Background: an optimization exercise with open tools, aiming at small area, a short achievable clock period and few clock cycles. Do not read the settings as production practice. RTL that was checked went through simulation tests only; none was proved equivalent to the original. The series may have gaps, and a smaller design here may also do less where the tests do not look. The RTL of runs 2, 4 and 5 was laid out without a check of its function.

===== design/flow/design.v =====
`timescale 1ns / 1ps
module alu #(parameter DATA_WIDTH = 32)
(
    input  [DATA_WIDTH-1 : 0] a_i,
    input  [DATA_WIDTH-1 : 0] b_i,              
    input  [ 2 : 0]           operation_sel_i,
    input                     shift_sel_i,      
    output [DATA_WIDTH-1 : 0] alu_result_o
);
wire [DATA_WIDTH-1 : 0] ones;
wire [DATA_WIDTH-1 : 0] result_add, result_sll, result_slt, result_sltu;
wire [DATA_WIDTH-1 : 0] result_xor, result_sr, result_or, result_and;
wire operation_add, operation_sll, operation_slt, operation_sltu;
wire operation_xor, operation_sr, operation_or, operation_and;
assign result_add = a_i + b_i;                                     
assign result_sll = a_i << b_i[4:0];                               
assign result_slt = ($signed(a_i) < $signed(b_i)) ? 1 : 0;         
assign result_sltu = (a_i < b_i) ? 1 : 0;                          
assign result_xor = a_i ^ b_i;                                     
assign result_sr = shift_sel_i? ($signed(a_i) >>> b_i[4:0]) : ($signed(a_i) >> b_i[4:0]);  
assign result_or = a_i | b_i;                                      
assign result_and = a_i & b_i;                                     
assign operation_add  = (operation_sel_i == 3'b000);
assign operation_sll  = (operation_sel_i == 3'b001);
assign operation_slt  = (operation_sel_i == 3'b010);
assign operation_sltu = (operation_sel_i == 3'b011);
assign operation_xor  = (operation_sel_i == 3'b100);
assign operation_sr   = (operation_sel_i == 3'b101);
assign operation_or   = (operation_sel_i == 3'b110);
assign operation_and  = (operation_sel_i == 3'b111);
assign alu_result_o =
       (    {DATA_WIDTH{operation_add }} & result_add  )
       | (  {DATA_WIDTH{operation_sll }} & result_sll  )
       | (  {DATA_WIDTH{operation_slt }} & result_slt  )
       | (  {DATA_WIDTH{operation_sltu}} & result_sltu )
       | (  {DATA_WIDTH{operation_xor }} & result_xor  )
       | (  {DATA_WIDTH{operation_sr  }} & result_sr   )
       | (  {DATA_WIDTH{operation_or  }} & result_or   )
       | (  {DATA_WIDTH{operation_and }} & result_and  );
endmodule  
`timescale 1ns / 1ps
module bcu#(parameter DATA_WIDTH = 32)
(
    input  [DATA_WIDTH-1 : 0] a_i,
    input  [DATA_WIDTH-1 : 0] b_i,
    input  [2 : 0]            operation_sel_i,
    output                    compare_result_o
);
wire signed [DATA_WIDTH-1 : 0] signed_a = a_i;
wire signed [DATA_WIDTH-1 : 0] signed_b = b_i;
wire result_beq  = (a_i == b_i) ? 1 : 0;
wire result_bne  = (a_i != b_i) ? 1 : 0;
wire result_blt  = (signed_a < signed_b) ? 1 : 0;
wire result_bge  = (signed_a >= signed_b) ? 1 : 0;
wire result_bltu = (a_i < b_i) ? 1 : 0;
wire result_bgeu = (a_i >= b_i) ? 1 : 0;
wire operation_beq = (operation_sel_i == 3'b000);
wire operation_bne = (operation_sel_i == 3'b001);
wire operation_blt = (operation_sel_i == 3'b100);
wire operation_bge = (operation_sel_i == 3'b101);
wire operation_bltu = (operation_sel_i == 3'b110);
wire operation_bgeu = (operation_sel_i == 3'b111);
assign compare_result_o =
       (operation_beq & result_beq )
       | (operation_bne & result_bne )
       | (operation_blt & result_blt )
       | (operation_bge & result_bge )
       | (operation_bltu & result_bltu)
       | (operation_bgeu & result_bgeu);
endmodule  
`timescale 1ns / 1ps 
module bpu #( parameter ENTRY_NUM = 24, ADDR_WIDTH = 5, DATA_WIDTH = 32 )
(
    input                       clk_i,
    input                       rst_i,
    input                       stall_i,
    input  [DATA_WIDTH - 1 : 0] pc_IF_i,
    input                       is_cond_branch_i,
    input  [DATA_WIDTH - 1 : 0] pc_EXE_i,
    input                       branch_taken_i,
    input  [DATA_WIDTH-1 : 0]   branch_target_addr_i,
    input                       cond_branch_misprediction_i,
    output                      cond_branch_hit_o,
    output                      cond_branch_result_o,
    output [DATA_WIDTH-1 : 0]   cond_branch_target_addr_o
);
wire we;
wire [DATA_WIDTH - 1 : 0] data_out;
wire [ENTRY_NUM - 1  : 0] addr_hit_IF, addr_hit_EXE;
reg  [ADDR_WIDTH - 1 : 0] read_addr, update_addr;
reg  [ADDR_WIDTH - 1 : 0] write_addr;
reg  [DATA_WIDTH - 1 : 0] cond_branch_pc_table[ENTRY_NUM - 1 : 0];
reg  [1: 0]               prediction_table[ENTRY_NUM - 1 : 0];
assign we = ~stall_i & is_cond_branch_i & ~|addr_hit_EXE;  
genvar i;
generate
    for (i = 0; i < ENTRY_NUM; i = i + 1)
    begin
        assign addr_hit_IF[i] = (cond_branch_pc_table[i] == pc_IF_i);
        assign addr_hit_EXE[i] = (cond_branch_pc_table[i] == pc_EXE_i);
    end
endgenerate
always @(posedge clk_i)
begin
    if (rst_i)
    begin
        write_addr <= 0;
    end
    else if (stall_i)
    begin
        write_addr <= write_addr;
    end
    else if (we)
    begin
        write_addr <= (write_addr == (ENTRY_NUM - 1)) ? 0 : write_addr + 1;
    end
end
always @( * )
begin
    case (addr_hit_IF)
        32'h0000_0002: read_addr <= 1 ;
        32'h0000_0004: read_addr <= 2 ;
        32'h0000_0008: read_addr <= 3 ;
        32'h0000_0010: read_addr <= 4 ;
        32'h0000_0020: read_addr <= 5 ;
        32'h0000_0040: read_addr <= 6 ;
        32'h0000_0080: read_addr <= 7 ;
        32'h0000_0100: read_addr <= 8 ;
        32'h0000_0200: read_addr <= 9 ;
        32'h0000_0400: read_addr <= 10;
        32'h0000_0800: read_addr <= 11;
        32'h0000_1000: read_addr <= 12;
        32'h0000_2000: read_addr <= 13;
        32'h0000_4000: read_addr <= 14;
        32'h0000_8000: read_addr <= 15;
        32'h0001_0000: read_addr <= 16;
        32'h0002_0000: read_addr <= 17;
        32'h0004_0000: read_addr <= 18;
        32'h0008_0000: read_addr <= 19;
        32'h0010_0000: read_addr <= 20;
        32'h0020_0000: read_addr <= 21;
        32'h0040_0000: read_addr <= 22;
        32'h0080_0000: read_addr <= 23;
        32'h0100_0000: read_addr <= 24;
        32'h0200_0000: read_addr <= 25;
        32'h0400_0000: read_addr <= 26;
        32'h0800_0000: read_addr <= 27;
        32'h1000_0000: read_addr <= 28;
        32'h2000_0000: read_addr <= 29;
        32'h4000_0000: read_addr <= 30;
        32'h8000_0000: read_addr <= 31;
        default:       read_addr <= 0;   
    endcase
end
always @( * )
begin
    case (addr_hit_EXE)
        32'h0000_0002: update_addr <= 1 ;
        32'h0000_0004: update_addr <= 2 ;
        32'h0000_0008: update_addr <= 3 ;
        32'h0000_0010: update_addr <= 4 ;
        32'h0000_0020: update_addr <= 5 ;
        32'h0000_0040: update_addr <= 6 ;
        32'h0000_0080: update_addr <= 7 ;
        32'h0000_0100: update_addr <= 8 ;
        32'h0000_0200: update_addr <= 9 ;
        32'h0000_0400: update_addr <= 10;
        32'h0000_0800: update_addr <= 11;
        32'h0000_1000: update_addr <= 12;
        32'h0000_2000: update_addr <= 13;
        32'h0000_4000: update_addr <= 14;
        32'h0000_8000: update_addr <= 15;
        32'h0001_0000: update_addr <= 16;
        32'h0002_0000: update_addr <= 17;
        32'h0004_0000: update_addr <= 18;
        32'h0008_0000: update_addr <= 19;
        32'h0010_0000: update_addr <= 20;
        32'h0020_0000: update_addr <= 21;
        32'h0040_0000: update_addr <= 22;
        32'h0080_0000: update_addr <= 23;
        32'h0100_0000: update_addr <= 24;
        32'h0200_0000: update_addr <= 25;
        32'h0400_0000: update_addr <= 26;
        32'h0800_0000: update_addr <= 27;
        32'h1000_0000: update_addr <= 28;
        32'h2000_0000: update_addr <= 29;
        32'h4000_0000: update_addr <= 30;
        32'h8000_0000: update_addr <= 31;
        default:       update_addr <= 0;   
    endcase
end
integer idx;
always @(posedge clk_i)
begin
    if (rst_i)
    begin
        for (idx = 0; idx < ENTRY_NUM; idx = idx + 1)
            cond_branch_pc_table[idx] <= 0;
    end
    else if (stall_i)
    begin
        for (idx = 0; idx < ENTRY_NUM; idx = idx + 1)
            cond_branch_pc_table[idx] <= cond_branch_pc_table[idx];
    end
    else if (we)
    begin
        cond_branch_pc_table[write_addr] <= pc_EXE_i;
    end
end
always @(posedge clk_i)
begin
    if (rst_i)
    begin
        for (idx = 0; idx < ENTRY_NUM; idx = idx + 1)
            prediction_table[idx] <= 2'b0;
    end
    else if (stall_i)
    begin
        for (idx = 0; idx < ENTRY_NUM; idx = idx + 1)
            prediction_table[idx] <= prediction_table[idx];
    end
    else
    begin
        if (we)
        begin
            prediction_table[write_addr] <= {branch_taken_i, branch_taken_i};
        end
        else if (cond_branch_misprediction_i)
        begin
            case (prediction_table[update_addr])
                2'b00:   
                    if (branch_taken_i)
                        prediction_table[update_addr] <= 2'b01;
                    else
                        prediction_table[update_addr] <= 2'b00;
                2'b01:   
                    if (branch_taken_i)
                        prediction_table[update_addr] <= 2'b11;
                    else
                        prediction_table[update_addr] <= 2'b00;
                2'b10:   
                    if (branch_taken_i)
                        prediction_table[update_addr] <= 2'b11;
                    else
                        prediction_table[update_addr] <= 2'b00;
                2'b11:   
                    if (branch_taken_i)
                        prediction_table[update_addr] <= 2'b11;
                    else
                        prediction_table[update_addr] <= 2'b10;
            endcase
        end
    end
end
distri_ram #(.ENTRY_NUM(ENTRY_NUM), .ADDR_WIDTH(ADDR_WIDTH), .DATA_WIDTH(DATA_WIDTH))
           BPU_distri_ram_0(
               .clk_i(clk_i),
               .we_i(we),
               .write_addr_i(write_addr),
               .read_addr_i(read_addr),
               .branch_target_addr_i(branch_target_addr_i),
               .data_o(data_out)
           );
assign cond_branch_hit_o = ( | addr_hit_IF) & ( | pc_IF_i);
assign cond_branch_result_o = ( | prediction_table[read_addr][1]);
assign cond_branch_target_addr_o = {32{( | addr_hit_IF)}} & data_out;
endmodule    
`timescale 1ns / 1ps
module distri_ram
#(parameter ENTRY_NUM = 24, ADDR_WIDTH = 5, DATA_WIDTH = 32)
(
    input  clk_i,
    input  we_i,
    input  [DATA_WIDTH - 1: 0] branch_target_addr_i,
    input  [ADDR_WIDTH - 1: 0] write_addr_i,
    input  [ADDR_WIDTH - 1: 0] read_addr_i,
    output [DATA_WIDTH - 1: 0] data_o
);
reg [DATA_WIDTH - 1: 0] history_table [ENTRY_NUM - 1: 0];
assign data_o = history_table[read_addr_i];
always @(posedge clk_i)
begin
    if (we_i)
    begin
        history_table[write_addr_i] <= branch_target_addr_i;
    end
end
endmodule  
`timescale 1ns / 1ps
module uncond_BHT #( parameter ENTRY_NUM = 24, ADDR_WIDTH = 5, DATA_WIDTH = 32 )
(
    input                     clk_i,
    input                     rst_i,
    input                     stall_i,
    input  [DATA_WIDTH-1 : 0] pc_IF_i,
    input                     is_uncond_branch_i,
    input  [DATA_WIDTH-1 : 0] pc_EXE_i,
    input  [DATA_WIDTH-1 : 0] branch_target_addr_i,
    output                    uncond_branch_hit_o,
    output [DATA_WIDTH-1 : 0] uncond_branch_target_addr_o
);
reg  [DATA_WIDTH-1 : 0] uncond_branch_pc_table[ENTRY_NUM - 1: 0];
wire                    we;
wire [DATA_WIDTH-1 : 0] data_o;
wire [ENTRY_NUM-1  : 0] addr_hit_IF;
wire [ENTRY_NUM-1  : 0] addr_hit_EXE;
reg  [ADDR_WIDTH-1 : 0] read_addr;
reg  [ADDR_WIDTH-1 : 0] write_addr;
assign we = is_uncond_branch_i & ~|addr_hit_EXE;
genvar i;
generate
    for (i = 0; i < ENTRY_NUM; i = i + 1)
    begin
        assign addr_hit_IF[i] = (uncond_branch_pc_table[i] == pc_IF_i);
        assign addr_hit_EXE[i] = (uncond_branch_pc_table[i] == pc_EXE_i);
    end
endgenerate
always @( * )
begin
    case (addr_hit_IF)
        32'h0000_0002: read_addr <= 1 ;
        32'h0000_0004: read_addr <= 2 ;
        32'h0000_0008: read_addr <= 3 ;
        32'h0000_0010: read_addr <= 4 ;
        32'h0000_0020: read_addr <= 5 ;
        32'h0000_0040: read_addr <= 6 ;
        32'h0000_0080: read_addr <= 7 ;
        32'h0000_0100: read_addr <= 8 ;
        32'h0000_0200: read_addr <= 9 ;
        32'h0000_0400: read_addr <= 10;
        32'h0000_0800: read_addr <= 11;
        32'h0000_1000: read_addr <= 12;
        32'h0000_2000: read_addr <= 13;
        32'h0000_4000: read_addr <= 14;
        32'h0000_8000: read_addr <= 15;
        32'h0001_0000: read_addr <= 16;
        32'h0002_0000: read_addr <= 17;
        32'h0004_0000: read_addr <= 18;
        32'h0008_0000: read_addr <= 19;
        32'h0010_0000: read_addr <= 20;
        32'h0020_0000: read_addr <= 21;
        32'h0040_0000: read_addr <= 22;
        32'h0080_0000: read_addr <= 23;
        32'h0100_0000: read_addr <= 24;
        32'h0200_0000: read_addr <= 25;
        32'h0400_0000: read_addr <= 26;
        32'h0800_0000: read_addr <= 27;
        32'h1000_0000: read_addr <= 28;
        32'h2000_0000: read_addr <= 29;
        32'h4000_0000: read_addr <= 30;
        32'h8000_0000: read_addr <= 31;
        default:       read_addr <= 0;   
    endcase
end
always @(posedge clk_i)
begin
    if (rst_i)
    begin
        write_addr <= 0;
    end
    else if (stall_i)
    begin
        write_addr <= write_addr;
    end
    else if (we)
    begin
        write_addr <= (write_addr == (ENTRY_NUM - 1)) ? 0 : write_addr + 1;
    end
end
integer idx;
always @(posedge clk_i)
begin
    if (rst_i)
    begin
        for (idx = 0; idx < ENTRY_NUM; idx = idx + 1)
            uncond_branch_pc_table[idx] <= 0;
    end
    else if (stall_i)
    begin
        for (idx = 0; idx < ENTRY_NUM; idx = idx + 1)
            uncond_branch_pc_table[idx] <= uncond_branch_pc_table[idx];
    end
    else if (we)
    begin
        uncond_branch_pc_table[write_addr] <= pc_EXE_i;
    end
end
distri_ram #(.ENTRY_NUM(ENTRY_NUM), .ADDR_WIDTH(ADDR_WIDTH), .DATA_WIDTH(DATA_WIDTH))
uncond_BHT_distri_ram_0(
    .clk_i(clk_i),
    .we_i(we),
    .write_addr_i(write_addr),
    .read_addr_i(read_addr),
    .branch_target_addr_i(branch_target_addr_i),
    .data_o(data_o)
);
assign uncond_branch_hit_o = ( | addr_hit_IF) & ( | pc_IF_i);
assign uncond_branch_target_addr_o = {32{( | addr_hit_IF)}} & data_o;
endmodule  
`timescale 1ns / 1ps 
module csr_file #(parameter HART_ID = 0, ADDR_WIDTH = 32, DATA_WIDTH = 32)
(
    input  wire                    clk_i,
    input  wire                    rst_i,
    input wire                     stall_i,
    input  wire [11: 0]            csr_rd_addr_i,
    output wire [DATA_WIDTH-1 : 0] csr_data_o,
    input  wire                    csr_we_i,
    input  wire [11: 0]            csr_we_addr_i,
    input  wire [DATA_WIDTH-1 : 0] csr_we_data_i,
    output wire                    irq_taken_o,
    output wire [ADDR_WIDTH-1 : 0] PC_handler_o,
    input  wire [ADDR_WIDTH-1 : 0] nxt_unwb_PC_i,
    input  wire                    sys_jump_i,
    input  wire [ 1: 0]            sys_jump_csr_addr_i,
    output wire                    sys_jump_o,
    output wire [DATA_WIDTH-1 : 0] sys_jump_csr_data_o,
    output wire [ 1: 0]            privilege_lvl_o,
    output wire                    tvm_o,
    output wire                    mmu_enable_o,
    output wire [ 1: 0]            ld_st_privilege_lvl_o,
    output wire [21: 0]            root_ppn_o,
    output wire [ 8: 0]            asid_o,
    output wire                    mxr_o,
    output wire                    sum_o,
    input wire                     exp_vld_i,
    input wire                     exp_isinterrupt_i,
    input wire [ 3: 0]             exp_cause_i,
    input wire [31: 0]             exp_tval_i,
    output wire [ 3: 0]            mstatus_ie_o,  
    output wire [31: 0]            mie_o,
    input  wire [31: 0]            mip_update_i
);
reg  [DATA_WIDTH-1 : 0] mstatus_r;
reg  [DATA_WIDTH-1 : 0] mie_r;
reg  [DATA_WIDTH-1 : 0] mip_r;
reg  [DATA_WIDTH-1 : 0] mtvec_r;
reg  [DATA_WIDTH-1 : 0] mscratch_r;
reg  [DATA_WIDTH-1 : 0] mepc_r;
reg  [DATA_WIDTH-1 : 0] mcause_r, mcause_d;
reg  [DATA_WIDTH-1 : 0] mtval_r;   
reg  [DATA_WIDTH-1 : 0] medeleg_r;   
reg  [DATA_WIDTH-1 : 0] mideleg_r;   
reg  [63           : 0] mcycle_r;
wire [DATA_WIDTH-1 : 0] mvendorid = 0;   
wire [DATA_WIDTH-1 : 0] marchid   = 0;
wire [DATA_WIDTH-1 : 0] mimpid    = 0;
wire [DATA_WIDTH-1 : 0] mhartid   = HART_ID;
wire [DATA_WIDTH-1 : 0] sstatus;
wire [DATA_WIDTH-1 : 0] sip;
wire [DATA_WIDTH-1 : 0] sie;
reg  [DATA_WIDTH-1 : 0] satp_r;
reg  [DATA_WIDTH-1 : 0] stvec_r;
reg  [DATA_WIDTH-1 : 0] sscratch_r;
reg  [DATA_WIDTH-1 : 0] sepc_r;
reg  [DATA_WIDTH-1 : 0] scause_r, scause_d;
reg  [DATA_WIDTH-1 : 0] stval_r;   
reg  [DATA_WIDTH-1 : 0] sedeleg_r;   
reg  [DATA_WIDTH-1 : 0] sideleg_r;   
reg  [63           : 0] cycle_r;
reg  [1            : 0] privilege_lvl_r;
wire [DATA_WIDTH-1 : 0] mtvec_base;
wire [DATA_WIDTH-1 : 0] stvec_base;
wire is_mret = (sys_jump_csr_addr_i == 2'b11);
wire is_sret = (sys_jump_csr_addr_i == 2'b01);
wire is_uret = (sys_jump_csr_addr_i == 2'b00);  
reg  [DATA_WIDTH-1 : 0] csr_data;
reg          trap_to_M;
reg          irq_taken;
reg  [31: 0] PC_handler;
reg stall_delay;
always@(posedge clk_i)
begin
    stall_delay <= stall_i;
end
always @(posedge clk_i)
begin
    if (rst_i)
    begin
        mstatus_r <= {19'b0, 2'b11, 7'b0, 1'b1, 3'b0}; 
    end
    else if(stall_delay)
    begin
        mstatus_r <= mstatus_r;
    end
    else if (irq_taken)
    begin
        if(trap_to_M)
        begin
            mstatus_r <= {mstatus_r[31:13], privilege_lvl_r, mstatus_r[10:8], mstatus_r[3], mstatus_r[6:4], 1'b0, mstatus_r[2:0]}; 
        end
        else
        begin
            mstatus_r <= {mstatus_r[31:9], privilege_lvl_r[0], mstatus_r[7:6], mstatus_r[1], mstatus_r[4:2], 1'b0, mstatus_r[0]}; 
        end
    end
    else if (sys_jump_i)
    begin
        if(is_mret)
        begin
            mstatus_r <= {mstatus_r[31:8], 1'b1, mstatus_r[6:4], mstatus_r[7], mstatus_r[2:0]}; 
        end
        else if(is_sret)
        begin
            mstatus_r <= {mstatus_r[31:6], 1'b1,mstatus_r[4:2], mstatus_r[5],mstatus_r[0]}; 
        end
    end
    else if (csr_we_i)
    begin
        if(csr_we_addr_i == 12'h300)
        begin
            mstatus_r <= csr_we_data_i;
        end
        else if(csr_we_addr_i == 12'h100)
        begin
            mstatus_r <= {csr_we_data_i[31], mstatus_r[30:20], csr_we_data_i[19:18], mstatus_r[17], csr_we_data_i[16:13], mstatus_r[12:9], csr_we_data_i[8], mstatus_r[7:6], csr_we_data_i[5:4], mstatus_r[3:2], csr_we_data_i[1:0]};
        end
    end
end
always @(posedge clk_i)
begin
    if (rst_i)
    begin
        mie_r <= 32'b0;
    end
    else if (csr_we_i && csr_we_addr_i == 12'h304)
    begin
        mie_r <= csr_we_data_i;
    end
end
always @(posedge clk_i)
begin
    if (rst_i)
    begin
        mip_r <= 32'b0;
    end
    else if (csr_we_i && csr_we_addr_i == 12'h304)
    begin
        mip_r <= {22'b0, csr_we_data_i[9:8], 2'b0, csr_we_data_i[5:4], 2'b0, csr_we_data_i[1:0]};
    end
    else
    begin
        mip_r <= mip_update_i;
    end
end
assign mtvec_base = {mtvec_r[DATA_WIDTH-1 : 2], 2'b00};
always @(posedge clk_i)
begin
    if (rst_i)
    begin
        mtvec_r <= 32'h0;  
    end
    else if (csr_we_i && csr_we_addr_i == 12'h305)
    begin
        mtvec_r <= csr_we_data_i;
    end
end
always @(posedge clk_i)
begin
    if (rst_i)
    begin
        mscratch_r <= 32'b0;
    end
    else if (csr_we_i && csr_we_addr_i == 12'h340)
    begin
        mscratch_r <= csr_we_data_i;
    end
end
always @(posedge clk_i)
begin
    if (rst_i)
    begin
        mepc_r <= 32'b0;
    end
    else if (irq_taken && trap_to_M)
    begin
        mepc_r <= nxt_unwb_PC_i;
    end
    else if (csr_we_i && csr_we_addr_i == 12'h341)
    begin
        mepc_r <= csr_we_data_i;
    end
end
always @(posedge clk_i)
begin
    if (rst_i)
    begin
        mcause_r <= 32'b0;
    end
    else if (irq_taken)
    begin
        mcause_r <= mcause_d;
    end
    else if (csr_we_i && csr_we_addr_i == 12'h342)
    begin
        mcause_r <= csr_we_data_i;
    end
end
always @(*)
begin
    mcause_d = mcause_r;
    if(irq_taken && trap_to_M)
    begin
        mcause_d = {exp_isinterrupt_i, 27'b0, exp_cause_i};     
    end
end
always @(posedge clk_i)
begin
    if (rst_i)
    begin
        mtval_r <= 32'b0;
    end
    else if(exp_vld_i && !exp_isinterrupt_i && trap_to_M)
    begin
        if( (exp_cause_i >= 'd0  && exp_cause_i <= 'd1)  ||
            (exp_cause_i >= 'd4  && exp_cause_i <= 'd7)  ||
            (exp_cause_i >= 'd12 && exp_cause_i <= 'd13) ||
            (exp_cause_i == 'd15))
        begin
            mtval_r <= exp_tval_i;
        end
    end
    else if (csr_we_i && csr_we_addr_i == 12'h343)
    begin
        mtval_r <= csr_we_data_i;
    end
end
always @(posedge clk_i)
begin
    if (rst_i)
    begin
        medeleg_r <= 32'b0;
    end
    else if (csr_we_i && csr_we_addr_i == 12'h302)
    begin
        medeleg_r <= csr_we_data_i;
    end
end
always @(posedge clk_i)
begin
    if (rst_i)
    begin
        mideleg_r <= 32'b0;
    end
    else if (csr_we_i && csr_we_addr_i == 12'h303)
    begin
        mideleg_r <= csr_we_data_i;
    end
end
always @(posedge clk_i)
begin
    if (rst_i)
    begin
        mcycle_r    <= 64'b0;
    end
    else if (csr_we_i)
    begin
        case (csr_we_addr_i)
            12'hB00 :
                mcycle_r[31 : 0] <= csr_we_data_i;
            12'hB80 :
                mcycle_r[63: 32] <= csr_we_data_i;
            12'hC00 :
                mcycle_r[31 : 0] <= csr_we_data_i;
            12'hC00 :
                mcycle_r[63: 32] <= csr_we_data_i;
        endcase
    end
    else
    begin
        mcycle_r <= mcycle_r + 1;
    end
end
assign sstatus = {mstatus_r[31], 11'b0, mstatus_r[19:18], 1'b0, mstatus_r[16:13], 4'b0, mstatus_r[ 8], 2'b0, mstatus_r[ 5: 4], 2'b0, mstatus_r[ 1: 0]};
assign sip = {20'b0, mip_r[9:8], 2'b0, mip_r[5:4], 2'b0, mip_r[1:0]};
assign sie = {20'b0, mie_r[9:8], 2'b0, mie_r[5:4], 2'b0, mie_r[1:0]};
always @(posedge clk_i)
begin
    if (rst_i)
    begin
        satp_r <= 32'b0;
    end
    else if (csr_we_i && csr_we_addr_i == 12'h180)
    begin
        satp_r <= csr_we_data_i;
    end
end
assign stvec_base = {stvec_r[DATA_WIDTH-1 : 2], 2'b00};
always @(posedge clk_i)
begin
    if (rst_i)
    begin
        stvec_r <= 32'h0;  
    end
    else if (csr_we_i && csr_we_addr_i == 12'h105)
    begin
        stvec_r <= csr_we_data_i;
    end
end
always @(posedge clk_i)
begin
    if (rst_i)
    begin
        sscratch_r <= 32'b0;
    end
    else if (csr_we_i && csr_we_addr_i == 12'h140)
    begin
        sscratch_r <= csr_we_data_i;
    end
end
always @(posedge clk_i)
begin
    if (rst_i)
    begin
        sepc_r <= 32'b0;
    end
    else if (irq_taken && !trap_to_M)
    begin
        sepc_r <= nxt_unwb_PC_i;
    end
    else if (csr_we_i && csr_we_addr_i == 12'h141)
    begin
        sepc_r <= csr_we_data_i;
    end
end
always @(posedge clk_i)
begin
    if (rst_i)
    begin
        scause_r <= 32'b0;
    end
    else if (irq_taken)
    begin
        scause_r <= scause_d;
    end
    else if (csr_we_i && csr_we_addr_i == 12'h142)
    begin
        scause_r <= csr_we_data_i;
    end
end
always @(*)
begin
    scause_d = scause_r;
    if(irq_taken && !trap_to_M)
    begin
        scause_d = {exp_isinterrupt_i, 27'b0, exp_cause_i};
    end
end
always @(posedge clk_i)
begin
    if (rst_i)
    begin
        stval_r <= 32'b0;
    end
    else if(exp_vld_i && !exp_isinterrupt_i && !trap_to_M)
    begin
        if( (exp_cause_i >= 'd0  && exp_cause_i <= 'd1)  ||
            (exp_cause_i >= 'd4  && exp_cause_i <= 'd7)  ||
            (exp_cause_i >= 'd12 && exp_cause_i <= 'd13) ||
            (exp_cause_i == 'd15))
        begin
            stval_r <= exp_tval_i;
        end
    end
    else if (csr_we_i && csr_we_addr_i == 12'h143)
    begin
        stval_r <= csr_we_data_i;
    end
end
always @(posedge clk_i)
begin
    if (rst_i)
    begin
        sedeleg_r <= 32'b0;
    end
    else if (csr_we_i && csr_we_addr_i == 12'h102)
    begin
        sedeleg_r <= csr_we_data_i;
    end
end
always @(posedge clk_i)
begin
    if (rst_i)
    begin
        sideleg_r <= 32'b0;
    end
    else if (csr_we_i && csr_we_addr_i == 12'h103)
    begin
        sideleg_r <= csr_we_data_i;
    end
end
always @(posedge clk_i)
begin
    if (rst_i)
    begin
        cycle_r <= 64'b0;
    end
    else
    begin
        cycle_r <= cycle_r + 1;
    end
end
always @( * )
begin
    case (csr_rd_addr_i)
        12'h300:
            csr_data = mstatus_r;
        12'h304:
            csr_data = mie_r;
        12'h344:
            csr_data = mip_r;
        12'h305:
            csr_data = mtvec_r;
        12'h340:
            csr_data = mscratch_r;
        12'h341:
            csr_data = mepc_r;
        12'h342:
            csr_data = mcause_r;
        12'h343:       
            csr_data = mtval_r;
        12'hB00:
            csr_data = mcycle_r[31 : 0];
        12'hB80:
            csr_data = mcycle_r[63: 32];
        12'hF11:
            csr_data = mvendorid;
        12'hF12:
            csr_data = marchid;
        12'hF13:
            csr_data = mimpid;
        12'hF14:
            csr_data = mhartid;
        12'h302:
            csr_data = medeleg_r;
        12'h303:
            csr_data = mideleg_r;
        12'h100:
            csr_data = sstatus;
        12'h304:
            csr_data = sie;
        12'h144:
            csr_data = sip;
        12'h180:
            csr_data = satp_r;
        12'h105:
            csr_data = stvec_r;
        12'h140:
            csr_data = sscratch_r;
        12'h141:
            csr_data = sepc_r;
        12'h142:
            csr_data = scause_r;
        12'h143:
            csr_data = stval_r;
        12'h102:
            csr_data = sedeleg_r;
        12'h103:
            csr_data = sideleg_r;
        12'hC00:                        
            csr_data = mcycle_r[31 : 0];   
        12'hC00:                       
            csr_data = mcycle_r[63: 32];   
        default :
            csr_data = 0;
    endcase
end
always@(*) begin
    irq_taken         = 0;
    trap_to_M         = 1;
    if(exp_vld_i)
    begin
        irq_taken = 1;
        if(exp_isinterrupt_i)
        begin
            trap_to_M = (privilege_lvl_r == 2'b11)?1:~mideleg_r[exp_cause_i];
        end
        else
        begin
            trap_to_M = (privilege_lvl_r == 2'b11)?1:~medeleg_r[exp_cause_i];
        end
    end
end
always@(*)
begin
    if(trap_to_M)
    begin
        if(mtvec_r[1: 0] == 2'b00 || !mcause_d[31])
        begin
            PC_handler = mtvec_base;
        end
        else
        begin
            PC_handler = mtvec_base + (mcause_d[30: 0] << 2);
        end
    end
    else
    begin
        if(mtvec_r[1: 0] == 2'b00)
        begin
            PC_handler = stvec_base;
        end
        else
        begin
            PC_handler = stvec_base + (scause_d[30: 0] << 2);
        end
    end
end
always @(posedge clk_i)
begin
    if (rst_i)
    begin 
        privilege_lvl_r <= 2'b11; 
    end
    else
    begin
        if(is_mret)
        begin
            privilege_lvl_r <= mstatus_r[12:11];  
        end
        else if(is_sret)
        begin
            privilege_lvl_r <= {1'b0, mstatus_r[8]};  
        end
        else if(irq_taken)
        begin
            privilege_lvl_r <= (trap_to_M)?2'b11:2'b01;
        end
    end
end
assign csr_data_o          = csr_data;
assign sys_jump_o          = sys_jump_i;
assign sys_jump_csr_data_o = is_mret ? mepc_r :
                             is_sret ? sepc_r :
                             32'b0;
assign irq_taken_o  = irq_taken;
assign PC_handler_o = PC_handler;
assign privilege_lvl_o       = privilege_lvl_r;
assign tvm_o                 = mstatus_r[20]; 
assign mmu_enable_o          = satp_r[31] && privilege_lvl_r != 2'b11; 
assign root_ppn_o            = satp_r[21: 0];
assign asid_o                = satp_r[30:22];
assign ld_st_privilege_lvl_o = (mstatus_r[17])? mstatus_r[12:11] : privilege_lvl_r; 
assign mxr_o                 = mstatus_r[19];
assign sum_o                 = mstatus_r[18];
assign mie_o                 = mie_r;
assign mstatus_ie_o          = mstatus_r[3:0];
endmodule    
`timescale 1ns / 1ps
module decode #(parameter DATA_WIDTH = 32)
(
    input                     clk_i,
    input                     rst_i,
    input                     stall_i,
    input                     flush_i,
    input [DATA_WIDTH-1 : 0]  pc_i,
    input                     pc_vld_i,
    input [DATA_WIDTH-1 : 0]  instruction_i,
    input                     instr_valid_i,
    input                     cond_branch_hit_ID_i,
    input                     cond_branch_result_ID_i,
    input                     uncond_branch_hit_ID_i,
    input  [DATA_WIDTH-1 : 0] rs1_data_i,
    input  [DATA_WIDTH-1 : 0] rs2_data_i,
    output [4: 0]             rs1_addr_o,
    output [4: 0]             rs2_addr_o,
    output                    illegal_instr_o,
    output reg [DATA_WIDTH-1 : 0] pc_o,
    output reg [DATA_WIDTH-1 : 0] imm_o,
    output reg [1: 0]             inputA_sel_o,
    output reg [1: 0]             inputB_sel_o,
    output reg [2: 0]             operation_sel_o,
    output reg                    mem_load_ext_sel_o,
    output reg                    alu_muldiv_sel_o,
    output reg                    shift_sel_o,
    output reg                    is_branch_o,
    output reg                    is_jal_o,
    output reg                    is_jalr_o,
    output reg                    cond_branch_hit_EXE_o,
    output reg                    cond_branch_result_EXE_o,
    output reg                    uncond_branch_hit_EXE_o,
    output reg                    is_csr_instr_o,
    output reg [4: 0]             csr_imm_o,
    output reg                    instr_pc_valid_o,
    output wire [11: 0]            csr_addr_o,
    input  wire [DATA_WIDTH-1 : 0] csr_data_i,
    output reg                    regfile_we_o,
    output reg [2: 0]             regfile_input_sel_o,
    output reg                    mem_we_o,
    output reg                    mem_re_o,
    output reg [1: 0]             mem_input_sel_o,
    output reg [4: 0]             rd_addr_o,
    output reg [4: 0]             rs1_addr2fwd_o,
    output reg [4: 0]             rs2_addr2fwd_o,
    output reg [DATA_WIDTH-1 : 0] rs1_data2fwd_o,
    output reg [DATA_WIDTH-1 : 0] rs2_data2fwd_o,
    output reg [11 :0]            csr_addr2fwd_o,
    output reg [DATA_WIDTH-1 : 0] csr_data2fwd_o,
    input  wire                    tvm_i,
    input  wire [ 1: 0]            privilege_lvl_i,
    output reg                     sys_jump_o,
    output reg  [ 1: 0]            sys_jump_csr_addr_o,
    output reg                     sfence_o,
    output reg                     sfence_type_o, 
    input  wire                    exp_vld_i,
    input  wire [ 3: 0]            exp_cause_i,
    input  wire [31: 0]            exp_tval_i,
    output reg                     exp_vld_o,
    output reg  [ 3: 0]            exp_cause_o,
    output reg  [31: 0]            exp_tval_o
);
wire [DATA_WIDTH-1 : 0] imm;
wire [4: 0]             rd_addr;
wire                    mem_we;
wire                    mem_re;
wire                    regfile_we;
reg  [1: 0]             inputA_sel;
reg  [1: 0]             inputB_sel;
reg  [2: 0]             regfile_input_sel;
wire [2: 0]             operation_sel;
wire [1: 0]             mem_input_sel;
wire                    mem_load_ext_sel;  
wire                    alu_muldiv_sel;    
wire                    shift_sel;         
wire                    is_branch;
wire                    is_jal;
wire                    is_jalr;
wire                    is_csr_instr;
wire [4: 0]             csr_imm;
wire [DATA_WIDTH-1 : 0] rv32_instr = instruction_i;
wire [ 6 : 0]           opcode = rv32_instr[6: 0];
wire [ 4 : 0]           rv32_shamt = rv32_instr[24: 20];
wire [ 2 : 0]           rv32_funct3 = rv32_instr[14: 12];
wire [ 6 : 0]           rv32_funct7 = rv32_instr[DATA_WIDTH-1 : 25];
wire [DATA_WIDTH-1 : 0] immI, immS, immB, immU, immJ;
assign immI = { {21{rv32_instr[31]}}, rv32_instr[30: 25],
                 rv32_instr[24: 21], rv32_instr[20] };
assign immS = { {21{rv32_instr[31]}}, rv32_instr[30: 25], rv32_instr[11: 7] };
assign immB = { {20{rv32_instr[31]}}, rv32_instr[7],
                 rv32_instr[30: 25], rv32_instr[11: 8], 1'b0 };
assign immU = { rv32_instr[31: 12], 12'b0 };
assign immJ = { {12{rv32_instr[31]}}, rv32_instr[19: 12],
                rv32_instr[20], rv32_instr[30: 25], rv32_instr[24: 21], 1'b0 };
wire opcode_1_0_11 = (opcode[1: 0] == 2'b11);  
wire opcode_4_2_000 = (opcode[4: 2] == 3'b000);
wire opcode_4_2_001 = (opcode[4: 2] == 3'b001);
wire opcode_4_2_010 = (opcode[4: 2] == 3'b010);
wire opcode_4_2_011 = (opcode[4: 2] == 3'b011);
wire opcode_4_2_100 = (opcode[4: 2] == 3'b100);
wire opcode_4_2_101 = (opcode[4: 2] == 3'b101);
wire opcode_4_2_110 = (opcode[4: 2] == 3'b110);
wire opcode_4_2_111 = (opcode[4: 2] == 3'b111);
wire opcode_6_5_00 = (opcode[6: 5] == 2'b00);
wire opcode_6_5_01 = (opcode[6: 5] == 2'b01);
wire opcode_6_5_10 = (opcode[6: 5] == 2'b10);
wire opcode_6_5_11 = (opcode[6: 5] == 2'b11);
wire rv32_funct3_000 = (rv32_funct3 == 3'b000);
wire rv32_funct3_001 = (rv32_funct3 == 3'b001);
wire rv32_funct3_010 = (rv32_funct3 == 3'b010);
wire rv32_funct3_011 = (rv32_funct3 == 3'b011);
wire rv32_funct3_100 = (rv32_funct3 == 3'b100);
wire rv32_funct3_101 = (rv32_funct3 == 3'b101);
wire rv32_funct3_110 = (rv32_funct3 == 3'b110);
wire rv32_funct3_111 = (rv32_funct3 == 3'b111);
wire rv32_funct7_0000000 = (rv32_funct7 == 7'b0000000);
wire rv32_funct7_0100000 = (rv32_funct7 == 7'b0100000);
wire rv32_funct7_0000001 = (rv32_funct7 == 7'b0000001);
wire rv32_funct7_0000101 = (rv32_funct7 == 7'b0000101);
wire rv32_funct7_0001001 = (rv32_funct7 == 7'b0001001);
wire rv32_funct7_0001101 = (rv32_funct7 == 7'b0001101);
wire rv32_funct7_0010101 = (rv32_funct7 == 7'b0010101);
wire rv32_funct7_0100001 = (rv32_funct7 == 7'b0100001);
wire rv32_funct7_0010001 = (rv32_funct7 == 7'b0010001);
wire rv32_funct7_0101101 = (rv32_funct7 == 7'b0101101);
wire rv32_funct7_1111111 = (rv32_funct7 == 7'b1111111);
wire rv32_funct7_0000100 = (rv32_funct7 == 7'b0000100);
wire rv32_funct7_0001000 = (rv32_funct7 == 7'b0001000);
wire rv32_funct7_0001100 = (rv32_funct7 == 7'b0001100);
wire rv32_funct7_0101100 = (rv32_funct7 == 7'b0101100);
wire rv32_funct7_0010000 = (rv32_funct7 == 7'b0010000);
wire rv32_funct7_0010100 = (rv32_funct7 == 7'b0010100);
wire rv32_funct7_1100000 = (rv32_funct7 == 7'b1100000);
wire rv32_funct7_1110000 = (rv32_funct7 == 7'b1110000);
wire rv32_funct7_1010000 = (rv32_funct7 == 7'b1010000);
wire rv32_funct7_1101000 = (rv32_funct7 == 7'b1101000);
wire rv32_funct7_1111000 = (rv32_funct7 == 7'b1111000);
wire rv32_funct7_1010001 = (rv32_funct7 == 7'b1010001);
wire rv32_funct7_1110001 = (rv32_funct7 == 7'b1110001);
wire rv32_funct7_1100001 = (rv32_funct7 == 7'b1100001);
wire rv32_funct7_1101001 = (rv32_funct7 == 7'b1101001);
wire rv32_op = opcode_6_5_01 & opcode_4_2_100;       
wire rv32_op_imm = opcode_6_5_00 & opcode_4_2_100;   
wire rv32_jal = opcode_6_5_11 & opcode_4_2_011;      
wire rv32_jalr = opcode_6_5_11 & opcode_4_2_001;     
wire rv32_load = opcode_6_5_00 & opcode_4_2_000 & opcode_1_0_11;     
wire rv32_store = opcode_6_5_01 & opcode_4_2_000 & opcode_1_0_11;    
wire rv32_branch = opcode_6_5_11 & opcode_4_2_000;   
wire rv32_lui = opcode_6_5_01 & opcode_4_2_101;      
wire rv32_auipc = opcode_6_5_00 & opcode_4_2_101;    
wire rv32_miscmem = opcode_6_5_00 & opcode_4_2_011;  
wire rv32_system = opcode_6_5_11 & opcode_4_2_100;   
wire rv32_amo = opcode_6_5_01 & opcode_4_2_011;      
wire rv32m = rv32_op & rv32_funct7_0000001;   
wire rv32_imm_seli = rv32_op_imm | rv32_jalr | rv32_load;
wire rv32_imm_sels = rv32_store;
wire rv32_imm_selb = rv32_branch;
wire rv32_imm_selu = rv32_lui | rv32_auipc;
wire rv32_imm_selj = rv32_jal;
wire rv32_sub = rv32_op & rv32_funct3_000 & rv32_funct7_0100000;
wire rv32_beq = rv32_branch & rv32_funct3_000;
wire rv32_bne = rv32_branch & rv32_funct3_001;
wire rv32_blt = rv32_branch & rv32_funct3_100;
wire rv32_bgt = rv32_branch & rv32_funct3_101;
wire rv32_bltu = rv32_branch & rv32_funct3_110;
wire rv32_bgtu = rv32_branch & rv32_funct3_111;
wire rv32_fence = rv32_miscmem & rv32_funct3_000;
wire rv32_fence_i = rv32_miscmem & rv32_funct3_001;
wire rv32_csrrw = rv32_system & rv32_funct3_001;
wire rv32_csrrs = rv32_system & rv32_funct3_010;
wire rv32_csrrc = rv32_system & rv32_funct3_011;
wire rv32_csrrwi = rv32_system & rv32_funct3_101;
wire rv32_csrrsi = rv32_system & rv32_funct3_110;
wire rv32_csrrci = rv32_system & rv32_funct3_111;
wire rv32_csr = rv32_system & (~rv32_funct3_000);
wire rv32_sys_op = rv32_system & rv32_funct3_000;
wire rv32_ecall = rv32_sys_op & (rv32_instr[31: 20] == 12'b0000_0000_0000);
wire rv32_ebreak = rv32_sys_op & (rv32_instr[31: 20] == 12'b0000_0000_0001);
wire rv32_mret = rv32_sys_op & (rv32_instr[31: 20] == 12'b0011_0000_0010);
wire rv32_sret = rv32_sys_op & (rv32_instr[31: 20] == 12'b0001_0000_0010);
wire rv32_lb = rv32_load & rv32_funct3_000;
wire rv32_lh = rv32_load & rv32_funct3_001;
wire rv32_lw = rv32_load & rv32_funct3_010;
wire rv32_lbu = rv32_load & rv32_funct3_100;
wire rv32_lhu = rv32_load & rv32_funct3_101;
wire rv32_sb = rv32_store & rv32_funct3_000;
wire rv32_sh = rv32_store & rv32_funct3_001;
wire rv32_sw = rv32_store & rv32_funct3_010;
wire rv32_sfence_vma = rv32_funct7_0001001 && rv32_funct3_000 && opcode_6_5_11 && opcode_4_2_100 && opcode_1_0_11;
wire rv32_sfence_type = (rs1_addr_o != 0);
wire         exp_vld   = rv32_ecall;
wire [ 3: 0] exp_cause = (privilege_lvl_i == 2'b11)?'d11:
                         (privilege_lvl_i == 2'b01)?'d9 :'d8;
wire [31: 0] exp_tval  = 0;
assign imm =
       ({32{rv32_imm_seli}} & immI)
       | ({32{rv32_imm_sels}} & immS)
       | ({32{rv32_imm_selb}} & immB)
       | ({32{rv32_imm_selu}} & immU)
       | ({32{rv32_imm_selj}} & immJ)
       ;
assign regfile_we = rv32_lui | rv32_auipc | rv32_load | rv32_op_imm |
                    rv32_op | rv32_csr | rv32_amo | rv32_jal | rv32_jalr;
assign mem_re = rv32_load | rv32_amo;  
assign mem_we = rv32_store;
assign is_jal = rv32_jal;
assign is_jalr = rv32_jalr;
assign is_branch = rv32_branch;
assign rd_addr = rv32_instr[11: 7];
assign rs1_addr_o = rv32_instr[19: 15];
assign rs2_addr_o = rv32_instr[24: 20];
assign csr_addr_o = rv32_instr[31: 20];
assign mem_input_sel = rv32_funct3[1: 0];          
assign mem_load_ext_sel = rv32_funct3[2];          
assign alu_muldiv_sel = rv32m;                     
assign operation_sel = (rv32_lui | rv32_auipc) ?   
       3'b000 : rv32_funct3;                       
assign shift_sel = rv32_funct7_0100000;            
assign is_csr_instr = rv32_csr;
assign csr_imm = rv32_instr[19: 15];
always @(*)
begin
    if (rv32_auipc | rv32_jal | rv32_branch)
        inputA_sel = 1;  
    else if (rv32_lui | rv32_store)
        inputA_sel = 0;  
    else
        inputA_sel = 2;  
end
always @(*)
begin
    if (rv32_sub)
        inputB_sel = 2;  
    else if (rv32_store | rv32_op | rv32_amo)
        inputB_sel = 1;  
    else
        inputB_sel = 0;  
end
always @(*)
begin
    if (rv32_lb | rv32_lbu)
        regfile_input_sel = 0;  
    else if (rv32_lh | rv32_lhu)
        regfile_input_sel = 1;  
    else if (rv32_lw)
        regfile_input_sel = 2;  
    else if (is_jal | is_jalr)
        regfile_input_sel = 3;  
    else if (rv32_csr)
        regfile_input_sel = 5;  
    else
        regfile_input_sel = 4;  
end
wire         sys_jump          = rv32_mret | rv32_sret;  
wire [ 1: 0] sys_jump_csr_addr = ( {2{rv32_mret}} & 2'b11) |
                                 ( {2{rv32_sret}} & 2'b01) ;
assign illegal_instr_o =      
       rv32_fence
       | rv32_fence_i
       | rv32_ebreak;
always @(posedge clk_i)
begin
    if (rst_i)
    begin
        pc_o <= 0;
        rs1_data2fwd_o <= 0;
        rs2_data2fwd_o <= 0;
        imm_o <= 0;
        inputA_sel_o <= 2;
        inputB_sel_o <= 0;
        operation_sel_o <= 0;
        mem_load_ext_sel_o  <= 0;
        mem_input_sel_o <= 0;
        alu_muldiv_sel_o <= 0;
        shift_sel_o <= 0;
        is_branch_o <= 0;
        is_jal_o <= 0;
        is_jalr_o <= 0;
        regfile_we_o <= 1;
        regfile_input_sel_o <= 4;
        mem_we_o <= 0;
        mem_re_o <= 0;
        mem_input_sel_o <= 0;
        rd_addr_o <= 0;
        rs1_addr2fwd_o <= 0;
        rs2_addr2fwd_o <= 0;
        is_csr_instr_o <= 0;
        csr_imm_o <= 0;
        instr_pc_valid_o <= 0;
        cond_branch_hit_EXE_o <= 0;
        cond_branch_result_EXE_o <= 0;
        uncond_branch_hit_EXE_o <= 0;
        sfence_o <= 0;
        sfence_type_o <= 0;
        sys_jump_o <= 0;
        sys_jump_csr_addr_o <= 0;
        exp_vld_o   <= 0;
        exp_cause_o <= 0;
        exp_tval_o <= 0;
        csr_data2fwd_o <= 0;
        csr_addr2fwd_o <= 0;
    end
    else if (stall_i)
    begin
        pc_o <= pc_o;
        rs1_data2fwd_o <= rs1_data2fwd_o;
        rs2_data2fwd_o <= rs2_data2fwd_o;
        imm_o <= imm_o;
        inputA_sel_o <= inputA_sel_o;
        inputB_sel_o <= inputB_sel_o;
        operation_sel_o <= operation_sel_o;
        mem_load_ext_sel_o <= mem_load_ext_sel_o;
        mem_input_sel_o <= mem_input_sel_o;
        alu_muldiv_sel_o <= alu_muldiv_sel_o;
        shift_sel_o <= shift_sel_o;
        is_branch_o <= is_branch_o;
        is_jal_o <= is_jal_o;
        is_jalr_o <= is_jalr_o;
        regfile_we_o <= regfile_we_o;
        regfile_input_sel_o <= regfile_input_sel_o;
        mem_we_o <= mem_we_o;
        mem_re_o <= mem_re_o;
        mem_input_sel_o <= mem_input_sel_o;
        rd_addr_o <= rd_addr_o;
        rs1_addr2fwd_o <= rs1_addr2fwd_o;
        rs2_addr2fwd_o <= rs2_addr2fwd_o;
        is_csr_instr_o <= is_csr_instr_o;
        csr_imm_o <= csr_imm_o;
        instr_pc_valid_o <= instr_pc_valid_o;
        cond_branch_hit_EXE_o <= cond_branch_hit_EXE_o;
        cond_branch_result_EXE_o <= cond_branch_result_EXE_o;
        uncond_branch_hit_EXE_o <= uncond_branch_hit_EXE_o;
        sfence_o <= sfence_o;
        sfence_type_o <= sfence_type_o;
        sys_jump_o <= sys_jump_o;
        sys_jump_csr_addr_o <= sys_jump_csr_addr_o;
        exp_vld_o   <= exp_vld_o;
        exp_cause_o <= exp_cause_o;
        exp_tval_o <= exp_tval_o;
        csr_data2fwd_o <= csr_data2fwd_o;
        csr_addr2fwd_o <= csr_addr2fwd_o;
    end
    else if (flush_i)
    begin  
        pc_o <= pc_i;
        rs1_data2fwd_o <= 0;
        rs2_data2fwd_o <= 0;
        imm_o <= 0;
        inputA_sel_o <= 2;
        inputB_sel_o <= 0;
        operation_sel_o <= 0;
        mem_load_ext_sel_o <= 0;
        mem_input_sel_o <= 0;
        alu_muldiv_sel_o <= 0;
        shift_sel_o <= 0;
        is_branch_o <= 0;
        is_jal_o <= 0;
        is_jalr_o <= 0;
        regfile_we_o <= 1;
        regfile_input_sel_o <= 4;
        mem_we_o <= 0;
        mem_re_o <= 0;
        mem_input_sel_o <= 0;
        rd_addr_o <= 0;
        rs1_addr2fwd_o <= 0;
        rs2_addr2fwd_o <= 0;
        is_csr_instr_o <= 0;
        csr_imm_o <= 0;
        instr_pc_valid_o <= 0;
        cond_branch_hit_EXE_o <= 0;
        cond_branch_result_EXE_o <= 0;
        uncond_branch_hit_EXE_o <= 0;
        sfence_o <= 0;
        sfence_type_o <= 0;
        sys_jump_o <= 0;
        sys_jump_csr_addr_o <= 0;
        exp_vld_o   <= 0;
        exp_cause_o <= 0;
        exp_tval_o <= 0;
        csr_data2fwd_o <= 0;
        csr_addr2fwd_o <= 0;
    end
    else if(exp_vld)
    begin
        pc_o <= pc_i;
        rs1_data2fwd_o <= 0;
        rs2_data2fwd_o <= 0;
        imm_o <= 0;
        inputA_sel_o <= 2;
        inputB_sel_o <= 0;
        operation_sel_o <= 0;
        mem_load_ext_sel_o <= 0;
        mem_input_sel_o <= 0;
        alu_muldiv_sel_o <= 0;
        shift_sel_o <= 0;
        is_branch_o <= 0;
        is_jal_o <= 0;
        is_jalr_o <= 0;
        regfile_we_o <= 1;
        regfile_input_sel_o <= 4;
        mem_we_o <= 0;
        mem_re_o <= 0;
        mem_input_sel_o <= 0;
        rd_addr_o <= 0;
        rs1_addr2fwd_o <= 0;
        rs2_addr2fwd_o <= 0;
        is_csr_instr_o <= 0;
        csr_imm_o <= 0;
        instr_pc_valid_o <= 1;
        cond_branch_hit_EXE_o <= 0;
        cond_branch_result_EXE_o <= 0;
        uncond_branch_hit_EXE_o <= 0;
        sfence_o <= 0;
        sfence_type_o <= 0;
        sys_jump_o <= 0;
        sys_jump_csr_addr_o <= 0;
        exp_vld_o   <= exp_vld;
        exp_cause_o <= exp_cause;
        exp_tval_o <= exp_tval;
        csr_data2fwd_o <= 0;
        csr_addr2fwd_o <= 0;
    end
    else
    begin
        pc_o <= pc_i;
        rs1_data2fwd_o <= rs1_data_i;
        rs2_data2fwd_o <= rs2_data_i;
        imm_o <= imm;
        inputA_sel_o <= inputA_sel;
        inputB_sel_o <= inputB_sel;
        operation_sel_o <= operation_sel;
        mem_load_ext_sel_o <= mem_load_ext_sel;
        mem_input_sel_o <= mem_input_sel;
        alu_muldiv_sel_o <= alu_muldiv_sel;
        shift_sel_o <= shift_sel;
        is_branch_o <= is_branch;
        is_jal_o <= is_jal;
        is_jalr_o <= is_jalr;
        regfile_we_o <= regfile_we;
        regfile_input_sel_o <= regfile_input_sel;
        mem_we_o <= mem_we;
        mem_re_o <= mem_re;
        mem_input_sel_o <= mem_input_sel;
        rd_addr_o <= rd_addr;
        rs1_addr2fwd_o <= rs1_addr_o;
        rs2_addr2fwd_o <= rs2_addr_o;
        is_csr_instr_o <= is_csr_instr;
        csr_imm_o <= csr_imm;
        instr_pc_valid_o <= pc_vld_i;
        cond_branch_hit_EXE_o <= cond_branch_hit_ID_i;
        cond_branch_result_EXE_o <= cond_branch_result_ID_i;
        uncond_branch_hit_EXE_o <= uncond_branch_hit_ID_i;
        sfence_o <= rv32_sfence_vma;
        sfence_type_o <= rv32_sfence_type;
        sys_jump_o <= sys_jump;
        sys_jump_csr_addr_o <= sys_jump_csr_addr;
        exp_vld_o   <= exp_vld_i;
        exp_cause_o <= exp_cause_i;
        exp_tval_o <= exp_tval_i;
        csr_data2fwd_o <= csr_data_i;
        csr_addr2fwd_o <= csr_addr_o;
    end
end
endmodule    
`timescale 1ns / 1ps
module execute #(parameter DATA_WIDTH = 32)
(
    input  wire                    clk_i,
    input  wire                    rst_i,
    input  wire                    flush_i,
    input  wire [DATA_WIDTH-1 : 0] pc_i,
    input  wire                    stall_i,
    input  wire [DATA_WIDTH-1 : 0] imm_i,
    input  wire [ 1: 0]            inputA_sel_i,
    input  wire [ 1: 0]            inputB_sel_i,
    input  wire [ 2: 0]            operation_sel_i,
    input  wire                    alu_muldiv_sel_i,
    input  wire                    shift_sel_i,
    input  wire                    is_branch_i,
    input  wire                    is_jal_i,
    input  wire                    is_jalr_i,
    input  wire                    cond_branch_hit_EXE_i,
    input  wire                    cond_branch_result_EXE_i,
    input  wire                    regfile_we_i,
    input  wire [2: 0]             regfile_input_sel_i,
    input  wire                    mem_we_i,
    input  wire                    mem_re_i,
    input  wire [1: 0]             mem_input_sel_i,
    input  wire                    mem_load_ext_sel_i,
    input  wire [4: 0]             rd_addr_i,
    input  wire [4: 0]             csr_imm_i,
    input  wire                    csr_we_i,
    input  wire [11: 0]            csr_we_addr_i,
    input  wire [DATA_WIDTH-1 : 0] rs1_data_i,
    input  wire [DATA_WIDTH-1 : 0] rs2_data_i,
    input  wire [DATA_WIDTH-1 : 0] csr_data_i,
    output wire [DATA_WIDTH-1 : 0] pc_o,
    output wire [DATA_WIDTH-1 : 0] branch_target_addr_o,
    output wire                    branch_taken_o,
    output wire                    cond_branch_misprediction_o,
    output wire                    stall_from_exe_o,
    output reg                     mem_we_o,
    output reg                     mem_re_o,
    output reg  [DATA_WIDTH-1 : 0] rs2_data_o,
    output reg  [DATA_WIDTH-1 : 0] mem_addr_o,
    output reg  [1: 0]             mem_input_sel_o,
    output reg  [2: 0]             regfile_input_sel_o,
    output reg                     regfile_we_o,
    output reg  [4: 0]             rd_addr_o,
    output reg  [DATA_WIDTH-1 : 0] p_data_o,
    output reg                     csr_we_o,
    output reg  [11: 0]            csr_we_addr_o,
    output reg  [DATA_WIDTH-1 : 0] csr_we_data_o,
    output reg                     mem_load_ext_sel_o,
    input  wire                    sys_jump_i,
    input  wire [ 1: 0]            sys_jump_csr_addr_i,
    output reg                     sys_jump_o,
    output reg  [ 1: 0]            sys_jump_csr_addr_o,
    input  wire                    sfence_i,
    output reg                     sfence_o,
    input  wire                    sfence_type_i,
    output reg                     sfence_type_o, 
    output reg [DATA_WIDTH-1 : 0]  rs1_data_o,
    input  wire                    exp_vld_i,
    input  wire [ 3: 0]            exp_cause_i,
    input  wire [31: 0]            exp_tval_i,
    input  wire                    instruction_pc_vld_i,
    output reg                     exp_vld_o,
    output reg  [ 3: 0]            exp_cause_o,
    output reg  [31: 0]            exp_tval_o,
    output reg  [31: 0]            instruction_pc_o,
    output reg                     instruction_pc_vld_o
);
reg  [DATA_WIDTH-1 : 0]           inputA, inputB;
wire [DATA_WIDTH-1 : 0]           alu_result;
wire [DATA_WIDTH-1 : 0]           muldiv_result;
wire                              compare_result, stall_from_muldiv, muldiv_ready;
wire [DATA_WIDTH-1 : 0]           result;
wire [DATA_WIDTH-1 : 0]           mem_addr;
always @(*)
begin
    case (inputA_sel_i)
        3'd0: inputA = 0;
        3'd1: inputA = pc_i;
        3'd2: inputA = rs1_data_i;
        default: inputA = 0;
    endcase
end
always @(*)
begin
    case (inputB_sel_i)
        3'd0: inputB = imm_i;
        3'd1: inputB = rs2_data_i;
        3'd2: inputB = ~rs2_data_i + 1'b1;
        default: inputB = 0;
    endcase
end
wire [2: 0] alu_operation = (is_branch_i | is_jal_i | is_jalr_i)? 3'b000 : operation_sel_i;
wire [2: 0] muldiv_operation = operation_sel_i;
wire muldiv_req = alu_muldiv_sel_i & !muldiv_ready;
wire [2: 0] branch_operation = operation_sel_i;
alu ALU(
    .a_i(inputA),
    .b_i(inputB),
    .operation_sel_i(alu_operation),
    .shift_sel_i(shift_sel_i),
    .alu_result_o(alu_result)
);
muldiv MulDiv(
    .clk_i(clk_i),
    .rst_i(rst_i),
    .stall_i(stall_i),
    .a_i(inputA),
    .b_i(inputB),
    .req_i(muldiv_req),
    .operation_sel_i(muldiv_operation),
    .muldiv_result_o(muldiv_result),
    .ready_o(muldiv_ready)
);
bcu BCU(
    .a_i(rs1_data_i),
    .b_i(rs2_data_i),
    .operation_sel_i(branch_operation),
    .compare_result_o(compare_result)
);
assign mem_addr = rs1_data_i + imm_i;          
assign branch_target_addr_o = alu_result;  
assign pc_o = pc_i + 'd4;                    
assign branch_taken_o = (is_branch_i & compare_result) | is_jal_i | is_jalr_i;
assign cond_branch_misprediction_o = cond_branch_hit_EXE_i &
                                    (cond_branch_result_EXE_i ^ branch_taken_o);
assign result = alu_muldiv_sel_i ? muldiv_result : alu_result;
assign stall_from_exe_o = alu_muldiv_sel_i & !muldiv_ready;
wire [DATA_WIDTH-1 : 0] csr_inputA = csr_data_i;
wire [DATA_WIDTH-1 : 0] csr_inputB = operation_sel_i[2] ? {27'b0, csr_imm_i} : rs1_data_i;
reg  [DATA_WIDTH-1 : 0] csr_update_data;
always @( * )
begin
    case (operation_sel_i[1: 0])
        2'b01:
            csr_update_data = csr_inputB;
        2'b10:
            csr_update_data = csr_inputA | csr_inputB;
        2'b11:
            csr_update_data = csr_inputA & ~csr_inputB;
        default:
            csr_update_data = csr_inputA;
    endcase
end
always @(posedge clk_i)
begin
    if (rst_i)
    begin
        mem_we_o            <= 0;
        mem_re_o            <= 0;
        rs2_data_o          <= 0;
        mem_addr_o          <= 0;
        mem_input_sel_o     <= 0;
        mem_load_ext_sel_o  <= 0;
        regfile_input_sel_o <= 0;
        regfile_we_o        <= 0;
        rd_addr_o           <= 0;
        sys_jump_o          <= 0;
        sys_jump_csr_addr_o <= 0;
        exp_vld_o           <= 0;
        exp_cause_o         <= 0;
        exp_tval_o          <= 0;
        instruction_pc_o    <= 0;
        instruction_pc_vld_o<= 0;
        csr_we_o            <= 0;
        csr_we_addr_o       <= 0;
        csr_we_data_o       <= 0;
        sfence_o            <= 0;
        sfence_type_o       <= 0;
        rs1_data_o          <= 0;
    end
    else if (stall_i)
    begin
        mem_we_o            <= mem_we_o;
        mem_re_o            <= mem_re_o;
        rs2_data_o          <= rs2_data_o;
        mem_addr_o          <= mem_addr_o;
        mem_input_sel_o     <= mem_input_sel_o;
        mem_load_ext_sel_o  <= mem_load_ext_sel_o;
        regfile_input_sel_o <= regfile_input_sel_o;
        regfile_we_o        <= regfile_we_o;
        rd_addr_o           <= rd_addr_o;
        sys_jump_o          <= sys_jump_o;
        sys_jump_csr_addr_o <= sys_jump_csr_addr_o;
        exp_vld_o           <= exp_vld_o;
        exp_cause_o         <= exp_cause_o;
        exp_tval_o          <= exp_tval_o;
        instruction_pc_o    <= instruction_pc_o;
        instruction_pc_vld_o<= instruction_pc_vld_o;
        csr_we_o            <= csr_we_o;
        csr_we_addr_o       <= csr_we_addr_o;
        csr_we_data_o       <= csr_we_data_o;
        sfence_o            <= sfence_o;
        sfence_type_o       <= sfence_type_o;
        rs1_data_o          <= rs1_data_o;
    end
    else if(flush_i)
    begin
        mem_we_o            <= 0;
        mem_re_o            <= 0;
        rs2_data_o          <= 0;
        mem_addr_o          <= 0;
        mem_input_sel_o     <= 0;
        mem_load_ext_sel_o  <= 0;
        regfile_input_sel_o <= 0;
        regfile_we_o        <= 0;
        rd_addr_o           <= 0;
        sys_jump_o          <= 0;
        sys_jump_csr_addr_o <= 0;
        exp_vld_o           <= 0;
        exp_cause_o         <= 0;
        exp_tval_o          <= 0;
        instruction_pc_o    <= 0;
        instruction_pc_vld_o<= 0;
        csr_we_o            <= 0;
        csr_we_addr_o       <= 0;
        csr_we_data_o       <= 0;
        sfence_o            <= 0;
        sfence_type_o       <= 0;
        rs1_data_o          <= 0;
    end
    else
    begin
        mem_we_o            <= mem_we_i ;
        mem_re_o            <= mem_re_i;
        rs2_data_o          <= rs2_data_i;
        mem_addr_o          <= mem_addr;
        mem_input_sel_o     <= mem_input_sel_i;
        mem_load_ext_sel_o  <= mem_load_ext_sel_i;
        regfile_input_sel_o <= regfile_input_sel_i;
        regfile_we_o        <= regfile_we_i;
        rd_addr_o           <= rd_addr_i;
        sys_jump_o          <= sys_jump_i;
        sys_jump_csr_addr_o <= sys_jump_csr_addr_i;
        exp_vld_o           <= exp_vld_i;
        exp_cause_o         <= exp_cause_i;
        exp_tval_o          <= exp_tval_i;
        instruction_pc_o    <= pc_i;
        instruction_pc_vld_o<= instruction_pc_vld_i;
        csr_we_o            <= csr_we_i;
        csr_we_addr_o       <= csr_we_addr_i;
        csr_we_data_o       <= csr_update_data;
        sfence_o            <= sfence_i;
        sfence_type_o       <= sfence_type_i;
        rs1_data_o          <= rs1_data_i;
    end
end
always @(posedge clk_i)
begin
    if (rst_i)
    begin
        p_data_o <= 0;   
    end
    else if (stall_i)
    begin
        p_data_o <= p_data_o;
    end
    else
    begin
        case (regfile_input_sel_i)
            3'b011: p_data_o <= pc_o;
            3'b100: p_data_o <= result;
            3'b101: p_data_o <= csr_data_i;
            default: p_data_o <= 0;
        endcase
    end
end
endmodule    
`timescale 1ns / 1ps
module fetch #( parameter DATA_WIDTH = 32 )
(
    input                         clk_i,
    input                         rst_i,
    input                         stall_i,
    input                         flush_i,
    input  [DATA_WIDTH-1 : 0]     instruction_i,
    input  [DATA_WIDTH-1 : 0]     pc_i,
    input                         cond_branch_hit_IF_i,
    input                         cond_branch_result_IF_i,
    input                         uncond_branch_hit_IF_i,
    output reg [DATA_WIDTH-1 : 0] instruction_o,
    output reg [DATA_WIDTH-1 : 0] pc_o,
    output reg                    pc_vld_o,
    output reg                    instr_valid_o,
    output reg                    cond_branch_hit_ID_o,
    output reg                    cond_branch_result_ID_o,
    output reg                    uncond_branch_hit_ID_o,
    input  wire                    exp_from_mmu_vld_i,
    input  wire [ 3: 0]            exp_from_mmu_cause_i,
    input  wire [31: 0]            exp_from_mmu_tval_i,
    output reg                     exp_vld_o,
    output reg  [ 3: 0]            exp_cause_o,
    output reg  [31: 0]            exp_tval_o
);
reg [DATA_WIDTH-1 : 0] instruction_tcm;
reg [DATA_WIDTH-1 : 0] instruction_dram;
reg stall_delay;
reg flush_delay;
reg [31: 0] instruction_delay;
always @(posedge clk_i)
begin
    if (rst_i)
        instruction_o <= 32'h00000013;
    else if (stall_i)
        instruction_o <= instruction_o;
    else if (flush_i)
        instruction_o <= 32'h00000013;
    else
        instruction_o <= instruction_i;
end
always @(posedge clk_i)
begin
    if (rst_i)
    begin
        pc_o <= 32'h00000000;
        pc_vld_o <= 0;
        instr_valid_o <= 0;
        cond_branch_hit_ID_o <= 0;
        cond_branch_result_ID_o <= 0;
        uncond_branch_hit_ID_o <= 0;
        exp_vld_o <= 0;
        exp_cause_o <= 0;
        exp_tval_o <= 0;
    end
    else if (stall_i)
    begin
        pc_o <= pc_o;
        pc_vld_o <= pc_vld_o;
        instr_valid_o <= instr_valid_o;
        cond_branch_hit_ID_o <= cond_branch_hit_ID_o;
        cond_branch_result_ID_o <= cond_branch_result_ID_o;
        uncond_branch_hit_ID_o <= uncond_branch_hit_ID_o;
        exp_vld_o <= exp_vld_o;
        exp_cause_o <= exp_cause_o;
        exp_tval_o <= exp_tval_o;
    end
    else if (flush_i)
    begin
        pc_o <= pc_i;
        pc_vld_o <= 0;
        instr_valid_o <= 0;
        cond_branch_hit_ID_o <= 0;
        cond_branch_result_ID_o <= 0;
        uncond_branch_hit_ID_o <= 0;
        exp_vld_o <= 0;
        exp_cause_o <= 0;
        exp_tval_o <= 0;
    end
    else if(exp_from_mmu_vld_i)
    begin
        pc_o <= pc_i;
        pc_vld_o <= 1;
        instr_valid_o <= 0;  
        cond_branch_hit_ID_o <= 0;
        cond_branch_result_ID_o <= 0;
        uncond_branch_hit_ID_o <= 0;
        exp_vld_o <= exp_from_mmu_vld_i;
        exp_cause_o <= exp_from_mmu_cause_i;
        exp_tval_o <= exp_from_mmu_tval_i;
    end
    else
    begin
        pc_o <= pc_i;
        pc_vld_o <= 1;
        instr_valid_o <= 1;  
        cond_branch_hit_ID_o <= cond_branch_hit_IF_i;
        cond_branch_result_ID_o <= cond_branch_result_IF_i;
        uncond_branch_hit_ID_o <= uncond_branch_hit_IF_i;
        exp_vld_o <= exp_from_mmu_vld_i;
        exp_cause_o <= exp_from_mmu_cause_i;
        exp_tval_o <= exp_from_mmu_tval_i;
    end
end
endmodule
`timescale 1ns / 1ps
module forwarding_unit #( parameter DATA_WIDTH = 32 )
(
    input wire  [ 4: 0]            rs1_addr_i,
    input wire  [ 4: 0]            rs2_addr_i,
    input wire  [11: 0]            csr_addr_i,
    input wire  [DATA_WIDTH-1 : 0] rs1_data_i,
    input wire  [DATA_WIDTH-1 : 0] rs2_data_i,
    input wire  [DATA_WIDTH-1 : 0] csr_data_i,
    input wire  [4: 0]             rd_addr_EXE_MEM_i,
    input wire                     regfile_we_EXE_MEM_i,
    input wire  [2: 0]             regfile_input_sel_EXE_MEM_i,
    input wire  [DATA_WIDTH-1 : 0] p_data_EXE_MEM_i,
    input wire  [11: 0]            csr_addr_EXE_MEM_i,
    input wire                     csr_we_EXE_MEM_i,
    input wire  [DATA_WIDTH-1 : 0] csr_data_EXE_MEM_i,
    input wire  [4: 0]             rd_addr_MEM_WB_i,
    input wire                     regfile_we_MEM_WB_i,
    input wire  [DATA_WIDTH-1 : 0] rd_data_MEM_WB_i,
    input wire  [11: 0]            csr_addr_MEM_WB_i,
    input wire                     csr_we_MEM_WB_i,
    input wire  [DATA_WIDTH-1 : 0] csr_data_MEM_WB_i,
    output wire [DATA_WIDTH-1 : 0] rs1_fwd_o,
    output wire [DATA_WIDTH-1 : 0] rs2_fwd_o,
    output wire [DATA_WIDTH-1 : 0] csr_fwd_o
);
wire is_rs1_rd_EXE_MEM_same, is_rs2_rd_EXE_MEM_same, is_csr_addr_EXE_MEM_same;
wire is_rs1_rd_MEM_WB_same, is_rs2_rd_MEM_WB_same, is_csr_addr_MEM_WB_same;
wire is_rd_EXE_MEM_not_zero, is_rd_MEM_WB_not_zero;
wire rs1_EXE_MEM_fwd, rs2_EXE_MEM_fwd, csr_EXE_MEM_fwd;
wire rs1_MEM_WB_fwd, rs2_MEM_WB_fwd, csr_MEM_WB_fwd;
wire [DATA_WIDTH-1 : 0] correct_rs1_data, correct_rs2_data, correct_csr_data;
wire [DATA_WIDTH-1 : 0] correct_fwd_src2;
wire [DATA_WIDTH-1 : 0] correct_fwd_src1;
assign is_rs1_rd_EXE_MEM_same = (rs1_addr_i == rd_addr_EXE_MEM_i);
assign is_rs2_rd_EXE_MEM_same = (rs2_addr_i == rd_addr_EXE_MEM_i);
assign is_csr_addr_EXE_MEM_same = (csr_addr_i == csr_addr_EXE_MEM_i);
assign is_rs1_rd_MEM_WB_same = (rs1_addr_i == rd_addr_MEM_WB_i);
assign is_rs2_rd_MEM_WB_same = (rs2_addr_i == rd_addr_MEM_WB_i);
assign is_csr_addr_MEM_WB_same = (csr_addr_i == csr_addr_MEM_WB_i);
assign is_rd_EXE_MEM_not_zero = ( | rd_addr_EXE_MEM_i);
assign is_rd_MEM_WB_not_zero = ( | rd_addr_MEM_WB_i);
assign rs1_EXE_MEM_fwd = regfile_we_EXE_MEM_i & is_rs1_rd_EXE_MEM_same & is_rd_EXE_MEM_not_zero;
assign rs2_EXE_MEM_fwd = regfile_we_EXE_MEM_i & is_rs2_rd_EXE_MEM_same & is_rd_EXE_MEM_not_zero;
assign csr_EXE_MEM_fwd = csr_we_EXE_MEM_i & is_csr_addr_EXE_MEM_same;
assign rs1_MEM_WB_fwd = regfile_we_MEM_WB_i & is_rs1_rd_MEM_WB_same & is_rd_MEM_WB_not_zero;
assign rs2_MEM_WB_fwd = regfile_we_MEM_WB_i & is_rs2_rd_MEM_WB_same & is_rd_MEM_WB_not_zero;
assign csr_MEM_WB_fwd = csr_we_MEM_WB_i & is_csr_addr_MEM_WB_same;
assign correct_fwd_src2 = rd_data_MEM_WB_i;
assign correct_fwd_src1 = p_data_EXE_MEM_i;     
assign correct_rs1_data =
       rs1_EXE_MEM_fwd ? correct_fwd_src1
       : rs1_MEM_WB_fwd ? correct_fwd_src2
       : rs1_data_i;
assign correct_rs2_data =
       rs2_EXE_MEM_fwd ? correct_fwd_src1
       : rs2_MEM_WB_fwd ? correct_fwd_src2
       : rs2_data_i;
assign correct_csr_data =
       csr_EXE_MEM_fwd ? csr_data_EXE_MEM_i
       : csr_MEM_WB_fwd ? csr_data_MEM_WB_i
       : csr_data_i;
assign rs1_fwd_o = correct_rs1_data;
assign rs2_fwd_o = correct_rs2_data;
assign csr_fwd_o = correct_csr_data;
endmodule    
`timescale 1ns / 1ps
module memory_access #( parameter DATA_WIDTH = 32 )
(
    input  wire                     clk_i,
    input  wire                     rst_i,
    input  wire                    stall_i,
    input  wire                    flush_i,
    output wire                     stall_for_data_fetch_o,
    input  wire [DATA_WIDTH-1 : 0]  unaligned_data_i,        
    input  wire [31: 0]             mem_addr_i,
    input  wire [1 : 0]             mem_input_sel_i,
    input  wire                     exe_we_i,
    input  wire                     exe_re_i,
    output wire [DATA_WIDTH-1 : 0]   data_o,            
    output wire [3: 0]               byte_write_sel_o,
    output wire                      req_vld_o,    
    output wire [DATA_WIDTH-1 : 0]   req_vaddr_o,       
    output wire                      req_rw_o,     
    input  wire                     d_rtrn_vld_i,
    input  wire [DATA_WIDTH-1 : 0]  d_rtrn_data_i,
    input  wire                     sys_jump_i,
    input  wire [ 1: 0]             sys_jump_csr_addr_i,
    output wire                     sys_jump_o,
    output wire [ 1: 0]             sys_jump_csr_addr_o,  
    input  wire                     exp_vld_i,
    input  wire [3 : 0]             exp_cause_i,
    input  wire [31: 0]             exp_tval_i,
    input  wire [31: 0]             instruction_pc_i,
    input  wire                     instruction_pc_vld_i,
    input  wire                     exp_from_mmu_vld_i,
    input  wire [3 : 0]             exp_from_mmu_cause_i,
    input  wire [31: 0]             exp_from_mmu_tval_i,
    output wire                     exp_vld_o,
    output wire                     exp_isinterrupt_o,
    output wire [3 : 0]             exp_cause_o,
    output wire [31: 0]             exp_tval_o,
    output wire [31: 0]             instruction_pc_o,
    output wire                     instruction_pc_vld_o,
    input  wire                    regfile_we_i,
    input  wire [4 : 0]            rd_addr_i,
    input  wire [2 : 0]            regfile_input_sel_i,
    input  wire                    mem_load_ext_sel_i,
    input  wire [1 : 0]            mem_addr_alignment_i,
    input  wire [DATA_WIDTH-1 : 0] p_data_i,
    input  wire                    csr_we_i,
    input  wire [11: 0]            csr_we_addr_i,
    input  wire [DATA_WIDTH-1 : 0] csr_we_data_i,
    input  wire                    sfence_i,
    input  wire                    sfence_type_i,  
    input  wire [DATA_WIDTH-1 : 0] rs1_data_i,  
    input  wire [DATA_WIDTH-1 : 0] rs2_data_i,
    output wire                    sfence_o,
    output wire                    sfence_type_o,  
    output wire [DATA_WIDTH-1 : 0] rs1_data_o,  
    output wire [DATA_WIDTH-1 : 0] rs2_data_o,
    output wire [2: 0]             regfile_input_sel_o,
    output wire                    regfile_we_o,
    output wire [4: 0]             rd_addr_o,
    output wire                    mem_load_ext_sel_o,
    output wire [1: 0]             mem_addr_alignment_o,
    output wire [DATA_WIDTH-1 : 0] p_data_o,
    output wire                    csr_we_o,
    output wire [31: 0]            csr_we_addr_o,
    output wire [31: 0]            csr_we_data_o,
    output wire [DATA_WIDTH-1 : 0] mem_data_o,
    output wire [31: 0]            mip_update_o,
    input  wire                    m_ext_irq_i,  
    input  wire                    m_tmr_irq_i,  
    input  wire                    m_sft_irq_i,  
    input  wire                    s_ext_irq_i,  
    input  wire                    s_tmr_irq_i,  
    input  wire                    s_sft_irq_i,  
    input  wire                    u_ext_irq_i,  
    input  wire                    u_tmr_irq_i,  
    input  wire                    u_sft_irq_i,  
    input  wire [ 3: 0]            mstatus_ie_i,  
    input  wire [31: 0]            mie_i
);
localparam d_IDLE = 0, d_WAIT = 1;
reg                     dS, dS_nxt;
reg  [DATA_WIDTH-1 : 0] data;            
reg  [3: 0]             byte_write_sel;
reg          memory_alignment_exception;
reg          exp_vld;
reg          exp_isinterrupt;
reg  [3 : 0] exp_cause;
reg  [31: 0] exp_tval;
reg                     req_done;
reg                     buffer_exp_vld;
reg [3 : 0]             buffer_exp_cause;
reg [31: 0]             buffer_exp_tval;
reg [DATA_WIDTH-1 : 0]  buffer_data;
reg [2: 0]             regfile_input_sel_r;
reg                    regfile_we_r;
reg [4: 0]             rd_addr_r;
reg                    mem_load_ext_sel_r;
reg [1: 0]             mem_addr_alignment_r;
reg [DATA_WIDTH-1 : 0] p_data_r;
reg                    exp_vld_r;
reg [ 3: 0]            exp_cause_r;
reg [31: 0]            exp_tval_r;
reg                    sys_jump_r;
reg [ 1: 0]            sys_jump_csr_addr_r;
reg [31: 0]            instruction_pc_r;
reg                    instruction_pc_vld_r;
reg                    csr_we_r;
reg [31: 0]            csr_we_addr_r;
reg [31: 0]            csr_we_data_r;
reg [DATA_WIDTH-1 : 0] mem_data_r;
reg [31: 0]            mip_update_r;
reg                    exp_isinterrupt_r;
always @(posedge clk_i)
begin
    if (rst_i)
        dS <= d_IDLE;
    else
        dS <= dS_nxt;
end
always @(*)
begin
    case (dS)
        d_IDLE:
            if ((exe_re_i || exe_we_i) && !memory_alignment_exception && !flush_i && !req_done)
                dS_nxt = d_WAIT;
            else
                dS_nxt = d_IDLE;
        d_WAIT:
            if (d_rtrn_vld_i || exp_from_mmu_vld_i)
                dS_nxt = d_IDLE;
            else
                dS_nxt = d_WAIT;
    endcase
end
always@(posedge clk_i)
begin
    if(rst_i)
    begin
        req_done         <= 'd0;
        buffer_exp_vld   <= 'd0;
        buffer_exp_cause <= 'd0;
        buffer_exp_tval  <= 'd0;
        buffer_data      <= 'd0;
    end
    else if(dS == d_WAIT && (d_rtrn_vld_i || exp_from_mmu_vld_i) && stall_i && !stall_for_data_fetch_o)
    begin
        req_done         <= 'd1;
        buffer_exp_vld   <= exp_from_mmu_vld_i;
        buffer_exp_cause <= exp_from_mmu_cause_i;
        buffer_exp_tval  <= exp_from_mmu_tval_i;
        buffer_data      <= d_rtrn_data_i;
    end
    else if(stall_i)
    begin
        req_done         <= req_done;
        buffer_exp_vld   <= buffer_exp_vld;
        buffer_exp_cause <= buffer_exp_cause;
        buffer_exp_tval  <= buffer_exp_tval;
        buffer_data      <= buffer_data;
    end
    else
    begin
        req_done         <= 'd0;
        buffer_exp_vld   <= 'd0;
        buffer_exp_cause <= 'd0;
        buffer_exp_tval  <= 'd0;
        buffer_data      <= 'd0;
    end
end
always@(*)
begin
    if(m_ext_irq_i && mstatus_ie_i[3] && mie_i[11])
    begin
        exp_vld         = 1'b1;
        exp_isinterrupt = 1'b1;
        exp_cause       = 'd11;
        exp_tval        = 'd0;
    end
    else if(m_tmr_irq_i && mstatus_ie_i[3] && mie_i[7])
    begin
        exp_vld         = 1'b1;
        exp_isinterrupt = 1'b1;
        exp_cause       = 'd7;
        exp_tval        = 'd0;
    end
    else if(m_sft_irq_i && mstatus_ie_i[3] && mie_i[3])
    begin
        exp_vld         = 1'b1;
        exp_isinterrupt = 1'b1;
        exp_cause       = 'd3;
        exp_tval        = 'd0;
    end
    else if(s_ext_irq_i && mstatus_ie_i[1] && mie_i[9])
    begin
        exp_vld         = 1'b1;
        exp_isinterrupt = 1'b1;
        exp_cause       = 'd9;
        exp_tval        = 'd0;
    end
    else if(s_tmr_irq_i && mstatus_ie_i[1] && mie_i[5])
    begin
        exp_vld         = 1'b1;
        exp_isinterrupt = 1'b1;
        exp_cause       = 'd5;
        exp_tval        = 'd0;
    end
    else if(s_sft_irq_i && mstatus_ie_i[1] && mie_i[1])
    begin
        exp_vld         = 1'b1;
        exp_isinterrupt = 1'b1;
        exp_cause       = 'd1;
        exp_tval        = 'd0;
    end
     else if(u_ext_irq_i && mstatus_ie_i[0] && mie_i[8])
    begin
        exp_vld         = 1'b1;
        exp_isinterrupt = 1'b1;
        exp_cause       = 'd8;
        exp_tval        = 'd0;
    end
    else if(u_tmr_irq_i && mstatus_ie_i[0] && mie_i[4])
    begin
        exp_vld         = 1'b1;
        exp_isinterrupt = 1'b1;
        exp_cause       = 'd4;
        exp_tval        = 'd0;
    end
    else if(u_sft_irq_i && mstatus_ie_i[0] && mie_i[0])
    begin
        exp_vld         = 1'b1;
        exp_isinterrupt = 1'b1;
        exp_cause       = 'd0;
        exp_tval        = 'd0;
    end
    else if(memory_alignment_exception && (exe_we_i || exe_re_i))
    begin
        exp_vld         = 1'b1;
        exp_isinterrupt = 1'b0;
        exp_cause       = 'd11;
        exp_tval        = 'd0;
    end
    else if(exp_from_mmu_vld_i)
    begin
        exp_vld         = 1'b1;
        exp_isinterrupt = 1'b0;
        exp_cause       = exp_from_mmu_cause_i;
        exp_tval        = exp_from_mmu_tval_i;
    end
    else if(req_done)
    begin
        exp_vld         = buffer_exp_vld;
        exp_isinterrupt = 1'b0;
        exp_cause       = buffer_exp_cause;
        exp_tval        = buffer_exp_tval;
    end
    else
    begin
        exp_vld         = exp_vld_i;
        exp_isinterrupt = 1'b0;
        exp_cause       = exp_cause_i;
        exp_tval        = exp_tval_i;
    end
end
always @(*)
begin
    case (mem_addr_i[1:0])
        2'b00:
        begin
            case (mem_input_sel_i)
                2'b00:
                begin    
                    data = {24'b0, unaligned_data_i[7: 0]};
                    byte_write_sel = 4'b0001;
                    memory_alignment_exception = 0;
                end
                2'b01:
                begin    
                    data = {16'b0, unaligned_data_i[15: 0]};
                    byte_write_sel = 4'b0011;
                    memory_alignment_exception = 0;
                end
                2'b10:
                begin    
                    data = unaligned_data_i;
                    byte_write_sel = 4'b1111;
                    memory_alignment_exception = 0;
                end
                default:
                begin
                    data = 0;
                    byte_write_sel = 4'b0000;
                    memory_alignment_exception = 1;
                end
            endcase
        end
        2'b01:
        begin
            case (mem_input_sel_i)
                2'b00:
                begin    
                    data = {16'b0, unaligned_data_i[7: 0], 8'b0};
                    byte_write_sel = 4'b0010;
                    memory_alignment_exception = 0;
                end
                default:
                begin
                    data = 0;
                    byte_write_sel = 4'b0000;
                    memory_alignment_exception = 1;
                end
            endcase
        end
        2'b10:
        begin
            case (mem_input_sel_i)
                2'b00:
                begin
                    data = {8'b0, unaligned_data_i[7: 0], 16'b0};
                    byte_write_sel = 4'b0100;
                    memory_alignment_exception = 0;
                end
                2'b01:
                begin
                    data = {unaligned_data_i[15: 0], 16'b0};
                    byte_write_sel = 4'b1100;
                    memory_alignment_exception = 0;
                end
                default:
                begin
                    data = 0;
                    byte_write_sel = 4'b0000;
                    memory_alignment_exception = 1;
                end
            endcase
        end
        2'b11:
        begin
            case (mem_input_sel_i)
                2'b00:
                begin
                    data = {unaligned_data_i[7: 0], 24'b0};
                    byte_write_sel = 4'b1000;
                    memory_alignment_exception = 0;
                end
                default:
                begin
                    data = 0;
                    byte_write_sel = 4'b0000;
                    memory_alignment_exception = 1;
                end
            endcase
        end
        default:
        begin
            data = 0;
            byte_write_sel = 4'b0000;
            memory_alignment_exception = 0;
        end
    endcase
end
always @(posedge clk_i)
begin
    if (rst_i)
    begin
        regfile_we_r         <= 0;
        rd_addr_r            <= 0;
        regfile_input_sel_r  <= 4;
        mem_load_ext_sel_r   <= 0;
        mem_addr_alignment_r <= 0;
        p_data_r             <= 0;
        csr_we_r             <= 0;
        csr_we_addr_r        <= 0;
        csr_we_data_r        <= 0;
        sys_jump_r           <= 0;
        sys_jump_csr_addr_r  <= 0;
        exp_vld_r            <= 0;
        exp_cause_r          <= 0;
        exp_tval_r           <= 0;
        instruction_pc_r     <= 0;
        instruction_pc_vld_r <= 0;
        mem_data_r           <= 32'b0;
        exp_isinterrupt_r    <= 0;
    end
    else if (stall_i)
    begin
        regfile_we_r         <= regfile_we_r;
        rd_addr_r            <= rd_addr_r;
        regfile_input_sel_r  <= regfile_input_sel_r;
        mem_load_ext_sel_r   <= mem_load_ext_sel_r;
        mem_addr_alignment_r <= mem_addr_alignment_r;
        p_data_r             <= p_data_r;
        csr_we_r             <= csr_we_r;
        csr_we_addr_r        <= csr_we_addr_r;
        csr_we_data_r        <= csr_we_data_r;
        sys_jump_r           <= sys_jump_r;
        sys_jump_csr_addr_r  <= sys_jump_csr_addr_r;
        exp_vld_r            <= exp_vld_r;
        exp_cause_r          <= exp_cause_r;
        exp_tval_r           <= exp_tval_r;
        instruction_pc_r     <= instruction_pc_r;
        instruction_pc_vld_r <= instruction_pc_vld_r;
        mem_data_r           <= mem_data_r;
        exp_isinterrupt_r    <= exp_isinterrupt_r;
    end
    else if(flush_i)
    begin
        regfile_we_r         <= 0;
        rd_addr_r            <= 0;
        regfile_input_sel_r  <= 4;
        mem_load_ext_sel_r   <= 0;
        mem_addr_alignment_r <= 0;
        p_data_r             <= 0;
        csr_we_r             <= 0;
        csr_we_addr_r        <= 0;
        csr_we_data_r        <= 0;
        sys_jump_r           <= 0;
        sys_jump_csr_addr_r  <= 0;
        exp_vld_r            <= 0;
        exp_cause_r          <= 0;
        exp_tval_r           <= 0;
        instruction_pc_r     <= 0;
        instruction_pc_vld_r <= 0;
        mem_data_r           <= 32'b0;
        exp_isinterrupt_r    <= 0;
    end
    else if(exp_vld)
    begin
        regfile_we_r         <= 0;
        rd_addr_r            <= 0;
        regfile_input_sel_r  <= 4;
        mem_load_ext_sel_r   <= 0;
        mem_addr_alignment_r <= 0;
        p_data_r             <= 0;
        csr_we_r             <= 0;
        csr_we_addr_r        <= 0;
        csr_we_data_r        <= 0;
        sys_jump_r           <= 0;
        sys_jump_csr_addr_r  <= 0;
        exp_vld_r            <= exp_vld;
        exp_cause_r          <= exp_cause;
        exp_tval_r           <= exp_tval;
        instruction_pc_r     <= instruction_pc_i;
        instruction_pc_vld_r <= instruction_pc_vld_i;
        mem_data_r           <= 32'b0;
        exp_isinterrupt_r    <= exp_isinterrupt;
    end
    else
    begin
        regfile_we_r         <= regfile_we_i;
        rd_addr_r            <= rd_addr_i;
        regfile_input_sel_r  <= regfile_input_sel_i;
        mem_load_ext_sel_r   <= mem_load_ext_sel_i;
        mem_addr_alignment_r <= mem_addr_alignment_i;
        p_data_r             <= p_data_i;
        csr_we_r             <= csr_we_i;
        csr_we_addr_r        <= csr_we_addr_i;
        csr_we_data_r        <= csr_we_data_i;
        sys_jump_r           <= sys_jump_i;
        sys_jump_csr_addr_r  <= sys_jump_csr_addr_i;
        exp_vld_r            <= exp_vld;
        exp_cause_r          <= exp_cause;
        exp_tval_r           <= exp_tval;
        instruction_pc_r     <= instruction_pc_i;
        instruction_pc_vld_r <= instruction_pc_vld_i;
        mem_data_r           <= (req_done)?buffer_data:d_rtrn_data_i;
        exp_isinterrupt_r    <= exp_isinterrupt;
    end
end
always@(posedge clk_i)
begin
    if(rst_i)
    begin
        mip_update_r <= 0;
    end
    else
    begin
        mip_update_r <= {20'b0, {m_ext_irq_i, 1'b0, s_ext_irq_i, u_ext_irq_i}, 
                                {m_tmr_irq_i, 1'b0, s_tmr_irq_i, u_tmr_irq_i}, 
                                {m_sft_irq_i, 1'b0, s_sft_irq_i, u_sft_irq_i}} & mie_i;
    end
end
assign req_vld_o              = (dS == d_IDLE) && ((exe_re_i || exe_we_i) && !memory_alignment_exception && !flush_i && !req_done);      
assign req_vaddr_o            = mem_addr_i;
assign req_rw_o               = exe_we_i;
assign data_o                 = data;
assign byte_write_sel_o       = byte_write_sel;
assign stall_for_data_fetch_o = (dS_nxt == d_WAIT);
assign regfile_input_sel_o  = regfile_input_sel_r;
assign regfile_we_o         = regfile_we_r;
assign rd_addr_o            = rd_addr_r;
assign mem_load_ext_sel_o   = mem_load_ext_sel_r;
assign mem_addr_alignment_o = mem_addr_alignment_r;
assign p_data_o             = p_data_r;
assign exp_vld_o            = exp_vld_r;
assign exp_cause_o          = exp_cause_r;
assign exp_tval_o           = exp_tval_r;
assign sys_jump_o           = sys_jump_r;
assign sys_jump_csr_addr_o  = sys_jump_csr_addr_r;
assign instruction_pc_o     = instruction_pc_r;
assign instruction_pc_vld_o = instruction_pc_vld_r;
assign csr_we_o             = csr_we_r;
assign csr_we_addr_o        = csr_we_addr_r;
assign csr_we_data_o        = csr_we_data_r;
assign mem_data_o           = mem_data_r;
assign mip_update_o         = mip_update_r;
assign exp_isinterrupt_o    = exp_isinterrupt_r;
assign sfence_o             = sfence_i;
assign sfence_type_o        = sfence_type_i;
assign rs1_data_o           = rs1_data_i;
assign rs2_data_o           = rs2_data_i;
endmodule    
`timescale 1 ns / 1 ps
module tlb # (
    parameter TLB_ENTRIES = 4
)(
    input wire          clk_i,
    input wire          rst_i,
    input wire          flush_i,
    input  wire         flush_type_i,
    input  wire [31: 0] fulsh_vaddr_i,
    input  wire [31: 0] fulsh_asid_i,
    input wire          enable_i,
    input wire [ 8: 0]  asid_i,
    input wire          update_vld_i,
    input wire [19: 0]  update_tag_i,
    input wire [31: 0]  update_content_i,
    input wire          update_content_is_4MB_i,
    input  wire [31: 0] vaddr_i,
    output wire         hit_o,
    output wire [31: 0] paddr_o,
    output wire [31: 0] content_o
);
integer i;
genvar  g;
reg  [ 9: 0] tag_vpn_1_r      [0 : TLB_ENTRIES - 1];
reg  [ 9: 0] tag_vpn_0_r      [0 : TLB_ENTRIES - 1];
reg  [31: 0] content_r        [0 : TLB_ENTRIES - 1];
wire [11: 0] content_ppn_1    [0 : TLB_ENTRIES - 1];
wire [ 9: 0] content_ppn_0    [0 : TLB_ENTRIES - 1];
wire [ 1: 0] content_rsw      [0 : TLB_ENTRIES - 1];
wire         content_D        [0 : TLB_ENTRIES - 1];
wire         content_A        [0 : TLB_ENTRIES - 1];
wire         content_G        [0 : TLB_ENTRIES - 1];
wire         content_U        [0 : TLB_ENTRIES - 1];
wire         content_X        [0 : TLB_ENTRIES - 1];
wire         content_W        [0 : TLB_ENTRIES - 1];
wire         content_R        [0 : TLB_ENTRIES - 1];
wire         content_V        [0 : TLB_ENTRIES - 1];        
reg          content_is_4MB_r [0 : TLB_ENTRIES - 1];
reg          content_valid_r  [0 : TLB_ENTRIES - 1];
reg [ 8: 0]  content_asid_r   [0 : TLB_ENTRIES - 1];
wire [ 9: 0] vaddr_i_vpn_1;
wire [ 9: 0] vaddr_i_vpn_0;
reg [0 : TLB_ENTRIES - 1] tlb_sel;
reg [33: 0]               tlb_paddr [0 : TLB_ENTRIES - 1];
reg [$clog2(TLB_ENTRIES) - 1 : 0] FIFO_cnt_r;
assign vaddr_i_vpn_1 = vaddr_i[31:22];
assign vaddr_i_vpn_0 = vaddr_i[21:12];
always@(*) begin
    for(i = 0; i < TLB_ENTRIES; i = i + 1) begin
        if(content_valid_r[i] && (tag_vpn_1_r[i] == vaddr_i_vpn_1)) begin
            if(content_is_4MB_r[i]) begin
                tlb_sel[i]   = 'b1;
                tlb_paddr[i] = {content_ppn_1[i], vaddr_i[21:0]};
            end else begin
                if(tag_vpn_0_r[i] == vaddr_i_vpn_0) begin
                    tlb_sel[i]   = 'b1;
                    tlb_paddr[i] = {content_ppn_1[i], content_ppn_0[i], vaddr_i[11:0]};
                end else begin
                    tlb_sel[i]   = 'b0;
                    tlb_paddr[i] = 'd0;
                end
            end    
        end else begin
            tlb_sel[i]   = 'b0;
            tlb_paddr[i] = 'd0;
        end
    end
end
always@(posedge clk_i) begin
    if(rst_i) begin
        for(i = 0; i < TLB_ENTRIES; i = i +1) begin
            content_valid_r[i]    <= 'b0;
        end
    end else if(flush_i) begin
        for(i = 0; i < TLB_ENTRIES; i = i +1) begin
            if(flush_type_i) begin
                if((content_is_4MB_r[i] && fulsh_vaddr_i[31:22] == {tag_vpn_1_r[i]}) || (fulsh_vaddr_i[31:12] == {tag_vpn_1_r[i],tag_vpn_0_r[i]})) begin
                    if(!fulsh_asid_i) begin
                        content_valid_r[i]    <= (content_asid_r[i] == fulsh_asid_i[8:0])?content_G[i]:content_valid_r[i];
                    end else begin
                        content_valid_r[i]    <= 0;
                    end
                end
            end else begin
                if(!fulsh_asid_i) begin
                    content_valid_r[i]    <= (content_asid_r[i] == fulsh_asid_i[8:0])?content_G[i]:content_valid_r[i];
                end else begin
                    content_valid_r[i]    <= 0;
                end
            end
        end
    end else if(update_vld_i) begin
        content_valid_r[FIFO_cnt_r] <= 'b1;
    end
end
always@(posedge clk_i) begin
    if(update_vld_i) begin
        content_asid_r[FIFO_cnt_r] <= asid_i;
    end
end
always@(posedge clk_i) begin
    if(update_vld_i) begin
        content_r[FIFO_cnt_r] <= update_content_i;
    end
end
generate
    for(g = 0; g < TLB_ENTRIES ; g = g + 1) 
    begin : content_gen
        assign content_ppn_1[g] = content_r[g][31:20];
        assign content_ppn_0[g] = content_r[g][19:10];
        assign content_rsw[g]   = content_r[g][ 9: 8];
        assign content_D[g]     = content_r[g][7];
        assign content_A[g]     = content_r[g][6];
        assign content_G[g]     = content_r[g][5];
        assign content_U[g]     = content_r[g][4];
        assign content_X[g]     = content_r[g][3];
        assign content_W[g]     = content_r[g][2];
        assign content_R[g]     = content_r[g][1];
        assign content_V[g]     = content_r[g][0];
    end
endgenerate
always@(posedge clk_i) begin
    if(update_vld_i) begin
        content_is_4MB_r[FIFO_cnt_r] <= update_content_is_4MB_i;
    end
end
always@(posedge clk_i) begin
    if(rst_i) begin
        for(i = 0; i < TLB_ENTRIES; i = i +1) begin
            tag_vpn_1_r[i] <= 'd0;
            tag_vpn_0_r[i] <= 'd0;
        end
    end else if(update_vld_i) begin
        tag_vpn_1_r[FIFO_cnt_r] <= update_tag_i[19:10];
        tag_vpn_0_r[FIFO_cnt_r] <= update_tag_i[ 9: 0];
    end
end
always @(posedge clk_i) begin
    if (rst_i) begin
        FIFO_cnt_r <= 'd0;
    end else if (update_vld_i) begin
        FIFO_cnt_r <= FIFO_cnt_r + 'd1;
    end
end
assign hit_o = (|tlb_sel);
generate
    for(g = 0; g < TLB_ENTRIES ; g = g + 1) 
    begin : paddr_o_gen
        wire [33:0] paddr_temp;
        if(g == 0)
            assign paddr_temp = {(34){tlb_sel[g]}} & tlb_paddr[g];
        else
            assign paddr_temp = paddr_o_gen[g-1].paddr_temp | ( {(34){tlb_sel[g]}} & tlb_paddr[g] );
    end
    assign paddr_o = paddr_o_gen[TLB_ENTRIES-1].paddr_temp[31:0];
endgenerate
generate
    for(g = 0; g < TLB_ENTRIES ; g = g + 1) 
    begin : content_o_gen
        wire [31:0] content_temp;
        if(g == 0)
            assign content_temp = {(32){tlb_sel[g]}} & content_r[g];
        else
            assign content_temp = content_o_gen[g-1].content_temp | ( {(32){tlb_sel[g]}} & content_r[g] );
    end
    assign content_o = content_o_gen[TLB_ENTRIES-1].content_temp;
endgenerate
endmodule
`timescale 1 ns / 1 ps
module ptw (
    input  wire         clk_i,
    input  wire         rst_i,
    input  wire         flush_i,
    input  wire         itlb_miss_i,
    input  wire [31: 0] i_vaddr_i,
    output wire         itlb_update_vld_o,
    output wire [31: 0] itlb_update_content_o,
    output wire         itlb_update_content_is_4MB_o,
    input  wire         dtlb_miss_i,
    input  wire [31: 0] d_vaddr_i,
    output wire         dtlb_update_vld_o,
    output wire [31: 0] dtlb_update_content_o,
    output wire         dtlb_update_content_is_4MB_o,
    output wire         req_vld_o,          
    output wire         req_rw_o,           
    output wire [3 : 0] req_byte_enable_o,  
    output wire [31: 0] req_addr_o,         
    input  wire         rtrn_vld_i,        
    input  wire [31: 0] rtrn_data_i,       
    input  wire [21: 0] root_ppn_i,
    input  wire [ 8: 0] asid_i,
    input  wire [ 1: 0] privilege_lvl_i,
    output wire         i_exp_vld_o,
    output wire         d_exp_vld_o
);
parameter [1:0] Idle    = 0,
                Look_up = 1,
                Update  = 2;
reg [ 1: 0] S, S_nxt;
reg         work_for_itlb_r;
reg [33: 0] req_addr_r;
reg         pte_lvl_r;
wire [ 9 : 0] d_vaddr_i_vpn_1, d_vaddr_i_vpn_0;
wire [ 9 : 0] i_vaddr_i_vpn_1, i_vaddr_i_vpn_0;
wire [11: 0] rtrn_data_ppn_1;
wire [ 9: 0] rtrn_data_ppn_0;
wire [ 1: 0] rtrn_data_rsw;
wire         rtrn_data_D;
wire         rtrn_data_A;
wire         rtrn_data_G;
wire         rtrn_data_U;
wire         rtrn_data_X;
wire         rtrn_data_W;
wire         rtrn_data_R;
wire         rtrn_data_V;
reg  [31: 0] rtrn_data_r;
reg          content_is_4MB_r;
reg         exception_vld;
assign i_vaddr_i_vpn_1 = i_vaddr_i[31:22];
assign i_vaddr_i_vpn_0 = i_vaddr_i[21:12];
assign d_vaddr_i_vpn_1 = d_vaddr_i[31:22];
assign d_vaddr_i_vpn_0 = d_vaddr_i[21:12];
assign rtrn_data_ppn_1      = rtrn_data_i[31:20];
assign rtrn_data_ppn_0      = rtrn_data_i[19:10];
assign rtrn_data_rsw        = rtrn_data_i[ 9: 8];
assign rtrn_data_D          = rtrn_data_i[7];
assign rtrn_data_A          = rtrn_data_i[6];
assign rtrn_data_G          = rtrn_data_i[5];
assign rtrn_data_U          = rtrn_data_i[4];
assign rtrn_data_X          = rtrn_data_i[3];
assign rtrn_data_W          = rtrn_data_i[2];
assign rtrn_data_R          = rtrn_data_i[1];
assign rtrn_data_V          = rtrn_data_i[0];
assign req_vld_o         = (S == Look_up);
assign req_rw_o          = 'b0;  
assign req_byte_enable_o = 'b1111;
assign req_addr_o        = req_addr_r[31:0];
always@(posedge clk_i) begin
    if(rst_i) begin
        S <= 'd0;
    end else begin
        S <= S_nxt;
    end
end
always @(*) begin
    case(S)
        Idle:
            if(itlb_miss_i || dtlb_miss_i) begin
                S_nxt = Look_up;
            end else begin
                S_nxt = Idle;
            end
        Look_up:
            if(rtrn_vld_i) begin
                if(!rtrn_data_V || 
                    (rtrn_data_W && !rtrn_data_R)) begin
                        S_nxt = Idle;
                end else begin
                    if(rtrn_data_X || rtrn_data_R) begin
                        S_nxt = Update;
                    end else begin
                        if(!pte_lvl_r) begin
                            S_nxt = Look_up;
                        end else begin
                            S_nxt = Idle;
                        end 
                    end
                end
            end else begin
                S_nxt = Look_up;
            end 
        Update:
            S_nxt = Idle;
        default:
            S_nxt = Idle;
    endcase
end
always@(posedge clk_i) begin
    if(S == Idle) begin
        if(itlb_miss_i) begin
            work_for_itlb_r <= 1'b1;  
        end else begin
            work_for_itlb_r <= 1'b0;  
        end
    end
end
always@(posedge clk_i) begin
    if(S == Idle) begin
        if(itlb_miss_i) begin
            req_addr_r <= {root_ppn_i, i_vaddr_i_vpn_1, 2'b0};  
        end else begin
            req_addr_r <= {root_ppn_i, d_vaddr_i_vpn_1, 2'b0};  
        end
    end else if(S == Look_up) begin
        if(rtrn_vld_i) begin
            if(rtrn_data_V
            && !(rtrn_data_W && !rtrn_data_R)  
            && !(rtrn_data_X || rtrn_data_R)  
            && (!pte_lvl_r)) begin  
                if(work_for_itlb_r)
                    req_addr_r <= {rtrn_data_i[31:10], i_vaddr_i_vpn_0, 2'b0};
                else
                    req_addr_r <= {rtrn_data_i[31:10], d_vaddr_i_vpn_0, 2'b0};
            end
        end
    end
end
always@(posedge clk_i) begin
    if(rtrn_vld_i) begin
        if(rtrn_data_V 
        && !(rtrn_data_W && !rtrn_data_R) 
        && (rtrn_data_X || rtrn_data_R)) begin  
            if(!pte_lvl_r) begin
                content_is_4MB_r <= 1'b1;
            end else begin
                content_is_4MB_r <= 1'b0;
            end
        end
    end
end
always@(posedge clk_i) begin
    rtrn_data_r <= rtrn_data_i;
end
always@(posedge clk_i) begin
    if(S == Idle) begin
        pte_lvl_r <= 'b0;
    end else if(S == Look_up && rtrn_vld_i) begin
        pte_lvl_r <= 'b1;
    end
end
assign itlb_update_vld_o     = (S == Update) && work_for_itlb_r;
assign itlb_update_content_o        = rtrn_data_r;
assign itlb_update_content_is_4MB_o = content_is_4MB_r;
assign dtlb_update_vld_o     = (S == Update) && ~work_for_itlb_r;
assign dtlb_update_content_o        = rtrn_data_r;
assign dtlb_update_content_is_4MB_o = content_is_4MB_r;
assign i_exp_vld_o   = exception_vld & work_for_itlb_r;
assign d_exp_vld_o   = exception_vld & (~work_for_itlb_r);
always@(posedge clk_i) begin
    if(rst_i) begin
        exception_vld <= 0;
    end else if(S == Look_up) begin
        if(rtrn_vld_i) begin
            if(~rtrn_data_V || 
                (rtrn_data_W && ~rtrn_data_R)) begin
                    exception_vld <= 1;
            end else begin
                if(rtrn_data_X || rtrn_data_R) begin
                    exception_vld <= 0;
                end else begin
                    if(!pte_lvl_r) begin
                        exception_vld <= 0;
                    end else begin
                        exception_vld <= 1;
                    end 
                end
            end
        end
    end else begin
        exception_vld <= 0;
    end
end
endmodule
`timescale 1 ns / 1 ps
module mmu_arb #(
) (
    input  wire         clk_i,
    input  wire         rst_i,
    input  wire         flush_i,
    input  wire         d_req_vld_i,          
    input  wire [31: 0] d_req_paddr_i,        
    input  wire [31: 0] d_req_data_i,
    input  wire         d_req_rw_i,           
    input  wire [ 3: 0] d_req_byte_enable_i,
    output wire         d_rtrn_vld_o,
    output wire [31: 0] d_rtrn_data_o,
    input  wire         ptw_req_vld_i,          
    input  wire [31: 0] ptw_req_paddr_i,        
    input  wire [31: 0] ptw_req_data_i,
    input  wire         ptw_req_rw_i,           
    input  wire [ 3: 0] ptw_req_byte_enable_i,
    output wire         ptw_rtrn_vld_o,
    output wire [31: 0] ptw_rtrn_data_o,
    output wire         d_req_vld_o,          
    output wire         d_strobe_o,
    output wire [31: 0] d_req_paddr_o,        
    output wire [31: 0] d_req_data_o,
    output wire         d_req_rw_o,           
    output wire [ 3: 0] d_req_byte_enable_o,
    input  wire         d_rtrn_vld_i,
    input  wire [31: 0] d_rtrn_data_i
);
    wire [ 1: 0] req_masked;
    wire [ 1: 0] mask_higher_pri_reqs;
    wire [ 1: 0] grant_masked;
    wire [ 1: 0] unmask_higher_pri_reqs;
    wire [ 1: 0] grant_unmasked;
    wire         no_req_masked;
    wire [ 1: 0] grant;  
    reg  [ 1: 0] pointer_reg, pointer_update_reg;
    reg          wait_for_dcache;
    assign req_masked = {ptw_req_vld_i, d_req_vld_i} & pointer_reg;
    assign mask_higher_pri_reqs[1] = mask_higher_pri_reqs[0] | req_masked[0];
    assign mask_higher_pri_reqs[0] = 1'b0;
    assign grant_masked[ 1: 0] = req_masked[ 1: 0] & ~mask_higher_pri_reqs[ 1: 0];
    assign unmask_higher_pri_reqs[1] = unmask_higher_pri_reqs[0] | d_req_vld_i;
    assign unmask_higher_pri_reqs[0] = 1'b0;
    assign grant_unmasked[ 1: 0] = {ptw_req_vld_i, d_req_vld_i} & ~unmask_higher_pri_reqs[ 1: 0];
    assign no_req_masked = ~(|req_masked);
    assign grant = ({2{no_req_masked}} & grant_unmasked) | grant_masked;
    always @ (posedge clk_i) begin
        if (rst_i) begin
            pointer_update_reg <= 2'b11;
        end else begin
            if (|req_masked) begin  
                pointer_update_reg <= mask_higher_pri_reqs;
            end else begin
                if (d_req_vld_i || ptw_req_vld_i) begin  
                    pointer_update_reg <= unmask_higher_pri_reqs;
                end else begin
                    pointer_update_reg <= pointer_update_reg ;
                end
            end
        end
    end
    always @ (posedge clk_i) begin
        if(rst_i) begin
            pointer_reg <= 2'b11;
        end else begin
            if(d_rtrn_vld_i) begin
                pointer_reg <= pointer_update_reg;
            end
        end 
    end
    reg [31: 0] req_paddr;
    always@(posedge clk_i) begin
        if(rst_i) begin
            req_paddr <= 0;
        end else if(grant[0]) begin
            req_paddr <= d_req_paddr_i;
        end else if(grant[1]) begin
            req_paddr <= ptw_req_paddr_i;
        end
    end 
    reg [31: 0] req_data;
    always@(posedge clk_i) begin
        if(rst_i) begin
            req_data <= 0;
        end else if(grant[0]) begin
            req_data <= d_req_data_i;
        end else if(grant[1]) begin
            req_data <= ptw_req_data_i;
        end
    end 
    reg req_rw;
    always@(posedge clk_i) begin
        if(rst_i) begin
            req_rw <= 0;
        end else if(grant[0]) begin
            req_rw <= d_req_rw_i;
        end else if(grant[1]) begin
            req_rw <= ptw_req_rw_i;
        end
    end 
    reg [3:0] req_byte_enable;
    always@(posedge clk_i) begin
        if(rst_i) begin
            req_byte_enable <= 0;
        end else if(grant[0]) begin
            req_byte_enable <= d_req_byte_enable_i;
        end else if(grant[1]) begin
            req_byte_enable <= ptw_req_byte_enable_i;
        end
    end 
    reg [1:0] req_vld;
    always@(posedge clk_i) begin
        if(rst_i) begin
            req_vld <= 2'b00;
        end else if(d_rtrn_vld_i) begin
            req_vld <= 2'b00;
        end else if(grant[0]) begin
            req_vld <= 2'b01;
        end else if(grant[1]) begin
            req_vld <= 2'b10;
        end else begin
            req_vld <= 2'b00;
        end
    end
    assign d_req_vld_o         = (grant[0] & ~req_vld[0])         |  (grant[1] & ~ req_vld[1]);     
    assign d_req_paddr_o       = (grant[0])?d_req_paddr_i         :((grant[1])?ptw_req_paddr_i:req_paddr);  
    assign d_req_data_o        = (grant[0])?d_req_data_i          :((grant[1])?ptw_req_data_i:req_data);
    assign d_req_rw_o          = (grant[0])?d_req_rw_i            :((grant[1])?ptw_req_rw_i:req_rw);       
    assign d_req_byte_enable_o = (grant[0])?d_req_byte_enable_i   :((grant[1])?ptw_req_byte_enable_i:req_byte_enable);
    assign d_rtrn_vld_o        = pointer_update_reg[1]       & d_rtrn_vld_i;
    assign d_rtrn_data_o       = {32{pointer_update_reg[1]}} & d_rtrn_data_i;
    assign ptw_rtrn_vld_o      = ~pointer_update_reg[1]       & d_rtrn_vld_i;
    assign ptw_rtrn_data_o     = {32{~pointer_update_reg[1]}} & d_rtrn_data_i;
endmodule
`timescale 1 ns / 1 ps
module mmu #(
    parameter INSTR_TLB_ENTRIES     = 4,
    parameter DATA_TLB_ENTRIES      = 4,
    parameter ASID_WIDTH            = 9
) (
    input  wire         clk_i,
    input  wire         rst_i,
    input  wire         flush_i,
    input  wire         flush_type_i,
    input  wire [31: 0] fulsh_vaddr_i,
    input  wire [31: 0] fulsh_asid_i,
    input  wire         enable_i,
    input  wire [21: 0] root_ppn_i,
    input  wire [ 8: 0] asid_i,
    input  wire [ 1: 0] privilege_lvl_i,
    input  wire [ 1: 0] ld_st_privilege_lvl_i,
    input  wire         mxr_i,
    input  wire         sum_i,
    input  wire         i_req_vld_i,          
    input  wire [31: 0] i_req_vaddr_i,        
    output wire         i_req_vld_o,          
    output wire [31: 0] i_req_paddr_o,         
    input  wire         d_req_vld_i,          
    input  wire [31: 0] d_req_vaddr_i,        
    input  wire [31: 0] d_req_data_i,
    input  wire         d_req_rw_i,           
    input  wire [ 3: 0] d_req_byte_enable_i,
    output wire         d_req_vld_o,
    output wire [31: 0] d_req_paddr_o,
    output wire [31: 0] d_req_data_o,
    output wire         d_req_rw_o,           
    output wire [ 3: 0] d_req_byte_enable_o,
    input  wire         i_rtrn_vld_i,
    input  wire [31: 0] i_rtrn_data_i,
    output wire         i_rtrn_vld_o,
    output wire [31: 0] i_rtrn_data_o,
    output wire [31: 0] i_rtrn_vaddr_o,
    input  wire         d_rtrn_vld_i,
    input  wire [31: 0] d_rtrn_data_i,
    output wire         d_rtrn_vld_o,
    output wire [31: 0] d_rtrn_data_o,
    output wire         i_exp_vld_o,
    output wire [ 3: 0] i_exp_cause_o,
    output wire [31: 0] i_exp_tval_o,
    output wire         d_exp_vld_o,
    output wire [ 3: 0] d_exp_cause_o,
    output wire [31: 0] d_exp_tval_o
);
    reg          itlb_req_vld_r;
    reg  [31: 0] itlb_paddr_r;
    reg  [31: 0] itlb_vaddr_r;
    reg          itlb_content_U_r;
    reg          itlb_content_R_r;
    reg          itlb_content_X_r;
    reg          pmp_i_exp_vld;
    reg  [ 3: 0] i_exp_cause;
    reg  [31: 0] i_exp_tval;
    wire         hit_itlb;
    wire [31: 0] paddr_itlb;
    wire [31: 0] itlb_content;
    reg          dtlb_req_vld_r;
    reg  [31: 0] dtlb_paddr_r;
    reg          dtlb_content_U_r;
    reg          dtlb_content_R_r;
    reg          dtlb_content_W_r;
    reg          dtlb_content_D_r;
    reg          dtlb_content_X_r;
    reg          pmp_d_exp_vld;
    reg  [ 3: 0] d_exp_cause;
    reg  [31: 0] d_exp_tval;
    wire         hit_dtlb;
    wire [31: 0] paddr_dtlb;        
    wire [31: 0] dtlb_content;
    wire         itlb_miss_vld = (enable_i && !hit_itlb && i_req_vld_i);
    wire         update_vld_ptw2itlb;
    wire [31: 0] update_content_ptw2itlb;
    wire         update_content_is_4MB_ptw2itlb;
    wire         dtlb_miss_vld = (enable_i && !hit_dtlb && d_req_vld_i);
    wire         update_vld_ptw2dtlb;
    wire [31: 0] update_content_ptw2dtlb;
    wire         update_content_is_4MB_ptw2dtlb;
    wire         req_vld_d2arb;   
    wire [31: 0] req_paddr_d2arb;
    wire [31: 0] req_data_d2arb;
    wire         req_rw_d2arb;
    wire [ 3: 0] req_byte_enable_d2arb;
    wire         req_vld_ptw2arb;
    wire         req_rw_ptw2arb;
    wire [ 3: 0] req_byte_enable_ptw2arb;
    wire [31: 0] req_addr_ptw2arb;
    wire         rtrn_vld_arb2ptw;
    wire         ptw_i_exp_vld;
    wire         ptw_d_exp_vld;
    wire [31: 0] rtrn_data_arb2ptw;
    always@(posedge clk_i) begin
        if(rst_i) begin
            itlb_req_vld_r   <= 0;
            itlb_paddr_r     <= 0;
            itlb_vaddr_r     <= 0;
            itlb_content_U_r <= 0;
            itlb_content_R_r <= 0;
            itlb_content_X_r <= 0;
        end if(enable_i && hit_itlb && i_req_vld_i && !flush_i) begin
            itlb_req_vld_r   <= 1;
            itlb_paddr_r     <= paddr_itlb;
            itlb_vaddr_r     <= i_req_vaddr_i;
            itlb_content_U_r <= itlb_content[4];
            itlb_content_R_r <= itlb_content[1];
            itlb_content_X_r <= itlb_content[3];
        end else if(i_rtrn_vld_i || i_exp_vld_o) begin
            itlb_req_vld_r   <= 0;
            itlb_paddr_r     <= 0;
            itlb_vaddr_r     <= 0;
            itlb_content_U_r <= 0;
            itlb_content_R_r <= 0;
            itlb_content_X_r <= 0;
        end
    end
    always@(*) begin
        if(itlb_req_vld_r && 
            ((!itlb_content_X_r && !itlb_content_R_r)  || 
             (privilege_lvl_i == 'd0 && !itlb_content_U_r) || 
             (privilege_lvl_i == 'd1 &&  itlb_content_U_r)) ) begin
            pmp_i_exp_vld   = 1'b1;
        end else begin
            pmp_i_exp_vld   = 1'b0;
        end
    end
    always@(*) begin
        i_exp_cause = 'd12;
        i_exp_tval  = i_req_vaddr_i;
    end
    reg update_dtlb_done;
    always@(posedge clk_i) begin
        if(rst_i) begin
            update_dtlb_done <= 0;
        end else begin
            update_dtlb_done <= update_vld_ptw2dtlb;
        end
    end
    always@(posedge clk_i) begin
        if(rst_i) begin
            dtlb_req_vld_r   <= 0;
            dtlb_paddr_r     <= 0;
            dtlb_content_U_r <= 0;
            dtlb_content_R_r <= 0;
            dtlb_content_W_r <= 0;
            dtlb_content_D_r <= 0;
            dtlb_content_X_r <= 0;
        end if(enable_i && hit_dtlb && (d_req_vld_i || update_dtlb_done)) begin
            dtlb_req_vld_r   <= 1;
            dtlb_paddr_r     <= paddr_dtlb;
            dtlb_content_U_r <= dtlb_content[4];
            dtlb_content_R_r <= dtlb_content[1];
            dtlb_content_W_r <= dtlb_content[2];
            dtlb_content_D_r <= dtlb_content[7];
            dtlb_content_X_r <= dtlb_content[3];
        end else if(d_rtrn_vld_o || d_exp_vld_o) begin
            dtlb_req_vld_r   <= 0;
            dtlb_paddr_r     <= 0;
            dtlb_content_U_r <= 0;
            dtlb_content_R_r <= 0;
            dtlb_content_W_r <= 0;
            dtlb_content_D_r <= 0;
            dtlb_content_X_r <= 0;
        end
    end
    always@(*) begin
        if(dtlb_req_vld_r && 
            ((!mxr_i && !dtlb_content_R_r) ||
             (mxr_i  && !dtlb_content_R_r && !dtlb_content_X_r) ||
             (d_req_rw_i && (!dtlb_content_W_r || !dtlb_content_D_r)) ||
             (              ld_st_privilege_lvl_i == 0   && !dtlb_content_U_r) || 
             (sum_i == 0 && ld_st_privilege_lvl_i == 'd1 && dtlb_content_U_r)) ) begin
                pmp_d_exp_vld   = 1'b1;
        end else begin
            pmp_d_exp_vld   = 1'b0;
        end
    end
    always@(*) begin
        d_exp_tval = d_req_vaddr_i;
        if(d_req_rw_i) begin
            d_exp_cause = 'd15;
        end else begin
            d_exp_cause = 'd13;
        end
    end
    assign req_vld_d2arb           = (enable_i)?(!d_exp_vld_o && dtlb_req_vld_r):d_req_vld_i;
    assign req_paddr_d2arb         = (enable_i)?dtlb_paddr_r                    :d_req_vaddr_i;
    assign req_data_d2arb          = d_req_data_i;
    assign req_rw_d2arb            = d_req_rw_i;
    assign req_byte_enable_d2arb   = d_req_byte_enable_i;
    assign i_req_vld_o   = (enable_i)?(!i_exp_vld_o && !i_rtrn_vld_o && itlb_req_vld_r):i_req_vld_i;
    assign i_req_paddr_o = (enable_i)?itlb_paddr_r                    :i_req_vaddr_i;
    assign i_rtrn_vld_o   = i_rtrn_vld_i;
    assign i_rtrn_data_o  = i_rtrn_data_i;
    assign i_rtrn_vaddr_o = (enable_i && !ptw_i_exp_vld)?itlb_vaddr_r                    :i_req_vaddr_i;
    assign i_exp_vld_o   = pmp_i_exp_vld || ptw_i_exp_vld;
    assign i_exp_cause_o = i_exp_cause;
    assign i_exp_tval_o  = i_exp_tval; 
    assign d_exp_vld_o   = pmp_d_exp_vld || ptw_d_exp_vld;
    assign d_exp_cause_o = d_exp_cause;
    assign d_exp_tval_o  = d_exp_tval; 
    tlb #(
    ) itlb (
        .clk_i(clk_i),
        .rst_i(rst_i),
        .flush_i(flush_i),
        .flush_type_i(flush_type_i),
        .fulsh_vaddr_i(fulsh_vaddr_i),
        .fulsh_asid_i(fulsh_asid_i),
        .enable_i(enable_i),
        .asid_i(asid_i),
        .update_vld_i(update_vld_ptw2itlb),
        .update_tag_i(i_req_vaddr_i[31:12]),
        .update_content_i(update_content_ptw2itlb),
        .update_content_is_4MB_i(update_content_is_4MB_ptw2itlb),
        .vaddr_i(i_req_vaddr_i),
        .hit_o(hit_itlb),
        .paddr_o(paddr_itlb),
        .content_o(itlb_content)
    );
    tlb #(
    ) dtlb (
        .clk_i(clk_i),
        .rst_i(rst_i),
        .flush_i(flush_i),
        .flush_type_i(flush_type_i),
        .fulsh_vaddr_i(fulsh_vaddr_i),
        .fulsh_asid_i(fulsh_asid_i),
        .enable_i(enable_i),
        .asid_i(asid_i),
        .update_vld_i(update_vld_ptw2dtlb),
        .update_tag_i(d_req_vaddr_i[31:12]),
        .update_content_i(update_content_ptw2dtlb),
        .update_content_is_4MB_i(update_content_is_4MB_ptw2dtlb),
        .vaddr_i(d_req_vaddr_i),
        .hit_o(hit_dtlb),
        .paddr_o(paddr_dtlb),
        .content_o(dtlb_content)
    );
    ptw #(
    ) Ptw (
        .clk_i(clk_i),
        .rst_i(rst_i),
        .flush_i(flush_i),
        .itlb_miss_i(itlb_miss_vld),
        .i_vaddr_i(i_req_vaddr_i),
        .itlb_update_vld_o(update_vld_ptw2itlb),
        .itlb_update_content_o(update_content_ptw2itlb),
        .itlb_update_content_is_4MB_o(update_content_is_4MB_ptw2itlb),
        .dtlb_miss_i(dtlb_miss_vld),
        .d_vaddr_i(d_req_vaddr_i),
        .dtlb_update_vld_o(update_vld_ptw2dtlb),
        .dtlb_update_content_o(update_content_ptw2dtlb),
        .dtlb_update_content_is_4MB_o(update_content_is_4MB_ptw2dtlb),
        .req_vld_o(req_vld_ptw2arb),        
        .req_addr_o(req_addr_ptw2arb),      
        .req_rw_o(req_rw_ptw2arb),          
        .req_byte_enable_o(req_byte_enable_ptw2arb),
        .rtrn_vld_i(rtrn_vld_arb2ptw),
        .rtrn_data_i(rtrn_data_arb2ptw),
        .root_ppn_i(root_ppn_i),
        .asid_i(asid_i),
        .privilege_lvl_i(privilege_lvl_i),
        .i_exp_vld_o(ptw_i_exp_vld),
        .d_exp_vld_o(ptw_d_exp_vld)
    );
    mmu_arb #(
    ) MMU_arb (
        .clk_i(clk_i),
        .rst_i(rst_i),
        .flush_i(flush_i),
        .d_req_vld_i(req_vld_d2arb),   
        .d_req_paddr_i(req_paddr_d2arb),    
        .d_req_data_i(req_data_d2arb),
        .d_req_rw_i(req_rw_d2arb),       
        .d_req_byte_enable_i(req_byte_enable_d2arb),
        .d_rtrn_vld_o(d_rtrn_vld_o),
        .d_rtrn_data_o(d_rtrn_data_o),
        .ptw_req_vld_i(req_vld_ptw2arb),    
        .ptw_req_paddr_i(req_addr_ptw2arb),    
        .ptw_req_data_i('d0),
        .ptw_req_rw_i(req_rw_ptw2arb),      
        .ptw_req_byte_enable_i(req_byte_enable_ptw2arb),
        .ptw_rtrn_vld_o(rtrn_vld_arb2ptw),
        .ptw_rtrn_data_o(rtrn_data_arb2ptw),
        .d_req_vld_o(d_req_vld_o),    
        .d_req_paddr_o(d_req_paddr_o),       
        .d_req_data_o(d_req_data_o),
        .d_req_rw_o(d_req_rw_o),      
        .d_req_byte_enable_o(d_req_byte_enable_o),
        .d_rtrn_vld_i(d_rtrn_vld_i),
        .d_rtrn_data_i(d_rtrn_data_i)
    );
endmodule
`timescale 1ns / 1ps
module muldiv#(parameter DATA_WIDTH = 32)
(
    input                         clk_i,
    input                         rst_i,
    input                         stall_i,
    input  [DATA_WIDTH-1 : 0]     a_i,
    input  [DATA_WIDTH-1 : 0]     b_i,
    input                         req_i,
    input  [ 2 : 0]               operation_sel_i,
    output reg [DATA_WIDTH-1 : 0] muldiv_result_o,
    output reg                    ready_o
);
function [DATA_WIDTH-1 : 0] twos;
    input [DATA_WIDTH-1 : 0] num;
    twos = ~num + 1'b1;
endfunction
function [DATA_WIDTH-1 : 0] abs;
    input [DATA_WIDTH-1 : 0] num;
    abs = num[DATA_WIDTH-1] ? twos(num) : num;
endfunction
wire operation_mul, operation_mulh, operation_mulhsu, operation_mulhu,
     operation_div, operation_divu, operation_rem, operation_remu;
assign operation_mul = (operation_sel_i == 3'b000);
assign operation_mulh = (operation_sel_i == 3'b001);
assign operation_mulhsu = (operation_sel_i == 3'b010);
assign operation_mulhu = (operation_sel_i == 3'b011);
assign operation_div = (operation_sel_i == 3'b100);
assign operation_divu = (operation_sel_i == 3'b101);
assign operation_rem = (operation_sel_i == 3'b110);
assign operation_remu = (operation_sel_i == 3'b111);
wire is_divider, is_a_zero, is_b_zero,
     is_a_neg, is_b_neg, signed_adjust, mul_overflow;
assign is_divider = operation_sel_i[2];
assign is_a_zero = (a_i == 32'b0);
assign is_b_zero = (b_i == 32'b0);
assign is_a_neg  = a_i[31] & (operation_mulh | operation_mulhsu | operation_div | operation_rem);
assign is_b_neg  = b_i[31] & (operation_mulh | operation_div | operation_rem);
assign signed_adjust = is_a_neg ^ is_b_neg;
assign mul_overflow   = (is_a_neg & (a_i[30: 0] == 31'b0));
wire [DATA_WIDTH-1 : 0] op_a, op_b;
assign op_a = ( | is_a_neg) ? abs(a_i) : a_i;
assign op_b = ( | is_b_neg) ? abs(b_i) : b_i;
wire                    is_calc_done;
reg  [DATA_WIDTH-1 : 0] reg32;
reg  [DATA_WIDTH*2 : 0] result;        
reg  [ 5 : 0]           cnt;
assign is_calc_done = ~|cnt;
wire [DATA_WIDTH-1 : 0] mull, mulh, quotient, remainder;
assign mull = result[31: 0];
assign mulh = result[63: 32];
assign quotient = result[31: 0];
assign remainder = result[64: 33];
localparam S_IDLE    = 2'b00,
           S_CALC    = 2'b01,
           S_SIGN_ADJUST = 2'b10,
           S_DONE    = 2'b11;
reg [1 : 0] S, S_nxt;
always @(posedge clk_i)
begin
    if (rst_i)
        S <= S_IDLE;
    else
        S <= S_nxt;
end
always @( * )
begin
    case (S)
        S_IDLE:
            S_nxt = ( | req_i) ?
            (is_a_zero | is_b_zero) ? S_DONE : S_CALC
                : S_IDLE;
        S_CALC:
            S_nxt = ( | is_calc_done) ? S_SIGN_ADJUST : S_CALC;
        S_SIGN_ADJUST:
            S_nxt = S_DONE;
        S_DONE:
            if(stall_i)
                S_nxt = S_DONE;
            else
                S_nxt = S_IDLE;
        default:
            S_nxt = S_IDLE;
    endcase
end
wire mul_add = ( | result[0]);
wire div_sub = (result[63: 32] >= reg32);
wire [32 : 0] adder_opa, adder_opb;
assign adder_opa = is_divider ? twos(reg32) : reg32;
assign adder_opb = result[63: 32];
wire [32 : 0] adder_tmp = adder_opa + adder_opb;
wire [64 : 0] result_tmp = {adder_tmp, result[31: 0]};
always @(posedge clk_i)
begin
    if ( (S == S_IDLE) & req_i)
    begin
        if ( | is_divider)
        begin                    
            if (is_b_zero)
            begin                    
                result[64: 33] <= a_i;
                result[32]  <= 1'b0;
                result[31: 0] <= {32{1'b1}};
            end
            else
            begin
                cnt <= 'd32;
                reg32 <= op_b;
                result <= {1'b0, 32'b0, op_a};   
            end
        end
        else
        begin                                
            if (is_a_zero | is_b_zero)
            begin
                result <= 65'b0;
            end
            else
            begin
                cnt <= 'd31;
                reg32 <= op_a;
                result <= {1'b0, 32'b0, op_b};   
            end
        end
    end
    else if (S == S_CALC)
    begin
        cnt <= cnt - 'd1;
        if ( | is_divider)
        begin
            result <= ( | div_sub) ? {result_tmp[63 : 0], 1'b1} : {result[63 : 0], 1'b0};        
        end
        else
        begin
            result <= ( | mul_add) ? {1'b0, result_tmp[64 : 1]} : {1'b0, result[64 : 1]};        
        end
    end
    else if (S == S_SIGN_ADJUST)
    begin
        if ( | is_divider)
        begin
            result[64: 33] <= ( | is_a_neg) ? twos(remainder) : remainder;
            result[31: 0] <= ( | signed_adjust) ? twos(quotient) : quotient;
        end
        else
        begin
            result <= (operation_mulh | operation_mulhu) ? ( | signed_adjust) ? -result : result
       : ( | operation_mulhsu) ? ( | is_a_neg) ? -result : result
       : result;
        end
    end
end
always @(posedge clk_i)
begin
    if (S == S_DONE)
        ready_o <= 1;
    else
        ready_o <= 0;
end
always @(posedge clk_i)
begin
    if (S == S_DONE)
        muldiv_result_o <= ( {32{operation_mul}} & mull)
                      | ( {32{operation_mulh | operation_mulhsu | operation_mulhu}} & mulh)
                      | ( {32{operation_div | operation_divu}} & quotient)
                      | ( {32{operation_rem | operation_remu}} & remainder)
                      ;
    else
        muldiv_result_o <= muldiv_result_o;
end
endmodule    
`timescale 1ns / 1ps
module pipeline_control(
    input [4: 0] rs1_addr_i,
    input [4: 0] rs2_addr_i,
    input        illegal_instr_i,
    input [4: 0] rd_addr_DEC_EXE_i,
    input        is_load_instr_DEC_EXE_i,
    input        cond_branch_hit_EXE_i,
    input        uncond_branch_hit_EXE_i,
    input        branch_taken_i,
    input        cond_branch_misprediction_i,
    input        sys_jump_i,
    output       flush2fet_o,
    output       flush2dec_o,
    output       flush2exe_o,
    output       flush2mem_o,
    output       stall_from_hazard_o,
    input wire                    sfence_i,
    input wire                    sfence_type_i,  
    input wire [31: 0]            rs1_data_i,  
    input wire [31: 0]            rs2_data_i,
    output wire                    tlb_fulsh_o,
    output wire                    tlb_flush_type_o,
    output wire [31: 0]            tlb_fulsh_vaddr_o,
    output wire [31: 0]            tlb_fulsh_asid_o
);
wire is_rs1_rd_DEC_EXE_same;
wire is_rs2_rd_DEC_EXE_same;
wire is_load_use;
wire branch_flush;
assign is_rs1_rd_DEC_EXE_same = (rs1_addr_i == rd_addr_DEC_EXE_i);
assign is_rs2_rd_DEC_EXE_same = (rs2_addr_i == rd_addr_DEC_EXE_i);
assign is_load_use = (is_rs1_rd_DEC_EXE_same | is_rs2_rd_DEC_EXE_same) & is_load_instr_DEC_EXE_i;
assign branch_flush = (branch_taken_i & !uncond_branch_hit_EXE_i & !cond_branch_hit_EXE_i) | cond_branch_misprediction_i;
assign flush2fet_o = branch_flush | sys_jump_i | sfence_i;
assign flush2dec_o = branch_flush | is_load_use | illegal_instr_i | sys_jump_i | sfence_i;
assign flush2exe_o = sys_jump_i | sfence_i;
assign flush2mem_o = sys_jump_i;
assign stall_from_hazard_o = is_load_use;
assign tlb_fulsh_o       = sfence_i;
assign tlb_flush_type_o  = sfence_type_i;
assign tlb_fulsh_vaddr_o = rs1_data_i;
assign tlb_fulsh_asid_o  = rs2_data_i;
endmodule    
`timescale 1ns / 1ps 
module program_counter #( parameter ADDR_WIDTH = 32, DATA_WIDTH = 32 )
(
    input                     clk_i,
    input                     rst_i,
    input  [ADDR_WIDTH-1 : 0] init_pc_addr_i,
    input                     irq_taken_i,
    input  [ADDR_WIDTH-1 : 0] PC_handler_i,
    input                     stall_i,
    input                     cond_branch_hit_IF_i,
    input                     cond_branch_result_IF_i,
    input  [ADDR_WIDTH-1 : 0] cond_branch_target_addr_i,
    input                     uncond_branch_hit_IF_i,
    input  [ADDR_WIDTH-1 : 0] uncond_branch_target_addr_i,
    input                     sys_jump_i,
    input  [ADDR_WIDTH-1 : 0] sys_jump_csr_data_i,
    input                     cond_branch_hit_EXE_i,
    input                     cond_branch_result_EXE_i,
    input                     uncond_branch_hit_EXE_i,
    input                     cond_branch_misprediction_i,
    input                     branch_taken_i,
    input  [ADDR_WIDTH-1 : 0] branch_target_addr_i,
    input  [ADDR_WIDTH-1 : 0] branch_restore_addr_i,   
    output [ADDR_WIDTH-1 : 0] pc_o,
    input wire         sfence_i,
    input wire [31: 0] dec_pc2exe_i
);
reg  [ADDR_WIDTH-1 : 0] pc_r;
wire                    rv32 = 1;
wire [ 2 : 0]           pc_offset = rv32 ? 4 : 2;
wire [ADDR_WIDTH-1 : 0] pc_increment;
assign pc_increment = pc_r + pc_offset;
reg irq_taken_hold;
reg [31: 0] PC_handler_hold;
always@(posedge clk_i)
begin
    if(rst_i)
    begin
        irq_taken_hold <= 0;
        PC_handler_hold <= 0;
    end
    else if (stall_i)
    begin
        if(!irq_taken_hold)
        begin
            irq_taken_hold <= irq_taken_i;
            PC_handler_hold <= PC_handler_i;
        end
        else
        begin
            irq_taken_hold <= irq_taken_hold;
            PC_handler_hold <= PC_handler_hold;
        end
    end
    else
    begin
        irq_taken_hold <= 0;
        PC_handler_hold <= 0;
    end
end
always @(posedge clk_i)
begin
    if (rst_i)
        pc_r <= init_pc_addr_i;
    else if (stall_i)
        pc_r <= pc_r;
    else if(irq_taken_hold)
        pc_r <= PC_handler_hold;
    else if (irq_taken_i)
        pc_r <= PC_handler_i;
    else if(sfence_i)
        pc_r <= dec_pc2exe_i;
    else
        if (branch_taken_i & !uncond_branch_hit_EXE_i & !cond_branch_hit_EXE_i)
            pc_r <= branch_target_addr_i;
        else if (cond_branch_misprediction_i)
            pc_r <= cond_branch_result_EXE_i ? branch_restore_addr_i : branch_target_addr_i;
        else if (sys_jump_i)
            pc_r <= sys_jump_csr_data_i;
        else if (uncond_branch_hit_IF_i)
            pc_r <= uncond_branch_target_addr_i;
        else if (cond_branch_hit_IF_i & cond_branch_result_IF_i)
            pc_r <= cond_branch_target_addr_i;
        else
            pc_r <= pc_increment;
end
assign pc_o = pc_r;
endmodule    
`timescale 1ns / 1ps
module regfile #( parameter stack_pointer_addr = 32'h0000_4000, DATA_WIDTH = 32 )
(
    input                       clk_i,
    input                       rst_i,
    input  [4: 0]               rs1_addr_i,
    input  [4: 0]               rs2_addr_i,
    input                       regfile_we_i,
    input  [4: 0]               rd_addr_i,
    input  [DATA_WIDTH - 1 : 0] rd_data_i,
    output [DATA_WIDTH - 1 : 0] rs1_data_o,
    output [DATA_WIDTH - 1 : 0] rs2_data_o
);
wire we = regfile_we_i & ( | rd_addr_i);  
reg [31 : 0] rf [0 : 31];
assign rs1_data_o = (we & (rs1_addr_i == rd_addr_i)) ? rd_data_i : rf[rs1_addr_i];
assign rs2_data_o = (we & (rs2_addr_i == rd_addr_i)) ? rd_data_i : rf[rs2_addr_i];
integer i;
always @(posedge clk_i)
begin
    if (rst_i)
    begin
        rf[0 ] <= 32'b0;
        rf[1 ] <= stack_pointer_addr;
        rf[2 ] <= stack_pointer_addr;
        rf[3 ] <= 32'b0;
        rf[4 ] <= 32'b0;
        rf[5 ] <= 32'b0;
        rf[6 ] <= 32'b0;
        rf[7 ] <= 32'b0;
        rf[8 ] <= 32'b0;
        rf[9 ] <= 32'b0;
        rf[10] <= 32'b0;
        rf[11] <= 32'b0;
        rf[12] <= 32'b0;
        rf[13] <= 32'b0;
        rf[14] <= 32'b0;
        rf[15] <= 32'b0;
        rf[16] <= 32'b0;
        rf[17] <= 32'b0;
        rf[18] <= 32'b0;
        rf[19] <= 32'b0;
        rf[20] <= 32'b0;
        rf[21] <= 32'b0;
        rf[22] <= 32'b0;
        rf[23] <= 32'b0;
        rf[24] <= 32'b0;
        rf[25] <= 32'b0;
        rf[26] <= 32'b0;
        rf[27] <= 32'b0;
        rf[28] <= 32'b0;
        rf[29] <= 32'b0;
        rf[30] <= 32'b0;
        rf[31] <= 32'b0;
    end
    else
    begin
        if (we)
        begin
            rf[rd_addr_i] <= rd_data_i;
        end
    end
end
endmodule    
`timescale 1ns / 1ps
module writeback #( parameter DATA_WIDTH = 32 )
(
    input  wire                    clk_i,
    input  wire                    rst_i,
    output wire                    csr_we_o,
    output wire [11: 0]            csr_we_addr_o,
    output wire [DATA_WIDTH-1 : 0] csr_we_data_o,
    output wire                    rd_we_o,
    output wire [4 : 0]            rd_addr_o,
    output wire [DATA_WIDTH-1 : 0] rd_data_o,
    input  wire                    sys_jump_i,
    input  wire [ 1: 0]            sys_jump_csr_addr_i,
    output wire                    sys_jump_o,
    output wire [ 1: 0]            sys_jump_csr_addr_o,
    input  wire                    exp_vld_i,
    input  wire                    exp_isinterrupt_i,
    input  wire [3 : 0]            exp_cause_i,
    input  wire [31: 0]            exp_tval_i,
    input  wire [31: 0]            instruction_pc_i,
    input  wire                    instruction_pc_vld_i,
    output wire                    exp_vld_o,
    output wire                    exp_isinterrupt_o,
    output wire [3 : 0]            exp_cause_o,
    output wire [31: 0]            exp_tval_o,
    output wire [31: 0]            instruction_pc_o,
    output wire                    instruction_pc_vld_o,
    output wire [31: 0]            mip_update_o,
    input wire [2: 0]              regfile_input_sel_i,
    input  wire                    regfile_we_i,
    input  wire [4: 0]             rd_addr_i,
    input  wire                    mem_load_ext_sel_i,
    input  wire [1: 0]             mem_addr_alignment_i,
    input  wire [DATA_WIDTH-1 : 0] p_data_i,
    input  wire                    csr_we_i,
    input  wire [31: 0]            csr_we_addr_i,
    input  wire [31: 0]            csr_we_data_i,
    input  wire [DATA_WIDTH-1 : 0] mem_data_i,
    input  wire [31: 0]            mip_update_i
);
reg [31 : 0] aligned_data, rd_data;
always @(*)
begin
    case (mem_addr_alignment_i)
        2'b00:   aligned_data = mem_data_i;
        2'b01:   aligned_data = {mem_data_i[7: 0], mem_data_i[31: 8]};
        2'b10:   aligned_data = {mem_data_i[15: 0], mem_data_i[31: 16]};
        2'b11:   aligned_data = {mem_data_i[23: 0], mem_data_i[31: 24]};
        default: aligned_data = mem_data_i;
    endcase
end
always @(*)
begin
    case (regfile_input_sel_i)
        3'b000:  rd_data = mem_load_ext_sel_i ?
                          {24'b0, aligned_data[7 : 0]} :
                          {{24{aligned_data[7]}}, aligned_data[7 : 0]};    
        3'b001:  rd_data = mem_load_ext_sel_i ?
                          {16'b0, aligned_data[15 : 0]} :
                          {{16{aligned_data[15]}}, aligned_data[15 : 0]};  
        3'b010:  rd_data = aligned_data;                                    
        default: rd_data = p_data_i;                                       
    endcase
end
assign rd_we_o              = regfile_we_i;
assign rd_addr_o            = rd_addr_i;
assign rd_data_o            = rd_data;
assign sys_jump_o           = sys_jump_i;
assign sys_jump_csr_addr_o  = sys_jump_csr_addr_i;
assign csr_we_o             = csr_we_i;
assign csr_we_addr_o        = csr_we_addr_i;
assign csr_we_data_o        = csr_we_data_i;
assign exp_vld_o            = exp_vld_i;
assign exp_cause_o          = exp_cause_i;
assign exp_tval_o           = exp_tval_i;
assign instruction_pc_o     = instruction_pc_i;
assign instruction_pc_vld_o = instruction_pc_vld_i;
assign mip_update_o         = mip_update_i;
assign exp_isinterrupt_o    = exp_isinterrupt_i;
endmodule  
`timescale 1ns / 1ps
module core_top #(
    parameter ADDR_WIDTH        = 32,
    parameter DATA_WIDTH        = 32,
    parameter HART_ID           = 0,
    parameter COND_ENTRY_NUM    = 8,
    parameter COND_DATA_WIDTH   = 32,
    parameter UNCOND_ENTRY_NUM  = 8,
    parameter UNCOND_DATA_WIDTH = 32
)
(
    input                       clk_i,
    input                       rst_i,
    input                       stall_i,
    input  [ADDR_WIDTH-1 : 0]   init_pc_addr_i,
    input  [DATA_WIDTH-1 : 0]   instruction_i,
    input                       instruction_ready_i,
    output [ADDR_WIDTH-1 : 0]   instruction_addr_o,
    output                      instruction_req_o,
    input  [DATA_WIDTH-1 : 0]   data_read_i,
    input                       data_ready_i,
    output [DATA_WIDTH-1 : 0]   data_write_o,
    output [ADDR_WIDTH-1 : 0]   data_addr_o,
    output                      data_rw_o,       
    output [DATA_WIDTH/8-1 : 0] data_byte_enable_o,
    output                      data_req_o,
    input                       ext_irq_i,
    input                       tmr_irq_i,
    input                       sft_irq_i
);
wire                    sys_jump;
wire [11 : 0]           sys_jump_csr_addr;
wire [DATA_WIDTH-1 : 0] sys_jump_csr_data;
wire flush2fet, flush2dec;
wire flush2exe, flush2mem_wb;
wire pc_vld_fet2dec;
wire stall_from_hazard;
wire [DATA_WIDTH-1 : 0] rs1_fwd, rs2_fwd;
wire [ADDR_WIDTH-1 : 0] pc;
wire [DATA_WIDTH-1 : 0] fet_instr2dec, fet_pc2dec;
wire                    fet_valid2dec;
wire [DATA_WIDTH-1 : 0] rs1_data2dec, rs2_data2dec;
wire [ 4 : 0]           dec_rs1_addr, dec_rs2_addr;
wire                    dec_illegal_instr;
wire [DATA_WIDTH-1 : 0] dec_pc2exe, dec_imm2exe,
                        dec_rs1_data2fwd, dec_rs2_data2fwd;
wire                    dec_regfile_we2exe, dec_we2exe, dec_re2exe,
                        dec_load_ext_sel2exe, instruction_pc_vld_dec2exe;
wire [ 4 : 0]           dec_rd_addr2exe, dec_rs1_addr2fwd, dec_rs2_addr2fwd,
                        dec_csr_imm2csr;
wire [ 1 : 0]           dec_inA_sel2exe, dec_inB_sel2exe, dec_input_sel2exe;
wire [ 2 : 0]           dec_regfile_sel2exe, dec_operation_sel2exe;
wire [11 : 0]           dec_csr_addr2csr;
wire                    alu_muldiv_sel2exe, shift_sel2exe, is_branch2exe,
                        is_jal2exe, is_jalr2exe;
wire                    exe_branch_taken;
wire                    stall_from_exe;
wire [DATA_WIDTH-1 : 0] exe_pc2pc, exe_branch_target_addr;
wire                    exe_we, exe_re;
wire                    exe_regfile_we2mem_wb, exe_load_ext_sel2mem_wb;
wire [DATA_WIDTH-1 : 0] exe_rs2_data2mem, exe_addr2mem, exe_p_data;
wire [ 4 : 0]           exe_rd_addr2mem_wb;
wire [ 1 : 0]           exe_input_sel2mem;
wire [ 2 : 0]           exe_regfile_input_sel2mem_wb;
wire [DATA_WIDTH-1 : 0] data2mem_wb;
wire [ 3 : 0]           byte_write_sel;
wire                    memory_alignment_exception;
wire [DATA_WIDTH-1 : 0] rd_data2wb;
wire                    rd_we2wb;
wire [ 4 : 0]           rd_addr2wb;
localparam COND_ADDR_WIDTH   = $clog2(COND_ENTRY_NUM),
           UNCOND_ADDR_WIDTH = $clog2(UNCOND_ENTRY_NUM);
wire                    cond_branch_hit_IF, cond_branch_hit_ID,
                        cond_branch_hit_EXE,
                        cond_branch_result_IF, cond_branch_result_ID,
                        cond_branch_result_EXE,
                        uncond_branch_hit_IF, uncond_branch_hit_ID,
                        uncond_branch_hit_EXE,
                        cond_branch_misprediction;
wire [DATA_WIDTH-1 : 0] cond_branch_target_addr, uncond_branch_target_addr;
wire irq_taken;
wire [DATA_WIDTH-1 : 0] PC_handler;
wire [ 1: 0] priv_lvl;
wire [11: 0]            csr_addr_dec2fwd;
wire [DATA_WIDTH-1 : 0] csr_data_dec2fwd;
wire [DATA_WIDTH-1 : 0] csr_fwd;
wire [3 : 0] mstatus_ie_csr2mem;
wire [31: 0] mie_csr2mem;
wire         mmu_enable_csr2mmu;
wire [21: 0] root_ppn_csr2mmu;
wire [ 8: 0] asid_csr2mmu;
wire [ 1: 0] ld_st_privilege_lvl_csr2mmu;
wire         mxr_csr2mmu;
wire         sum_csr2mmu;
wire         i_req_vld_fet2mmu;
wire [31: 0] i_req_vaddr_fet2mmu;
wire         i_rtrn_vld_mmu2fet;
wire [31: 0] i_rtrn_data_mmu2fet;
wire [31: 0] i_rtrn_vaddr_mmu2fet;
wire         i_exp_vld_mmu2fet;
wire [ 3: 0] i_exp_cause_mmu2fet;
wire [31: 0] i_exp_tval_mmu2fet;
wire         d_req_vld_mem2mmu;        
wire [31: 0] d_req_vaddr_mem2mmu;      
wire [31: 0] d_req_data_mem2mmu;
wire         d_req_rw_mem2mmu;         
wire [ 3: 0] d_req_byte_enable_mem2mmu;
wire         d_rtrn_vld_mmu2mem;
wire         d_exp_vld_mmu2mem;
wire [ 3: 0] d_exp_cause_mmu2mem;
wire [31: 0] d_exp_tval_mmu2mem;
wire         exp_vld_fet2dec;
wire [ 3: 0] exp_cause_fet2dec;
wire [31: 0] exp_tval_fet2dec;
wire         csr_we_dec2exe;
wire         sys_jump_dec2exe;
wire [ 1: 0] sys_jump_csr_addr_dec2exe;
wire         exp_vld_dec2exe;
wire [ 3: 0] exp_cause_dec2exe;
wire [31: 0] exp_tval_dec2exe;
wire          sfence_dec2exe;
wire          sfence_type_dec2exe;
wire         sys_jump_exe2mem;
wire [ 1: 0] sys_jump_csr_addr_exe2mem;
wire         exp_vld_exe2mem;
wire [ 3: 0] exp_cause_exe2mem;
wire [31: 0] exp_tval_exe2mem;
wire [31: 0] instruction_pc_exe2mem;
wire         instruction_pc_vld_exe2mem;
wire         csr_we_exe2mem_wb;
wire [31: 0] csr_we_addr_exe2mem_wb;
wire [31: 0] csr_we_data_exe2mem_wb;
wire          sfence_exe2mem;
wire          sfence_type_exe2mem;
wire [31: 0]  rs1_data_exe2mem;
wire         sys_jump_mem2mem_wb;
wire [ 1: 0] sys_jump_csr_addr_mem2mem_wb;
wire [31: 0] d_rtrn_data_mmu2mem_wb;
wire         exp_vld_mem2mem_wb;
wire         exp_isinterrupt_mem2wb;
wire [ 3: 0] exp_cause_mem2mem_wb;
wire [31: 0] exp_tval_mem2mem_wb;
wire [31: 0] instruction_pc_mem2mem_wb;
wire         instruction_pc_vld_mem2wb;
wire         sys_jump_mem_wb2csr;
wire [ 1: 0] sys_jump_csr_addr_mem_wb2csr;
wire         exp_vld_mem_wb2csr;
wire         exp_isinterrupt_wb2csr;
wire [ 3: 0] exp_cause_mem_wb2csr;
wire [31: 0] exp_tval_mem_wb2csr;
wire [31: 0] instruction_pc_mem_wb2csr;
wire         instruction_pc_vld_wb2csr;
wire         csr_we_mem_wb2csr;
wire [31: 0] csr_we_addr_mem_wb2csr;
wire [31: 0] csr_we_data_mem_wb2csr;
wire [31: 0] mip_update_wb2csr;
wire         tvm_csr2dec;
wire [31: 0]  csr_data2dec;
wire          flush2mmu;
wire          flush_type2mmu;
wire [31: 0]  fulsh_vaddr2mmu;
wire [31: 0]  fulsh_asid2mmu;
wire          sfence_mem2cont;
wire          sfence_type_mem2cont;
wire [31: 0]  rs1_data_mem2cont;
wire [31: 0]  rs2_data_mem2cont;
localparam i_IDLE = 0, i_NEXT = 1, i_WAIT = 2;
reg[ 1: 0] iS, iS_nxt, dS, dS_nxt;
wire stall_pipeline, stall_for_instr_fetch, stall_for_data_fetch;
assign stall_for_instr_fetch = (iS_nxt == i_WAIT) || (iS == i_IDLE);
 always @(posedge clk_i)
 begin
     if (rst_i)
         iS <= i_IDLE;
     else
         iS <= iS_nxt;
 end
 always @(*)
 begin
     case (iS)
        i_IDLE:
            iS_nxt = i_NEXT;
        i_NEXT:  
            if (i_rtrn_vld_mmu2fet || i_exp_vld_mmu2fet || flush2mmu)
                iS_nxt = i_NEXT;
            else
                iS_nxt = i_WAIT;
        i_WAIT:
            if (i_rtrn_vld_mmu2fet || i_exp_vld_mmu2fet)
                iS_nxt = i_NEXT;  
            else
                iS_nxt = i_WAIT;
        default:
            iS_nxt = i_IDLE;
     endcase
 end
assign i_req_vld_fet2mmu   = (iS == i_NEXT)||(iS == i_WAIT && (!i_rtrn_vld_mmu2fet && !i_exp_vld_mmu2fet));
assign i_req_vaddr_fet2mmu = pc;
pipeline_control Pipeline_Control(
    .rs1_addr_i(dec_rs1_addr),
    .rs2_addr_i(dec_rs2_addr),
    .illegal_instr_i(dec_illegal_instr),
    .rd_addr_DEC_EXE_i(dec_rd_addr2exe),
    .is_load_instr_DEC_EXE_i(dec_re2exe),
    .cond_branch_hit_EXE_i(cond_branch_hit_EXE),
    .uncond_branch_hit_EXE_i(uncond_branch_hit_EXE),
    .branch_taken_i(exe_branch_taken),
    .cond_branch_misprediction_i(cond_branch_misprediction),
    .sys_jump_i(sys_jump),
    .flush2fet_o(flush2fet),
    .flush2dec_o(flush2dec),
    .flush2exe_o(flush2exe),
    .flush2mem_o(flush2mem_wb),
    .stall_from_hazard_o(stall_from_hazard),
    .sfence_i(sfence_mem2cont),
    .sfence_type_i(sfence_type_mem2cont),  
    .rs1_data_i(rs1_data_mem2cont),  
    .rs2_data_i(rs2_data_mem2cont),
    .tlb_fulsh_o(flush2mmu),
    .tlb_flush_type_o(flush_type2mmu),
    .tlb_fulsh_vaddr_o(fulsh_vaddr2mmu),
    .tlb_fulsh_asid_o(fulsh_asid2mmu)
);
forwarding_unit Forwarding_Unit(
    .rs1_addr_i(dec_rs1_addr2fwd),
    .rs2_addr_i(dec_rs2_addr2fwd),
    .csr_addr_i(csr_addr_dec2fwd),
    .rs1_data_i(dec_rs1_data2fwd),
    .rs2_data_i(dec_rs2_data2fwd),
    .csr_data_i(csr_data_dec2fwd),
    .regfile_we_EXE_MEM_i(exe_regfile_we2mem_wb),
    .rd_addr_EXE_MEM_i(exe_rd_addr2mem_wb),
    .regfile_input_sel_EXE_MEM_i(exe_regfile_input_sel2mem_wb),
    .p_data_EXE_MEM_i(exe_p_data),
    .csr_addr_EXE_MEM_i(csr_we_addr_exe2mem_wb),
    .csr_we_EXE_MEM_i(csr_we_exe2mem_wb),
    .csr_data_EXE_MEM_i(csr_we_data_exe2mem_wb),
    .regfile_we_MEM_WB_i(rd_we2wb),
    .rd_addr_MEM_WB_i(rd_addr2wb),
    .rd_data_MEM_WB_i(rd_data2wb),
    .csr_addr_MEM_WB_i(csr_we_addr_mem_wb2csr),
    .csr_we_MEM_WB_i(csr_we_mem_wb2csr),
    .csr_data_MEM_WB_i(csr_we_data_mem_wb2csr),
    .rs1_fwd_o(rs1_fwd),
    .rs2_fwd_o(rs2_fwd),
    .csr_fwd_o(csr_fwd)
);
bpu #(
    .ENTRY_NUM(COND_ENTRY_NUM),
    .ADDR_WIDTH(COND_ADDR_WIDTH),
    .DATA_WIDTH(COND_DATA_WIDTH)
)
Branch_Prediction_Unit(
    .clk_i(clk_i),
    .rst_i(rst_i),
    .stall_i(stall_for_instr_fetch | stall_for_data_fetch | stall_from_exe),
    .pc_IF_i(pc),
    .is_cond_branch_i(is_branch2exe),
    .pc_EXE_i(dec_pc2exe),
    .branch_taken_i(exe_branch_taken),
    .branch_target_addr_i(exe_branch_target_addr),
    .cond_branch_misprediction_i(cond_branch_misprediction),
    .cond_branch_hit_o(cond_branch_hit_IF),
    .cond_branch_result_o(cond_branch_result_IF),
    .cond_branch_target_addr_o(cond_branch_target_addr)
);
uncond_BHT #(
    .ENTRY_NUM(UNCOND_ENTRY_NUM),
    .ADDR_WIDTH(UNCOND_ADDR_WIDTH),
    .DATA_WIDTH(UNCOND_DATA_WIDTH)
)
JAL_BHT(
    .clk_i(clk_i),
    .rst_i(rst_i),
    .stall_i(stall_for_instr_fetch | stall_for_data_fetch | stall_from_exe),
    .pc_IF_i(pc),
    .is_uncond_branch_i(is_jal2exe),
    .pc_EXE_i(dec_pc2exe),
    .branch_target_addr_i(exe_branch_target_addr),
    .uncond_branch_hit_o(uncond_branch_hit_IF),
    .uncond_branch_target_addr_o(uncond_branch_target_addr)
);
regfile Register_File(
    .clk_i(clk_i),
    .rst_i(rst_i),
    .rs1_addr_i(dec_rs1_addr),
    .rs2_addr_i(dec_rs2_addr),
    .regfile_we_i(rd_we2wb),
    .rd_addr_i(rd_addr2wb),
    .rd_data_i(rd_data2wb),
    .rs1_data_o(rs1_data2dec),
    .rs2_data_o(rs2_data2dec)
);
program_counter Program_Counter(
    .clk_i(clk_i),
    .rst_i(rst_i),
    .init_pc_addr_i(init_pc_addr_i),
    .irq_taken_i(irq_taken),
    .PC_handler_i(PC_handler),
    .stall_i((stall_for_instr_fetch | stall_for_data_fetch | stall_from_exe) || stall_from_hazard),
    .cond_branch_hit_IF_i(cond_branch_hit_IF),
    .cond_branch_result_IF_i(cond_branch_result_IF),
    .cond_branch_target_addr_i(cond_branch_target_addr),
    .uncond_branch_hit_IF_i(uncond_branch_hit_IF),
    .uncond_branch_target_addr_i(uncond_branch_target_addr),
    .sys_jump_i(sys_jump),
    .sys_jump_csr_data_i(sys_jump_csr_data),
    .cond_branch_hit_EXE_i(cond_branch_hit_EXE),
    .cond_branch_result_EXE_i(cond_branch_result_EXE),
    .uncond_branch_hit_EXE_i(uncond_branch_hit_EXE),
    .cond_branch_misprediction_i(cond_branch_misprediction),
    .branch_taken_i(exe_branch_taken),
    .branch_target_addr_i(exe_branch_target_addr),
    .branch_restore_addr_i(exe_pc2pc),
    .pc_o(pc),
    .sfence_i(flush2mmu),
    .dec_pc2exe_i(dec_pc2exe)
);
fetch Fetch(
    .clk_i(clk_i),
    .rst_i(rst_i),
    .stall_i((stall_for_instr_fetch | stall_for_data_fetch | stall_from_exe) || stall_from_hazard),
    .flush_i(flush2fet || irq_taken),
    .cond_branch_hit_IF_i(cond_branch_hit_IF),
    .cond_branch_result_IF_i(cond_branch_result_IF),
    .uncond_branch_hit_IF_i(uncond_branch_hit_IF),
    .instruction_i(i_rtrn_data_mmu2fet),
    .pc_i(i_rtrn_vaddr_mmu2fet),
    .instruction_o(fet_instr2dec),
    .cond_branch_hit_ID_o(cond_branch_hit_ID),
    .cond_branch_result_ID_o(cond_branch_result_ID),
    .uncond_branch_hit_ID_o(uncond_branch_hit_ID),
    .pc_o(fet_pc2dec),
    .instr_valid_o(fet_valid2dec),
    .pc_vld_o(pc_vld_fet2dec),
    .exp_from_mmu_vld_i(i_exp_vld_mmu2fet),
    .exp_from_mmu_cause_i(i_exp_cause_mmu2fet),
    .exp_from_mmu_tval_i(i_exp_tval_mmu2fet),
    .exp_vld_o(exp_vld_fet2dec),
    .exp_cause_o(exp_cause_fet2dec),
    .exp_tval_o(exp_tval_fet2dec)
);
decode Decode(
    .clk_i(clk_i),
    .rst_i(rst_i),
    .stall_i(stall_for_instr_fetch | stall_for_data_fetch | stall_from_exe),
    .flush_i(flush2dec || irq_taken),
    .pc_i(fet_pc2dec),
    .pc_vld_i(pc_vld_fet2dec),
    .instruction_i(fet_instr2dec),
    .instr_valid_i(fet_valid2dec),
    .cond_branch_hit_ID_i(cond_branch_hit_ID),
    .cond_branch_result_ID_i(cond_branch_result_ID),
    .uncond_branch_hit_ID_i(uncond_branch_hit_ID),
    .rs1_data_i(rs1_data2dec),
    .rs2_data_i(rs2_data2dec),
    .rs1_addr_o(dec_rs1_addr),
    .rs2_addr_o(dec_rs2_addr),
    .illegal_instr_o(dec_illegal_instr),
    .pc_o(dec_pc2exe),
    .imm_o(dec_imm2exe),
    .inputA_sel_o(dec_inA_sel2exe),
    .inputB_sel_o(dec_inB_sel2exe),
    .operation_sel_o(dec_operation_sel2exe),
    .alu_muldiv_sel_o(alu_muldiv_sel2exe),
    .shift_sel_o(shift_sel2exe),
    .cond_branch_hit_EXE_o(cond_branch_hit_EXE),
    .cond_branch_result_EXE_o(cond_branch_result_EXE),
    .is_jalr_o(is_jalr2exe),
    .is_csr_instr_o(csr_we_dec2exe),
    .csr_imm_o(dec_csr_imm2csr),
    .instr_pc_valid_o(instruction_pc_vld_dec2exe),
    .is_branch_o(is_branch2exe),
    .is_jal_o(is_jal2exe),
    .csr_addr_o(dec_csr_addr2csr),
    .csr_data_i(csr_data2dec),
    .regfile_we_o(dec_regfile_we2exe),
    .regfile_input_sel_o(dec_regfile_sel2exe),
    .mem_we_o(dec_we2exe),
    .mem_re_o(dec_re2exe),
    .mem_input_sel_o(dec_input_sel2exe),
    .mem_load_ext_sel_o(dec_load_ext_sel2exe),
    .uncond_branch_hit_EXE_o(uncond_branch_hit_EXE),
    .rd_addr_o(dec_rd_addr2exe),
    .rs1_addr2fwd_o(dec_rs1_addr2fwd),
    .rs2_addr2fwd_o(dec_rs2_addr2fwd),
    .rs1_data2fwd_o(dec_rs1_data2fwd),
    .rs2_data2fwd_o(dec_rs2_data2fwd),
    .csr_addr2fwd_o(csr_addr_dec2fwd),
    .csr_data2fwd_o(csr_data_dec2fwd),
    .tvm_i(tvm_csr2dec),
    .privilege_lvl_i(priv_lvl),
    .sys_jump_o(sys_jump_dec2exe),
    .sys_jump_csr_addr_o(sys_jump_csr_addr_dec2exe),
    .sfence_o(sfence_dec2exe),
    .sfence_type_o(sfence_type_dec2exe), 
    .exp_vld_i(exp_vld_fet2dec),
    .exp_cause_i(exp_cause_fet2dec),
    .exp_tval_i(exp_tval_fet2dec),
    .exp_vld_o(exp_vld_dec2exe),
    .exp_cause_o(exp_cause_dec2exe),
    .exp_tval_o(exp_tval_dec2exe)
);
execute Execute(
    .clk_i(clk_i),
    .rst_i(rst_i),
    .flush_i(flush2exe || irq_taken),
    .pc_i(dec_pc2exe),
    .stall_i(stall_for_instr_fetch | stall_for_data_fetch | stall_from_exe),
    .imm_i(dec_imm2exe),
    .inputA_sel_i(dec_inA_sel2exe),
    .inputB_sel_i(dec_inB_sel2exe),
    .operation_sel_i(dec_operation_sel2exe),
    .alu_muldiv_sel_i(alu_muldiv_sel2exe),
    .shift_sel_i(shift_sel2exe),
    .is_branch_i(is_branch2exe),
    .is_jal_i(is_jal2exe),
    .is_jalr_i(is_jalr2exe),
    .cond_branch_hit_EXE_i(cond_branch_hit_EXE),
    .cond_branch_result_EXE_i(cond_branch_result_EXE),
    .regfile_we_i(dec_regfile_we2exe),
    .regfile_input_sel_i(dec_regfile_sel2exe),
    .mem_we_i(dec_we2exe),
    .mem_re_i(dec_re2exe),
    .mem_input_sel_i(dec_input_sel2exe),
    .mem_load_ext_sel_i(dec_load_ext_sel2exe),
    .rd_addr_i(dec_rd_addr2exe),
    .csr_imm_i(dec_csr_imm2csr),
    .csr_we_i(csr_we_dec2exe),
    .csr_we_addr_i(csr_addr_dec2fwd),
    .rs1_data_i(rs1_fwd),
    .rs2_data_i(rs2_fwd),
    .csr_data_i(csr_fwd),
    .pc_o(exe_pc2pc),
    .branch_target_addr_o(exe_branch_target_addr),
    .branch_taken_o(exe_branch_taken),
    .cond_branch_misprediction_o(cond_branch_misprediction),
    .stall_from_exe_o(stall_from_exe),
    .mem_we_o(exe_we),
    .mem_re_o(exe_re),
    .rs2_data_o(exe_rs2_data2mem),
    .mem_addr_o(exe_addr2mem),
    .mem_input_sel_o(exe_input_sel2mem),
    .regfile_we_o(exe_regfile_we2mem_wb),
    .regfile_input_sel_o(exe_regfile_input_sel2mem_wb),
    .rd_addr_o(exe_rd_addr2mem_wb),
    .p_data_o(exe_p_data),
    .csr_we_o(csr_we_exe2mem_wb),
    .csr_we_addr_o(csr_we_addr_exe2mem_wb),
    .csr_we_data_o(csr_we_data_exe2mem_wb),
    .mem_load_ext_sel_o(exe_load_ext_sel2mem_wb),
    .sys_jump_i(sys_jump_dec2exe),
    .sys_jump_csr_addr_i(sys_jump_csr_addr_dec2exe),
    .sys_jump_o(sys_jump_exe2mem),
    .sys_jump_csr_addr_o(sys_jump_csr_addr_exe2mem),
    .sfence_i(sfence_dec2exe),
    .sfence_o(sfence_exe2mem),
    .sfence_type_i(sfence_type_dec2exe),
    .sfence_type_o(sfence_type_exe2mem), 
    .rs1_data_o(rs1_data_exe2mem),
    .exp_vld_i(exp_vld_dec2exe),
    .exp_cause_i(exp_cause_dec2exe),
    .exp_tval_i(exp_tval_dec2exe),
    .instruction_pc_vld_i(instruction_pc_vld_dec2exe),
    .exp_vld_o(exp_vld_exe2mem),
    .exp_cause_o(exp_cause_exe2mem),
    .exp_tval_o(exp_tval_exe2mem),
    .instruction_pc_o(instruction_pc_exe2mem),
    .instruction_pc_vld_o(instruction_pc_vld_exe2mem)
);
wire                     req_done_mem2wb;        
wire                     buffer_exp_vld_mem2wb;  
wire [3 : 0]             buffer_exp_cause_mem2wb;
wire [31: 0]             buffer_exp_tval_mem2wb; 
wire [DATA_WIDTH-1 : 0]  buffer_data_mem2wb;
wire [2: 0]             regfile_input_sel_mem2wb;
wire                    regfile_we_mem2wb;
wire [4: 0]             rd_addr_mem2wb;
wire                    mem_load_ext_sel_mem2wb;
wire [1: 0]             mem_addr_alignment_mem2wb;
wire [DATA_WIDTH-1 : 0] p_data_mem2wb;
wire                    exp_vld_mem2wb;
wire [ 3: 0]            exp_cause_mem2wb;
wire [31: 0]            exp_tval_mem2wb;
wire                    sys_jump_mem2wb;
wire [ 1: 0]            sys_jump_csr_addr_mem2wb;
wire [31: 0]            instruction_pc_mem2wb;
wire                    csr_we_mem2wb;
wire [31: 0]            csr_we_addr_mem2wb;
wire [31: 0]            csr_we_data_mem2wb;
wire [DATA_WIDTH-1 : 0] mem_data_mem2wb;
wire [31: 0]            mip_update_mem2wb;
memory_access Memory_Access(
    .clk_i(clk_i),
    .rst_i(rst_i),
    .stall_i(stall_for_instr_fetch | stall_for_data_fetch | stall_from_exe),
    .flush_i(flush2mem_wb || irq_taken),
    .stall_for_data_fetch_o(stall_for_data_fetch),
    .unaligned_data_i(exe_rs2_data2mem),       
    .mem_addr_i(exe_addr2mem),
    .mem_input_sel_i(exe_input_sel2mem),
    .exe_we_i(exe_we),
    .exe_re_i(exe_re),
    .data_o(d_req_data_mem2mmu),                         
    .byte_write_sel_o(d_req_byte_enable_mem2mmu),
    .req_vld_o(d_req_vld_mem2mmu),    
    .req_vaddr_o(d_req_vaddr_mem2mmu),       
    .req_rw_o(d_req_rw_mem2mmu),     
    .d_rtrn_vld_i(d_rtrn_vld_mmu2mem),
    .d_rtrn_data_i(d_rtrn_data_mmu2mem_wb),
    .sys_jump_i(sys_jump_exe2mem),
    .sys_jump_csr_addr_i(sys_jump_csr_addr_exe2mem),
    .sys_jump_o(sys_jump_mem2mem_wb),
    .sys_jump_csr_addr_o(sys_jump_csr_addr_mem2mem_wb),
    .exp_vld_i(exp_vld_exe2mem),
    .exp_cause_i(exp_cause_exe2mem),
    .exp_tval_i(exp_tval_exe2mem),
    .instruction_pc_i(instruction_pc_exe2mem),
    .instruction_pc_vld_i(instruction_pc_vld_exe2mem),
    .exp_from_mmu_vld_i(d_exp_vld_mmu2mem),
    .exp_from_mmu_cause_i(d_exp_cause_mmu2mem),
    .exp_from_mmu_tval_i(d_exp_tval_mmu2mem),
    .exp_vld_o(exp_vld_mem2mem_wb),
    .exp_isinterrupt_o(exp_isinterrupt_mem2wb),
    .exp_cause_o(exp_cause_mem2mem_wb),
    .exp_tval_o(exp_tval_mem2mem_wb),
    .instruction_pc_o(instruction_pc_mem2mem_wb),
    .instruction_pc_vld_o(instruction_pc_vld_mem2wb),
    .regfile_we_i(exe_regfile_we2mem_wb),
    .rd_addr_i(exe_rd_addr2mem_wb),
    .regfile_input_sel_i(exe_regfile_input_sel2mem_wb),
    .mem_load_ext_sel_i(exe_load_ext_sel2mem_wb),
    .mem_addr_alignment_i(exe_addr2mem[1: 0]),
    .p_data_i(exe_p_data),
    .csr_we_i(csr_we_exe2mem_wb),
    .csr_we_addr_i(csr_we_addr_exe2mem_wb),
    .csr_we_data_i(csr_we_data_exe2mem_wb),
    .sfence_i(sfence_exe2mem),
    .sfence_type_i(sfence_type_exe2mem),  
    .rs1_data_i(rs1_data_exe2mem),  
    .rs2_data_i(exe_rs2_data2mem),
    .sfence_o(sfence_mem2cont),
    .sfence_type_o(sfence_type_mem2cont),  
    .rs1_data_o(rs1_data_mem2cont),  
    .rs2_data_o(rs2_data_mem2cont),
    .regfile_input_sel_o(regfile_input_sel_mem2wb),
    .regfile_we_o(regfile_we_mem2wb),
    .rd_addr_o(rd_addr_mem2wb),
    .mem_load_ext_sel_o(mem_load_ext_sel_mem2wb),
    .mem_addr_alignment_o(mem_addr_alignment_mem2wb),
    .p_data_o(p_data_mem2wb),
    .csr_we_o(csr_we_mem2wb),
    .csr_we_addr_o(csr_we_addr_mem2wb),
    .csr_we_data_o(csr_we_data_mem2wb),
    .mem_data_o(mem_data_mem2wb),
    .mip_update_o(mip_update_mem2wb),
    .m_ext_irq_i(ext_irq_i),  
    .m_tmr_irq_i(tmr_irq_i),  
    .m_sft_irq_i(sft_irq_i),  
    .s_ext_irq_i(),  
    .s_tmr_irq_i(),  
    .s_sft_irq_i(),  
    .u_ext_irq_i(),  
    .u_tmr_irq_i(),  
    .u_sft_irq_i(),  
    .mstatus_ie_i(mstatus_ie_csr2mem),  
    .mie_i(mie_csr2mem)
);
writeback Writeback(
    .clk_i(clk_i),
    .rst_i(rst_i),
    .rd_we_o(rd_we2wb),
    .rd_addr_o(rd_addr2wb),
    .rd_data_o(rd_data2wb),
    .sys_jump_i(sys_jump_mem2mem_wb),
    .sys_jump_csr_addr_i(sys_jump_csr_addr_mem2mem_wb),
    .sys_jump_o(sys_jump_mem_wb2csr),
    .sys_jump_csr_addr_o(sys_jump_csr_addr_mem_wb2csr),  
    .exp_vld_i(exp_vld_mem2mem_wb),
    .exp_isinterrupt_i(exp_isinterrupt_mem2wb),
    .exp_cause_i(exp_cause_mem2mem_wb),
    .exp_tval_i(exp_tval_mem2mem_wb),
    .instruction_pc_i(instruction_pc_mem2mem_wb),
    .instruction_pc_vld_i(instruction_pc_vld_mem2wb),
    .csr_we_o(csr_we_mem_wb2csr),
    .csr_we_addr_o(csr_we_addr_mem_wb2csr),
    .csr_we_data_o(csr_we_data_mem_wb2csr),
    .exp_vld_o(exp_vld_mem_wb2csr),
    .exp_isinterrupt_o(exp_isinterrupt_wb2csr),
    .exp_cause_o(exp_cause_mem_wb2csr),
    .exp_tval_o(exp_tval_mem_wb2csr),
    .instruction_pc_o(instruction_pc_mem_wb2csr),
    .instruction_pc_vld_o(instruction_pc_vld_wb2csr),
    .mip_update_o(mip_update_wb2csr),
    .regfile_input_sel_i(regfile_input_sel_mem2wb),
    .regfile_we_i(regfile_we_mem2wb),
    .rd_addr_i(rd_addr_mem2wb),
    .mem_load_ext_sel_i(mem_load_ext_sel_mem2wb),
    .mem_addr_alignment_i(mem_addr_alignment_mem2wb),
    .p_data_i(p_data_mem2wb),
    .csr_we_i(csr_we_mem2wb),
    .csr_we_addr_i(csr_we_addr_mem2wb),
    .csr_we_data_i(csr_we_data_mem2wb),
    .mem_data_i(mem_data_mem2wb),
    .mip_update_i(mip_update_mem2wb)
);
reg [31: 0] nxt_unwb_PC;
always@(*) begin
    if(instruction_pc_vld_wb2csr)
        nxt_unwb_PC = instruction_pc_mem_wb2csr;
    else if(instruction_pc_vld_mem2wb)
        nxt_unwb_PC = instruction_pc_mem2mem_wb;
    else if(instruction_pc_vld_exe2mem)
        nxt_unwb_PC = instruction_pc_exe2mem;
    else if(instruction_pc_vld_dec2exe)
        nxt_unwb_PC = dec_pc2exe;
    else if(fet_valid2dec)
        nxt_unwb_PC = fet_pc2dec;
    else
        nxt_unwb_PC = i_rtrn_vaddr_mmu2fet;
end
csr_file #( .HART_ID(HART_ID) )
CSR(
    .clk_i(clk_i),
    .rst_i(rst_i),
    .stall_i(stall_for_instr_fetch | stall_for_data_fetch | stall_from_exe),
    .csr_rd_addr_i(dec_csr_addr2csr),
    .csr_data_o(csr_data2dec),
    .csr_we_i(csr_we_mem_wb2csr),
    .csr_we_addr_i(csr_we_addr_mem_wb2csr),
    .csr_we_data_i(csr_we_data_mem_wb2csr),
    .irq_taken_o(irq_taken),
    .PC_handler_o(PC_handler),
    .nxt_unwb_PC_i(nxt_unwb_PC),
    .sys_jump_i(sys_jump_mem_wb2csr),
    .sys_jump_csr_addr_i(sys_jump_csr_addr_mem_wb2csr),
    .sys_jump_o(sys_jump),
    .sys_jump_csr_data_o(sys_jump_csr_data),
    .privilege_lvl_o(priv_lvl),
    .tvm_o(tvm_csr2dec),
    .mmu_enable_o(mmu_enable_csr2mmu),
    .ld_st_privilege_lvl_o(ld_st_privilege_lvl_csr2mmu),
    .root_ppn_o(root_ppn_csr2mmu),
    .asid_o(asid_csr2mmu),
    .mxr_o(mxr_csr2mmu),
    .sum_o(sum_csr2mmu),
    .exp_vld_i(exp_vld_mem_wb2csr),
    .exp_isinterrupt_i(exp_isinterrupt_wb2csr),
    .exp_cause_i(exp_cause_mem_wb2csr),
    .exp_tval_i(exp_tval_mem_wb2csr),
    .mstatus_ie_o(mstatus_ie_csr2mem),  
    .mie_o(mie_csr2mem),
    .mip_update_i(mip_update_wb2csr)
);
mmu #(
    .INSTR_TLB_ENTRIES(16),
    .DATA_TLB_ENTRIES(16),
    .ASID_WIDTH(1)
) MMU (
    .clk_i(clk_i),
    .rst_i(rst_i),
    .flush_i(flush2mmu),
    .flush_type_i(flush_type2mmu),
    .fulsh_vaddr_i(fulsh_vaddr2mmu),
    .fulsh_asid_i(fulsh_asid2mmu),
    .enable_i(mmu_enable_csr2mmu),
    .root_ppn_i(root_ppn_csr2mmu),
    .asid_i(asid_csr2mmu),
    .privilege_lvl_i(priv_lvl),
    .ld_st_privilege_lvl_i(ld_st_privilege_lvl_csr2mmu),
    .mxr_i(mxr_csr2mmu),
    .sum_i(sum_csr2mmu),
    .i_req_vld_i(i_req_vld_fet2mmu),          
    .i_req_vaddr_i(i_req_vaddr_fet2mmu),      
    .i_req_vld_o(instruction_req_o),            
    .i_req_paddr_o(instruction_addr_o),         
    .d_req_vld_i(d_req_vld_mem2mmu),          
    .d_req_vaddr_i(d_req_vaddr_mem2mmu),        
    .d_req_data_i(d_req_data_mem2mmu),
    .d_req_rw_i(d_req_rw_mem2mmu),           
    .d_req_byte_enable_i(d_req_byte_enable_mem2mmu),
    .d_req_vld_o(data_req_o),
    .d_req_paddr_o(data_addr_o),
    .d_req_data_o(data_write_o),
    .d_req_rw_o(data_rw_o),           
    .d_req_byte_enable_o(data_byte_enable_o),    
    .i_rtrn_vld_i(instruction_ready_i),
    .i_rtrn_data_i(instruction_i),
    .i_rtrn_vld_o(i_rtrn_vld_mmu2fet),
    .i_rtrn_vaddr_o(i_rtrn_vaddr_mmu2fet),
    .i_rtrn_data_o(i_rtrn_data_mmu2fet),
    .d_rtrn_vld_i(data_ready_i),
    .d_rtrn_data_i(data_read_i),
    .d_rtrn_vld_o(d_rtrn_vld_mmu2mem),
    .d_rtrn_data_o(d_rtrn_data_mmu2mem_wb),
    .i_exp_vld_o(i_exp_vld_mmu2fet),
    .i_exp_cause_o(i_exp_cause_mmu2fet),
    .i_exp_tval_o(i_exp_tval_mmu2fet),
    .d_exp_vld_o(d_exp_vld_mmu2mem),
    .d_exp_cause_o(d_exp_cause_mmu2mem),
    .d_exp_tval_o(d_exp_tval_mmu2mem)
);
endmodule  

===== design/flow/constraint.sdc =====
create_clock -name core_clock -period 20.0 [get_ports {clk_i}]
set_input_delay 4.0000 -clock core_clock [delete_from_list [all_inputs] [get_ports {clk_i}]]
set_output_delay 4.0000 -clock core_clock [all_outputs]
set_load 0.01 [all_outputs]

===== design/flow/run.sh =====
#!/bin/bash
# synth_recipe.tcl (not shown) runs the flow's synth.tcl, then flattens the netlist and writes it again
# the make line also repeats each setting of config.mk as NAME=value (left out here)
make -C /OpenROAD-flow-scripts/flow DESIGN_CONFIG=/design/flow/config.mk WORK_HOME=/design/flow/orfs CLKGATE_MAP_FILE= SYNTH_SCRIPT=/design/flow/synth_recipe.tcl finish

===== design/flow/config.mk =====
export PLATFORM = sky130hd
export DESIGN_NAME = core_top
export DESIGN_NICKNAME = core_top
export VERILOG_FILES = /design/flow/design.v
export SDC_FILE = /design/flow/constraint.sdc
export NUM_CORES = 8
export LEC_CHECK = 0
export CAP_MARGIN = 20
export CORE_MARGIN = 2
export CORE_UTILIZATION = 40
export SLEW_MARGIN = 20

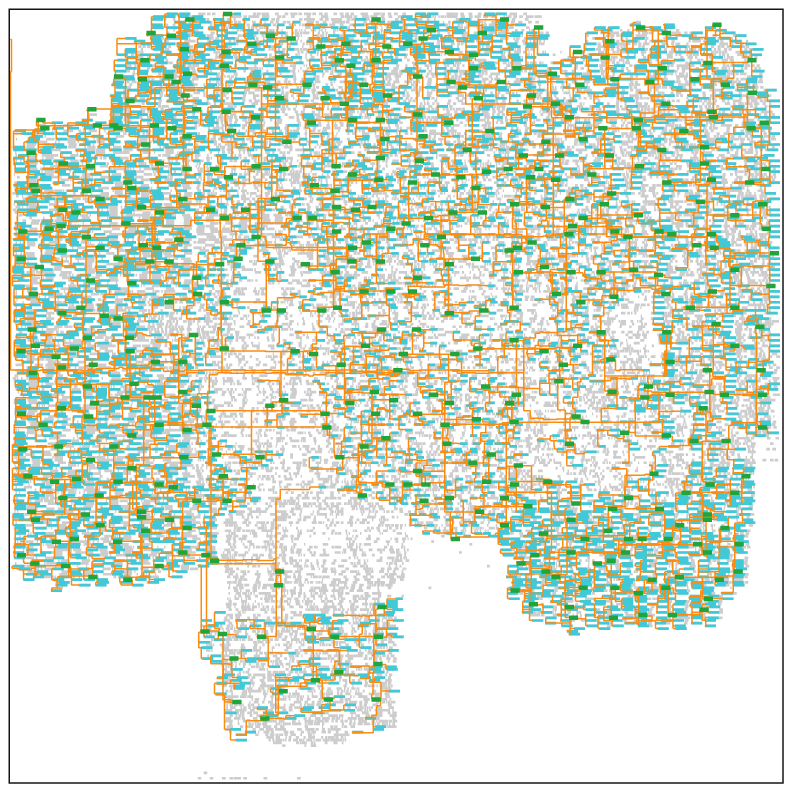
Figure 1: run 1, clock wires, drivers and flops.
Drawn at 1 px/um.
[cyan] flip-flops | count: 4462
[green] clock drivers | count: 477
[orange] clock wires | length: 59.1 mm
flops lie: spread over the die
routed clock nets: 478

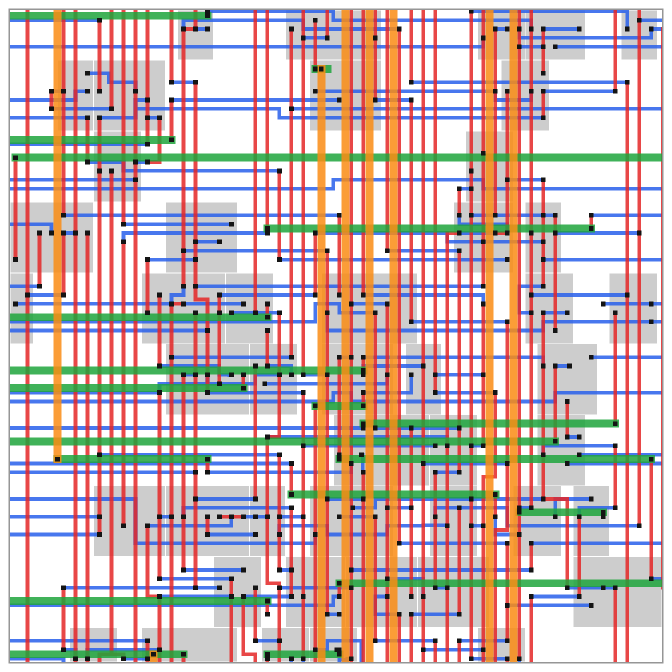
Figure 2: run 1, layout detail.
Window x 374 to 399, y 219 to 244 um. Cells in gray, sequential cells in the stronger gray; small squares are vias.
| color | layer |
|---|---|
| green | metal 3 |
| orange | metal 4 |
| red | metal 2 |
| blue | metal 1 |
cells with their middle in the window: 40
sequential cells in the window: 0
most frequent: o21ai_0 (5), mux2i_1 (4), nand2_1 (4)

==> results.toml, run 1 <==
[sta]
relSlewSlack_pct = 4.89
fmax_ghz = 0.0900
worst_pin_slew_ns = 1.42
setup_viol = 0
finalHoldViolCount = 0
skew_ns = 0.0908

[floorplanning]
start_util_pct = 40.1
die_y_um = 772
dieArea_um2 = 597000
core_um2 = 589000
fp.dieW_um = 772

[place]
place_area_um2 = 248000
hpwl_um = 724000

[setup_path]
cp_data_required_time_ns = 20.98
path_cells = "nor3_2, a211oi_2, buf_4, and2_1, nand2_1, o221ai_1, clkinv_1, ha_1, nand4_1, nor2_1, a21oi_1, o211ai_1, a21oi_1, o311ai_0, mux2i_1, o21ai_0, o21ai_1, and4_4, and3_4, buf_4, a32o_1"
endpoint_kind = "register"
worst_path_largest_cell_delay_ns = 0.97
path_buf_inv = 3
crit_type = "reg2reg"
timing.rr.end = "Decode.rs1_data2fwd_o[24]$_SDFFE_PP0P_"
reg2reg_depth = 21
crit_arrival_ns = 12.09
start_kind = "register"

[clocking]
hold_buffers = 0
postCtsSetupRepairBufs = 0
cts_resized = 0
ctsRootBufferMaster = "clkbuf_16"
cts_inserted_buffers = 477
htree_levels = 5
cts_tree = "built"
cts_buffer_depth = 4

[route]
viasPerCell = 6.45
final_antenna_net_count = 0
drt_iter0_drc = 30900
via_count = 194000

[cells_and_area]
fin_util_pct = 44.8
largest_register = "Register_File.rf"
area_growth_pct = 11.8

[synthesis]
synth_area_um2 = 236000
yosysTopAreaCellShare_pct = 35.7
ys_seq_area_share_pct = 49.7
synthCells = 22300
post-synth-top-count-cell = "edfxtp_1"
yosys_warnings = 30
avgSynthCellArea_um2 = 10.6

[status]
status = "finished clean"

[worst_hold_path]
hold_start = "Memory_Access.mip_update_r[11]$_SDFF_PP0_"
hold_class = "reg2reg"

[global_routing]
grt_pass1_vias = 178000
grt_antenna_before_repair = 112
grt_max_degree = 159
overflow = 0

[flow_run]
drv_cap = 0
Testbench counts for the RTL of run 1, summed over its fixed seeds: cycles 84,421.
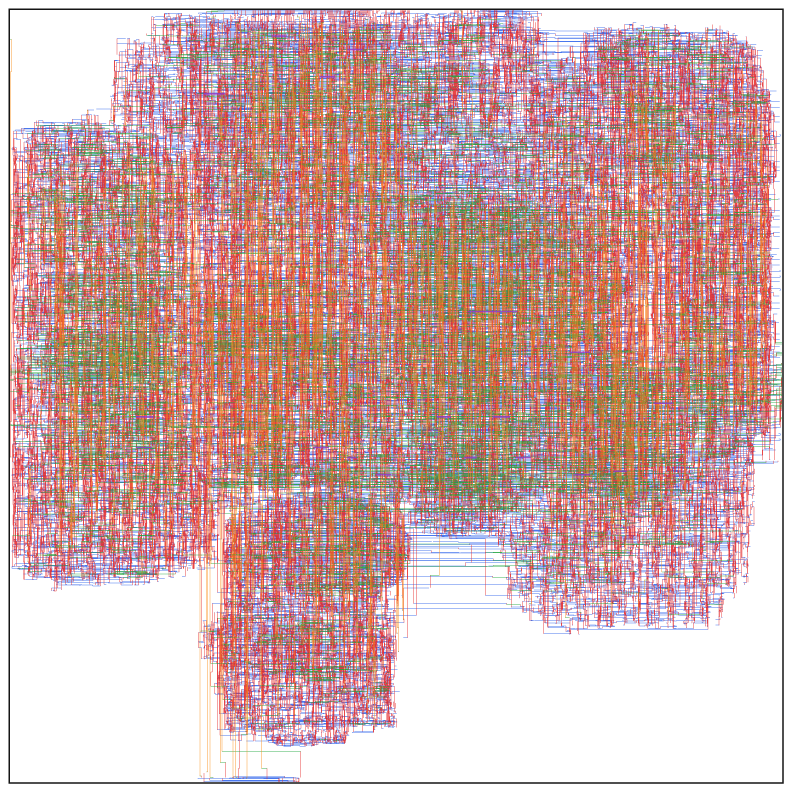
Figure 3: run 1, signal wires by layer.
Drawn at 1 px/um.
| color | layer | wire length |
|---|---|---|
| green | metal 3 | 130 mm |
| red | metal 2 | 446 mm |
| orange | metal 4 | 106 mm |
| blue | metal 1 | 386 mm |
| purple | metal 5 | 328 um |

## run 1: placed cells by master (no fill, tap or decap), types with 487 or more instances in the layout
| master | n |
|---|---|
| dfxtp_1 | 1589 |
| a21oi_1 | 1146 |
| xor2_1 | 1053 |
| buf_4 | 761 |
| nand2_1 | 2399 |
| xnor2_1 | 820 |
| nor2_1 | 1925 |
| o21ai_0 | 774 |
| and2_1 | 685 |
| clkbuf_16 | 487 |
| edfxtp_1 | 2806 |
| mux2i_1 | 854 |
| mux4_2 | 686 |
## run 1: area by class of cell
class,instances,area [um^2]
diodes,76,190
clock buffers,646,13400
clock inverters,249,2710
fillers,54600,325000
inverters,289,1090
multi-input cells,15500,111000
flip-flops and latches,4462,118000
well taps,7810,9770
repair buffers,983,8050
## run 1: metal layers
metal | up-vias | routed length [um] | part of all wire [%] | global-route usage, %
li1 | 80600 | - | - | -
met1 | 96000 | 386000 | 36 | 43.3
met2 | 13700 | 446000 | 42 | 49.9
met3 | 3388 | 130000 | 12 | 9.18
met4 | 44 | 106000 | 9.9 | 27.5
met5 | - | 327 | 0.031 | 0.0563
## run 1: how the worst max path moves through the flow
stage,endpoint,slack [ns],cells after the start
global placement,Decode.rs1_data2fwd_o[27]$_SDFFE_PP0P_,9.60,21
finish,Decode.rs1_data2fwd_o[24]$_SDFFE_PP0P_,8.89,21
CTS,Decode.rs1_data2fwd_o[24]$_SDFFE_PP0P_,9.47,21
floorplan,JAL_BHT.uncond_branch_pc_table[1][0]$_SDFFCE_PN0P_,9.96,7
detailed placement,Decode.rs1_data2fwd_o[21]$_SDFFE_PP0P_,9.59,21
global route,Decode.rs1_data2fwd_o[24]$_SDFFE_PP0P_,8.89,21
## run 1: cell families (layout without fill, tap and decap cells)
family	count (synthesis)	in the layout	share of synthesized area [%]
DFF	4462	4462	49.7
adders and majority gates	322	322	1.72
and+or+nand+nor	7110	7110	14.0
xor gates and xnor gates	1877	1877	6.96
AOI/OAI and AO/OA	4443	4443	12.7
other	1	108	0.00159
buffers and inverters	2327	2167	3.74
muxes	1759	1759	11.2
## run 1: per-stage QoR
| stage | setup slack (ns) |
|---|---|
| after floorplan | 9.96 |
| after global placement | 9.60 |
| after detailed placement | 9.59 |
| after CTS | 9.47 |
| after global routing | 8.89 |
| final | 8.89 |
==> run 2: changes to the inputs <==
--- a/design/flow/design.v
+++ b/design/flow/design.v
@@ -2406,7 +2406,8 @@
 wire [ 9: 0] vaddr_i_vpn_0;
 reg [0 : TLB_ENTRIES - 1] tlb_sel;
 reg [33: 0]               tlb_paddr [0 : TLB_ENTRIES - 1];
-reg [$clog2(TLB_ENTRIES) - 1 : 0] FIFO_cnt_r;
+localparam IW = (TLB_ENTRIES > 1) ? $clog2(TLB_ENTRIES) : 1;
+reg [IW - 1 : 0] FIFO_cnt_r;
 assign vaddr_i_vpn_1 = vaddr_i[31:22];
 assign vaddr_i_vpn_0 = vaddr_i[21:12];
 always@(*) begin
@@ -2503,7 +2504,7 @@
     if (rst_i) begin
         FIFO_cnt_r <= 'd0;
     end else if (update_vld_i) begin
-        FIFO_cnt_r <= FIFO_cnt_r + 'd1;
+        FIFO_cnt_r <= (FIFO_cnt_r == TLB_ENTRIES - 1) ? 'd0 : FIFO_cnt_r + 'd1;
     end
 end
 assign hit_o = (|tlb_sel);
@@ -3065,6 +3066,7 @@
     assign d_exp_cause_o = d_exp_cause;
     assign d_exp_tval_o  = d_exp_tval; 
     tlb #(
+        .TLB_ENTRIES(1)
     ) itlb (
         .clk_i(clk_i),
         .rst_i(rst_i),
@@ -3084,6 +3086,7 @@
         .content_o(itlb_content)
     );
     tlb #(
+        .TLB_ENTRIES(1)
     ) dtlb (
         .clk_i(clk_i),
         .rst_i(rst_i),
@@ -3170,162 +3173,124 @@
     output reg [DATA_WIDTH-1 : 0] muldiv_result_o,
     output reg                    ready_o
 );
-function [DATA_WIDTH-1 : 0] twos;
-    input [DATA_WIDTH-1 : 0] num;
-    twos = ~num + 1'b1;
-endfunction
-function [DATA_WIDTH-1 : 0] abs;
-    input [DATA_WIDTH-1 : 0] num;
-    abs = num[DATA_WIDTH-1] ? twos(num) : num;
+localparam S_IDLE  = 2'b00,
+           S_CALC  = 2'b01,
+           S_SETUP = 2'b10,
+           S_DONE  = 2'b11;
+reg [1 : 0] S;
+wire op_div    = operation_sel_i[2];
+wire signed_a  = (operation_sel_i == 3'b001) | (operation_sel_i == 3'b010) |
+                 (operation_sel_i == 3'b100) | (operation_sel_i == 3'b110);
+wire signed_b  = (operation_sel_i == 3'b001) |
+                 (operation_sel_i == 3'b100) | (operation_sel_i == 3'b110);
+wire neg_a     = a_i[31] & signed_a;
+wire neg_b     = b_i[31] & signed_b;
+wire a_zero    = (a_i == 32'b0);
+wire b_zero    = (b_i == 32'b0);
+wire [31:0] abs_a = neg_a ? (~a_i + 32'd1) : a_i;
+wire [31:0] abs_b = neg_b ? (~b_i + 32'd1) : b_i;
+reg  [2:0]  op_r;
+reg         neg_a_r, neg_b_r;
+reg  [32:0] X;
+reg  [31:0] Y;
+reg  [32:0] Z;
+reg  [3:0]  cnt;               
+wire [39:0] pp   = Z[31:0] * Y[7:0];
+wire [39:0] msum = {8'b0, X[31:0]} + pp;
+function [5:0] clz32;
+    input [31:0] v;
+    integer k;
+    begin
+        clz32 = 6'd32;
+        for (k = 0; k < 32; k = k + 1)
+            if (v[k]) clz32 = 6'd31 - k;
+    end
 endfunction
-wire operation_mul, operation_mulh, operation_mulhsu, operation_mulhu,
-     operation_div, operation_divu, operation_rem, operation_remu;
-assign operation_mul = (operation_sel_i == 3'b000);
-assign operation_mulh = (operation_sel_i == 3'b001);
-assign operation_mulhsu = (operation_sel_i == 3'b010);
-assign operation_mulhu = (operation_sel_i == 3'b011);
-assign operation_div = (operation_sel_i == 3'b100);
-assign operation_divu = (operation_sel_i == 3'b101);
-assign operation_rem = (operation_sel_i == 3'b110);
-assign operation_remu = (operation_sel_i == 3'b111);
-wire is_divider, is_a_zero, is_b_zero,
-     is_a_neg, is_b_neg, signed_adjust, mul_overflow;
-assign is_divider = operation_sel_i[2];
-assign is_a_zero = (a_i == 32'b0);
-assign is_b_zero = (b_i == 32'b0);
-assign is_a_neg  = a_i[31] & (operation_mulh | operation_mulhsu | operation_div | operation_rem);
-assign is_b_neg  = b_i[31] & (operation_mulh | operation_div | operation_rem);
-assign signed_adjust = is_a_neg ^ is_b_neg;
-assign mul_overflow   = (is_a_neg & (a_i[30: 0] == 31'b0));
-wire [DATA_WIDTH-1 : 0] op_a, op_b;
-assign op_a = ( | is_a_neg) ? abs(a_i) : a_i;
-assign op_b = ( | is_b_neg) ? abs(b_i) : b_i;
-wire                    is_calc_done;
-reg  [DATA_WIDTH-1 : 0] reg32;
-reg  [DATA_WIDTH*2 : 0] result;        
-reg  [ 5 : 0]           cnt;
-assign is_calc_done = ~|cnt;
-wire [DATA_WIDTH-1 : 0] mull, mulh, quotient, remainder;
-assign mull = result[31: 0];
-assign mulh = result[63: 32];
-assign quotient = result[31: 0];
-assign remainder = result[64: 33];
-localparam S_IDLE    = 2'b00,
-           S_CALC    = 2'b01,
-           S_SIGN_ADJUST = 2'b10,
-           S_DONE    = 2'b11;
-reg [1 : 0] S, S_nxt;
+wire [5:0]  clz_a   = clz32(X[31:0]);
+wire [5:0]  clz_b   = clz32(Z[31:0]);
+wire        a_lt_b  = (X[31:0] < Z[31:0]);
+wire [4:0]  sh      = clz_b[4:0] - clz_a[4:0];    
+wire [4:0]  sh_even = sh | 5'd1;
+wire [32:0] d_init  = {1'b0, Z[31:0]} << (sh + {4'b0, ~sh[0]});
+wire [33:0] t1   = {1'b0, X} - {1'b0, Z};
+wire        q1   = ~t1[33];
+wire [32:0] r1   = q1 ? t1[32:0] : X;
+wire [32:0] d1   = {1'b0, Z[32:1]};
+wire [33:0] t2   = {1'b0, r1} - {1'b0, d1};
+wire        q2   = ~t2[33];
+wire [32:0] r2   = q2 ? t2[32:0] : r1;
 always @(posedge clk_i)
 begin
     if (rst_i)
         S <= S_IDLE;
     else
-        S <= S_nxt;
+        case (S)
+            S_IDLE:  if (req_i) S <= (a_zero | b_zero) ? S_DONE : (op_div ? S_SETUP : S_CALC);
+            S_SETUP: S <= a_lt_b ? S_DONE : S_CALC;
+            S_CALC:  if (cnt == 4'd0) S <= S_DONE;
+            S_DONE:  if (!stall_i) S <= S_IDLE;
+        endcase
 end
-always @( * )
+always @(posedge clk_i)
 begin
     case (S)
         S_IDLE:
-            S_nxt = ( | req_i) ?
-            (is_a_zero | is_b_zero) ? S_DONE : S_CALC
-                : S_IDLE;
-        S_CALC:
-            S_nxt = ( | is_calc_done) ? S_SIGN_ADJUST : S_CALC;
-        S_SIGN_ADJUST:
-            S_nxt = S_DONE;
-        S_DONE:
-            if(stall_i)
-                S_nxt = S_DONE;
-            else
-                S_nxt = S_IDLE;
-        default:
-            S_nxt = S_IDLE;
-    endcase
-end
-wire mul_add = ( | result[0]);
-wire div_sub = (result[63: 32] >= reg32);
-wire [32 : 0] adder_opa, adder_opb;
-assign adder_opa = is_divider ? twos(reg32) : reg32;
-assign adder_opb = result[63: 32];
-wire [32 : 0] adder_tmp = adder_opa + adder_opb;
-wire [64 : 0] result_tmp = {adder_tmp, result[31: 0]};
-always @(posedge clk_i)
-begin
-    if ( (S == S_IDLE) & req_i)
-    begin
-        if ( | is_divider)
-        begin                    
-            if (is_b_zero)
-            begin                    
-                result[64: 33] <= a_i;
-                result[32]  <= 1'b0;
-                result[31: 0] <= {32{1'b1}};
-            end
-            else
-            begin
-                cnt <= 'd32;
-                reg32 <= op_b;
-                result <= {1'b0, 32'b0, op_a};   
-            end
-        end
-        else
-        begin                                
-            if (is_a_zero | is_b_zero)
-            begin
-                result <= 65'b0;
+            if (req_i) begin
+                op_r    <= operation_sel_i;
+                neg_a_r <= neg_a & ~b_zero;
+                neg_b_r <= neg_b & ~b_zero;
+                cnt     <= 4'd3;
+                if (a_zero | b_zero) begin
+                    X <= {1'b0, (b_zero & op_div) ? a_i : 32'b0};
+                    Y <= (b_zero & op_div) ? 32'hFFFF_FFFF : 32'b0;
+                end else if (op_div) begin
+                    X <= {1'b0, abs_a};
+                    Y <= 32'b0;
+                    Z <= {1'b0, abs_b};
+                end else begin
+                    X <= 33'b0;
+                    Y <= abs_b;
+                    Z <= {1'b0, abs_a};
+                end
             end
-            else
-            begin
-                cnt <= 'd31;
-                reg32 <= op_a;
-                result <= {1'b0, 32'b0, op_b};   
+        S_SETUP: begin
+            Z   <= d_init;
+            cnt <= sh_even[4:1];
+        end
+        S_CALC: begin
+            cnt <= cnt - 4'd1;
+            if (op_r[2]) begin
+                X <= r2;
+                Z <= {2'b0, Z[32:2]};
+                Y <= {Y[29:0], q1, q2};
+            end else begin
+                X <= {1'b0, msum[39:8]};
+                Y <= {msum[7:0], Y[31:8]};
             end
         end
-    end
-    else if (S == S_CALC)
-    begin
-        cnt <= cnt - 'd1;
-        if ( | is_divider)
-        begin
-            result <= ( | div_sub) ? {result_tmp[63 : 0], 1'b1} : {result[63 : 0], 1'b0};        
-        end
-        else
-        begin
-            result <= ( | mul_add) ? {1'b0, result_tmp[64 : 1]} : {1'b0, result[64 : 1]};        
-        end
-    end
-    else if (S == S_SIGN_ADJUST)
-    begin
-        if ( | is_divider)
-        begin
-            result[64: 33] <= ( | is_a_neg) ? twos(remainder) : remainder;
-            result[31: 0] <= ( | signed_adjust) ? twos(quotient) : quotient;
-        end
-        else
-        begin
-            result <= (operation_mulh | operation_mulhu) ? ( | signed_adjust) ? -result : result
-       : ( | operation_mulhsu) ? ( | is_a_neg) ? -result : result
-       : result;
-        end
-    end
+        default: ;
+    endcase
 end
-always @(posedge clk_i)
+wire        y_zero = (Y == 32'b0);
+wire [31:0] x_neg  = ~X[31:0] + {31'b0, (op_r[2] | y_zero)};
+wire [31:0] y_neg  = ~Y + 32'd1;
+wire        neg_ab = neg_a_r ^ neg_b_r;
+always @(*)
 begin
-    if (S == S_DONE)
-        ready_o <= 1;
-    else
-        ready_o <= 0;
+    case (op_r)
+        3'b000:         muldiv_result_o = Y;
+        3'b001, 3'b010,
+        3'b011:         muldiv_result_o = neg_ab ? x_neg : X[31:0];
+        3'b100, 3'b101: muldiv_result_o = neg_ab ? y_neg : Y;
+        default:        muldiv_result_o = neg_a_r ? x_neg : X[31:0];
+    endcase
 end
 always @(posedge clk_i)
 begin
     if (S == S_DONE)
-        muldiv_result_o <= ( {32{operation_mul}} & mull)
-                      | ( {32{operation_mulh | operation_mulhsu | operation_mulhu}} & mulh)
-                      | ( {32{operation_div | operation_divu}} & quotient)
-                      | ( {32{operation_rem | operation_remu}} & remainder)
-                      ;
+        ready_o <= 1;
     else
-        muldiv_result_o <= muldiv_result_o;
+        ready_o <= 0;
 end
 endmodule    
 `timescale 1ns / 1ps
@@ -3474,55 +3439,24 @@
     output [DATA_WIDTH - 1 : 0] rs2_data_o
 );
 wire we = regfile_we_i & ( | rd_addr_i);  
-reg [31 : 0] rf [0 : 31];
-assign rs1_data_o = (we & (rs1_addr_i == rd_addr_i)) ? rd_data_i : rf[rs1_addr_i];
-assign rs2_data_o = (we & (rs2_addr_i == rd_addr_i)) ? rd_data_i : rf[rs2_addr_i];
-integer i;
-always @(posedge clk_i)
-begin
-    if (rst_i)
-    begin
-        rf[0 ] <= 32'b0;
-        rf[1 ] <= stack_pointer_addr;
-        rf[2 ] <= stack_pointer_addr;
-        rf[3 ] <= 32'b0;
-        rf[4 ] <= 32'b0;
-        rf[5 ] <= 32'b0;
-        rf[6 ] <= 32'b0;
-        rf[7 ] <= 32'b0;
-        rf[8 ] <= 32'b0;
-        rf[9 ] <= 32'b0;
-        rf[10] <= 32'b0;
-        rf[11] <= 32'b0;
-        rf[12] <= 32'b0;
-        rf[13] <= 32'b0;
-        rf[14] <= 32'b0;
-        rf[15] <= 32'b0;
-        rf[16] <= 32'b0;
-        rf[17] <= 32'b0;
-        rf[18] <= 32'b0;
-        rf[19] <= 32'b0;
-        rf[20] <= 32'b0;
-        rf[21] <= 32'b0;
-        rf[22] <= 32'b0;
-        rf[23] <= 32'b0;
-        rf[24] <= 32'b0;
-        rf[25] <= 32'b0;
-        rf[26] <= 32'b0;
-        rf[27] <= 32'b0;
-        rf[28] <= 32'b0;
-        rf[29] <= 32'b0;
-        rf[30] <= 32'b0;
-        rf[31] <= 32'b0;
-    end
-    else
-    begin
-        if (we)
+reg  [31 : 0] rf [1 : 31];
+wire [31 : 0] wd_zero = rst_i ? 32'b0 : rd_data_i;
+wire [31 : 0] wd_sp   = rst_i ? stack_pointer_addr : rd_data_i;
+wire [31 : 0] rf_rs1 = (rs1_addr_i == 5'd0) ? 32'b0 : rf[rs1_addr_i];
+wire [31 : 0] rf_rs2 = (rs2_addr_i == 5'd0) ? 32'b0 : rf[rs2_addr_i];
+assign rs1_data_o = (we & (rs1_addr_i == rd_addr_i)) ? rd_data_i : rf_rs1;
+assign rs2_data_o = (we & (rs2_addr_i == rd_addr_i)) ? rd_data_i : rf_rs2;
+genvar g;
+generate
+    for (g = 1; g < 32; g = g + 1)
+    begin : regs
+        always @(posedge clk_i)
         begin
-            rf[rd_addr_i] <= rd_data_i;
+            if (rst_i | (we & (rd_addr_i == g)))
+                rf[g] <= (g == 1 || g == 2) ? wd_sp : wd_zero;
         end
     end
-end
+endgenerate
 endmodule    
 `timescale 1ns / 1ps
 module writeback #( parameter DATA_WIDTH = 32 )
==> run 2 against run 1 <==
Effect of this change: sequential share of layout area fell by 1.9 points; die area decreased by 6.5%; via count rose by 1.1%; first-iteration DRC count grew 2.5%; critical path type unchanged.
==> results.toml, run 2 <==
[sta]
min_period_ns = 11.27
relSlewSlack_pct = 7.10
fmax_ghz = 0.0887
finalHoldViolCount = 0
skew_ns = 0.0600

[synthesis]
synth-compound-area-share_pct = 17.4
synth_xor_area_share_pct = 6.42
post-synth-top-count-cell = "nand2_1"
ys_seq_area_share_pct = 47.7
yosysTopAreaCellShare_pct = 32.9
yosys.area_share.simple_pct = 15.1
synthCells = 22300
synthMuxAreaShare_pct = 5.12
avgSynthCellArea_um2 = 9.89
synthAdderAreaFrac_pct = 4.10

[status]
status = "finished clean"

[setup_path]
crit_arrival_ns = 12.25
reg2reg_depth = 23
crit_type = "reg2reg"
crit_family = "compound AO/OA/AOI/OAI gates"
critPathMaxFanout = 69
path_buf_inv = 4
start_kind = "register"
worst_path_largest_cell_delay_ns = 0.94
cp_data_required_time_ns = 20.99
path_cells = "buf_4, mux4_2, a22o_1, a211oi_1, a21oi_1, mux2i_1, inv_1, ha_1, a21o_1, a21o_1, a21o_1, a31oi_1, nand2_1, o211a_1, a2111oi_2, buf_4, mux2_2, nand3_1, or4_1, or3_2, buf_4, nor2_1, a221o_1"
cp.depth = 23

[clocking]
cts_resized = 0
hold_buffers = 0
cts_tree = "built"
cts_inserted_buffers = 428
cts_buffer_depth = 4

[place]
hpwl_um = 709000

[floorplanning]
start_util_pct = 40.2
core_um2 = 549000

[cells_and_area]
area_growth_pct = 12.1
largest_register = "Register_File.rf"
layout_commonest_cell = "nand2_1"

[route]
viasPerCell = 6.61
drc = 0
final_antenna_net_count = 0
via_count = 196000
drt_iter0_drc = 31600

[global_routing]
grt_max_degree = 190
overflow = 0
grt_pass1_vias = 180000

[worst_hold_path]
hold_class = "reg2reg"
==> run 2: changes by cell type after synthesis, moves of 336 or more <==
cell and change:
a22oi_1 +392, edfxtp_1 -387, mux4_2 -649, nand2_1 +336, nor2_1 -752, xor2_1 -379
==> run 2: worst reg2reg max path, stage by stage (launching register included) <==
cell and delay [ns]:
dfxtp_2 0.31, buf_4 0.57, mux4_2 0.71, a22o_1 0.51
a211oi_1 0.87, a21oi_1 0.43, mux2i_1 0.91, inv_1 0.17
ha_1 0.35, a21o_1 0.16, a21o_1 0.18, a21o_1 0.17
a31oi_1 0.73, nand2_1 0.11, o211a_1 0.28, a2111oi_2 0.66
buf_4 0.42, mux2_2 0.39, nand3_1 0.43, or4_1 0.95
or3_2 0.56, buf_4 0.44, nor2_1 0.65, a221o_1 0.24
==> run 2: final timing paths <==
| check | start | end | slack, ns |
|---|---|---|---|
| worst min-delay path | MMU.Ptw.rtrn_data_r[2]$_DFF_P_ | MMU.dtlb.content_r[0][2]$_DFFE_PP_ | 0.42 |
| worst max-delay path | Memory_Access.mem_addr_alignment_r[0]$_SDFFE_PP0P_ | Decode.imm_o[17]$_SDFFE_PP0P_ | 8.73 |
| worst max register to register | Memory_Access.mem_addr_alignment_r[0]$_SDFFE_PP0P_ | Decode.imm_o[17]$_SDFFE_PP0P_ | 8.73 |
| worst min register to register | MMU.Ptw.rtrn_data_r[2]$_DFF_P_ | MMU.dtlb.content_r[0][2]$_DFFE_PP_ | 0.42 |
==> run 2: cell type report <==
class | count | area [um^2] | share of cell area [%]
Clock inverter | 228 | 2530 | 1.02
Clock buffer | 568 | 11900 | 4.81
Multi-Input combinational cell | 15900 | 108000 | 43.7
Sequential cell | 4052 | 105000 | 42.6
Inverter | 541 | 2040 | 0.824
Timing Repair Buffer | 993 | 8050 | 3.25
Tap cell | 7261 | 9080 | 3.67
Antenna cell | 72 | 180 | 0.0728
==> run 2: kinds of logic (layout without fill, tap and decap cells) <==
kind of cell               count (synthesis)  count (layout)
xor gates and xnor gates                1619            1619
adders and majority gates                593             593
muxes                                   1060            1060
buffers and inverters                   2389            2330
DFF                                     4052            4052
and+or+nand+nor                         7044            7044
AOI/OAI and AO/OA                       5578            5578
other                                      0              72
==> run 2: stage by stage <==
stage                     cell area, um^2  instances  worst slack, ns  hold slack (ns)  util [%]
final                              247000      29600             8.73            0.425      45.1
after global routing               247000      29600             8.85            0.436      45.0
after CTS                          247000      29500             9.19            0.425      45.0
after detailed placement           233000      28700             9.30            0.389      42.4
after global placement             233000      28700             9.37            0.387      42.4
after floorplan                    221000      22300            10.66            0.386         -
==> run 2: layer usage <==
| layer | global-route usage (%) | wire (um) |
|---|---|---|
| met2 | 52.5 | 436000 |
| met1 | 44.4 | 376000 |
| met5 | 0 | 397 |
| met3 | 11.5 | 141000 |
| met4 | 28.4 | 104000 |
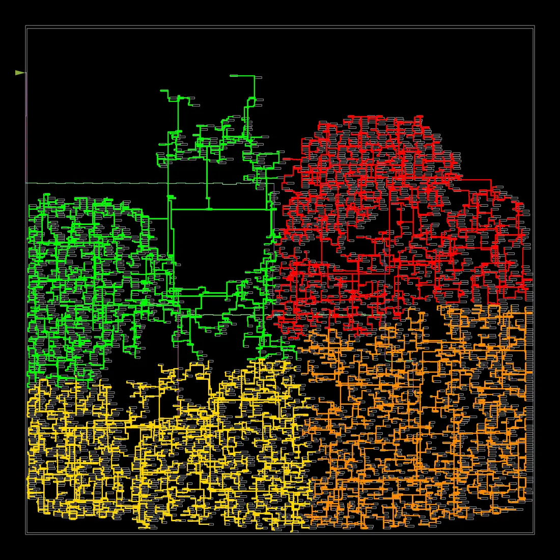
Figure 4: run 2, the clock tree on the layout.
clock sink count: 4052
H-tree depth: 5
clock root cell: clkbuf_16

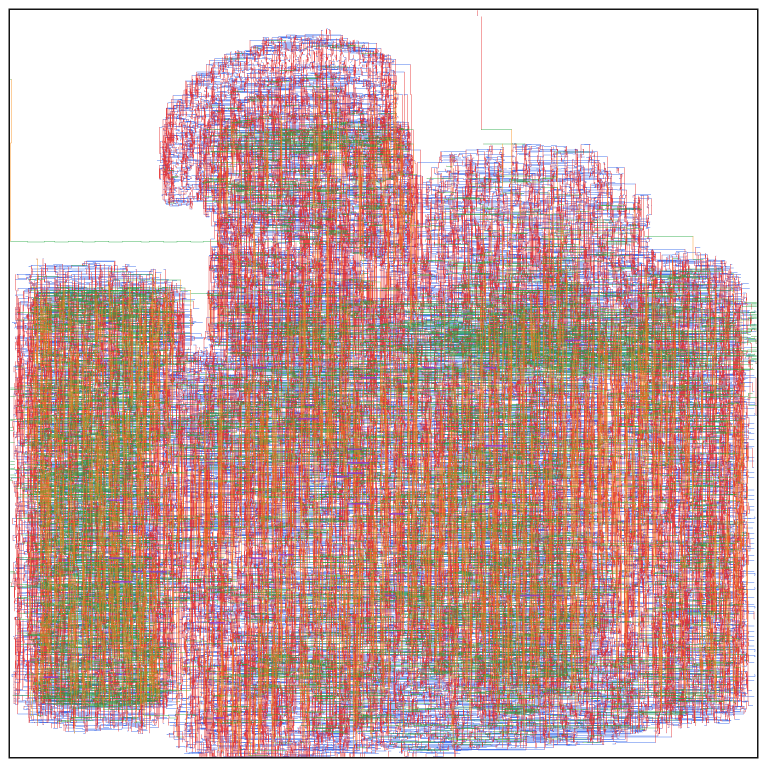
Figure 5: run 2, signal wires by layer.
Drawn at 1 px/um.
| color | layer | wire length |
|---|---|---|
| blue | metal 1 | 376 mm |
| purple | metal 5 | 398 um |
| red | metal 2 | 436 mm |
| green | metal 3 | 141 mm |
| orange | metal 4 | 104 mm |

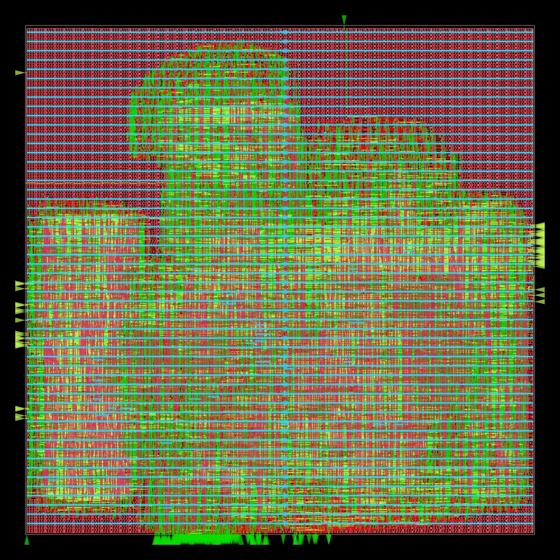
Figure 6: run 2, full-chip view from the flow's report step.
Die X-Extent: 747 um
die area: 558000 um^2
Final Core Density: 45.1%

==> run 3: changes to the inputs <==
--- a/design/flow/design.v
+++ b/design/flow/design.v
@@ -3224,12 +3224,7 @@
     if (rst_i)
         S <= S_IDLE;
     else
-        case (S)
-            S_IDLE:  if (req_i) S <= (a_zero | b_zero) ? S_DONE : (op_div ? S_SETUP : S_CALC);
-            S_SETUP: S <= a_lt_b ? S_DONE : S_CALC;
-            S_CALC:  if (cnt == 4'd0) S <= S_DONE;
-            S_DONE:  if (!stall_i) S <= S_IDLE;
-        endcase
+        S <= S_nxt;
 end
 always @(posedge clk_i)
 begin
@@ -3285,12 +3280,23 @@
         default:        muldiv_result_o = neg_a_r ? x_neg : X[31:0];
     endcase
 end
+reg [1:0] S_nxt;
+always @(*)
+begin
+    S_nxt = S;
+    case (S)
+        S_IDLE:  if (req_i) S_nxt = (a_zero | b_zero) ? S_DONE : (op_div ? S_SETUP : S_CALC);
+        S_SETUP: S_nxt = a_lt_b ? S_DONE : S_CALC;
+        S_CALC:  if (cnt == 4'd0) S_nxt = S_DONE;
+        S_DONE:  if (!stall_i) S_nxt = S_IDLE;
+    endcase
+end
 always @(posedge clk_i)
 begin
-    if (S == S_DONE)
-        ready_o <= 1;
-    else
+    if (rst_i)
         ready_o <= 0;
+    else
+        ready_o <= (S == S_DONE) | (S_nxt == S_DONE);
 end
 endmodule    
 `timescale 1ns / 1ps
==> run 3 against run 2 <==
Effect of this change: still clean on timing, DRC and antenna; design area about the same; area after synthesis rose by 0.14%; worst hold slack worse by 0.027 ns; sequential share of layout area about the same; routed wire length fell by 1.3%; global-route usage down 0.64 points; critical path type unchanged; largest cell class unchanged.
==> results.toml, run 3 <==
[status]
status = "finished clean"

[global_routing]
grt_max_degree = 208
grt_pass1_vias = 178000
overflow = 0

[setup_path]
start_kind = "register"
reg2reg_depth = 21
cp_data_required_time_ns = 20.86
r2r_slack_ns = 8.97
timing.rr.end = "Decode.inputA_sel_o[1]$_SDFFE_PP1P_"
crit_type = "reg2reg"
critPathMaxFanout = 51
worst_path_largest_cell_delay_ns = 1.01
crit_arrival_ns = 11.89
path_cells = "mux4_2, a22oi_2, nand2_1, mux2i_1, nor2_1, a21oi_1, inv_1, ha_1, nand4_1, nor4_1, nand3_1, o211ai_1, mux2i_1, a21oi_1, a211oi_2, buf_4, a2111oi_4, buf_4, and3_4, buf_4, a22oi_1"
endpoint_kind = "register"
r2r_start = "Memory_Access.mem_addr_alignment_r[0]$_SDFFE_PP0P_"

[clocking]
cts_buffer_depth = 4
cts_resized = 0
cts_tree = "built"
hold_buffers = 0
ctsRootBufferMaster = "clkbuf_16"
cts_sinks = 4052
cts_inserted_buffers = 430
htree_levels = 5

[worst_hold_path]
hold_class = "reg2reg"
hold_start = "Execute.csr_we_data_o[5]$_SDFFE_PP0P_"
holdPathEnd = "Memory_Access.csr_we_data_r[5]$_SDFFE_PP0P_"

[synthesis]
post-synth-top-count-cell = "nand2_1"
avgSynthCellArea_um2 = 9.96
ys_seq_area_share_pct = 47.6
synthCells = 22200
yosysTopAreaCellShare_pct = 32.9

[place]
place_inst = 28600
hpwl_um = 694000

[floorplanning]
start_util_pct = 40.1
core_um2 = 552000
fp.dieW_um = 748

[route]
viasPerCell = 6.62
final_antenna_net_count = 0
drc = 0
via_count = 195000
drt_iter0_drc = 31700

[cells_and_area]
largest_reg_flops = 992
layoutNonFillerInstCount = 29400
layout_commonest_cell = "nand2_1"
largest_register = "Register_File.rf"
area_growth_pct = 11.9

[sta]
relSlewSlack_pct = 10.7
min_period_ns = 11.03
finalHoldViolCount = 0
skew_ns = 0.118
fmax_ghz = 0.0907
grt_setup_unrepaired = "no"
Testbench counts for the RTL of run 3, summed over its fixed seeds: cycles 52,429.
-- run 3: cell types whose count changed after synthesis, sizes merged, moves of 58 or more --
cell | before | now
nand2 | 2813 | 2531
a221oi | 318 | 248
and2 | 857 | 757
xnor2 | 943 | 877
a22oi | 711 | 792
a211oi | 218 | 308
a311oi | 156 | 94
o21ai | 1028 | 1086
-- run 3: area by class of cell --
| cell class | count | area [um^2] |
|---|---|---|
| fill | 52200 | 304000 |
| multi-input combinational | 15800 | 108000 |
| sequential | 4052 | 105000 |
| clock buffer | 572 | 11900 |
| tap | 7287 | 9120 |
| timing repair buffer | 968 | 8010 |
| clock inverter | 225 | 2480 |
| inverter | 509 | 1920 |
| antenna | 51 | 128 |
-- run 3: how the worst max path moves through the flow --
stage	from	to
finish	Memory_Access.mem_addr_alignment_r[0]$_SDFFE_PP0P_	Decode.inputA_sel_o[1]$_SDFFE_PP1P_
global route	Memory_Access.mem_addr_alignment_r[0]$_SDFFE_PP0P_	Decode.inputA_sel_o[1]$_SDFFE_PP1P_
CTS	Memory_Access.mem_addr_alignment_r[0]$_SDFFE_PP0P_	Decode.inputA_sel_o[1]$_SDFFE_PP1P_
detailed placement	data_ready_i	Decode.is_jalr_o$_SDFFE_PP0P_
global placement	data_ready_i	Decode.imm_o[31]$_SDFFE_PP0P_
floorplan	data_ready_i	register
-- run 3: metal layers --
layer | global-route usage (%) | up-vias | part of all wire [%]
met5 | 0.0340 | - | 0.030
met4 | 24.9 | 50 | 8.8
met3 | 10.2 | 3733 | 13
met2 | 51.5 | 14700 | 41
met1 | 45.5 | 95500 | 37
li1 | - | 80800 | -
-- run 3: cell families (layout without fill, tap and decap cells) --
logic type / count (synthesis) / count (layout) / share of synthesized area (%)
simple gates: 6776 / 6776 / 14.7
compound gates: 5673 / 5673 / 17.6
flops: 4052 / 4052 / 47.6
buf+inv: 2388 / 2274 / 4.14
xor+xnor: 1606 / 1606 / 6.36
mux: 1122 / 1122 / 5.53
fa+ha+maj: 594 / 594 / 4.10
other cells: 0 / 51 / 0
-- run 3: worst max-delay path: cells and delay by family (launching register included) --
kind | cells | cell delay, ns
buffers and inverters | 4 | 1.84
AND/OR/NAND/NOR | 6 | 1.77
multiplexers | 3 | 1.71
adder cells (fa/ha/maj) | 1 | 0.35
flip-flops | 1 | 1.01
AO/OA/AOI/OAI | 7 | 3.86
-- run 3: stage by stage --
step	utilization [%]	area [um^2]	setup slack, ns	hold WS, ns
after floorplan	-	221000	11.15	0.386
after global placement	42.2	233000	9.12	0.388
after detailed placement	42.2	233000	9.10	0.403
after CTS	44.8	247000	9.47	0.410
after global routing	44.8	247000	8.97	0.431
final	44.8	247000	8.97	0.398
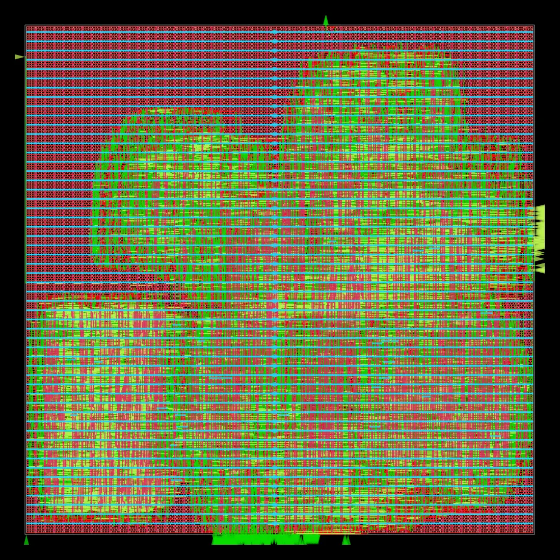
Figure 7: run 3, full-chip view from the flow's report step.
die area: 559000 um^2
Final Cell Area: 247000 um^2

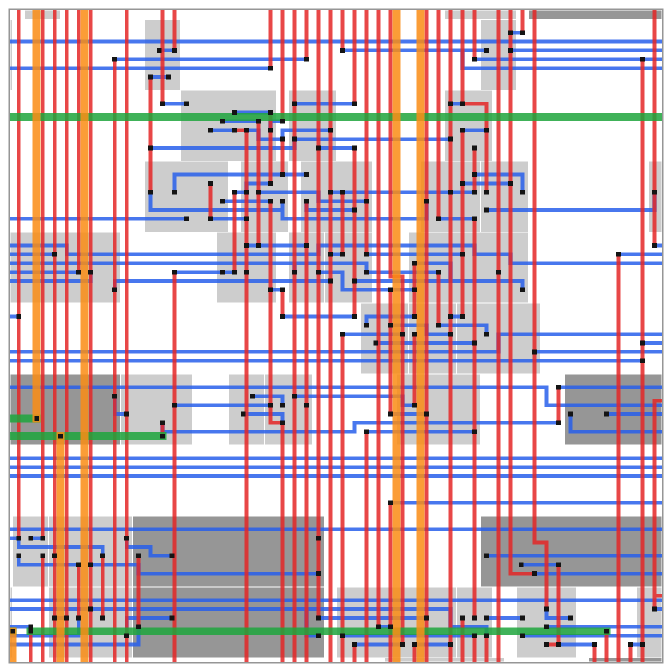
Figure 8: run 3, layout detail.
Window x 361 to 386, y 212 to 237 um. Cells in gray, sequential cells in the stronger gray; small squares are vias.
| color | layer |
|---|---|
| blue | metal 1 |
| red | metal 2 |
| green | metal 3 |
| orange | metal 4 |
most frequent: a21oi_1 (5), dfxtp_1 (4)
sequential cells in the window: 4
netlist names of flops here include: Decode.imm_o (2)
cells with their middle in the window: 32

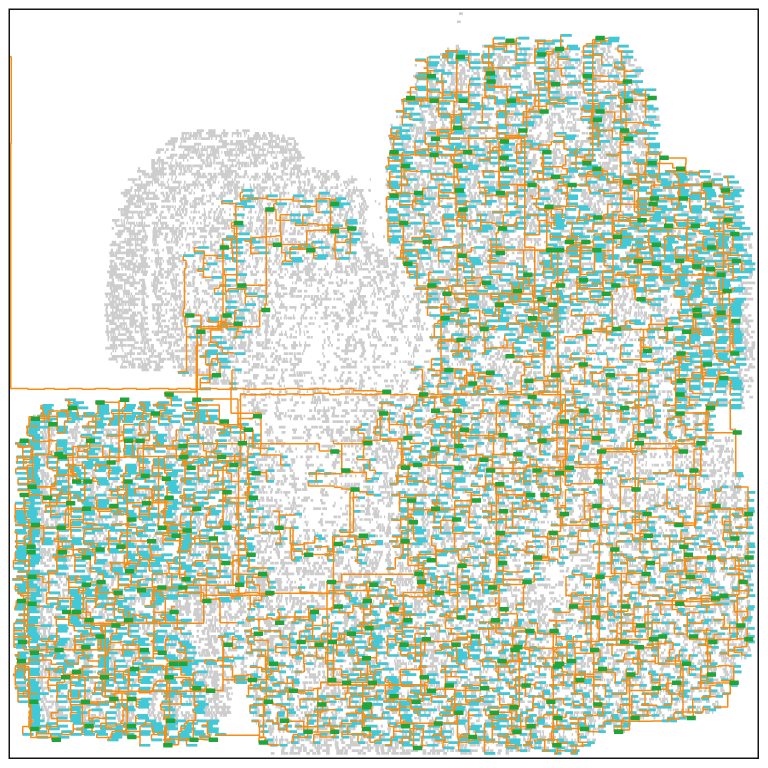
Figure 9: run 3, clock wires, drivers and flops.
Drawn at 1 px/um.
[orange] clock wires | length: 53.4 mm
[cyan] flip-flops | count: 4052
[green] clock drivers | count: 430
flops lie: spread over the die
routed clock nets: 431

==> run 4: too many edits to list; what changed since run 3 <==
design/flow/design.v: 4249 -> 4213 lines; modules unchanged: 14
  decode: edited, 464 -> 377 lines
  fetch: edited, 105 -> 110 lines
  forwarding_unit: edited, 65 -> 71 lines
  memory_access: edited, 509 -> 533 lines
  mmu: edited, 298 -> 308 lines
  writeback: edited, 79 -> 70 lines
  core_top: edited, 702 -> 717 lines
==> module mmu as of run 4 <==
module mmu #(
    parameter INSTR_TLB_ENTRIES     = 4,
    parameter DATA_TLB_ENTRIES      = 4,
    parameter ASID_WIDTH            = 9
) (
    input  wire         clk_i,
    input  wire         rst_i,
    input  wire         flush_i,
    input  wire         flush_type_i,
    input  wire [31: 0] fulsh_vaddr_i,
    input  wire [31: 0] fulsh_asid_i,
    input  wire         enable_i,
    input  wire [21: 0] root_ppn_i,
    input  wire [ 8: 0] asid_i,
    input  wire [ 1: 0] privilege_lvl_i,
    input  wire [ 1: 0] ld_st_privilege_lvl_i,
    input  wire         mxr_i,
    input  wire         sum_i,
    input  wire         i_req_vld_i,          
    input  wire [31: 0] i_req_vaddr_i,        
    output wire         i_req_vld_o,          
    output wire [31: 0] i_req_paddr_o,         
    input  wire         d_req_vld_i,          
    input  wire [31: 0] d_req_vaddr_i,        
    input  wire [31: 0] d_req_data_i,
    input  wire         d_req_rw_i,           
    input  wire [ 3: 0] d_req_byte_enable_i,
    output wire         d_req_vld_o,
    output wire [31: 0] d_req_paddr_o,
    output wire [31: 0] d_req_data_o,
    output wire         d_req_rw_o,           
    output wire [ 3: 0] d_req_byte_enable_o,
    input  wire         i_rtrn_vld_i,
    input  wire [31: 0] i_rtrn_data_i,
    output wire         i_rtrn_vld_o,
    output wire [31: 0] i_rtrn_data_o,
    output wire [31: 0] i_rtrn_vaddr_o,
    input  wire         d_rtrn_vld_i,
    input  wire [31: 0] d_rtrn_data_i,
    output wire         d_rtrn_vld_o,
    output wire [31: 0] d_rtrn_data_o,
    output wire         i_exp_vld_o,
    output wire [ 3: 0] i_exp_cause_o,
    output wire [31: 0] i_exp_tval_o,
    output wire         d_exp_vld_o,
    output wire [ 3: 0] d_exp_cause_o,
    output wire [31: 0] d_exp_tval_o
);
    reg          itlb_req_vld_r;
    reg  [31: 0] itlb_paddr_r;
    reg  [31: 0] itlb_vaddr_r;
    reg          itlb_content_U_r;
    reg          itlb_content_R_r;
    reg          itlb_content_X_r;
    reg          pmp_i_exp_vld;
    reg  [ 3: 0] i_exp_cause;
    reg  [31: 0] i_exp_tval;
    wire         hit_itlb;
    wire [31: 0] paddr_itlb;
    wire [31: 0] itlb_content;
    reg          dtlb_req_vld_r;
    reg  [31: 0] dtlb_paddr_r;
    reg          dtlb_content_U_r;
    reg          dtlb_content_R_r;
    reg          dtlb_content_W_r;
    reg          dtlb_content_D_r;
    reg          dtlb_content_X_r;
    reg          pmp_d_exp_vld;
    reg  [ 3: 0] d_exp_cause;
    reg  [31: 0] d_exp_tval;
    wire         hit_dtlb;
    wire [31: 0] paddr_dtlb;        
    wire [31: 0] dtlb_content;
    wire         itlb_miss_vld = (enable_i && !hit_itlb && i_req_vld_i);
    wire         update_vld_ptw2itlb;
    wire [31: 0] update_content_ptw2itlb;
    wire         update_content_is_4MB_ptw2itlb;
    wire         dtlb_miss_vld = (enable_i && !hit_dtlb && d_req_vld_i);
    wire         update_vld_ptw2dtlb;
    wire [31: 0] update_content_ptw2dtlb;
    wire         update_content_is_4MB_ptw2dtlb;
    wire         req_vld_d2arb;   
    wire [31: 0] req_paddr_d2arb;
    wire [31: 0] req_data_d2arb;
    wire         req_rw_d2arb;
    wire [ 3: 0] req_byte_enable_d2arb;
    wire         req_vld_ptw2arb;
    wire         req_rw_ptw2arb;
    wire [ 3: 0] req_byte_enable_ptw2arb;
    wire [31: 0] req_addr_ptw2arb;
    wire         rtrn_vld_arb2ptw;
    wire         ptw_i_exp_vld;
    wire         ptw_d_exp_vld;
    wire [31: 0] rtrn_data_arb2ptw;
    always@(posedge clk_i) begin
        if(rst_i) begin
            itlb_req_vld_r   <= 0;
            itlb_paddr_r     <= 0;
            itlb_vaddr_r     <= 0;
            itlb_content_U_r <= 0;
            itlb_content_R_r <= 0;
            itlb_content_X_r <= 0;
        end if(enable_i && hit_itlb && i_req_vld_i && !flush_i) begin
            itlb_req_vld_r   <= 1;
            itlb_paddr_r     <= paddr_itlb;
            itlb_vaddr_r     <= i_req_vaddr_i;
            itlb_content_U_r <= itlb_content[4];
            itlb_content_R_r <= itlb_content[1];
            itlb_content_X_r <= itlb_content[3];
        end else if(i_req_vld_o || i_exp_vld_o) begin
            itlb_req_vld_r   <= 0;
            itlb_paddr_r     <= 0;
            itlb_vaddr_r     <= 0;
            itlb_content_U_r <= 0;
            itlb_content_R_r <= 0;
            itlb_content_X_r <= 0;
        end
    end
    always@(*) begin
        if(itlb_req_vld_r && 
            ((!itlb_content_X_r && !itlb_content_R_r)  || 
             (privilege_lvl_i == 'd0 && !itlb_content_U_r) || 
             (privilege_lvl_i == 'd1 &&  itlb_content_U_r)) ) begin
            pmp_i_exp_vld   = 1'b1;
        end else begin
            pmp_i_exp_vld   = 1'b0;
        end
    end
    always@(*) begin
        i_exp_cause = 'd12;
        i_exp_tval  = i_req_vaddr_i;
    end
    reg update_dtlb_done;
    always@(posedge clk_i) begin
        if(rst_i) begin
            update_dtlb_done <= 0;
        end else begin
            update_dtlb_done <= update_vld_ptw2dtlb;
        end
    end
    always@(posedge clk_i) begin
        if(rst_i) begin
            dtlb_req_vld_r   <= 0;
            dtlb_paddr_r     <= 0;
            dtlb_content_U_r <= 0;
            dtlb_content_R_r <= 0;
            dtlb_content_W_r <= 0;
            dtlb_content_D_r <= 0;
            dtlb_content_X_r <= 0;
        end if(enable_i && hit_dtlb && (d_req_vld_i || update_dtlb_done)) begin
            dtlb_req_vld_r   <= 1;
            dtlb_paddr_r     <= paddr_dtlb;
            dtlb_content_U_r <= dtlb_content[4];
            dtlb_content_R_r <= dtlb_content[1];
            dtlb_content_W_r <= dtlb_content[2];
            dtlb_content_D_r <= dtlb_content[7];
            dtlb_content_X_r <= dtlb_content[3];
        end else if(d_rtrn_vld_o || d_exp_vld_o) begin
            dtlb_req_vld_r   <= 0;
            dtlb_paddr_r     <= 0;
            dtlb_content_U_r <= 0;
            dtlb_content_R_r <= 0;
            dtlb_content_W_r <= 0;
            dtlb_content_D_r <= 0;
            dtlb_content_X_r <= 0;
        end
    end
    always@(*) begin
        if(dtlb_req_vld_r && 
            ((!mxr_i && !dtlb_content_R_r) ||
             (mxr_i  && !dtlb_content_R_r && !dtlb_content_X_r) ||
             (d_req_rw_i && (!dtlb_content_W_r || !dtlb_content_D_r)) ||
             (              ld_st_privilege_lvl_i == 0   && !dtlb_content_U_r) || 
             (sum_i == 0 && ld_st_privilege_lvl_i == 'd1 && dtlb_content_U_r)) ) begin
                pmp_d_exp_vld   = 1'b1;
        end else begin
            pmp_d_exp_vld   = 1'b0;
        end
    end
    always@(*) begin
        d_exp_tval = d_req_vaddr_i;
        if(d_req_rw_i) begin
            d_exp_cause = 'd15;
        end else begin
            d_exp_cause = 'd13;
        end
    end
    assign req_vld_d2arb           = (enable_i)?(!d_exp_vld_o && dtlb_req_vld_r):d_req_vld_i;
    assign req_paddr_d2arb         = (enable_i)?dtlb_paddr_r                    :d_req_vaddr_i;
    assign req_data_d2arb          = d_req_data_i;
    assign req_rw_d2arb            = d_req_rw_i;
    assign req_byte_enable_d2arb   = d_req_byte_enable_i;
    assign i_req_vld_o   = (enable_i)?(!i_exp_vld_o && itlb_req_vld_r):i_req_vld_i;
    assign i_req_paddr_o = (enable_i)?itlb_paddr_r                    :i_req_vaddr_i;
    assign i_rtrn_vld_o   = i_req_vld_o;
    assign i_rtrn_data_o  = i_rtrn_data_i;
    assign i_rtrn_vaddr_o = (enable_i && !ptw_i_exp_vld)?itlb_vaddr_r                    :i_req_vaddr_i;
    assign i_exp_vld_o   = pmp_i_exp_vld || ptw_i_exp_vld;
    assign i_exp_cause_o = i_exp_cause;
    assign i_exp_tval_o  = i_exp_tval; 
    assign d_exp_vld_o   = pmp_d_exp_vld || ptw_d_exp_vld;
    assign d_exp_cause_o = d_exp_cause;
    assign d_exp_tval_o  = d_exp_tval; 
    tlb #(
        .TLB_ENTRIES(1)
    ) itlb (
        .clk_i(clk_i),
        .rst_i(rst_i),
        .flush_i(flush_i),
        .flush_type_i(flush_type_i),
        .fulsh_vaddr_i(fulsh_vaddr_i),
        .fulsh_asid_i(fulsh_asid_i),
        .enable_i(enable_i),
        .asid_i(asid_i),
        .update_vld_i(update_vld_ptw2itlb),
        .update_tag_i(i_req_vaddr_i[31:12]),
        .update_content_i(update_content_ptw2itlb),
        .update_content_is_4MB_i(update_content_is_4MB_ptw2itlb),
        .vaddr_i(i_req_vaddr_i),
        .hit_o(hit_itlb),
        .paddr_o(paddr_itlb),
        .content_o(itlb_content)
    );
    tlb #(
        .TLB_ENTRIES(1)
    ) dtlb (
        .clk_i(clk_i),
        .rst_i(rst_i),
        .flush_i(flush_i),
        .flush_type_i(flush_type_i),
        .fulsh_vaddr_i(fulsh_vaddr_i),
        .fulsh_asid_i(fulsh_asid_i),
        .enable_i(enable_i),
        .asid_i(asid_i),
        .update_vld_i(update_vld_ptw2dtlb),
        .update_tag_i(d_req_vaddr_i[31:12]),
        .update_content_i(update_content_ptw2dtlb),
        .update_content_is_4MB_i(update_content_is_4MB_ptw2dtlb),
        .vaddr_i(d_req_vaddr_i),
        .hit_o(hit_dtlb),
        .paddr_o(paddr_dtlb),
        .content_o(dtlb_content)
    );
    ptw #(
    ) Ptw (
        .clk_i(clk_i),
        .rst_i(rst_i),
        .flush_i(flush_i),
        .itlb_miss_i(itlb_miss_vld),
        .i_vaddr_i(i_req_vaddr_i),
        .itlb_update_vld_o(update_vld_ptw2itlb),
        .itlb_update_content_o(update_content_ptw2itlb),
        .itlb_update_content_is_4MB_o(update_content_is_4MB_ptw2itlb),
        .dtlb_miss_i(dtlb_miss_vld),
        .d_vaddr_i(d_req_vaddr_i),
        .dtlb_update_vld_o(update_vld_ptw2dtlb),
        .dtlb_update_content_o(update_content_ptw2dtlb),
        .dtlb_update_content_is_4MB_o(update_content_is_4MB_ptw2dtlb),
        .req_vld_o(req_vld_ptw2arb),        
        .req_addr_o(req_addr_ptw2arb),      
        .req_rw_o(req_rw_ptw2arb),          
        .req_byte_enable_o(req_byte_enable_ptw2arb),
        .rtrn_vld_i(rtrn_vld_arb2ptw),
        .rtrn_data_i(rtrn_data_arb2ptw),
        .root_ppn_i(root_ppn_i),
        .asid_i(asid_i),
        .privilege_lvl_i(privilege_lvl_i),
        .i_exp_vld_o(ptw_i_exp_vld),
        .d_exp_vld_o(ptw_d_exp_vld)
    );
    wire         arb_req_vld;
    wire [31: 0] arb_req_paddr;
    wire [31: 0] arb_req_data;
    wire         arb_req_rw;
    wire [ 3: 0] arb_req_byte_enable;
    assign d_req_vld_o         = enable_i ? arb_req_vld         : d_req_vld_i;
    assign d_req_paddr_o       = enable_i ? arb_req_paddr       : d_req_vaddr_i;
    assign d_req_data_o        = enable_i ? arb_req_data        : d_req_data_i;
    assign d_req_rw_o          = enable_i ? arb_req_rw          : d_req_rw_i;
    assign d_req_byte_enable_o = enable_i ? arb_req_byte_enable : d_req_byte_enable_i;
    mmu_arb #(
    ) MMU_arb (
        .clk_i(clk_i),
        .rst_i(rst_i),
        .flush_i(flush_i),
        .d_req_vld_i(req_vld_d2arb),   
        .d_req_paddr_i(req_paddr_d2arb),    
        .d_req_data_i(req_data_d2arb),
        .d_req_rw_i(req_rw_d2arb),       
        .d_req_byte_enable_i(req_byte_enable_d2arb),
        .d_rtrn_vld_o(d_rtrn_vld_o),
        .d_rtrn_data_o(d_rtrn_data_o),
        .ptw_req_vld_i(req_vld_ptw2arb),    
        .ptw_req_paddr_i(req_addr_ptw2arb),    
        .ptw_req_data_i('d0),
        .ptw_req_rw_i(req_rw_ptw2arb),      
        .ptw_req_byte_enable_i(req_byte_enable_ptw2arb),
        .ptw_rtrn_vld_o(rtrn_vld_arb2ptw),
        .ptw_rtrn_data_o(rtrn_data_arb2ptw),
        .d_req_vld_o(arb_req_vld),
        .d_req_paddr_o(arb_req_paddr),
        .d_req_data_o(arb_req_data),
        .d_req_rw_o(arb_req_rw),
        .d_req_byte_enable_o(arb_req_byte_enable),
        .d_rtrn_vld_i(d_rtrn_vld_i),
        .d_rtrn_data_i(d_rtrn_data_i)
    );
endmodule
==> run 4 against run 3 <==
Effect of this change: critical path type is now reg2out; maximum frequency grew 7.0%; final cell count grew 1.4%; sequential cell count shrank 28; worst setup slack gained 0.72 ns; routed wire length grew 2.2%; via count grew 1.5%; sequential share of layout area shrank 0.059 points; highest routed layer unchanged.
==> results.toml, run 4 <==
[clocking]
hold_buffers = 0
htree_levels = 5
cts_resized = 0
ctsRootBufferMaster = "clkbuf_16"

[sta]
fin_ws_ns = 9.70
grt_setup_unrepaired = "no"

[status]
status = "finished clean"

[global_routing]
overflow = 0

[floorplanning]
fp.dieW_um = 746
core_um2 = 549000
start_util_pct = 40.2

[cells_and_area]
seq_area_um2 = 105000
area_growth_pct = 12.2
final_area_um2 = 247000

[setup_path]
path_buf_inv = 3
cp_data_required_time_ns = 16.00
crit_arrival_ns = 6.30
crit_type = "reg2out"
path_cells = "buf_4, nor2_1, nand2_1, o21ai_0, nor4_1, nand2_1, and2_1, a31oi_4, buf_4, nor3_1, o21ai_0, nand2_1, clkdlybuf4s50_1"
start_kind = "register"

[place]
pre_cts_ws_ns = 10.25
hpwl_um = 711000
place_area_um2 = 232000
[run 4: layout make-up]
cell class,count,share of cell area [%]
well taps,7261,3.67
multi-input cells,16200,43.7
repair buffers,993,3.30
clock inverters,223,1.03
inverters,523,0.803
diodes,69,0.0698
flip-flops and latches,4024,42.6
clock buffers,589,4.82
[run 4: final timing paths]
check,startpoint,to,slack (ns),depth (start not counted)
setup / recovery,Execute.mem_addr_o[0]$_SDFFE_PP0P_,data_req_o,9.70,13
hold / removal,MMU.Ptw.rtrn_data_r[2]$_DFF_P_,MMU.dtlb.content_r[0][2]$_DFFE_PP_,0.41,0
setup reg to reg,Execute.MulDiv.Z[2]$_DFFE_PP_,Execute.MulDiv.X[3]$_DFFE_PP_,9.89,27
hold reg to reg,MMU.Ptw.rtrn_data_r[2]$_DFF_P_,MMU.dtlb.content_r[0][2]$_DFFE_PP_,0.41,0
[run 4: cells by family after synthesis]
logic type | count (synthesis) | share of synthesized area (%)
xor gates and xnor gates | 1498 | 5.95
and+or+nand+nor | 7186 | 15.4
AOI/OAI and AO/OA | 5876 | 17.9
muxes | 1008 | 4.72
DFF | 4024 | 47.7
buffers and inverters | 2382 | 4.15
adders and majority gates | 592 | 4.10
[run 4: per-stage QoR]
stage | hold WS, ns | instances
3_3_place_gp | 0.390 | 29000
5_1_grt | 0.414 | 29800
2_1_floorplan | 0.386 | 22600
3_5_place_dp | 0.392 | 29000
6_report | 0.406 | 29800
4_1_cts | 0.407 | 29800
[run 4: layer usage]
| metal | GRT usage [%] | share of wire [%] | vias to the layer above |
|---|---|---|---|
| li1 | - | - | 82000 |
| met1 | 47.0 | 37 | 97200 |
| met2 | 51.9 | 41 | 14800 |
| met3 | 13.8 | 15 | 3498 |
| met4 | 21.5 | 7.4 | 94 |
| met5 | 0.0343 | 0.060 | - |
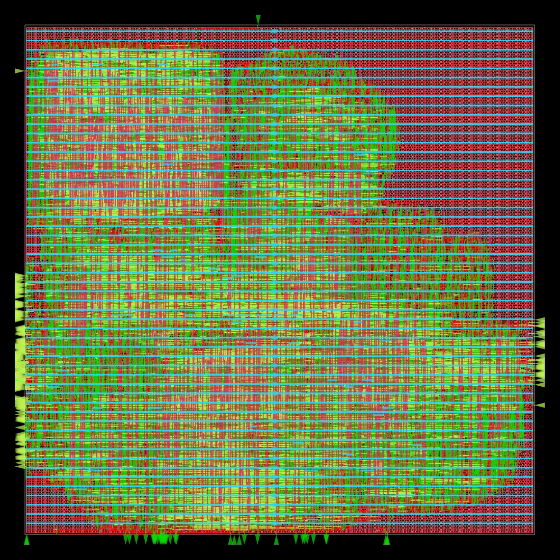
Figure 10: run 4, full-chip view from the flow's report step.
Final Core Density: 45.1%
die area: 557000 um^2
Non-Filler Instances: 29.8k

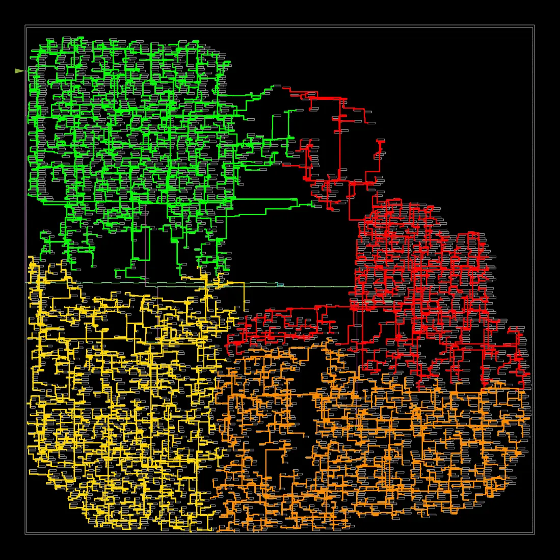
Figure 11: run 4, the clock tree on the layout.
TritonCTS buffer count: 434
Seq cells: 4024
clock sink count: 4024

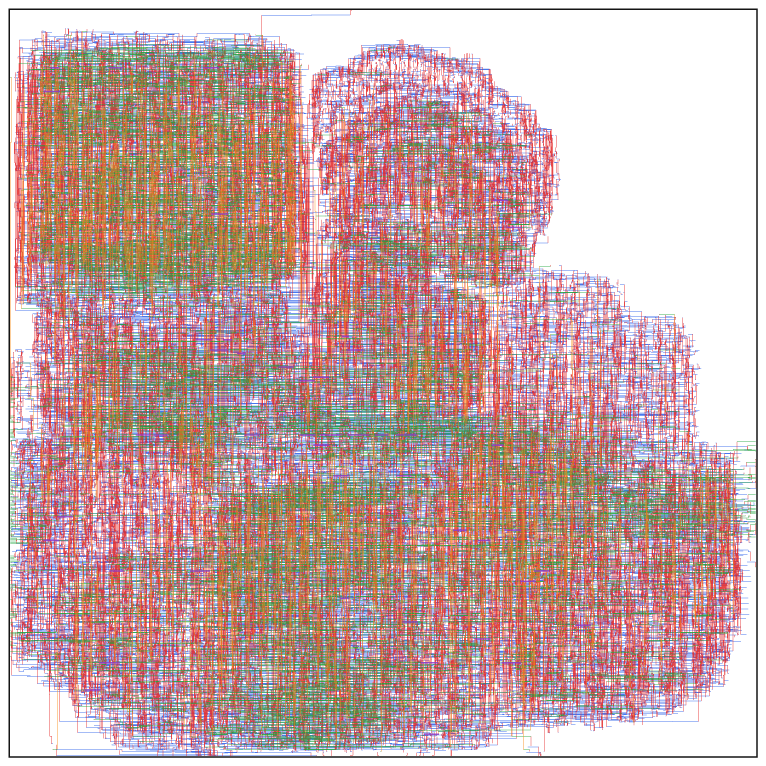
Figure 12: run 4, signal wires by layer.
Drawn at 1 px/um.
DRT Wirelength: 1070000 um
GR Util All Layers: 36.5%
Vias: 198k
Avg WL per Cell: 35.8 um

==> run 5: changes to the inputs <==
--- a/design/flow/design.v
+++ b/design/flow/design.v
@@ -1365,6 +1365,9 @@
     output reg                     mem_re_o,
     output reg  [DATA_WIDTH-1 : 0] rs2_data_o,
     output reg  [DATA_WIDTH-1 : 0] mem_addr_o,
+    output reg  [DATA_WIDTH-1 : 0] st_data_o,
+    output reg  [3: 0]             st_be_o,
+    output reg                     st_misalign_o,
     output reg  [1: 0]             mem_input_sel_o,
     output reg  [2: 0]             regfile_input_sel_o,
     output reg                     regfile_we_o,
@@ -1469,6 +1472,106 @@
             csr_update_data = csr_inputA;
     endcase
 end
+reg [DATA_WIDTH-1 : 0] st_data;
+reg [3: 0] st_be;
+reg st_misalign;
+always @(*)
+begin
+    case (mem_addr[1:0])
+        2'b00:
+        begin
+            case (mem_input_sel_i)
+                2'b00:
+                begin    
+                    st_data = {24'b0, rs2_data_i[7: 0]};
+                    st_be = 4'b0001;
+                    st_misalign = 0;
+                end
+                2'b01:
+                begin    
+                    st_data = {16'b0, rs2_data_i[15: 0]};
+                    st_be = 4'b0011;
+                    st_misalign = 0;
+                end
+                2'b10:
+                begin    
+                    st_data = rs2_data_i;
+                    st_be = 4'b1111;
+                    st_misalign = 0;
+                end
+                default:
+                begin
+                    st_data = 0;
+                    st_be = 4'b0000;
+                    st_misalign = 1;
+                end
+            endcase
+        end
+        2'b01:
+        begin
+            case (mem_input_sel_i)
+                2'b00:
+                begin    
+                    st_data = {16'b0, rs2_data_i[7: 0], 8'b0};
+                    st_be = 4'b0010;
+                    st_misalign = 0;
+                end
+                default:
+                begin
+                    st_data = 0;
+                    st_be = 4'b0000;
+                    st_misalign = 1;
+                end
+            endcase
+        end
+        2'b10:
+        begin
+            case (mem_input_sel_i)
+                2'b00:
+                begin
+                    st_data = {8'b0, rs2_data_i[7: 0], 16'b0};
+                    st_be = 4'b0100;
+                    st_misalign = 0;
+                end
+                2'b01:
+                begin
+                    st_data = {rs2_data_i[15: 0], 16'b0};
+                    st_be = 4'b1100;
+                    st_misalign = 0;
+                end
+                default:
+                begin
+                    st_data = 0;
+                    st_be = 4'b0000;
+                    st_misalign = 1;
+                end
+            endcase
+        end
+        2'b11:
+        begin
+            case (mem_input_sel_i)
+                2'b00:
+                begin
+                    st_data = {rs2_data_i[7: 0], 24'b0};
+                    st_be = 4'b1000;
+                    st_misalign = 0;
+                end
+                default:
+                begin
+                    st_data = 0;
+                    st_be = 4'b0000;
+                    st_misalign = 1;
+                end
+            endcase
+        end
+        default:
+        begin
+            st_data = 0;
+            st_be = 4'b0000;
+            st_misalign = 0;
+        end
+    endcase
+end
 always @(posedge clk_i)
 begin
     if (rst_i)
@@ -1477,6 +1580,9 @@
         mem_re_o            <= 0;
         rs2_data_o          <= 0;
         mem_addr_o          <= 0;
+        st_data_o           <= 0;
+        st_be_o             <= 4'b0001;
+        st_misalign_o       <= 0;
         mem_input_sel_o     <= 0;
         mem_load_ext_sel_o  <= 0;
         regfile_input_sel_o <= 0;
@@ -1502,6 +1608,9 @@
         mem_re_o            <= mem_re_o;
         rs2_data_o          <= rs2_data_o;
         mem_addr_o          <= mem_addr_o;
+        st_data_o           <= st_data_o;
+        st_be_o             <= st_be_o;
+        st_misalign_o       <= st_misalign_o;
         mem_input_sel_o     <= mem_input_sel_o;
         mem_load_ext_sel_o  <= mem_load_ext_sel_o;
         regfile_input_sel_o <= regfile_input_sel_o;
@@ -1527,6 +1636,9 @@
         mem_re_o            <= 0;
         rs2_data_o          <= 0;
         mem_addr_o          <= 0;
+        st_data_o           <= 0;
+        st_be_o             <= 4'b0001;
+        st_misalign_o       <= 0;
         mem_input_sel_o     <= 0;
         mem_load_ext_sel_o  <= 0;
         regfile_input_sel_o <= 0;
@@ -1552,6 +1664,9 @@
         mem_re_o            <= mem_re_i;
         rs2_data_o          <= rs2_data_i;
         mem_addr_o          <= mem_addr;
+        st_data_o           <= st_data;
+        st_be_o             <= st_be;
+        st_misalign_o       <= st_misalign;
         mem_input_sel_o     <= mem_input_sel_i;
         mem_load_ext_sel_o  <= mem_load_ext_sel_i;
         regfile_input_sel_o <= regfile_input_sel_i;
@@ -1789,6 +1904,9 @@
     input  wire [1 : 0]             mem_input_sel_i,
     input  wire                     exe_we_i,
     input  wire                     exe_re_i,
+    input  wire [DATA_WIDTH-1 : 0]  st_data_i,
+    input  wire [3 : 0]             st_be_i,
+    input  wire                     st_misalign_i,
     output wire [DATA_WIDTH-1 : 0]   data_o,            
     output wire [3: 0]               byte_write_sel_o,
     output wire                      req_vld_o,    
@@ -2040,100 +2158,9 @@
 end
 always @(*)
 begin
-    case (mem_addr_i[1:0])
-        2'b00:
-        begin
-            case (mem_input_sel_i)
-                2'b00:
-                begin    
-                    data = {24'b0, unaligned_data_i[7: 0]};
-                    byte_write_sel = 4'b0001;
-                    memory_alignment_exception = 0;
-                end
-                2'b01:
-                begin    
-                    data = {16'b0, unaligned_data_i[15: 0]};
-                    byte_write_sel = 4'b0011;
-                    memory_alignment_exception = 0;
-                end
-                2'b10:
-                begin    
-                    data = unaligned_data_i;
-                    byte_write_sel = 4'b1111;
-                    memory_alignment_exception = 0;
-                end
-                default:
-                begin
-                    data = 0;
-                    byte_write_sel = 4'b0000;
-                    memory_alignment_exception = 1;
-                end
-            endcase
-        end
-        2'b01:
-        begin
-            case (mem_input_sel_i)
-                2'b00:
-                begin    
-                    data = {16'b0, unaligned_data_i[7: 0], 8'b0};
-                    byte_write_sel = 4'b0010;
-                    memory_alignment_exception = 0;
-                end
-                default:
-                begin
-                    data = 0;
-                    byte_write_sel = 4'b0000;
-                    memory_alignment_exception = 1;
-                end
-            endcase
-        end
-        2'b10:
-        begin
-            case (mem_input_sel_i)
-                2'b00:
-                begin
-                    data = {8'b0, unaligned_data_i[7: 0], 16'b0};
-                    byte_write_sel = 4'b0100;
-                    memory_alignment_exception = 0;
-                end
-                2'b01:
-                begin
-                    data = {unaligned_data_i[15: 0], 16'b0};
-                    byte_write_sel = 4'b1100;
-                    memory_alignment_exception = 0;
-                end
-                default:
-                begin
-                    data = 0;
-                    byte_write_sel = 4'b0000;
-                    memory_alignment_exception = 1;
-                end
-            endcase
-        end
-        2'b11:
-        begin
-            case (mem_input_sel_i)
-                2'b00:
-                begin
-                    data = {unaligned_data_i[7: 0], 24'b0};
-                    byte_write_sel = 4'b1000;
-                    memory_alignment_exception = 0;
-                end
-                default:
-                begin
-                    data = 0;
-                    byte_write_sel = 4'b0000;
-                    memory_alignment_exception = 1;
-                end
-            endcase
-        end
-        default:
-        begin
-            data = 0;
-            byte_write_sel = 4'b0000;
-            memory_alignment_exception = 0;
-        end
-    endcase
+    data = st_data_i;
+    byte_write_sel = st_be_i;
+    memory_alignment_exception = st_misalign_i;
 end
 wire [DATA_WIDTH-1 : 0] load_raw = (req_done)?buffer_data:d_rtrn_data_i;
 reg  [DATA_WIDTH-1 : 0] load_aligned, wb_data;
@@ -3085,11 +3112,27 @@
     wire [31: 0] arb_req_data;
     wire         arb_req_rw;
     wire [ 3: 0] arb_req_byte_enable;
-    assign d_req_vld_o         = enable_i ? arb_req_vld         : d_req_vld_i;
-    assign d_req_paddr_o       = enable_i ? arb_req_paddr       : d_req_vaddr_i;
-    assign d_req_data_o        = enable_i ? arb_req_data        : d_req_data_i;
-    assign d_req_rw_o          = enable_i ? arb_req_rw          : d_req_rw_i;
-    assign d_req_byte_enable_o = enable_i ? arb_req_byte_enable : d_req_byte_enable_i;
+    reg          arb_req_vld_q;
+    reg  [31: 0] arb_req_paddr_q;
+    reg  [31: 0] arb_req_data_q;
+    reg          arb_req_rw_q;
+    reg  [ 3: 0] arb_req_byte_enable_q;
+    always @(posedge clk_i) begin
+        if (rst_i) begin
+            arb_req_vld_q <= 1'b0;
+        end else begin
+            arb_req_vld_q <= arb_req_vld & enable_i;
+        end
+        arb_req_paddr_q       <= arb_req_paddr;
+        arb_req_data_q        <= arb_req_data;
+        arb_req_rw_q          <= arb_req_rw;
+        arb_req_byte_enable_q <= arb_req_byte_enable;
+    end
+    assign d_req_vld_o         = enable_i ? arb_req_vld_q         : d_req_vld_i;
+    assign d_req_paddr_o       = enable_i ? arb_req_paddr_q       : d_req_vaddr_i;
+    assign d_req_data_o        = enable_i ? arb_req_data_q        : d_req_data_i;
+    assign d_req_rw_o          = enable_i ? arb_req_rw_q          : d_req_rw_i;
+    assign d_req_byte_enable_o = enable_i ? arb_req_byte_enable_q : d_req_byte_enable_i;
     mmu_arb #(
     ) MMU_arb (
         .clk_i(clk_i),
@@ -3558,6 +3601,9 @@
 wire [ 4 : 0]           exe_rd_addr2mem_wb;
 wire [ 1 : 0]           exe_input_sel2mem;
 wire [ 2 : 0]           exe_regfile_input_sel2mem_wb;
+wire [DATA_WIDTH-1 : 0] exe_st_data;
+wire [ 3 : 0]           exe_st_be;
+wire                    exe_st_misalign;
 wire [DATA_WIDTH-1 : 0] data2mem_wb;
 wire [ 3 : 0]           byte_write_sel;
 wire                    memory_alignment_exception;
@@ -3660,13 +3706,22 @@
 wire          sfence_type_mem2cont;
 wire [31: 0]  rs1_data_mem2cont;
 wire [31: 0]  rs2_data_mem2cont;
+reg rst_q;
+always @(posedge clk_i)
+    rst_q <= rst_i;
+reg mmu_en_r;
+always @(posedge clk_i)
+    if (rst_q)
+        mmu_en_r <= 1'b0;
+    else
+        mmu_en_r <= mmu_enable_csr2mmu;
 localparam i_IDLE = 0, i_NEXT = 1, i_WAIT = 2;
 reg[ 1: 0] iS, iS_nxt, dS, dS_nxt;
 wire stall_pipeline, stall_for_instr_fetch, stall_for_data_fetch;
 assign stall_for_instr_fetch = (iS_nxt == i_WAIT) || (iS == i_IDLE);
  always @(posedge clk_i)
  begin
-     if (rst_i)
+     if (rst_q)
          iS <= i_IDLE;
      else
          iS <= iS_nxt;
@@ -3754,7 +3809,7 @@
 )
 Branch_Prediction_Unit(
     .clk_i(clk_i),
-    .rst_i(rst_i),
+    .rst_i(rst_q),
     .stall_i(stall_for_instr_fetch | stall_for_data_fetch | stall_from_exe),
     .pc_IF_i(pc),
     .is_cond_branch_i(is_branch2exe),
@@ -3773,7 +3828,7 @@
 )
 JAL_BHT(
     .clk_i(clk_i),
-    .rst_i(rst_i),
+    .rst_i(rst_q),
     .stall_i(stall_for_instr_fetch | stall_for_data_fetch | stall_from_exe),
     .pc_IF_i(pc),
     .is_uncond_branch_i(is_jal2exe),
@@ -3784,7 +3839,7 @@
 );
 regfile Register_File(
     .clk_i(clk_i),
-    .rst_i(rst_i),
+    .rst_i(rst_q),
     .rs1_addr_i(dec_rs1_addr),
     .rs2_addr_i(dec_rs2_addr),
     .regfile_we_i(rd_we2wb),
@@ -3795,7 +3850,7 @@
 );
 program_counter Program_Counter(
     .clk_i(clk_i),
-    .rst_i(rst_i),
+    .rst_i(rst_q),
     .init_pc_addr_i(init_pc_addr_i),
     .irq_taken_i(irq_taken),
     .PC_handler_i(PC_handler),
@@ -3820,7 +3875,7 @@
 );
 fetch Fetch(
     .clk_i(clk_i),
-    .rst_i(rst_i),
+    .rst_i(rst_q),
     .stall_i((stall_for_instr_fetch | stall_for_data_fetch | stall_from_exe) || stall_from_hazard),
     .flush_i(flush2fet || irq_taken),
     .cond_branch_hit_IF_i(cond_branch_hit_IF),
@@ -3844,7 +3899,7 @@
 );
 decode Decode(
     .clk_i(clk_i),
-    .rst_i(rst_i),
+    .rst_i(rst_q),
     .stall_i(stall_for_instr_fetch | stall_for_data_fetch | stall_from_exe),
     .flush_i(flush2dec || irq_taken),
     .pc_i(fet_pc2dec),
@@ -3913,7 +3968,7 @@
 );
 execute Execute(
     .clk_i(clk_i),
-    .rst_i(rst_i),
+    .rst_i(rst_q),
     .flush_i(flush2exe || irq_taken),
     .pc_i(dec_pc2exe),
     .stall_i(stall_for_instr_fetch | stall_for_data_fetch | stall_from_exe),
@@ -3950,6 +4005,9 @@
     .mem_re_o(exe_re),
     .rs2_data_o(exe_rs2_data2mem),
     .mem_addr_o(exe_addr2mem),
+    .st_data_o(exe_st_data),
+    .st_be_o(exe_st_be),
+    .st_misalign_o(exe_st_misalign),
     .mem_input_sel_o(exe_input_sel2mem),
     .regfile_we_o(exe_regfile_we2mem_wb),
     .regfile_input_sel_o(exe_regfile_input_sel2mem_wb),
@@ -4002,7 +4060,7 @@
 wire [31: 0]            mip_update_mem2wb;
 memory_access Memory_Access(
     .clk_i(clk_i),
-    .rst_i(rst_i),
+    .rst_i(rst_q),
     .stall_i(stall_for_instr_fetch | stall_for_data_fetch | stall_from_exe),
     .flush_i(flush2mem_wb || irq_taken),
     .stall_for_data_fetch_o(stall_for_data_fetch),
@@ -4011,6 +4069,9 @@
     .mem_input_sel_i(exe_input_sel2mem),
     .exe_we_i(exe_we),
     .exe_re_i(exe_re),
+    .st_data_i(exe_st_data),
+    .st_be_i(exe_st_be),
+    .st_misalign_i(exe_st_misalign),
     .data_o(d_req_data_mem2mmu),                         
     .byte_write_sel_o(d_req_byte_enable_mem2mmu),
     .req_vld_o(d_req_vld_mem2mmu),    
@@ -4078,7 +4139,7 @@
 );
 writeback Writeback(
     .clk_i(clk_i),
-    .rst_i(rst_i),
+    .rst_i(rst_q),
     .rd_we_o(rd_we2wb),
     .rd_addr_o(rd_addr2wb),
     .rd_data_o(rd_data2wb),
@@ -4132,7 +4193,7 @@
 csr_file #( .HART_ID(HART_ID) )
 CSR(
     .clk_i(clk_i),
-    .rst_i(rst_i),
+    .rst_i(rst_q),
     .stall_i(stall_for_instr_fetch | stall_for_data_fetch | stall_from_exe),
     .csr_rd_addr_i(dec_csr_addr2csr),
     .csr_data_o(csr_data2dec),
@@ -4168,12 +4229,12 @@
     .ASID_WIDTH(1)
 ) MMU (
     .clk_i(clk_i),
-    .rst_i(rst_i),
+    .rst_i(rst_q),
     .flush_i(flush2mmu),
     .flush_type_i(flush_type2mmu),
     .fulsh_vaddr_i(fulsh_vaddr2mmu),
     .fulsh_asid_i(fulsh_asid2mmu),
-    .enable_i(mmu_enable_csr2mmu),
+    .enable_i(mmu_en_r),
     .root_ppn_i(root_ppn_csr2mmu),
     .asid_i(asid_csr2mmu),
     .privilege_lvl_i(priv_lvl),
==> design/flow/flow/run.sh (new file) <==
#!/bin/bash
# Standard ORFS layout (standard.sh, unchanged synthesis) with timing
# repair asked to aim for more setup slack than the 20 ns constraint needs.
# make's full output goes to flow.log in this folder.
set -euo pipefail
bash standard.sh SETUP_SLACK_MARGIN=15 TNS_END_PERCENT=10 finish > flow.log 2>&1
==> design/flow/standard.sh (new file) <==
#!/bin/bash
# synth_recipe.tcl (not shown) runs the flow's synth.tcl, then flattens the netlist and writes it again
# the make line also repeats each setting of config.mk as NAME=value (left out here)
make -C /OpenROAD-flow-scripts/flow DESIGN_CONFIG=/design/flow/config.mk WORK_HOME=/design/flow/orfs CLKGATE_MAP_FILE= SYNTH_SCRIPT=/design/flow/synth_recipe.tcl "${@:-finish}"
removed: design/flow/run.sh
==> run 5 against run 4 <==
Effect of this change: still clean on timing, DRC and antenna; register-to-register slack better by 2.9 ns; final cell count is 3.0% higher; worst setup slack better by 3.1 ns; routed wire length is 6.4% higher; clock skew is 0.027 ns lower; first-iteration DRC count is 4.1% higher; critical path type is now reg2reg; highest routed layer unchanged.
==> results.toml, run 5 <==
[setup_path]
crit_type = "reg2reg"
timing.rr.end = "Execute.MulDiv.X[14]$_DFFE_PP_"
critPathMaxFanout = 7
reg2reg_depth = 31
r2r_start = "Execute.MulDiv.X[4]$_DFFE_PP_"
crit_slowest_cell = "or4_1"
r2r_slack_ns = 12.83
start_kind = "register"
cp_data_required_time_ns = 20.80
crit_arrival_ns = 7.97

[sta]
whs_ns = 0.402
period_share_pct = 35.9
relSlewSlack_pct = 5.88
final.setup.tns_ns = 0
fmax_ghz = 0.139
grt_setup_unrepaired = "yes"

[place]
place_inst = 29100
place_area_um2 = 235000
hpwl_um = 729000

[cells_and_area]
seq_area_um2 = 107000
final_area_um2 = 266000
layoutNonFillerInstCount = 30800
fin_util_pct = 47.8
area_growth_pct = 18.9

[clocking]
hold_buffers = 0
htree_levels = 5
ctsRootBufferMaster = "clkbuf_16"
path_clk_slew_ns = 0.06

[synthesis]
synthAdderAreaFrac_pct = 4.04
synth_top_family_by_area = "compound AO/OA/AOI/OAI gates"
synthMuxAreaShare_pct = 5.33
yosys_warnings = 63
yosys.area_share.simple_pct = 14.8
synthArstFlopShare_pct = 0
synth-compound-area-share_pct = 17.7
synth_common_cells = "nand2_1 (2711), edfxtp_1 (2453), dfxtp_1 (1678), a21oi_1 (1592), clkbuf_1 (1458)"
yosysTopAreaCell = "edfxtp_1"
synth_xor_area_share_pct = 5.95

[floorplanning]
core_um2 = 557000
dieArea_um2 = 565000
fp.dieW_um = 752
io_pins = 207
start_util_pct = 40.2

[route]
final_antenna_net_count = 0
via_count = 205000
routed_wl_um = 1140000
routedWlPerCell_um = 36.9

[worst_hold_path]
hold_start = "MMU.Ptw.rtrn_data_r[7]$_DFF_P_"
holdPathEnd = "MMU.dtlb.content_r[0][7]$_DFFE_PP_"
hold_class = "reg2reg"
hold_depth = 0

[global_routing]
grt_usage_pct = 38.0
grt_pass1_wl_um = 1520000
overflow = 0

[status]
status = "finished clean"
run 5: cell types whose count changed after synthesis, sizes merged, moves of 53 or more:
cell	previous run	this run
xor2	795	873
a211oi	448	309
dfxtp	1571	1678
a222oi	160	107
buf	353	407
nand3	392	333
mux2	108	231
a22o	496	570
and2	760	843
xnor2	703	648
nand2	2852	2714
run 5: layer usage:
metal	GRT usage, %	wire (um)	up-vias
met5	0	478	-
met4	31.0	119000	62
met3	13.9	163000	4789
met2	54.3	460000	16800
met1	45.8	394000	100000
li1	-	-	83500
run 5: final cells by class:
class                           instances  area share, %
Timing Repair Buffer                 1686           6.60
Tap cell                             7452           3.50
Sequential cell                      4131           40.4
Clock inverter                        249           1.17
Clock buffer                          573           4.54
Inverter                              509          0.763
Antenna cell                           88         0.0828
Multi-Input combinational cell      16100           43.0
run 5: worst max-delay path by stage:
stage / start / endpoint / slack (ns) / depth (start not counted)
detailed placement: Execute.MulDiv.Z[2]$_DFFE_PP_ / Execute.MulDiv.X[25]$_DFFE_PP_ / 10.96 / 29
floorplan: data_ready_i / register / 13.42 / 7
global route: Execute.MulDiv.X[0]$_DFFE_PP_ / Execute.MulDiv.X[21]$_DFFE_PP_ / 12.60 / 31
finish: Execute.MulDiv.X[4]$_DFFE_PP_ / Execute.MulDiv.X[14]$_DFFE_PP_ / 12.83 / 31
CTS: Execute.MulDiv.Z[14]$_DFFE_PP_ / Execute.MulDiv.X[18]$_DFFE_PP_ / 13.10 / 32
global placement: Decode.fwd_m1_rs2_o$_SDFFE_PN0P_ / Program_Counter.pc_r[28]$_DFFE_PP_ / 11.07 / 23
run 5: logic make-up after synthesis:
logic type                 count (synthesis)
AOI/OAI and AO/OA                       5869
xor gates and xnor gates                1521
adders and majority gates                591
buffers and inverters                   2374
DFF                                     4131
muxes                                   1111
and+or+nand+nor                         6958
run 5: worst max-delay path, delay by kind of cell, from the launching register on:
| family | cells | cell delay, ns |
|---|---|---|
| AND/OR/NAND/NOR | 5 | 1.28 |
| flip-flops | 1 | 0.44 |
| buffers and inverters | 5 | 0.82 |
| AO/OA/AOI/OAI | 18 | 3.45 |
| adder cells (fa/ha/maj) | 2 | 0.61 |
| multiplexers | 1 | 0.27 |
run 5: stage by stage:
stage	setup slack [ns]
final	12.83
after global routing	12.60
after CTS	13.10
after detailed placement	10.96
after global placement	11.07
after floorplan	13.42
run 5: what timing repair did:
action	CTS	global route
hold endpoints to repair	0	0
setup endpoints to repair	3288	2978
gates resized for setup	1808	430
setup buffers	531	131
pin swaps	338	105
cloned	58	40
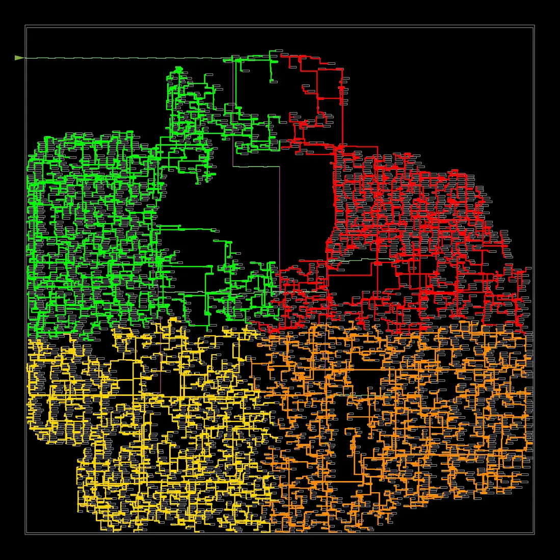
Figure 13: run 5, the clock tree on the layout.
clock sink count: 4131
Seq cells: 4131
TritonCTS buffer count: 440

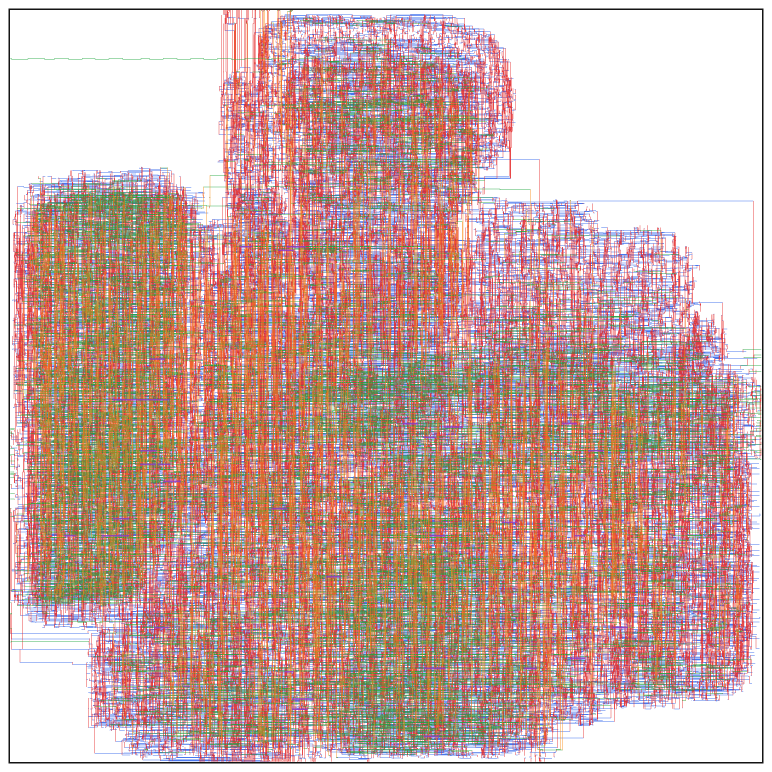
Figure 14: run 5, signal wires by layer.
Drawn at 1 px/um.
| color | layer | wire length |
|---|---|---|
| blue | metal 1 | 394 mm |
| orange | metal 4 | 119 mm |
| purple | metal 5 | 478 um |
| red | metal 2 | 460 mm |
| green | metal 3 | 163 mm |

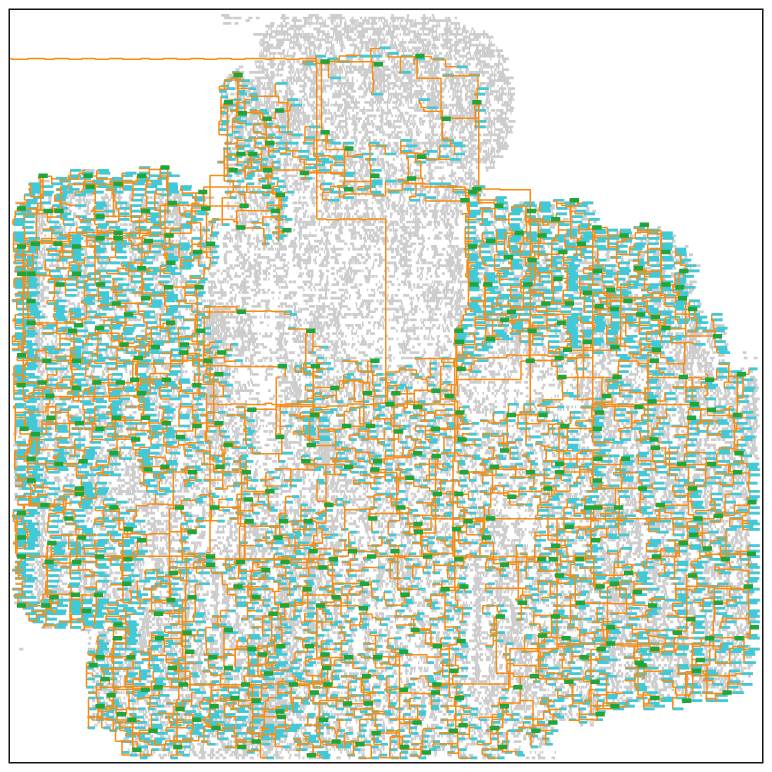
Figure 15: run 5, clock wires, drivers and flops.
Drawn at 1 px/um.
[cyan] flip-flops | count: 4131
[green] clock drivers | count: 440
[orange] clock wires | length: 54.6 mm
flops lie: spread over the die

==> afterwards: timing with drivers on the ports <==
The results above use ideal ports. As a check the final layouts listed here were re-extracted and re-timed, cells and wires unchanged.
Step 1, drivers: a clkbuf_16 drives clk_i and a buf_2 each remaining input, both assumed.
Step 2 moves the port delays by t, midway between the first and last clock arrival at a register: inputs arrive t later, outputs are due t later. That takes back most of the time a late clock gives input paths.
a / b / c = no drivers / after step 1 / after step 2; a / b = the first two.
| run | t (ns) | setup WS [ns] | worst hold slack (ns) |
|---|---|---|---|
| run 1 | 1.223 | 8.890 / 8.890 / 8.890 | 0.441 / 0.441 / 0.441 |
| run 2 | 1.181 | 8.732 / 8.732 / 8.732 | 0.425 / 0.425 / 0.425 |
| run 3 | 1.178 | 8.975 / 8.975 / 8.694 | 0.398 / 0.398 / 0.398 |
| run 4 | 1.183 | 9.700 / 9.573 / 9.891 | 0.406 / 0.406 / 0.406 |
| run 5 | 1.221 | 12.830 / 12.830 / 12.727 | 0.402 / 0.402 / 0.402 |
After both steps every run listed still meets setup and hold. The setup slack of run 3, which loses most, moves by 0.000 ns with the drivers and by -0.281 ns with both steps.
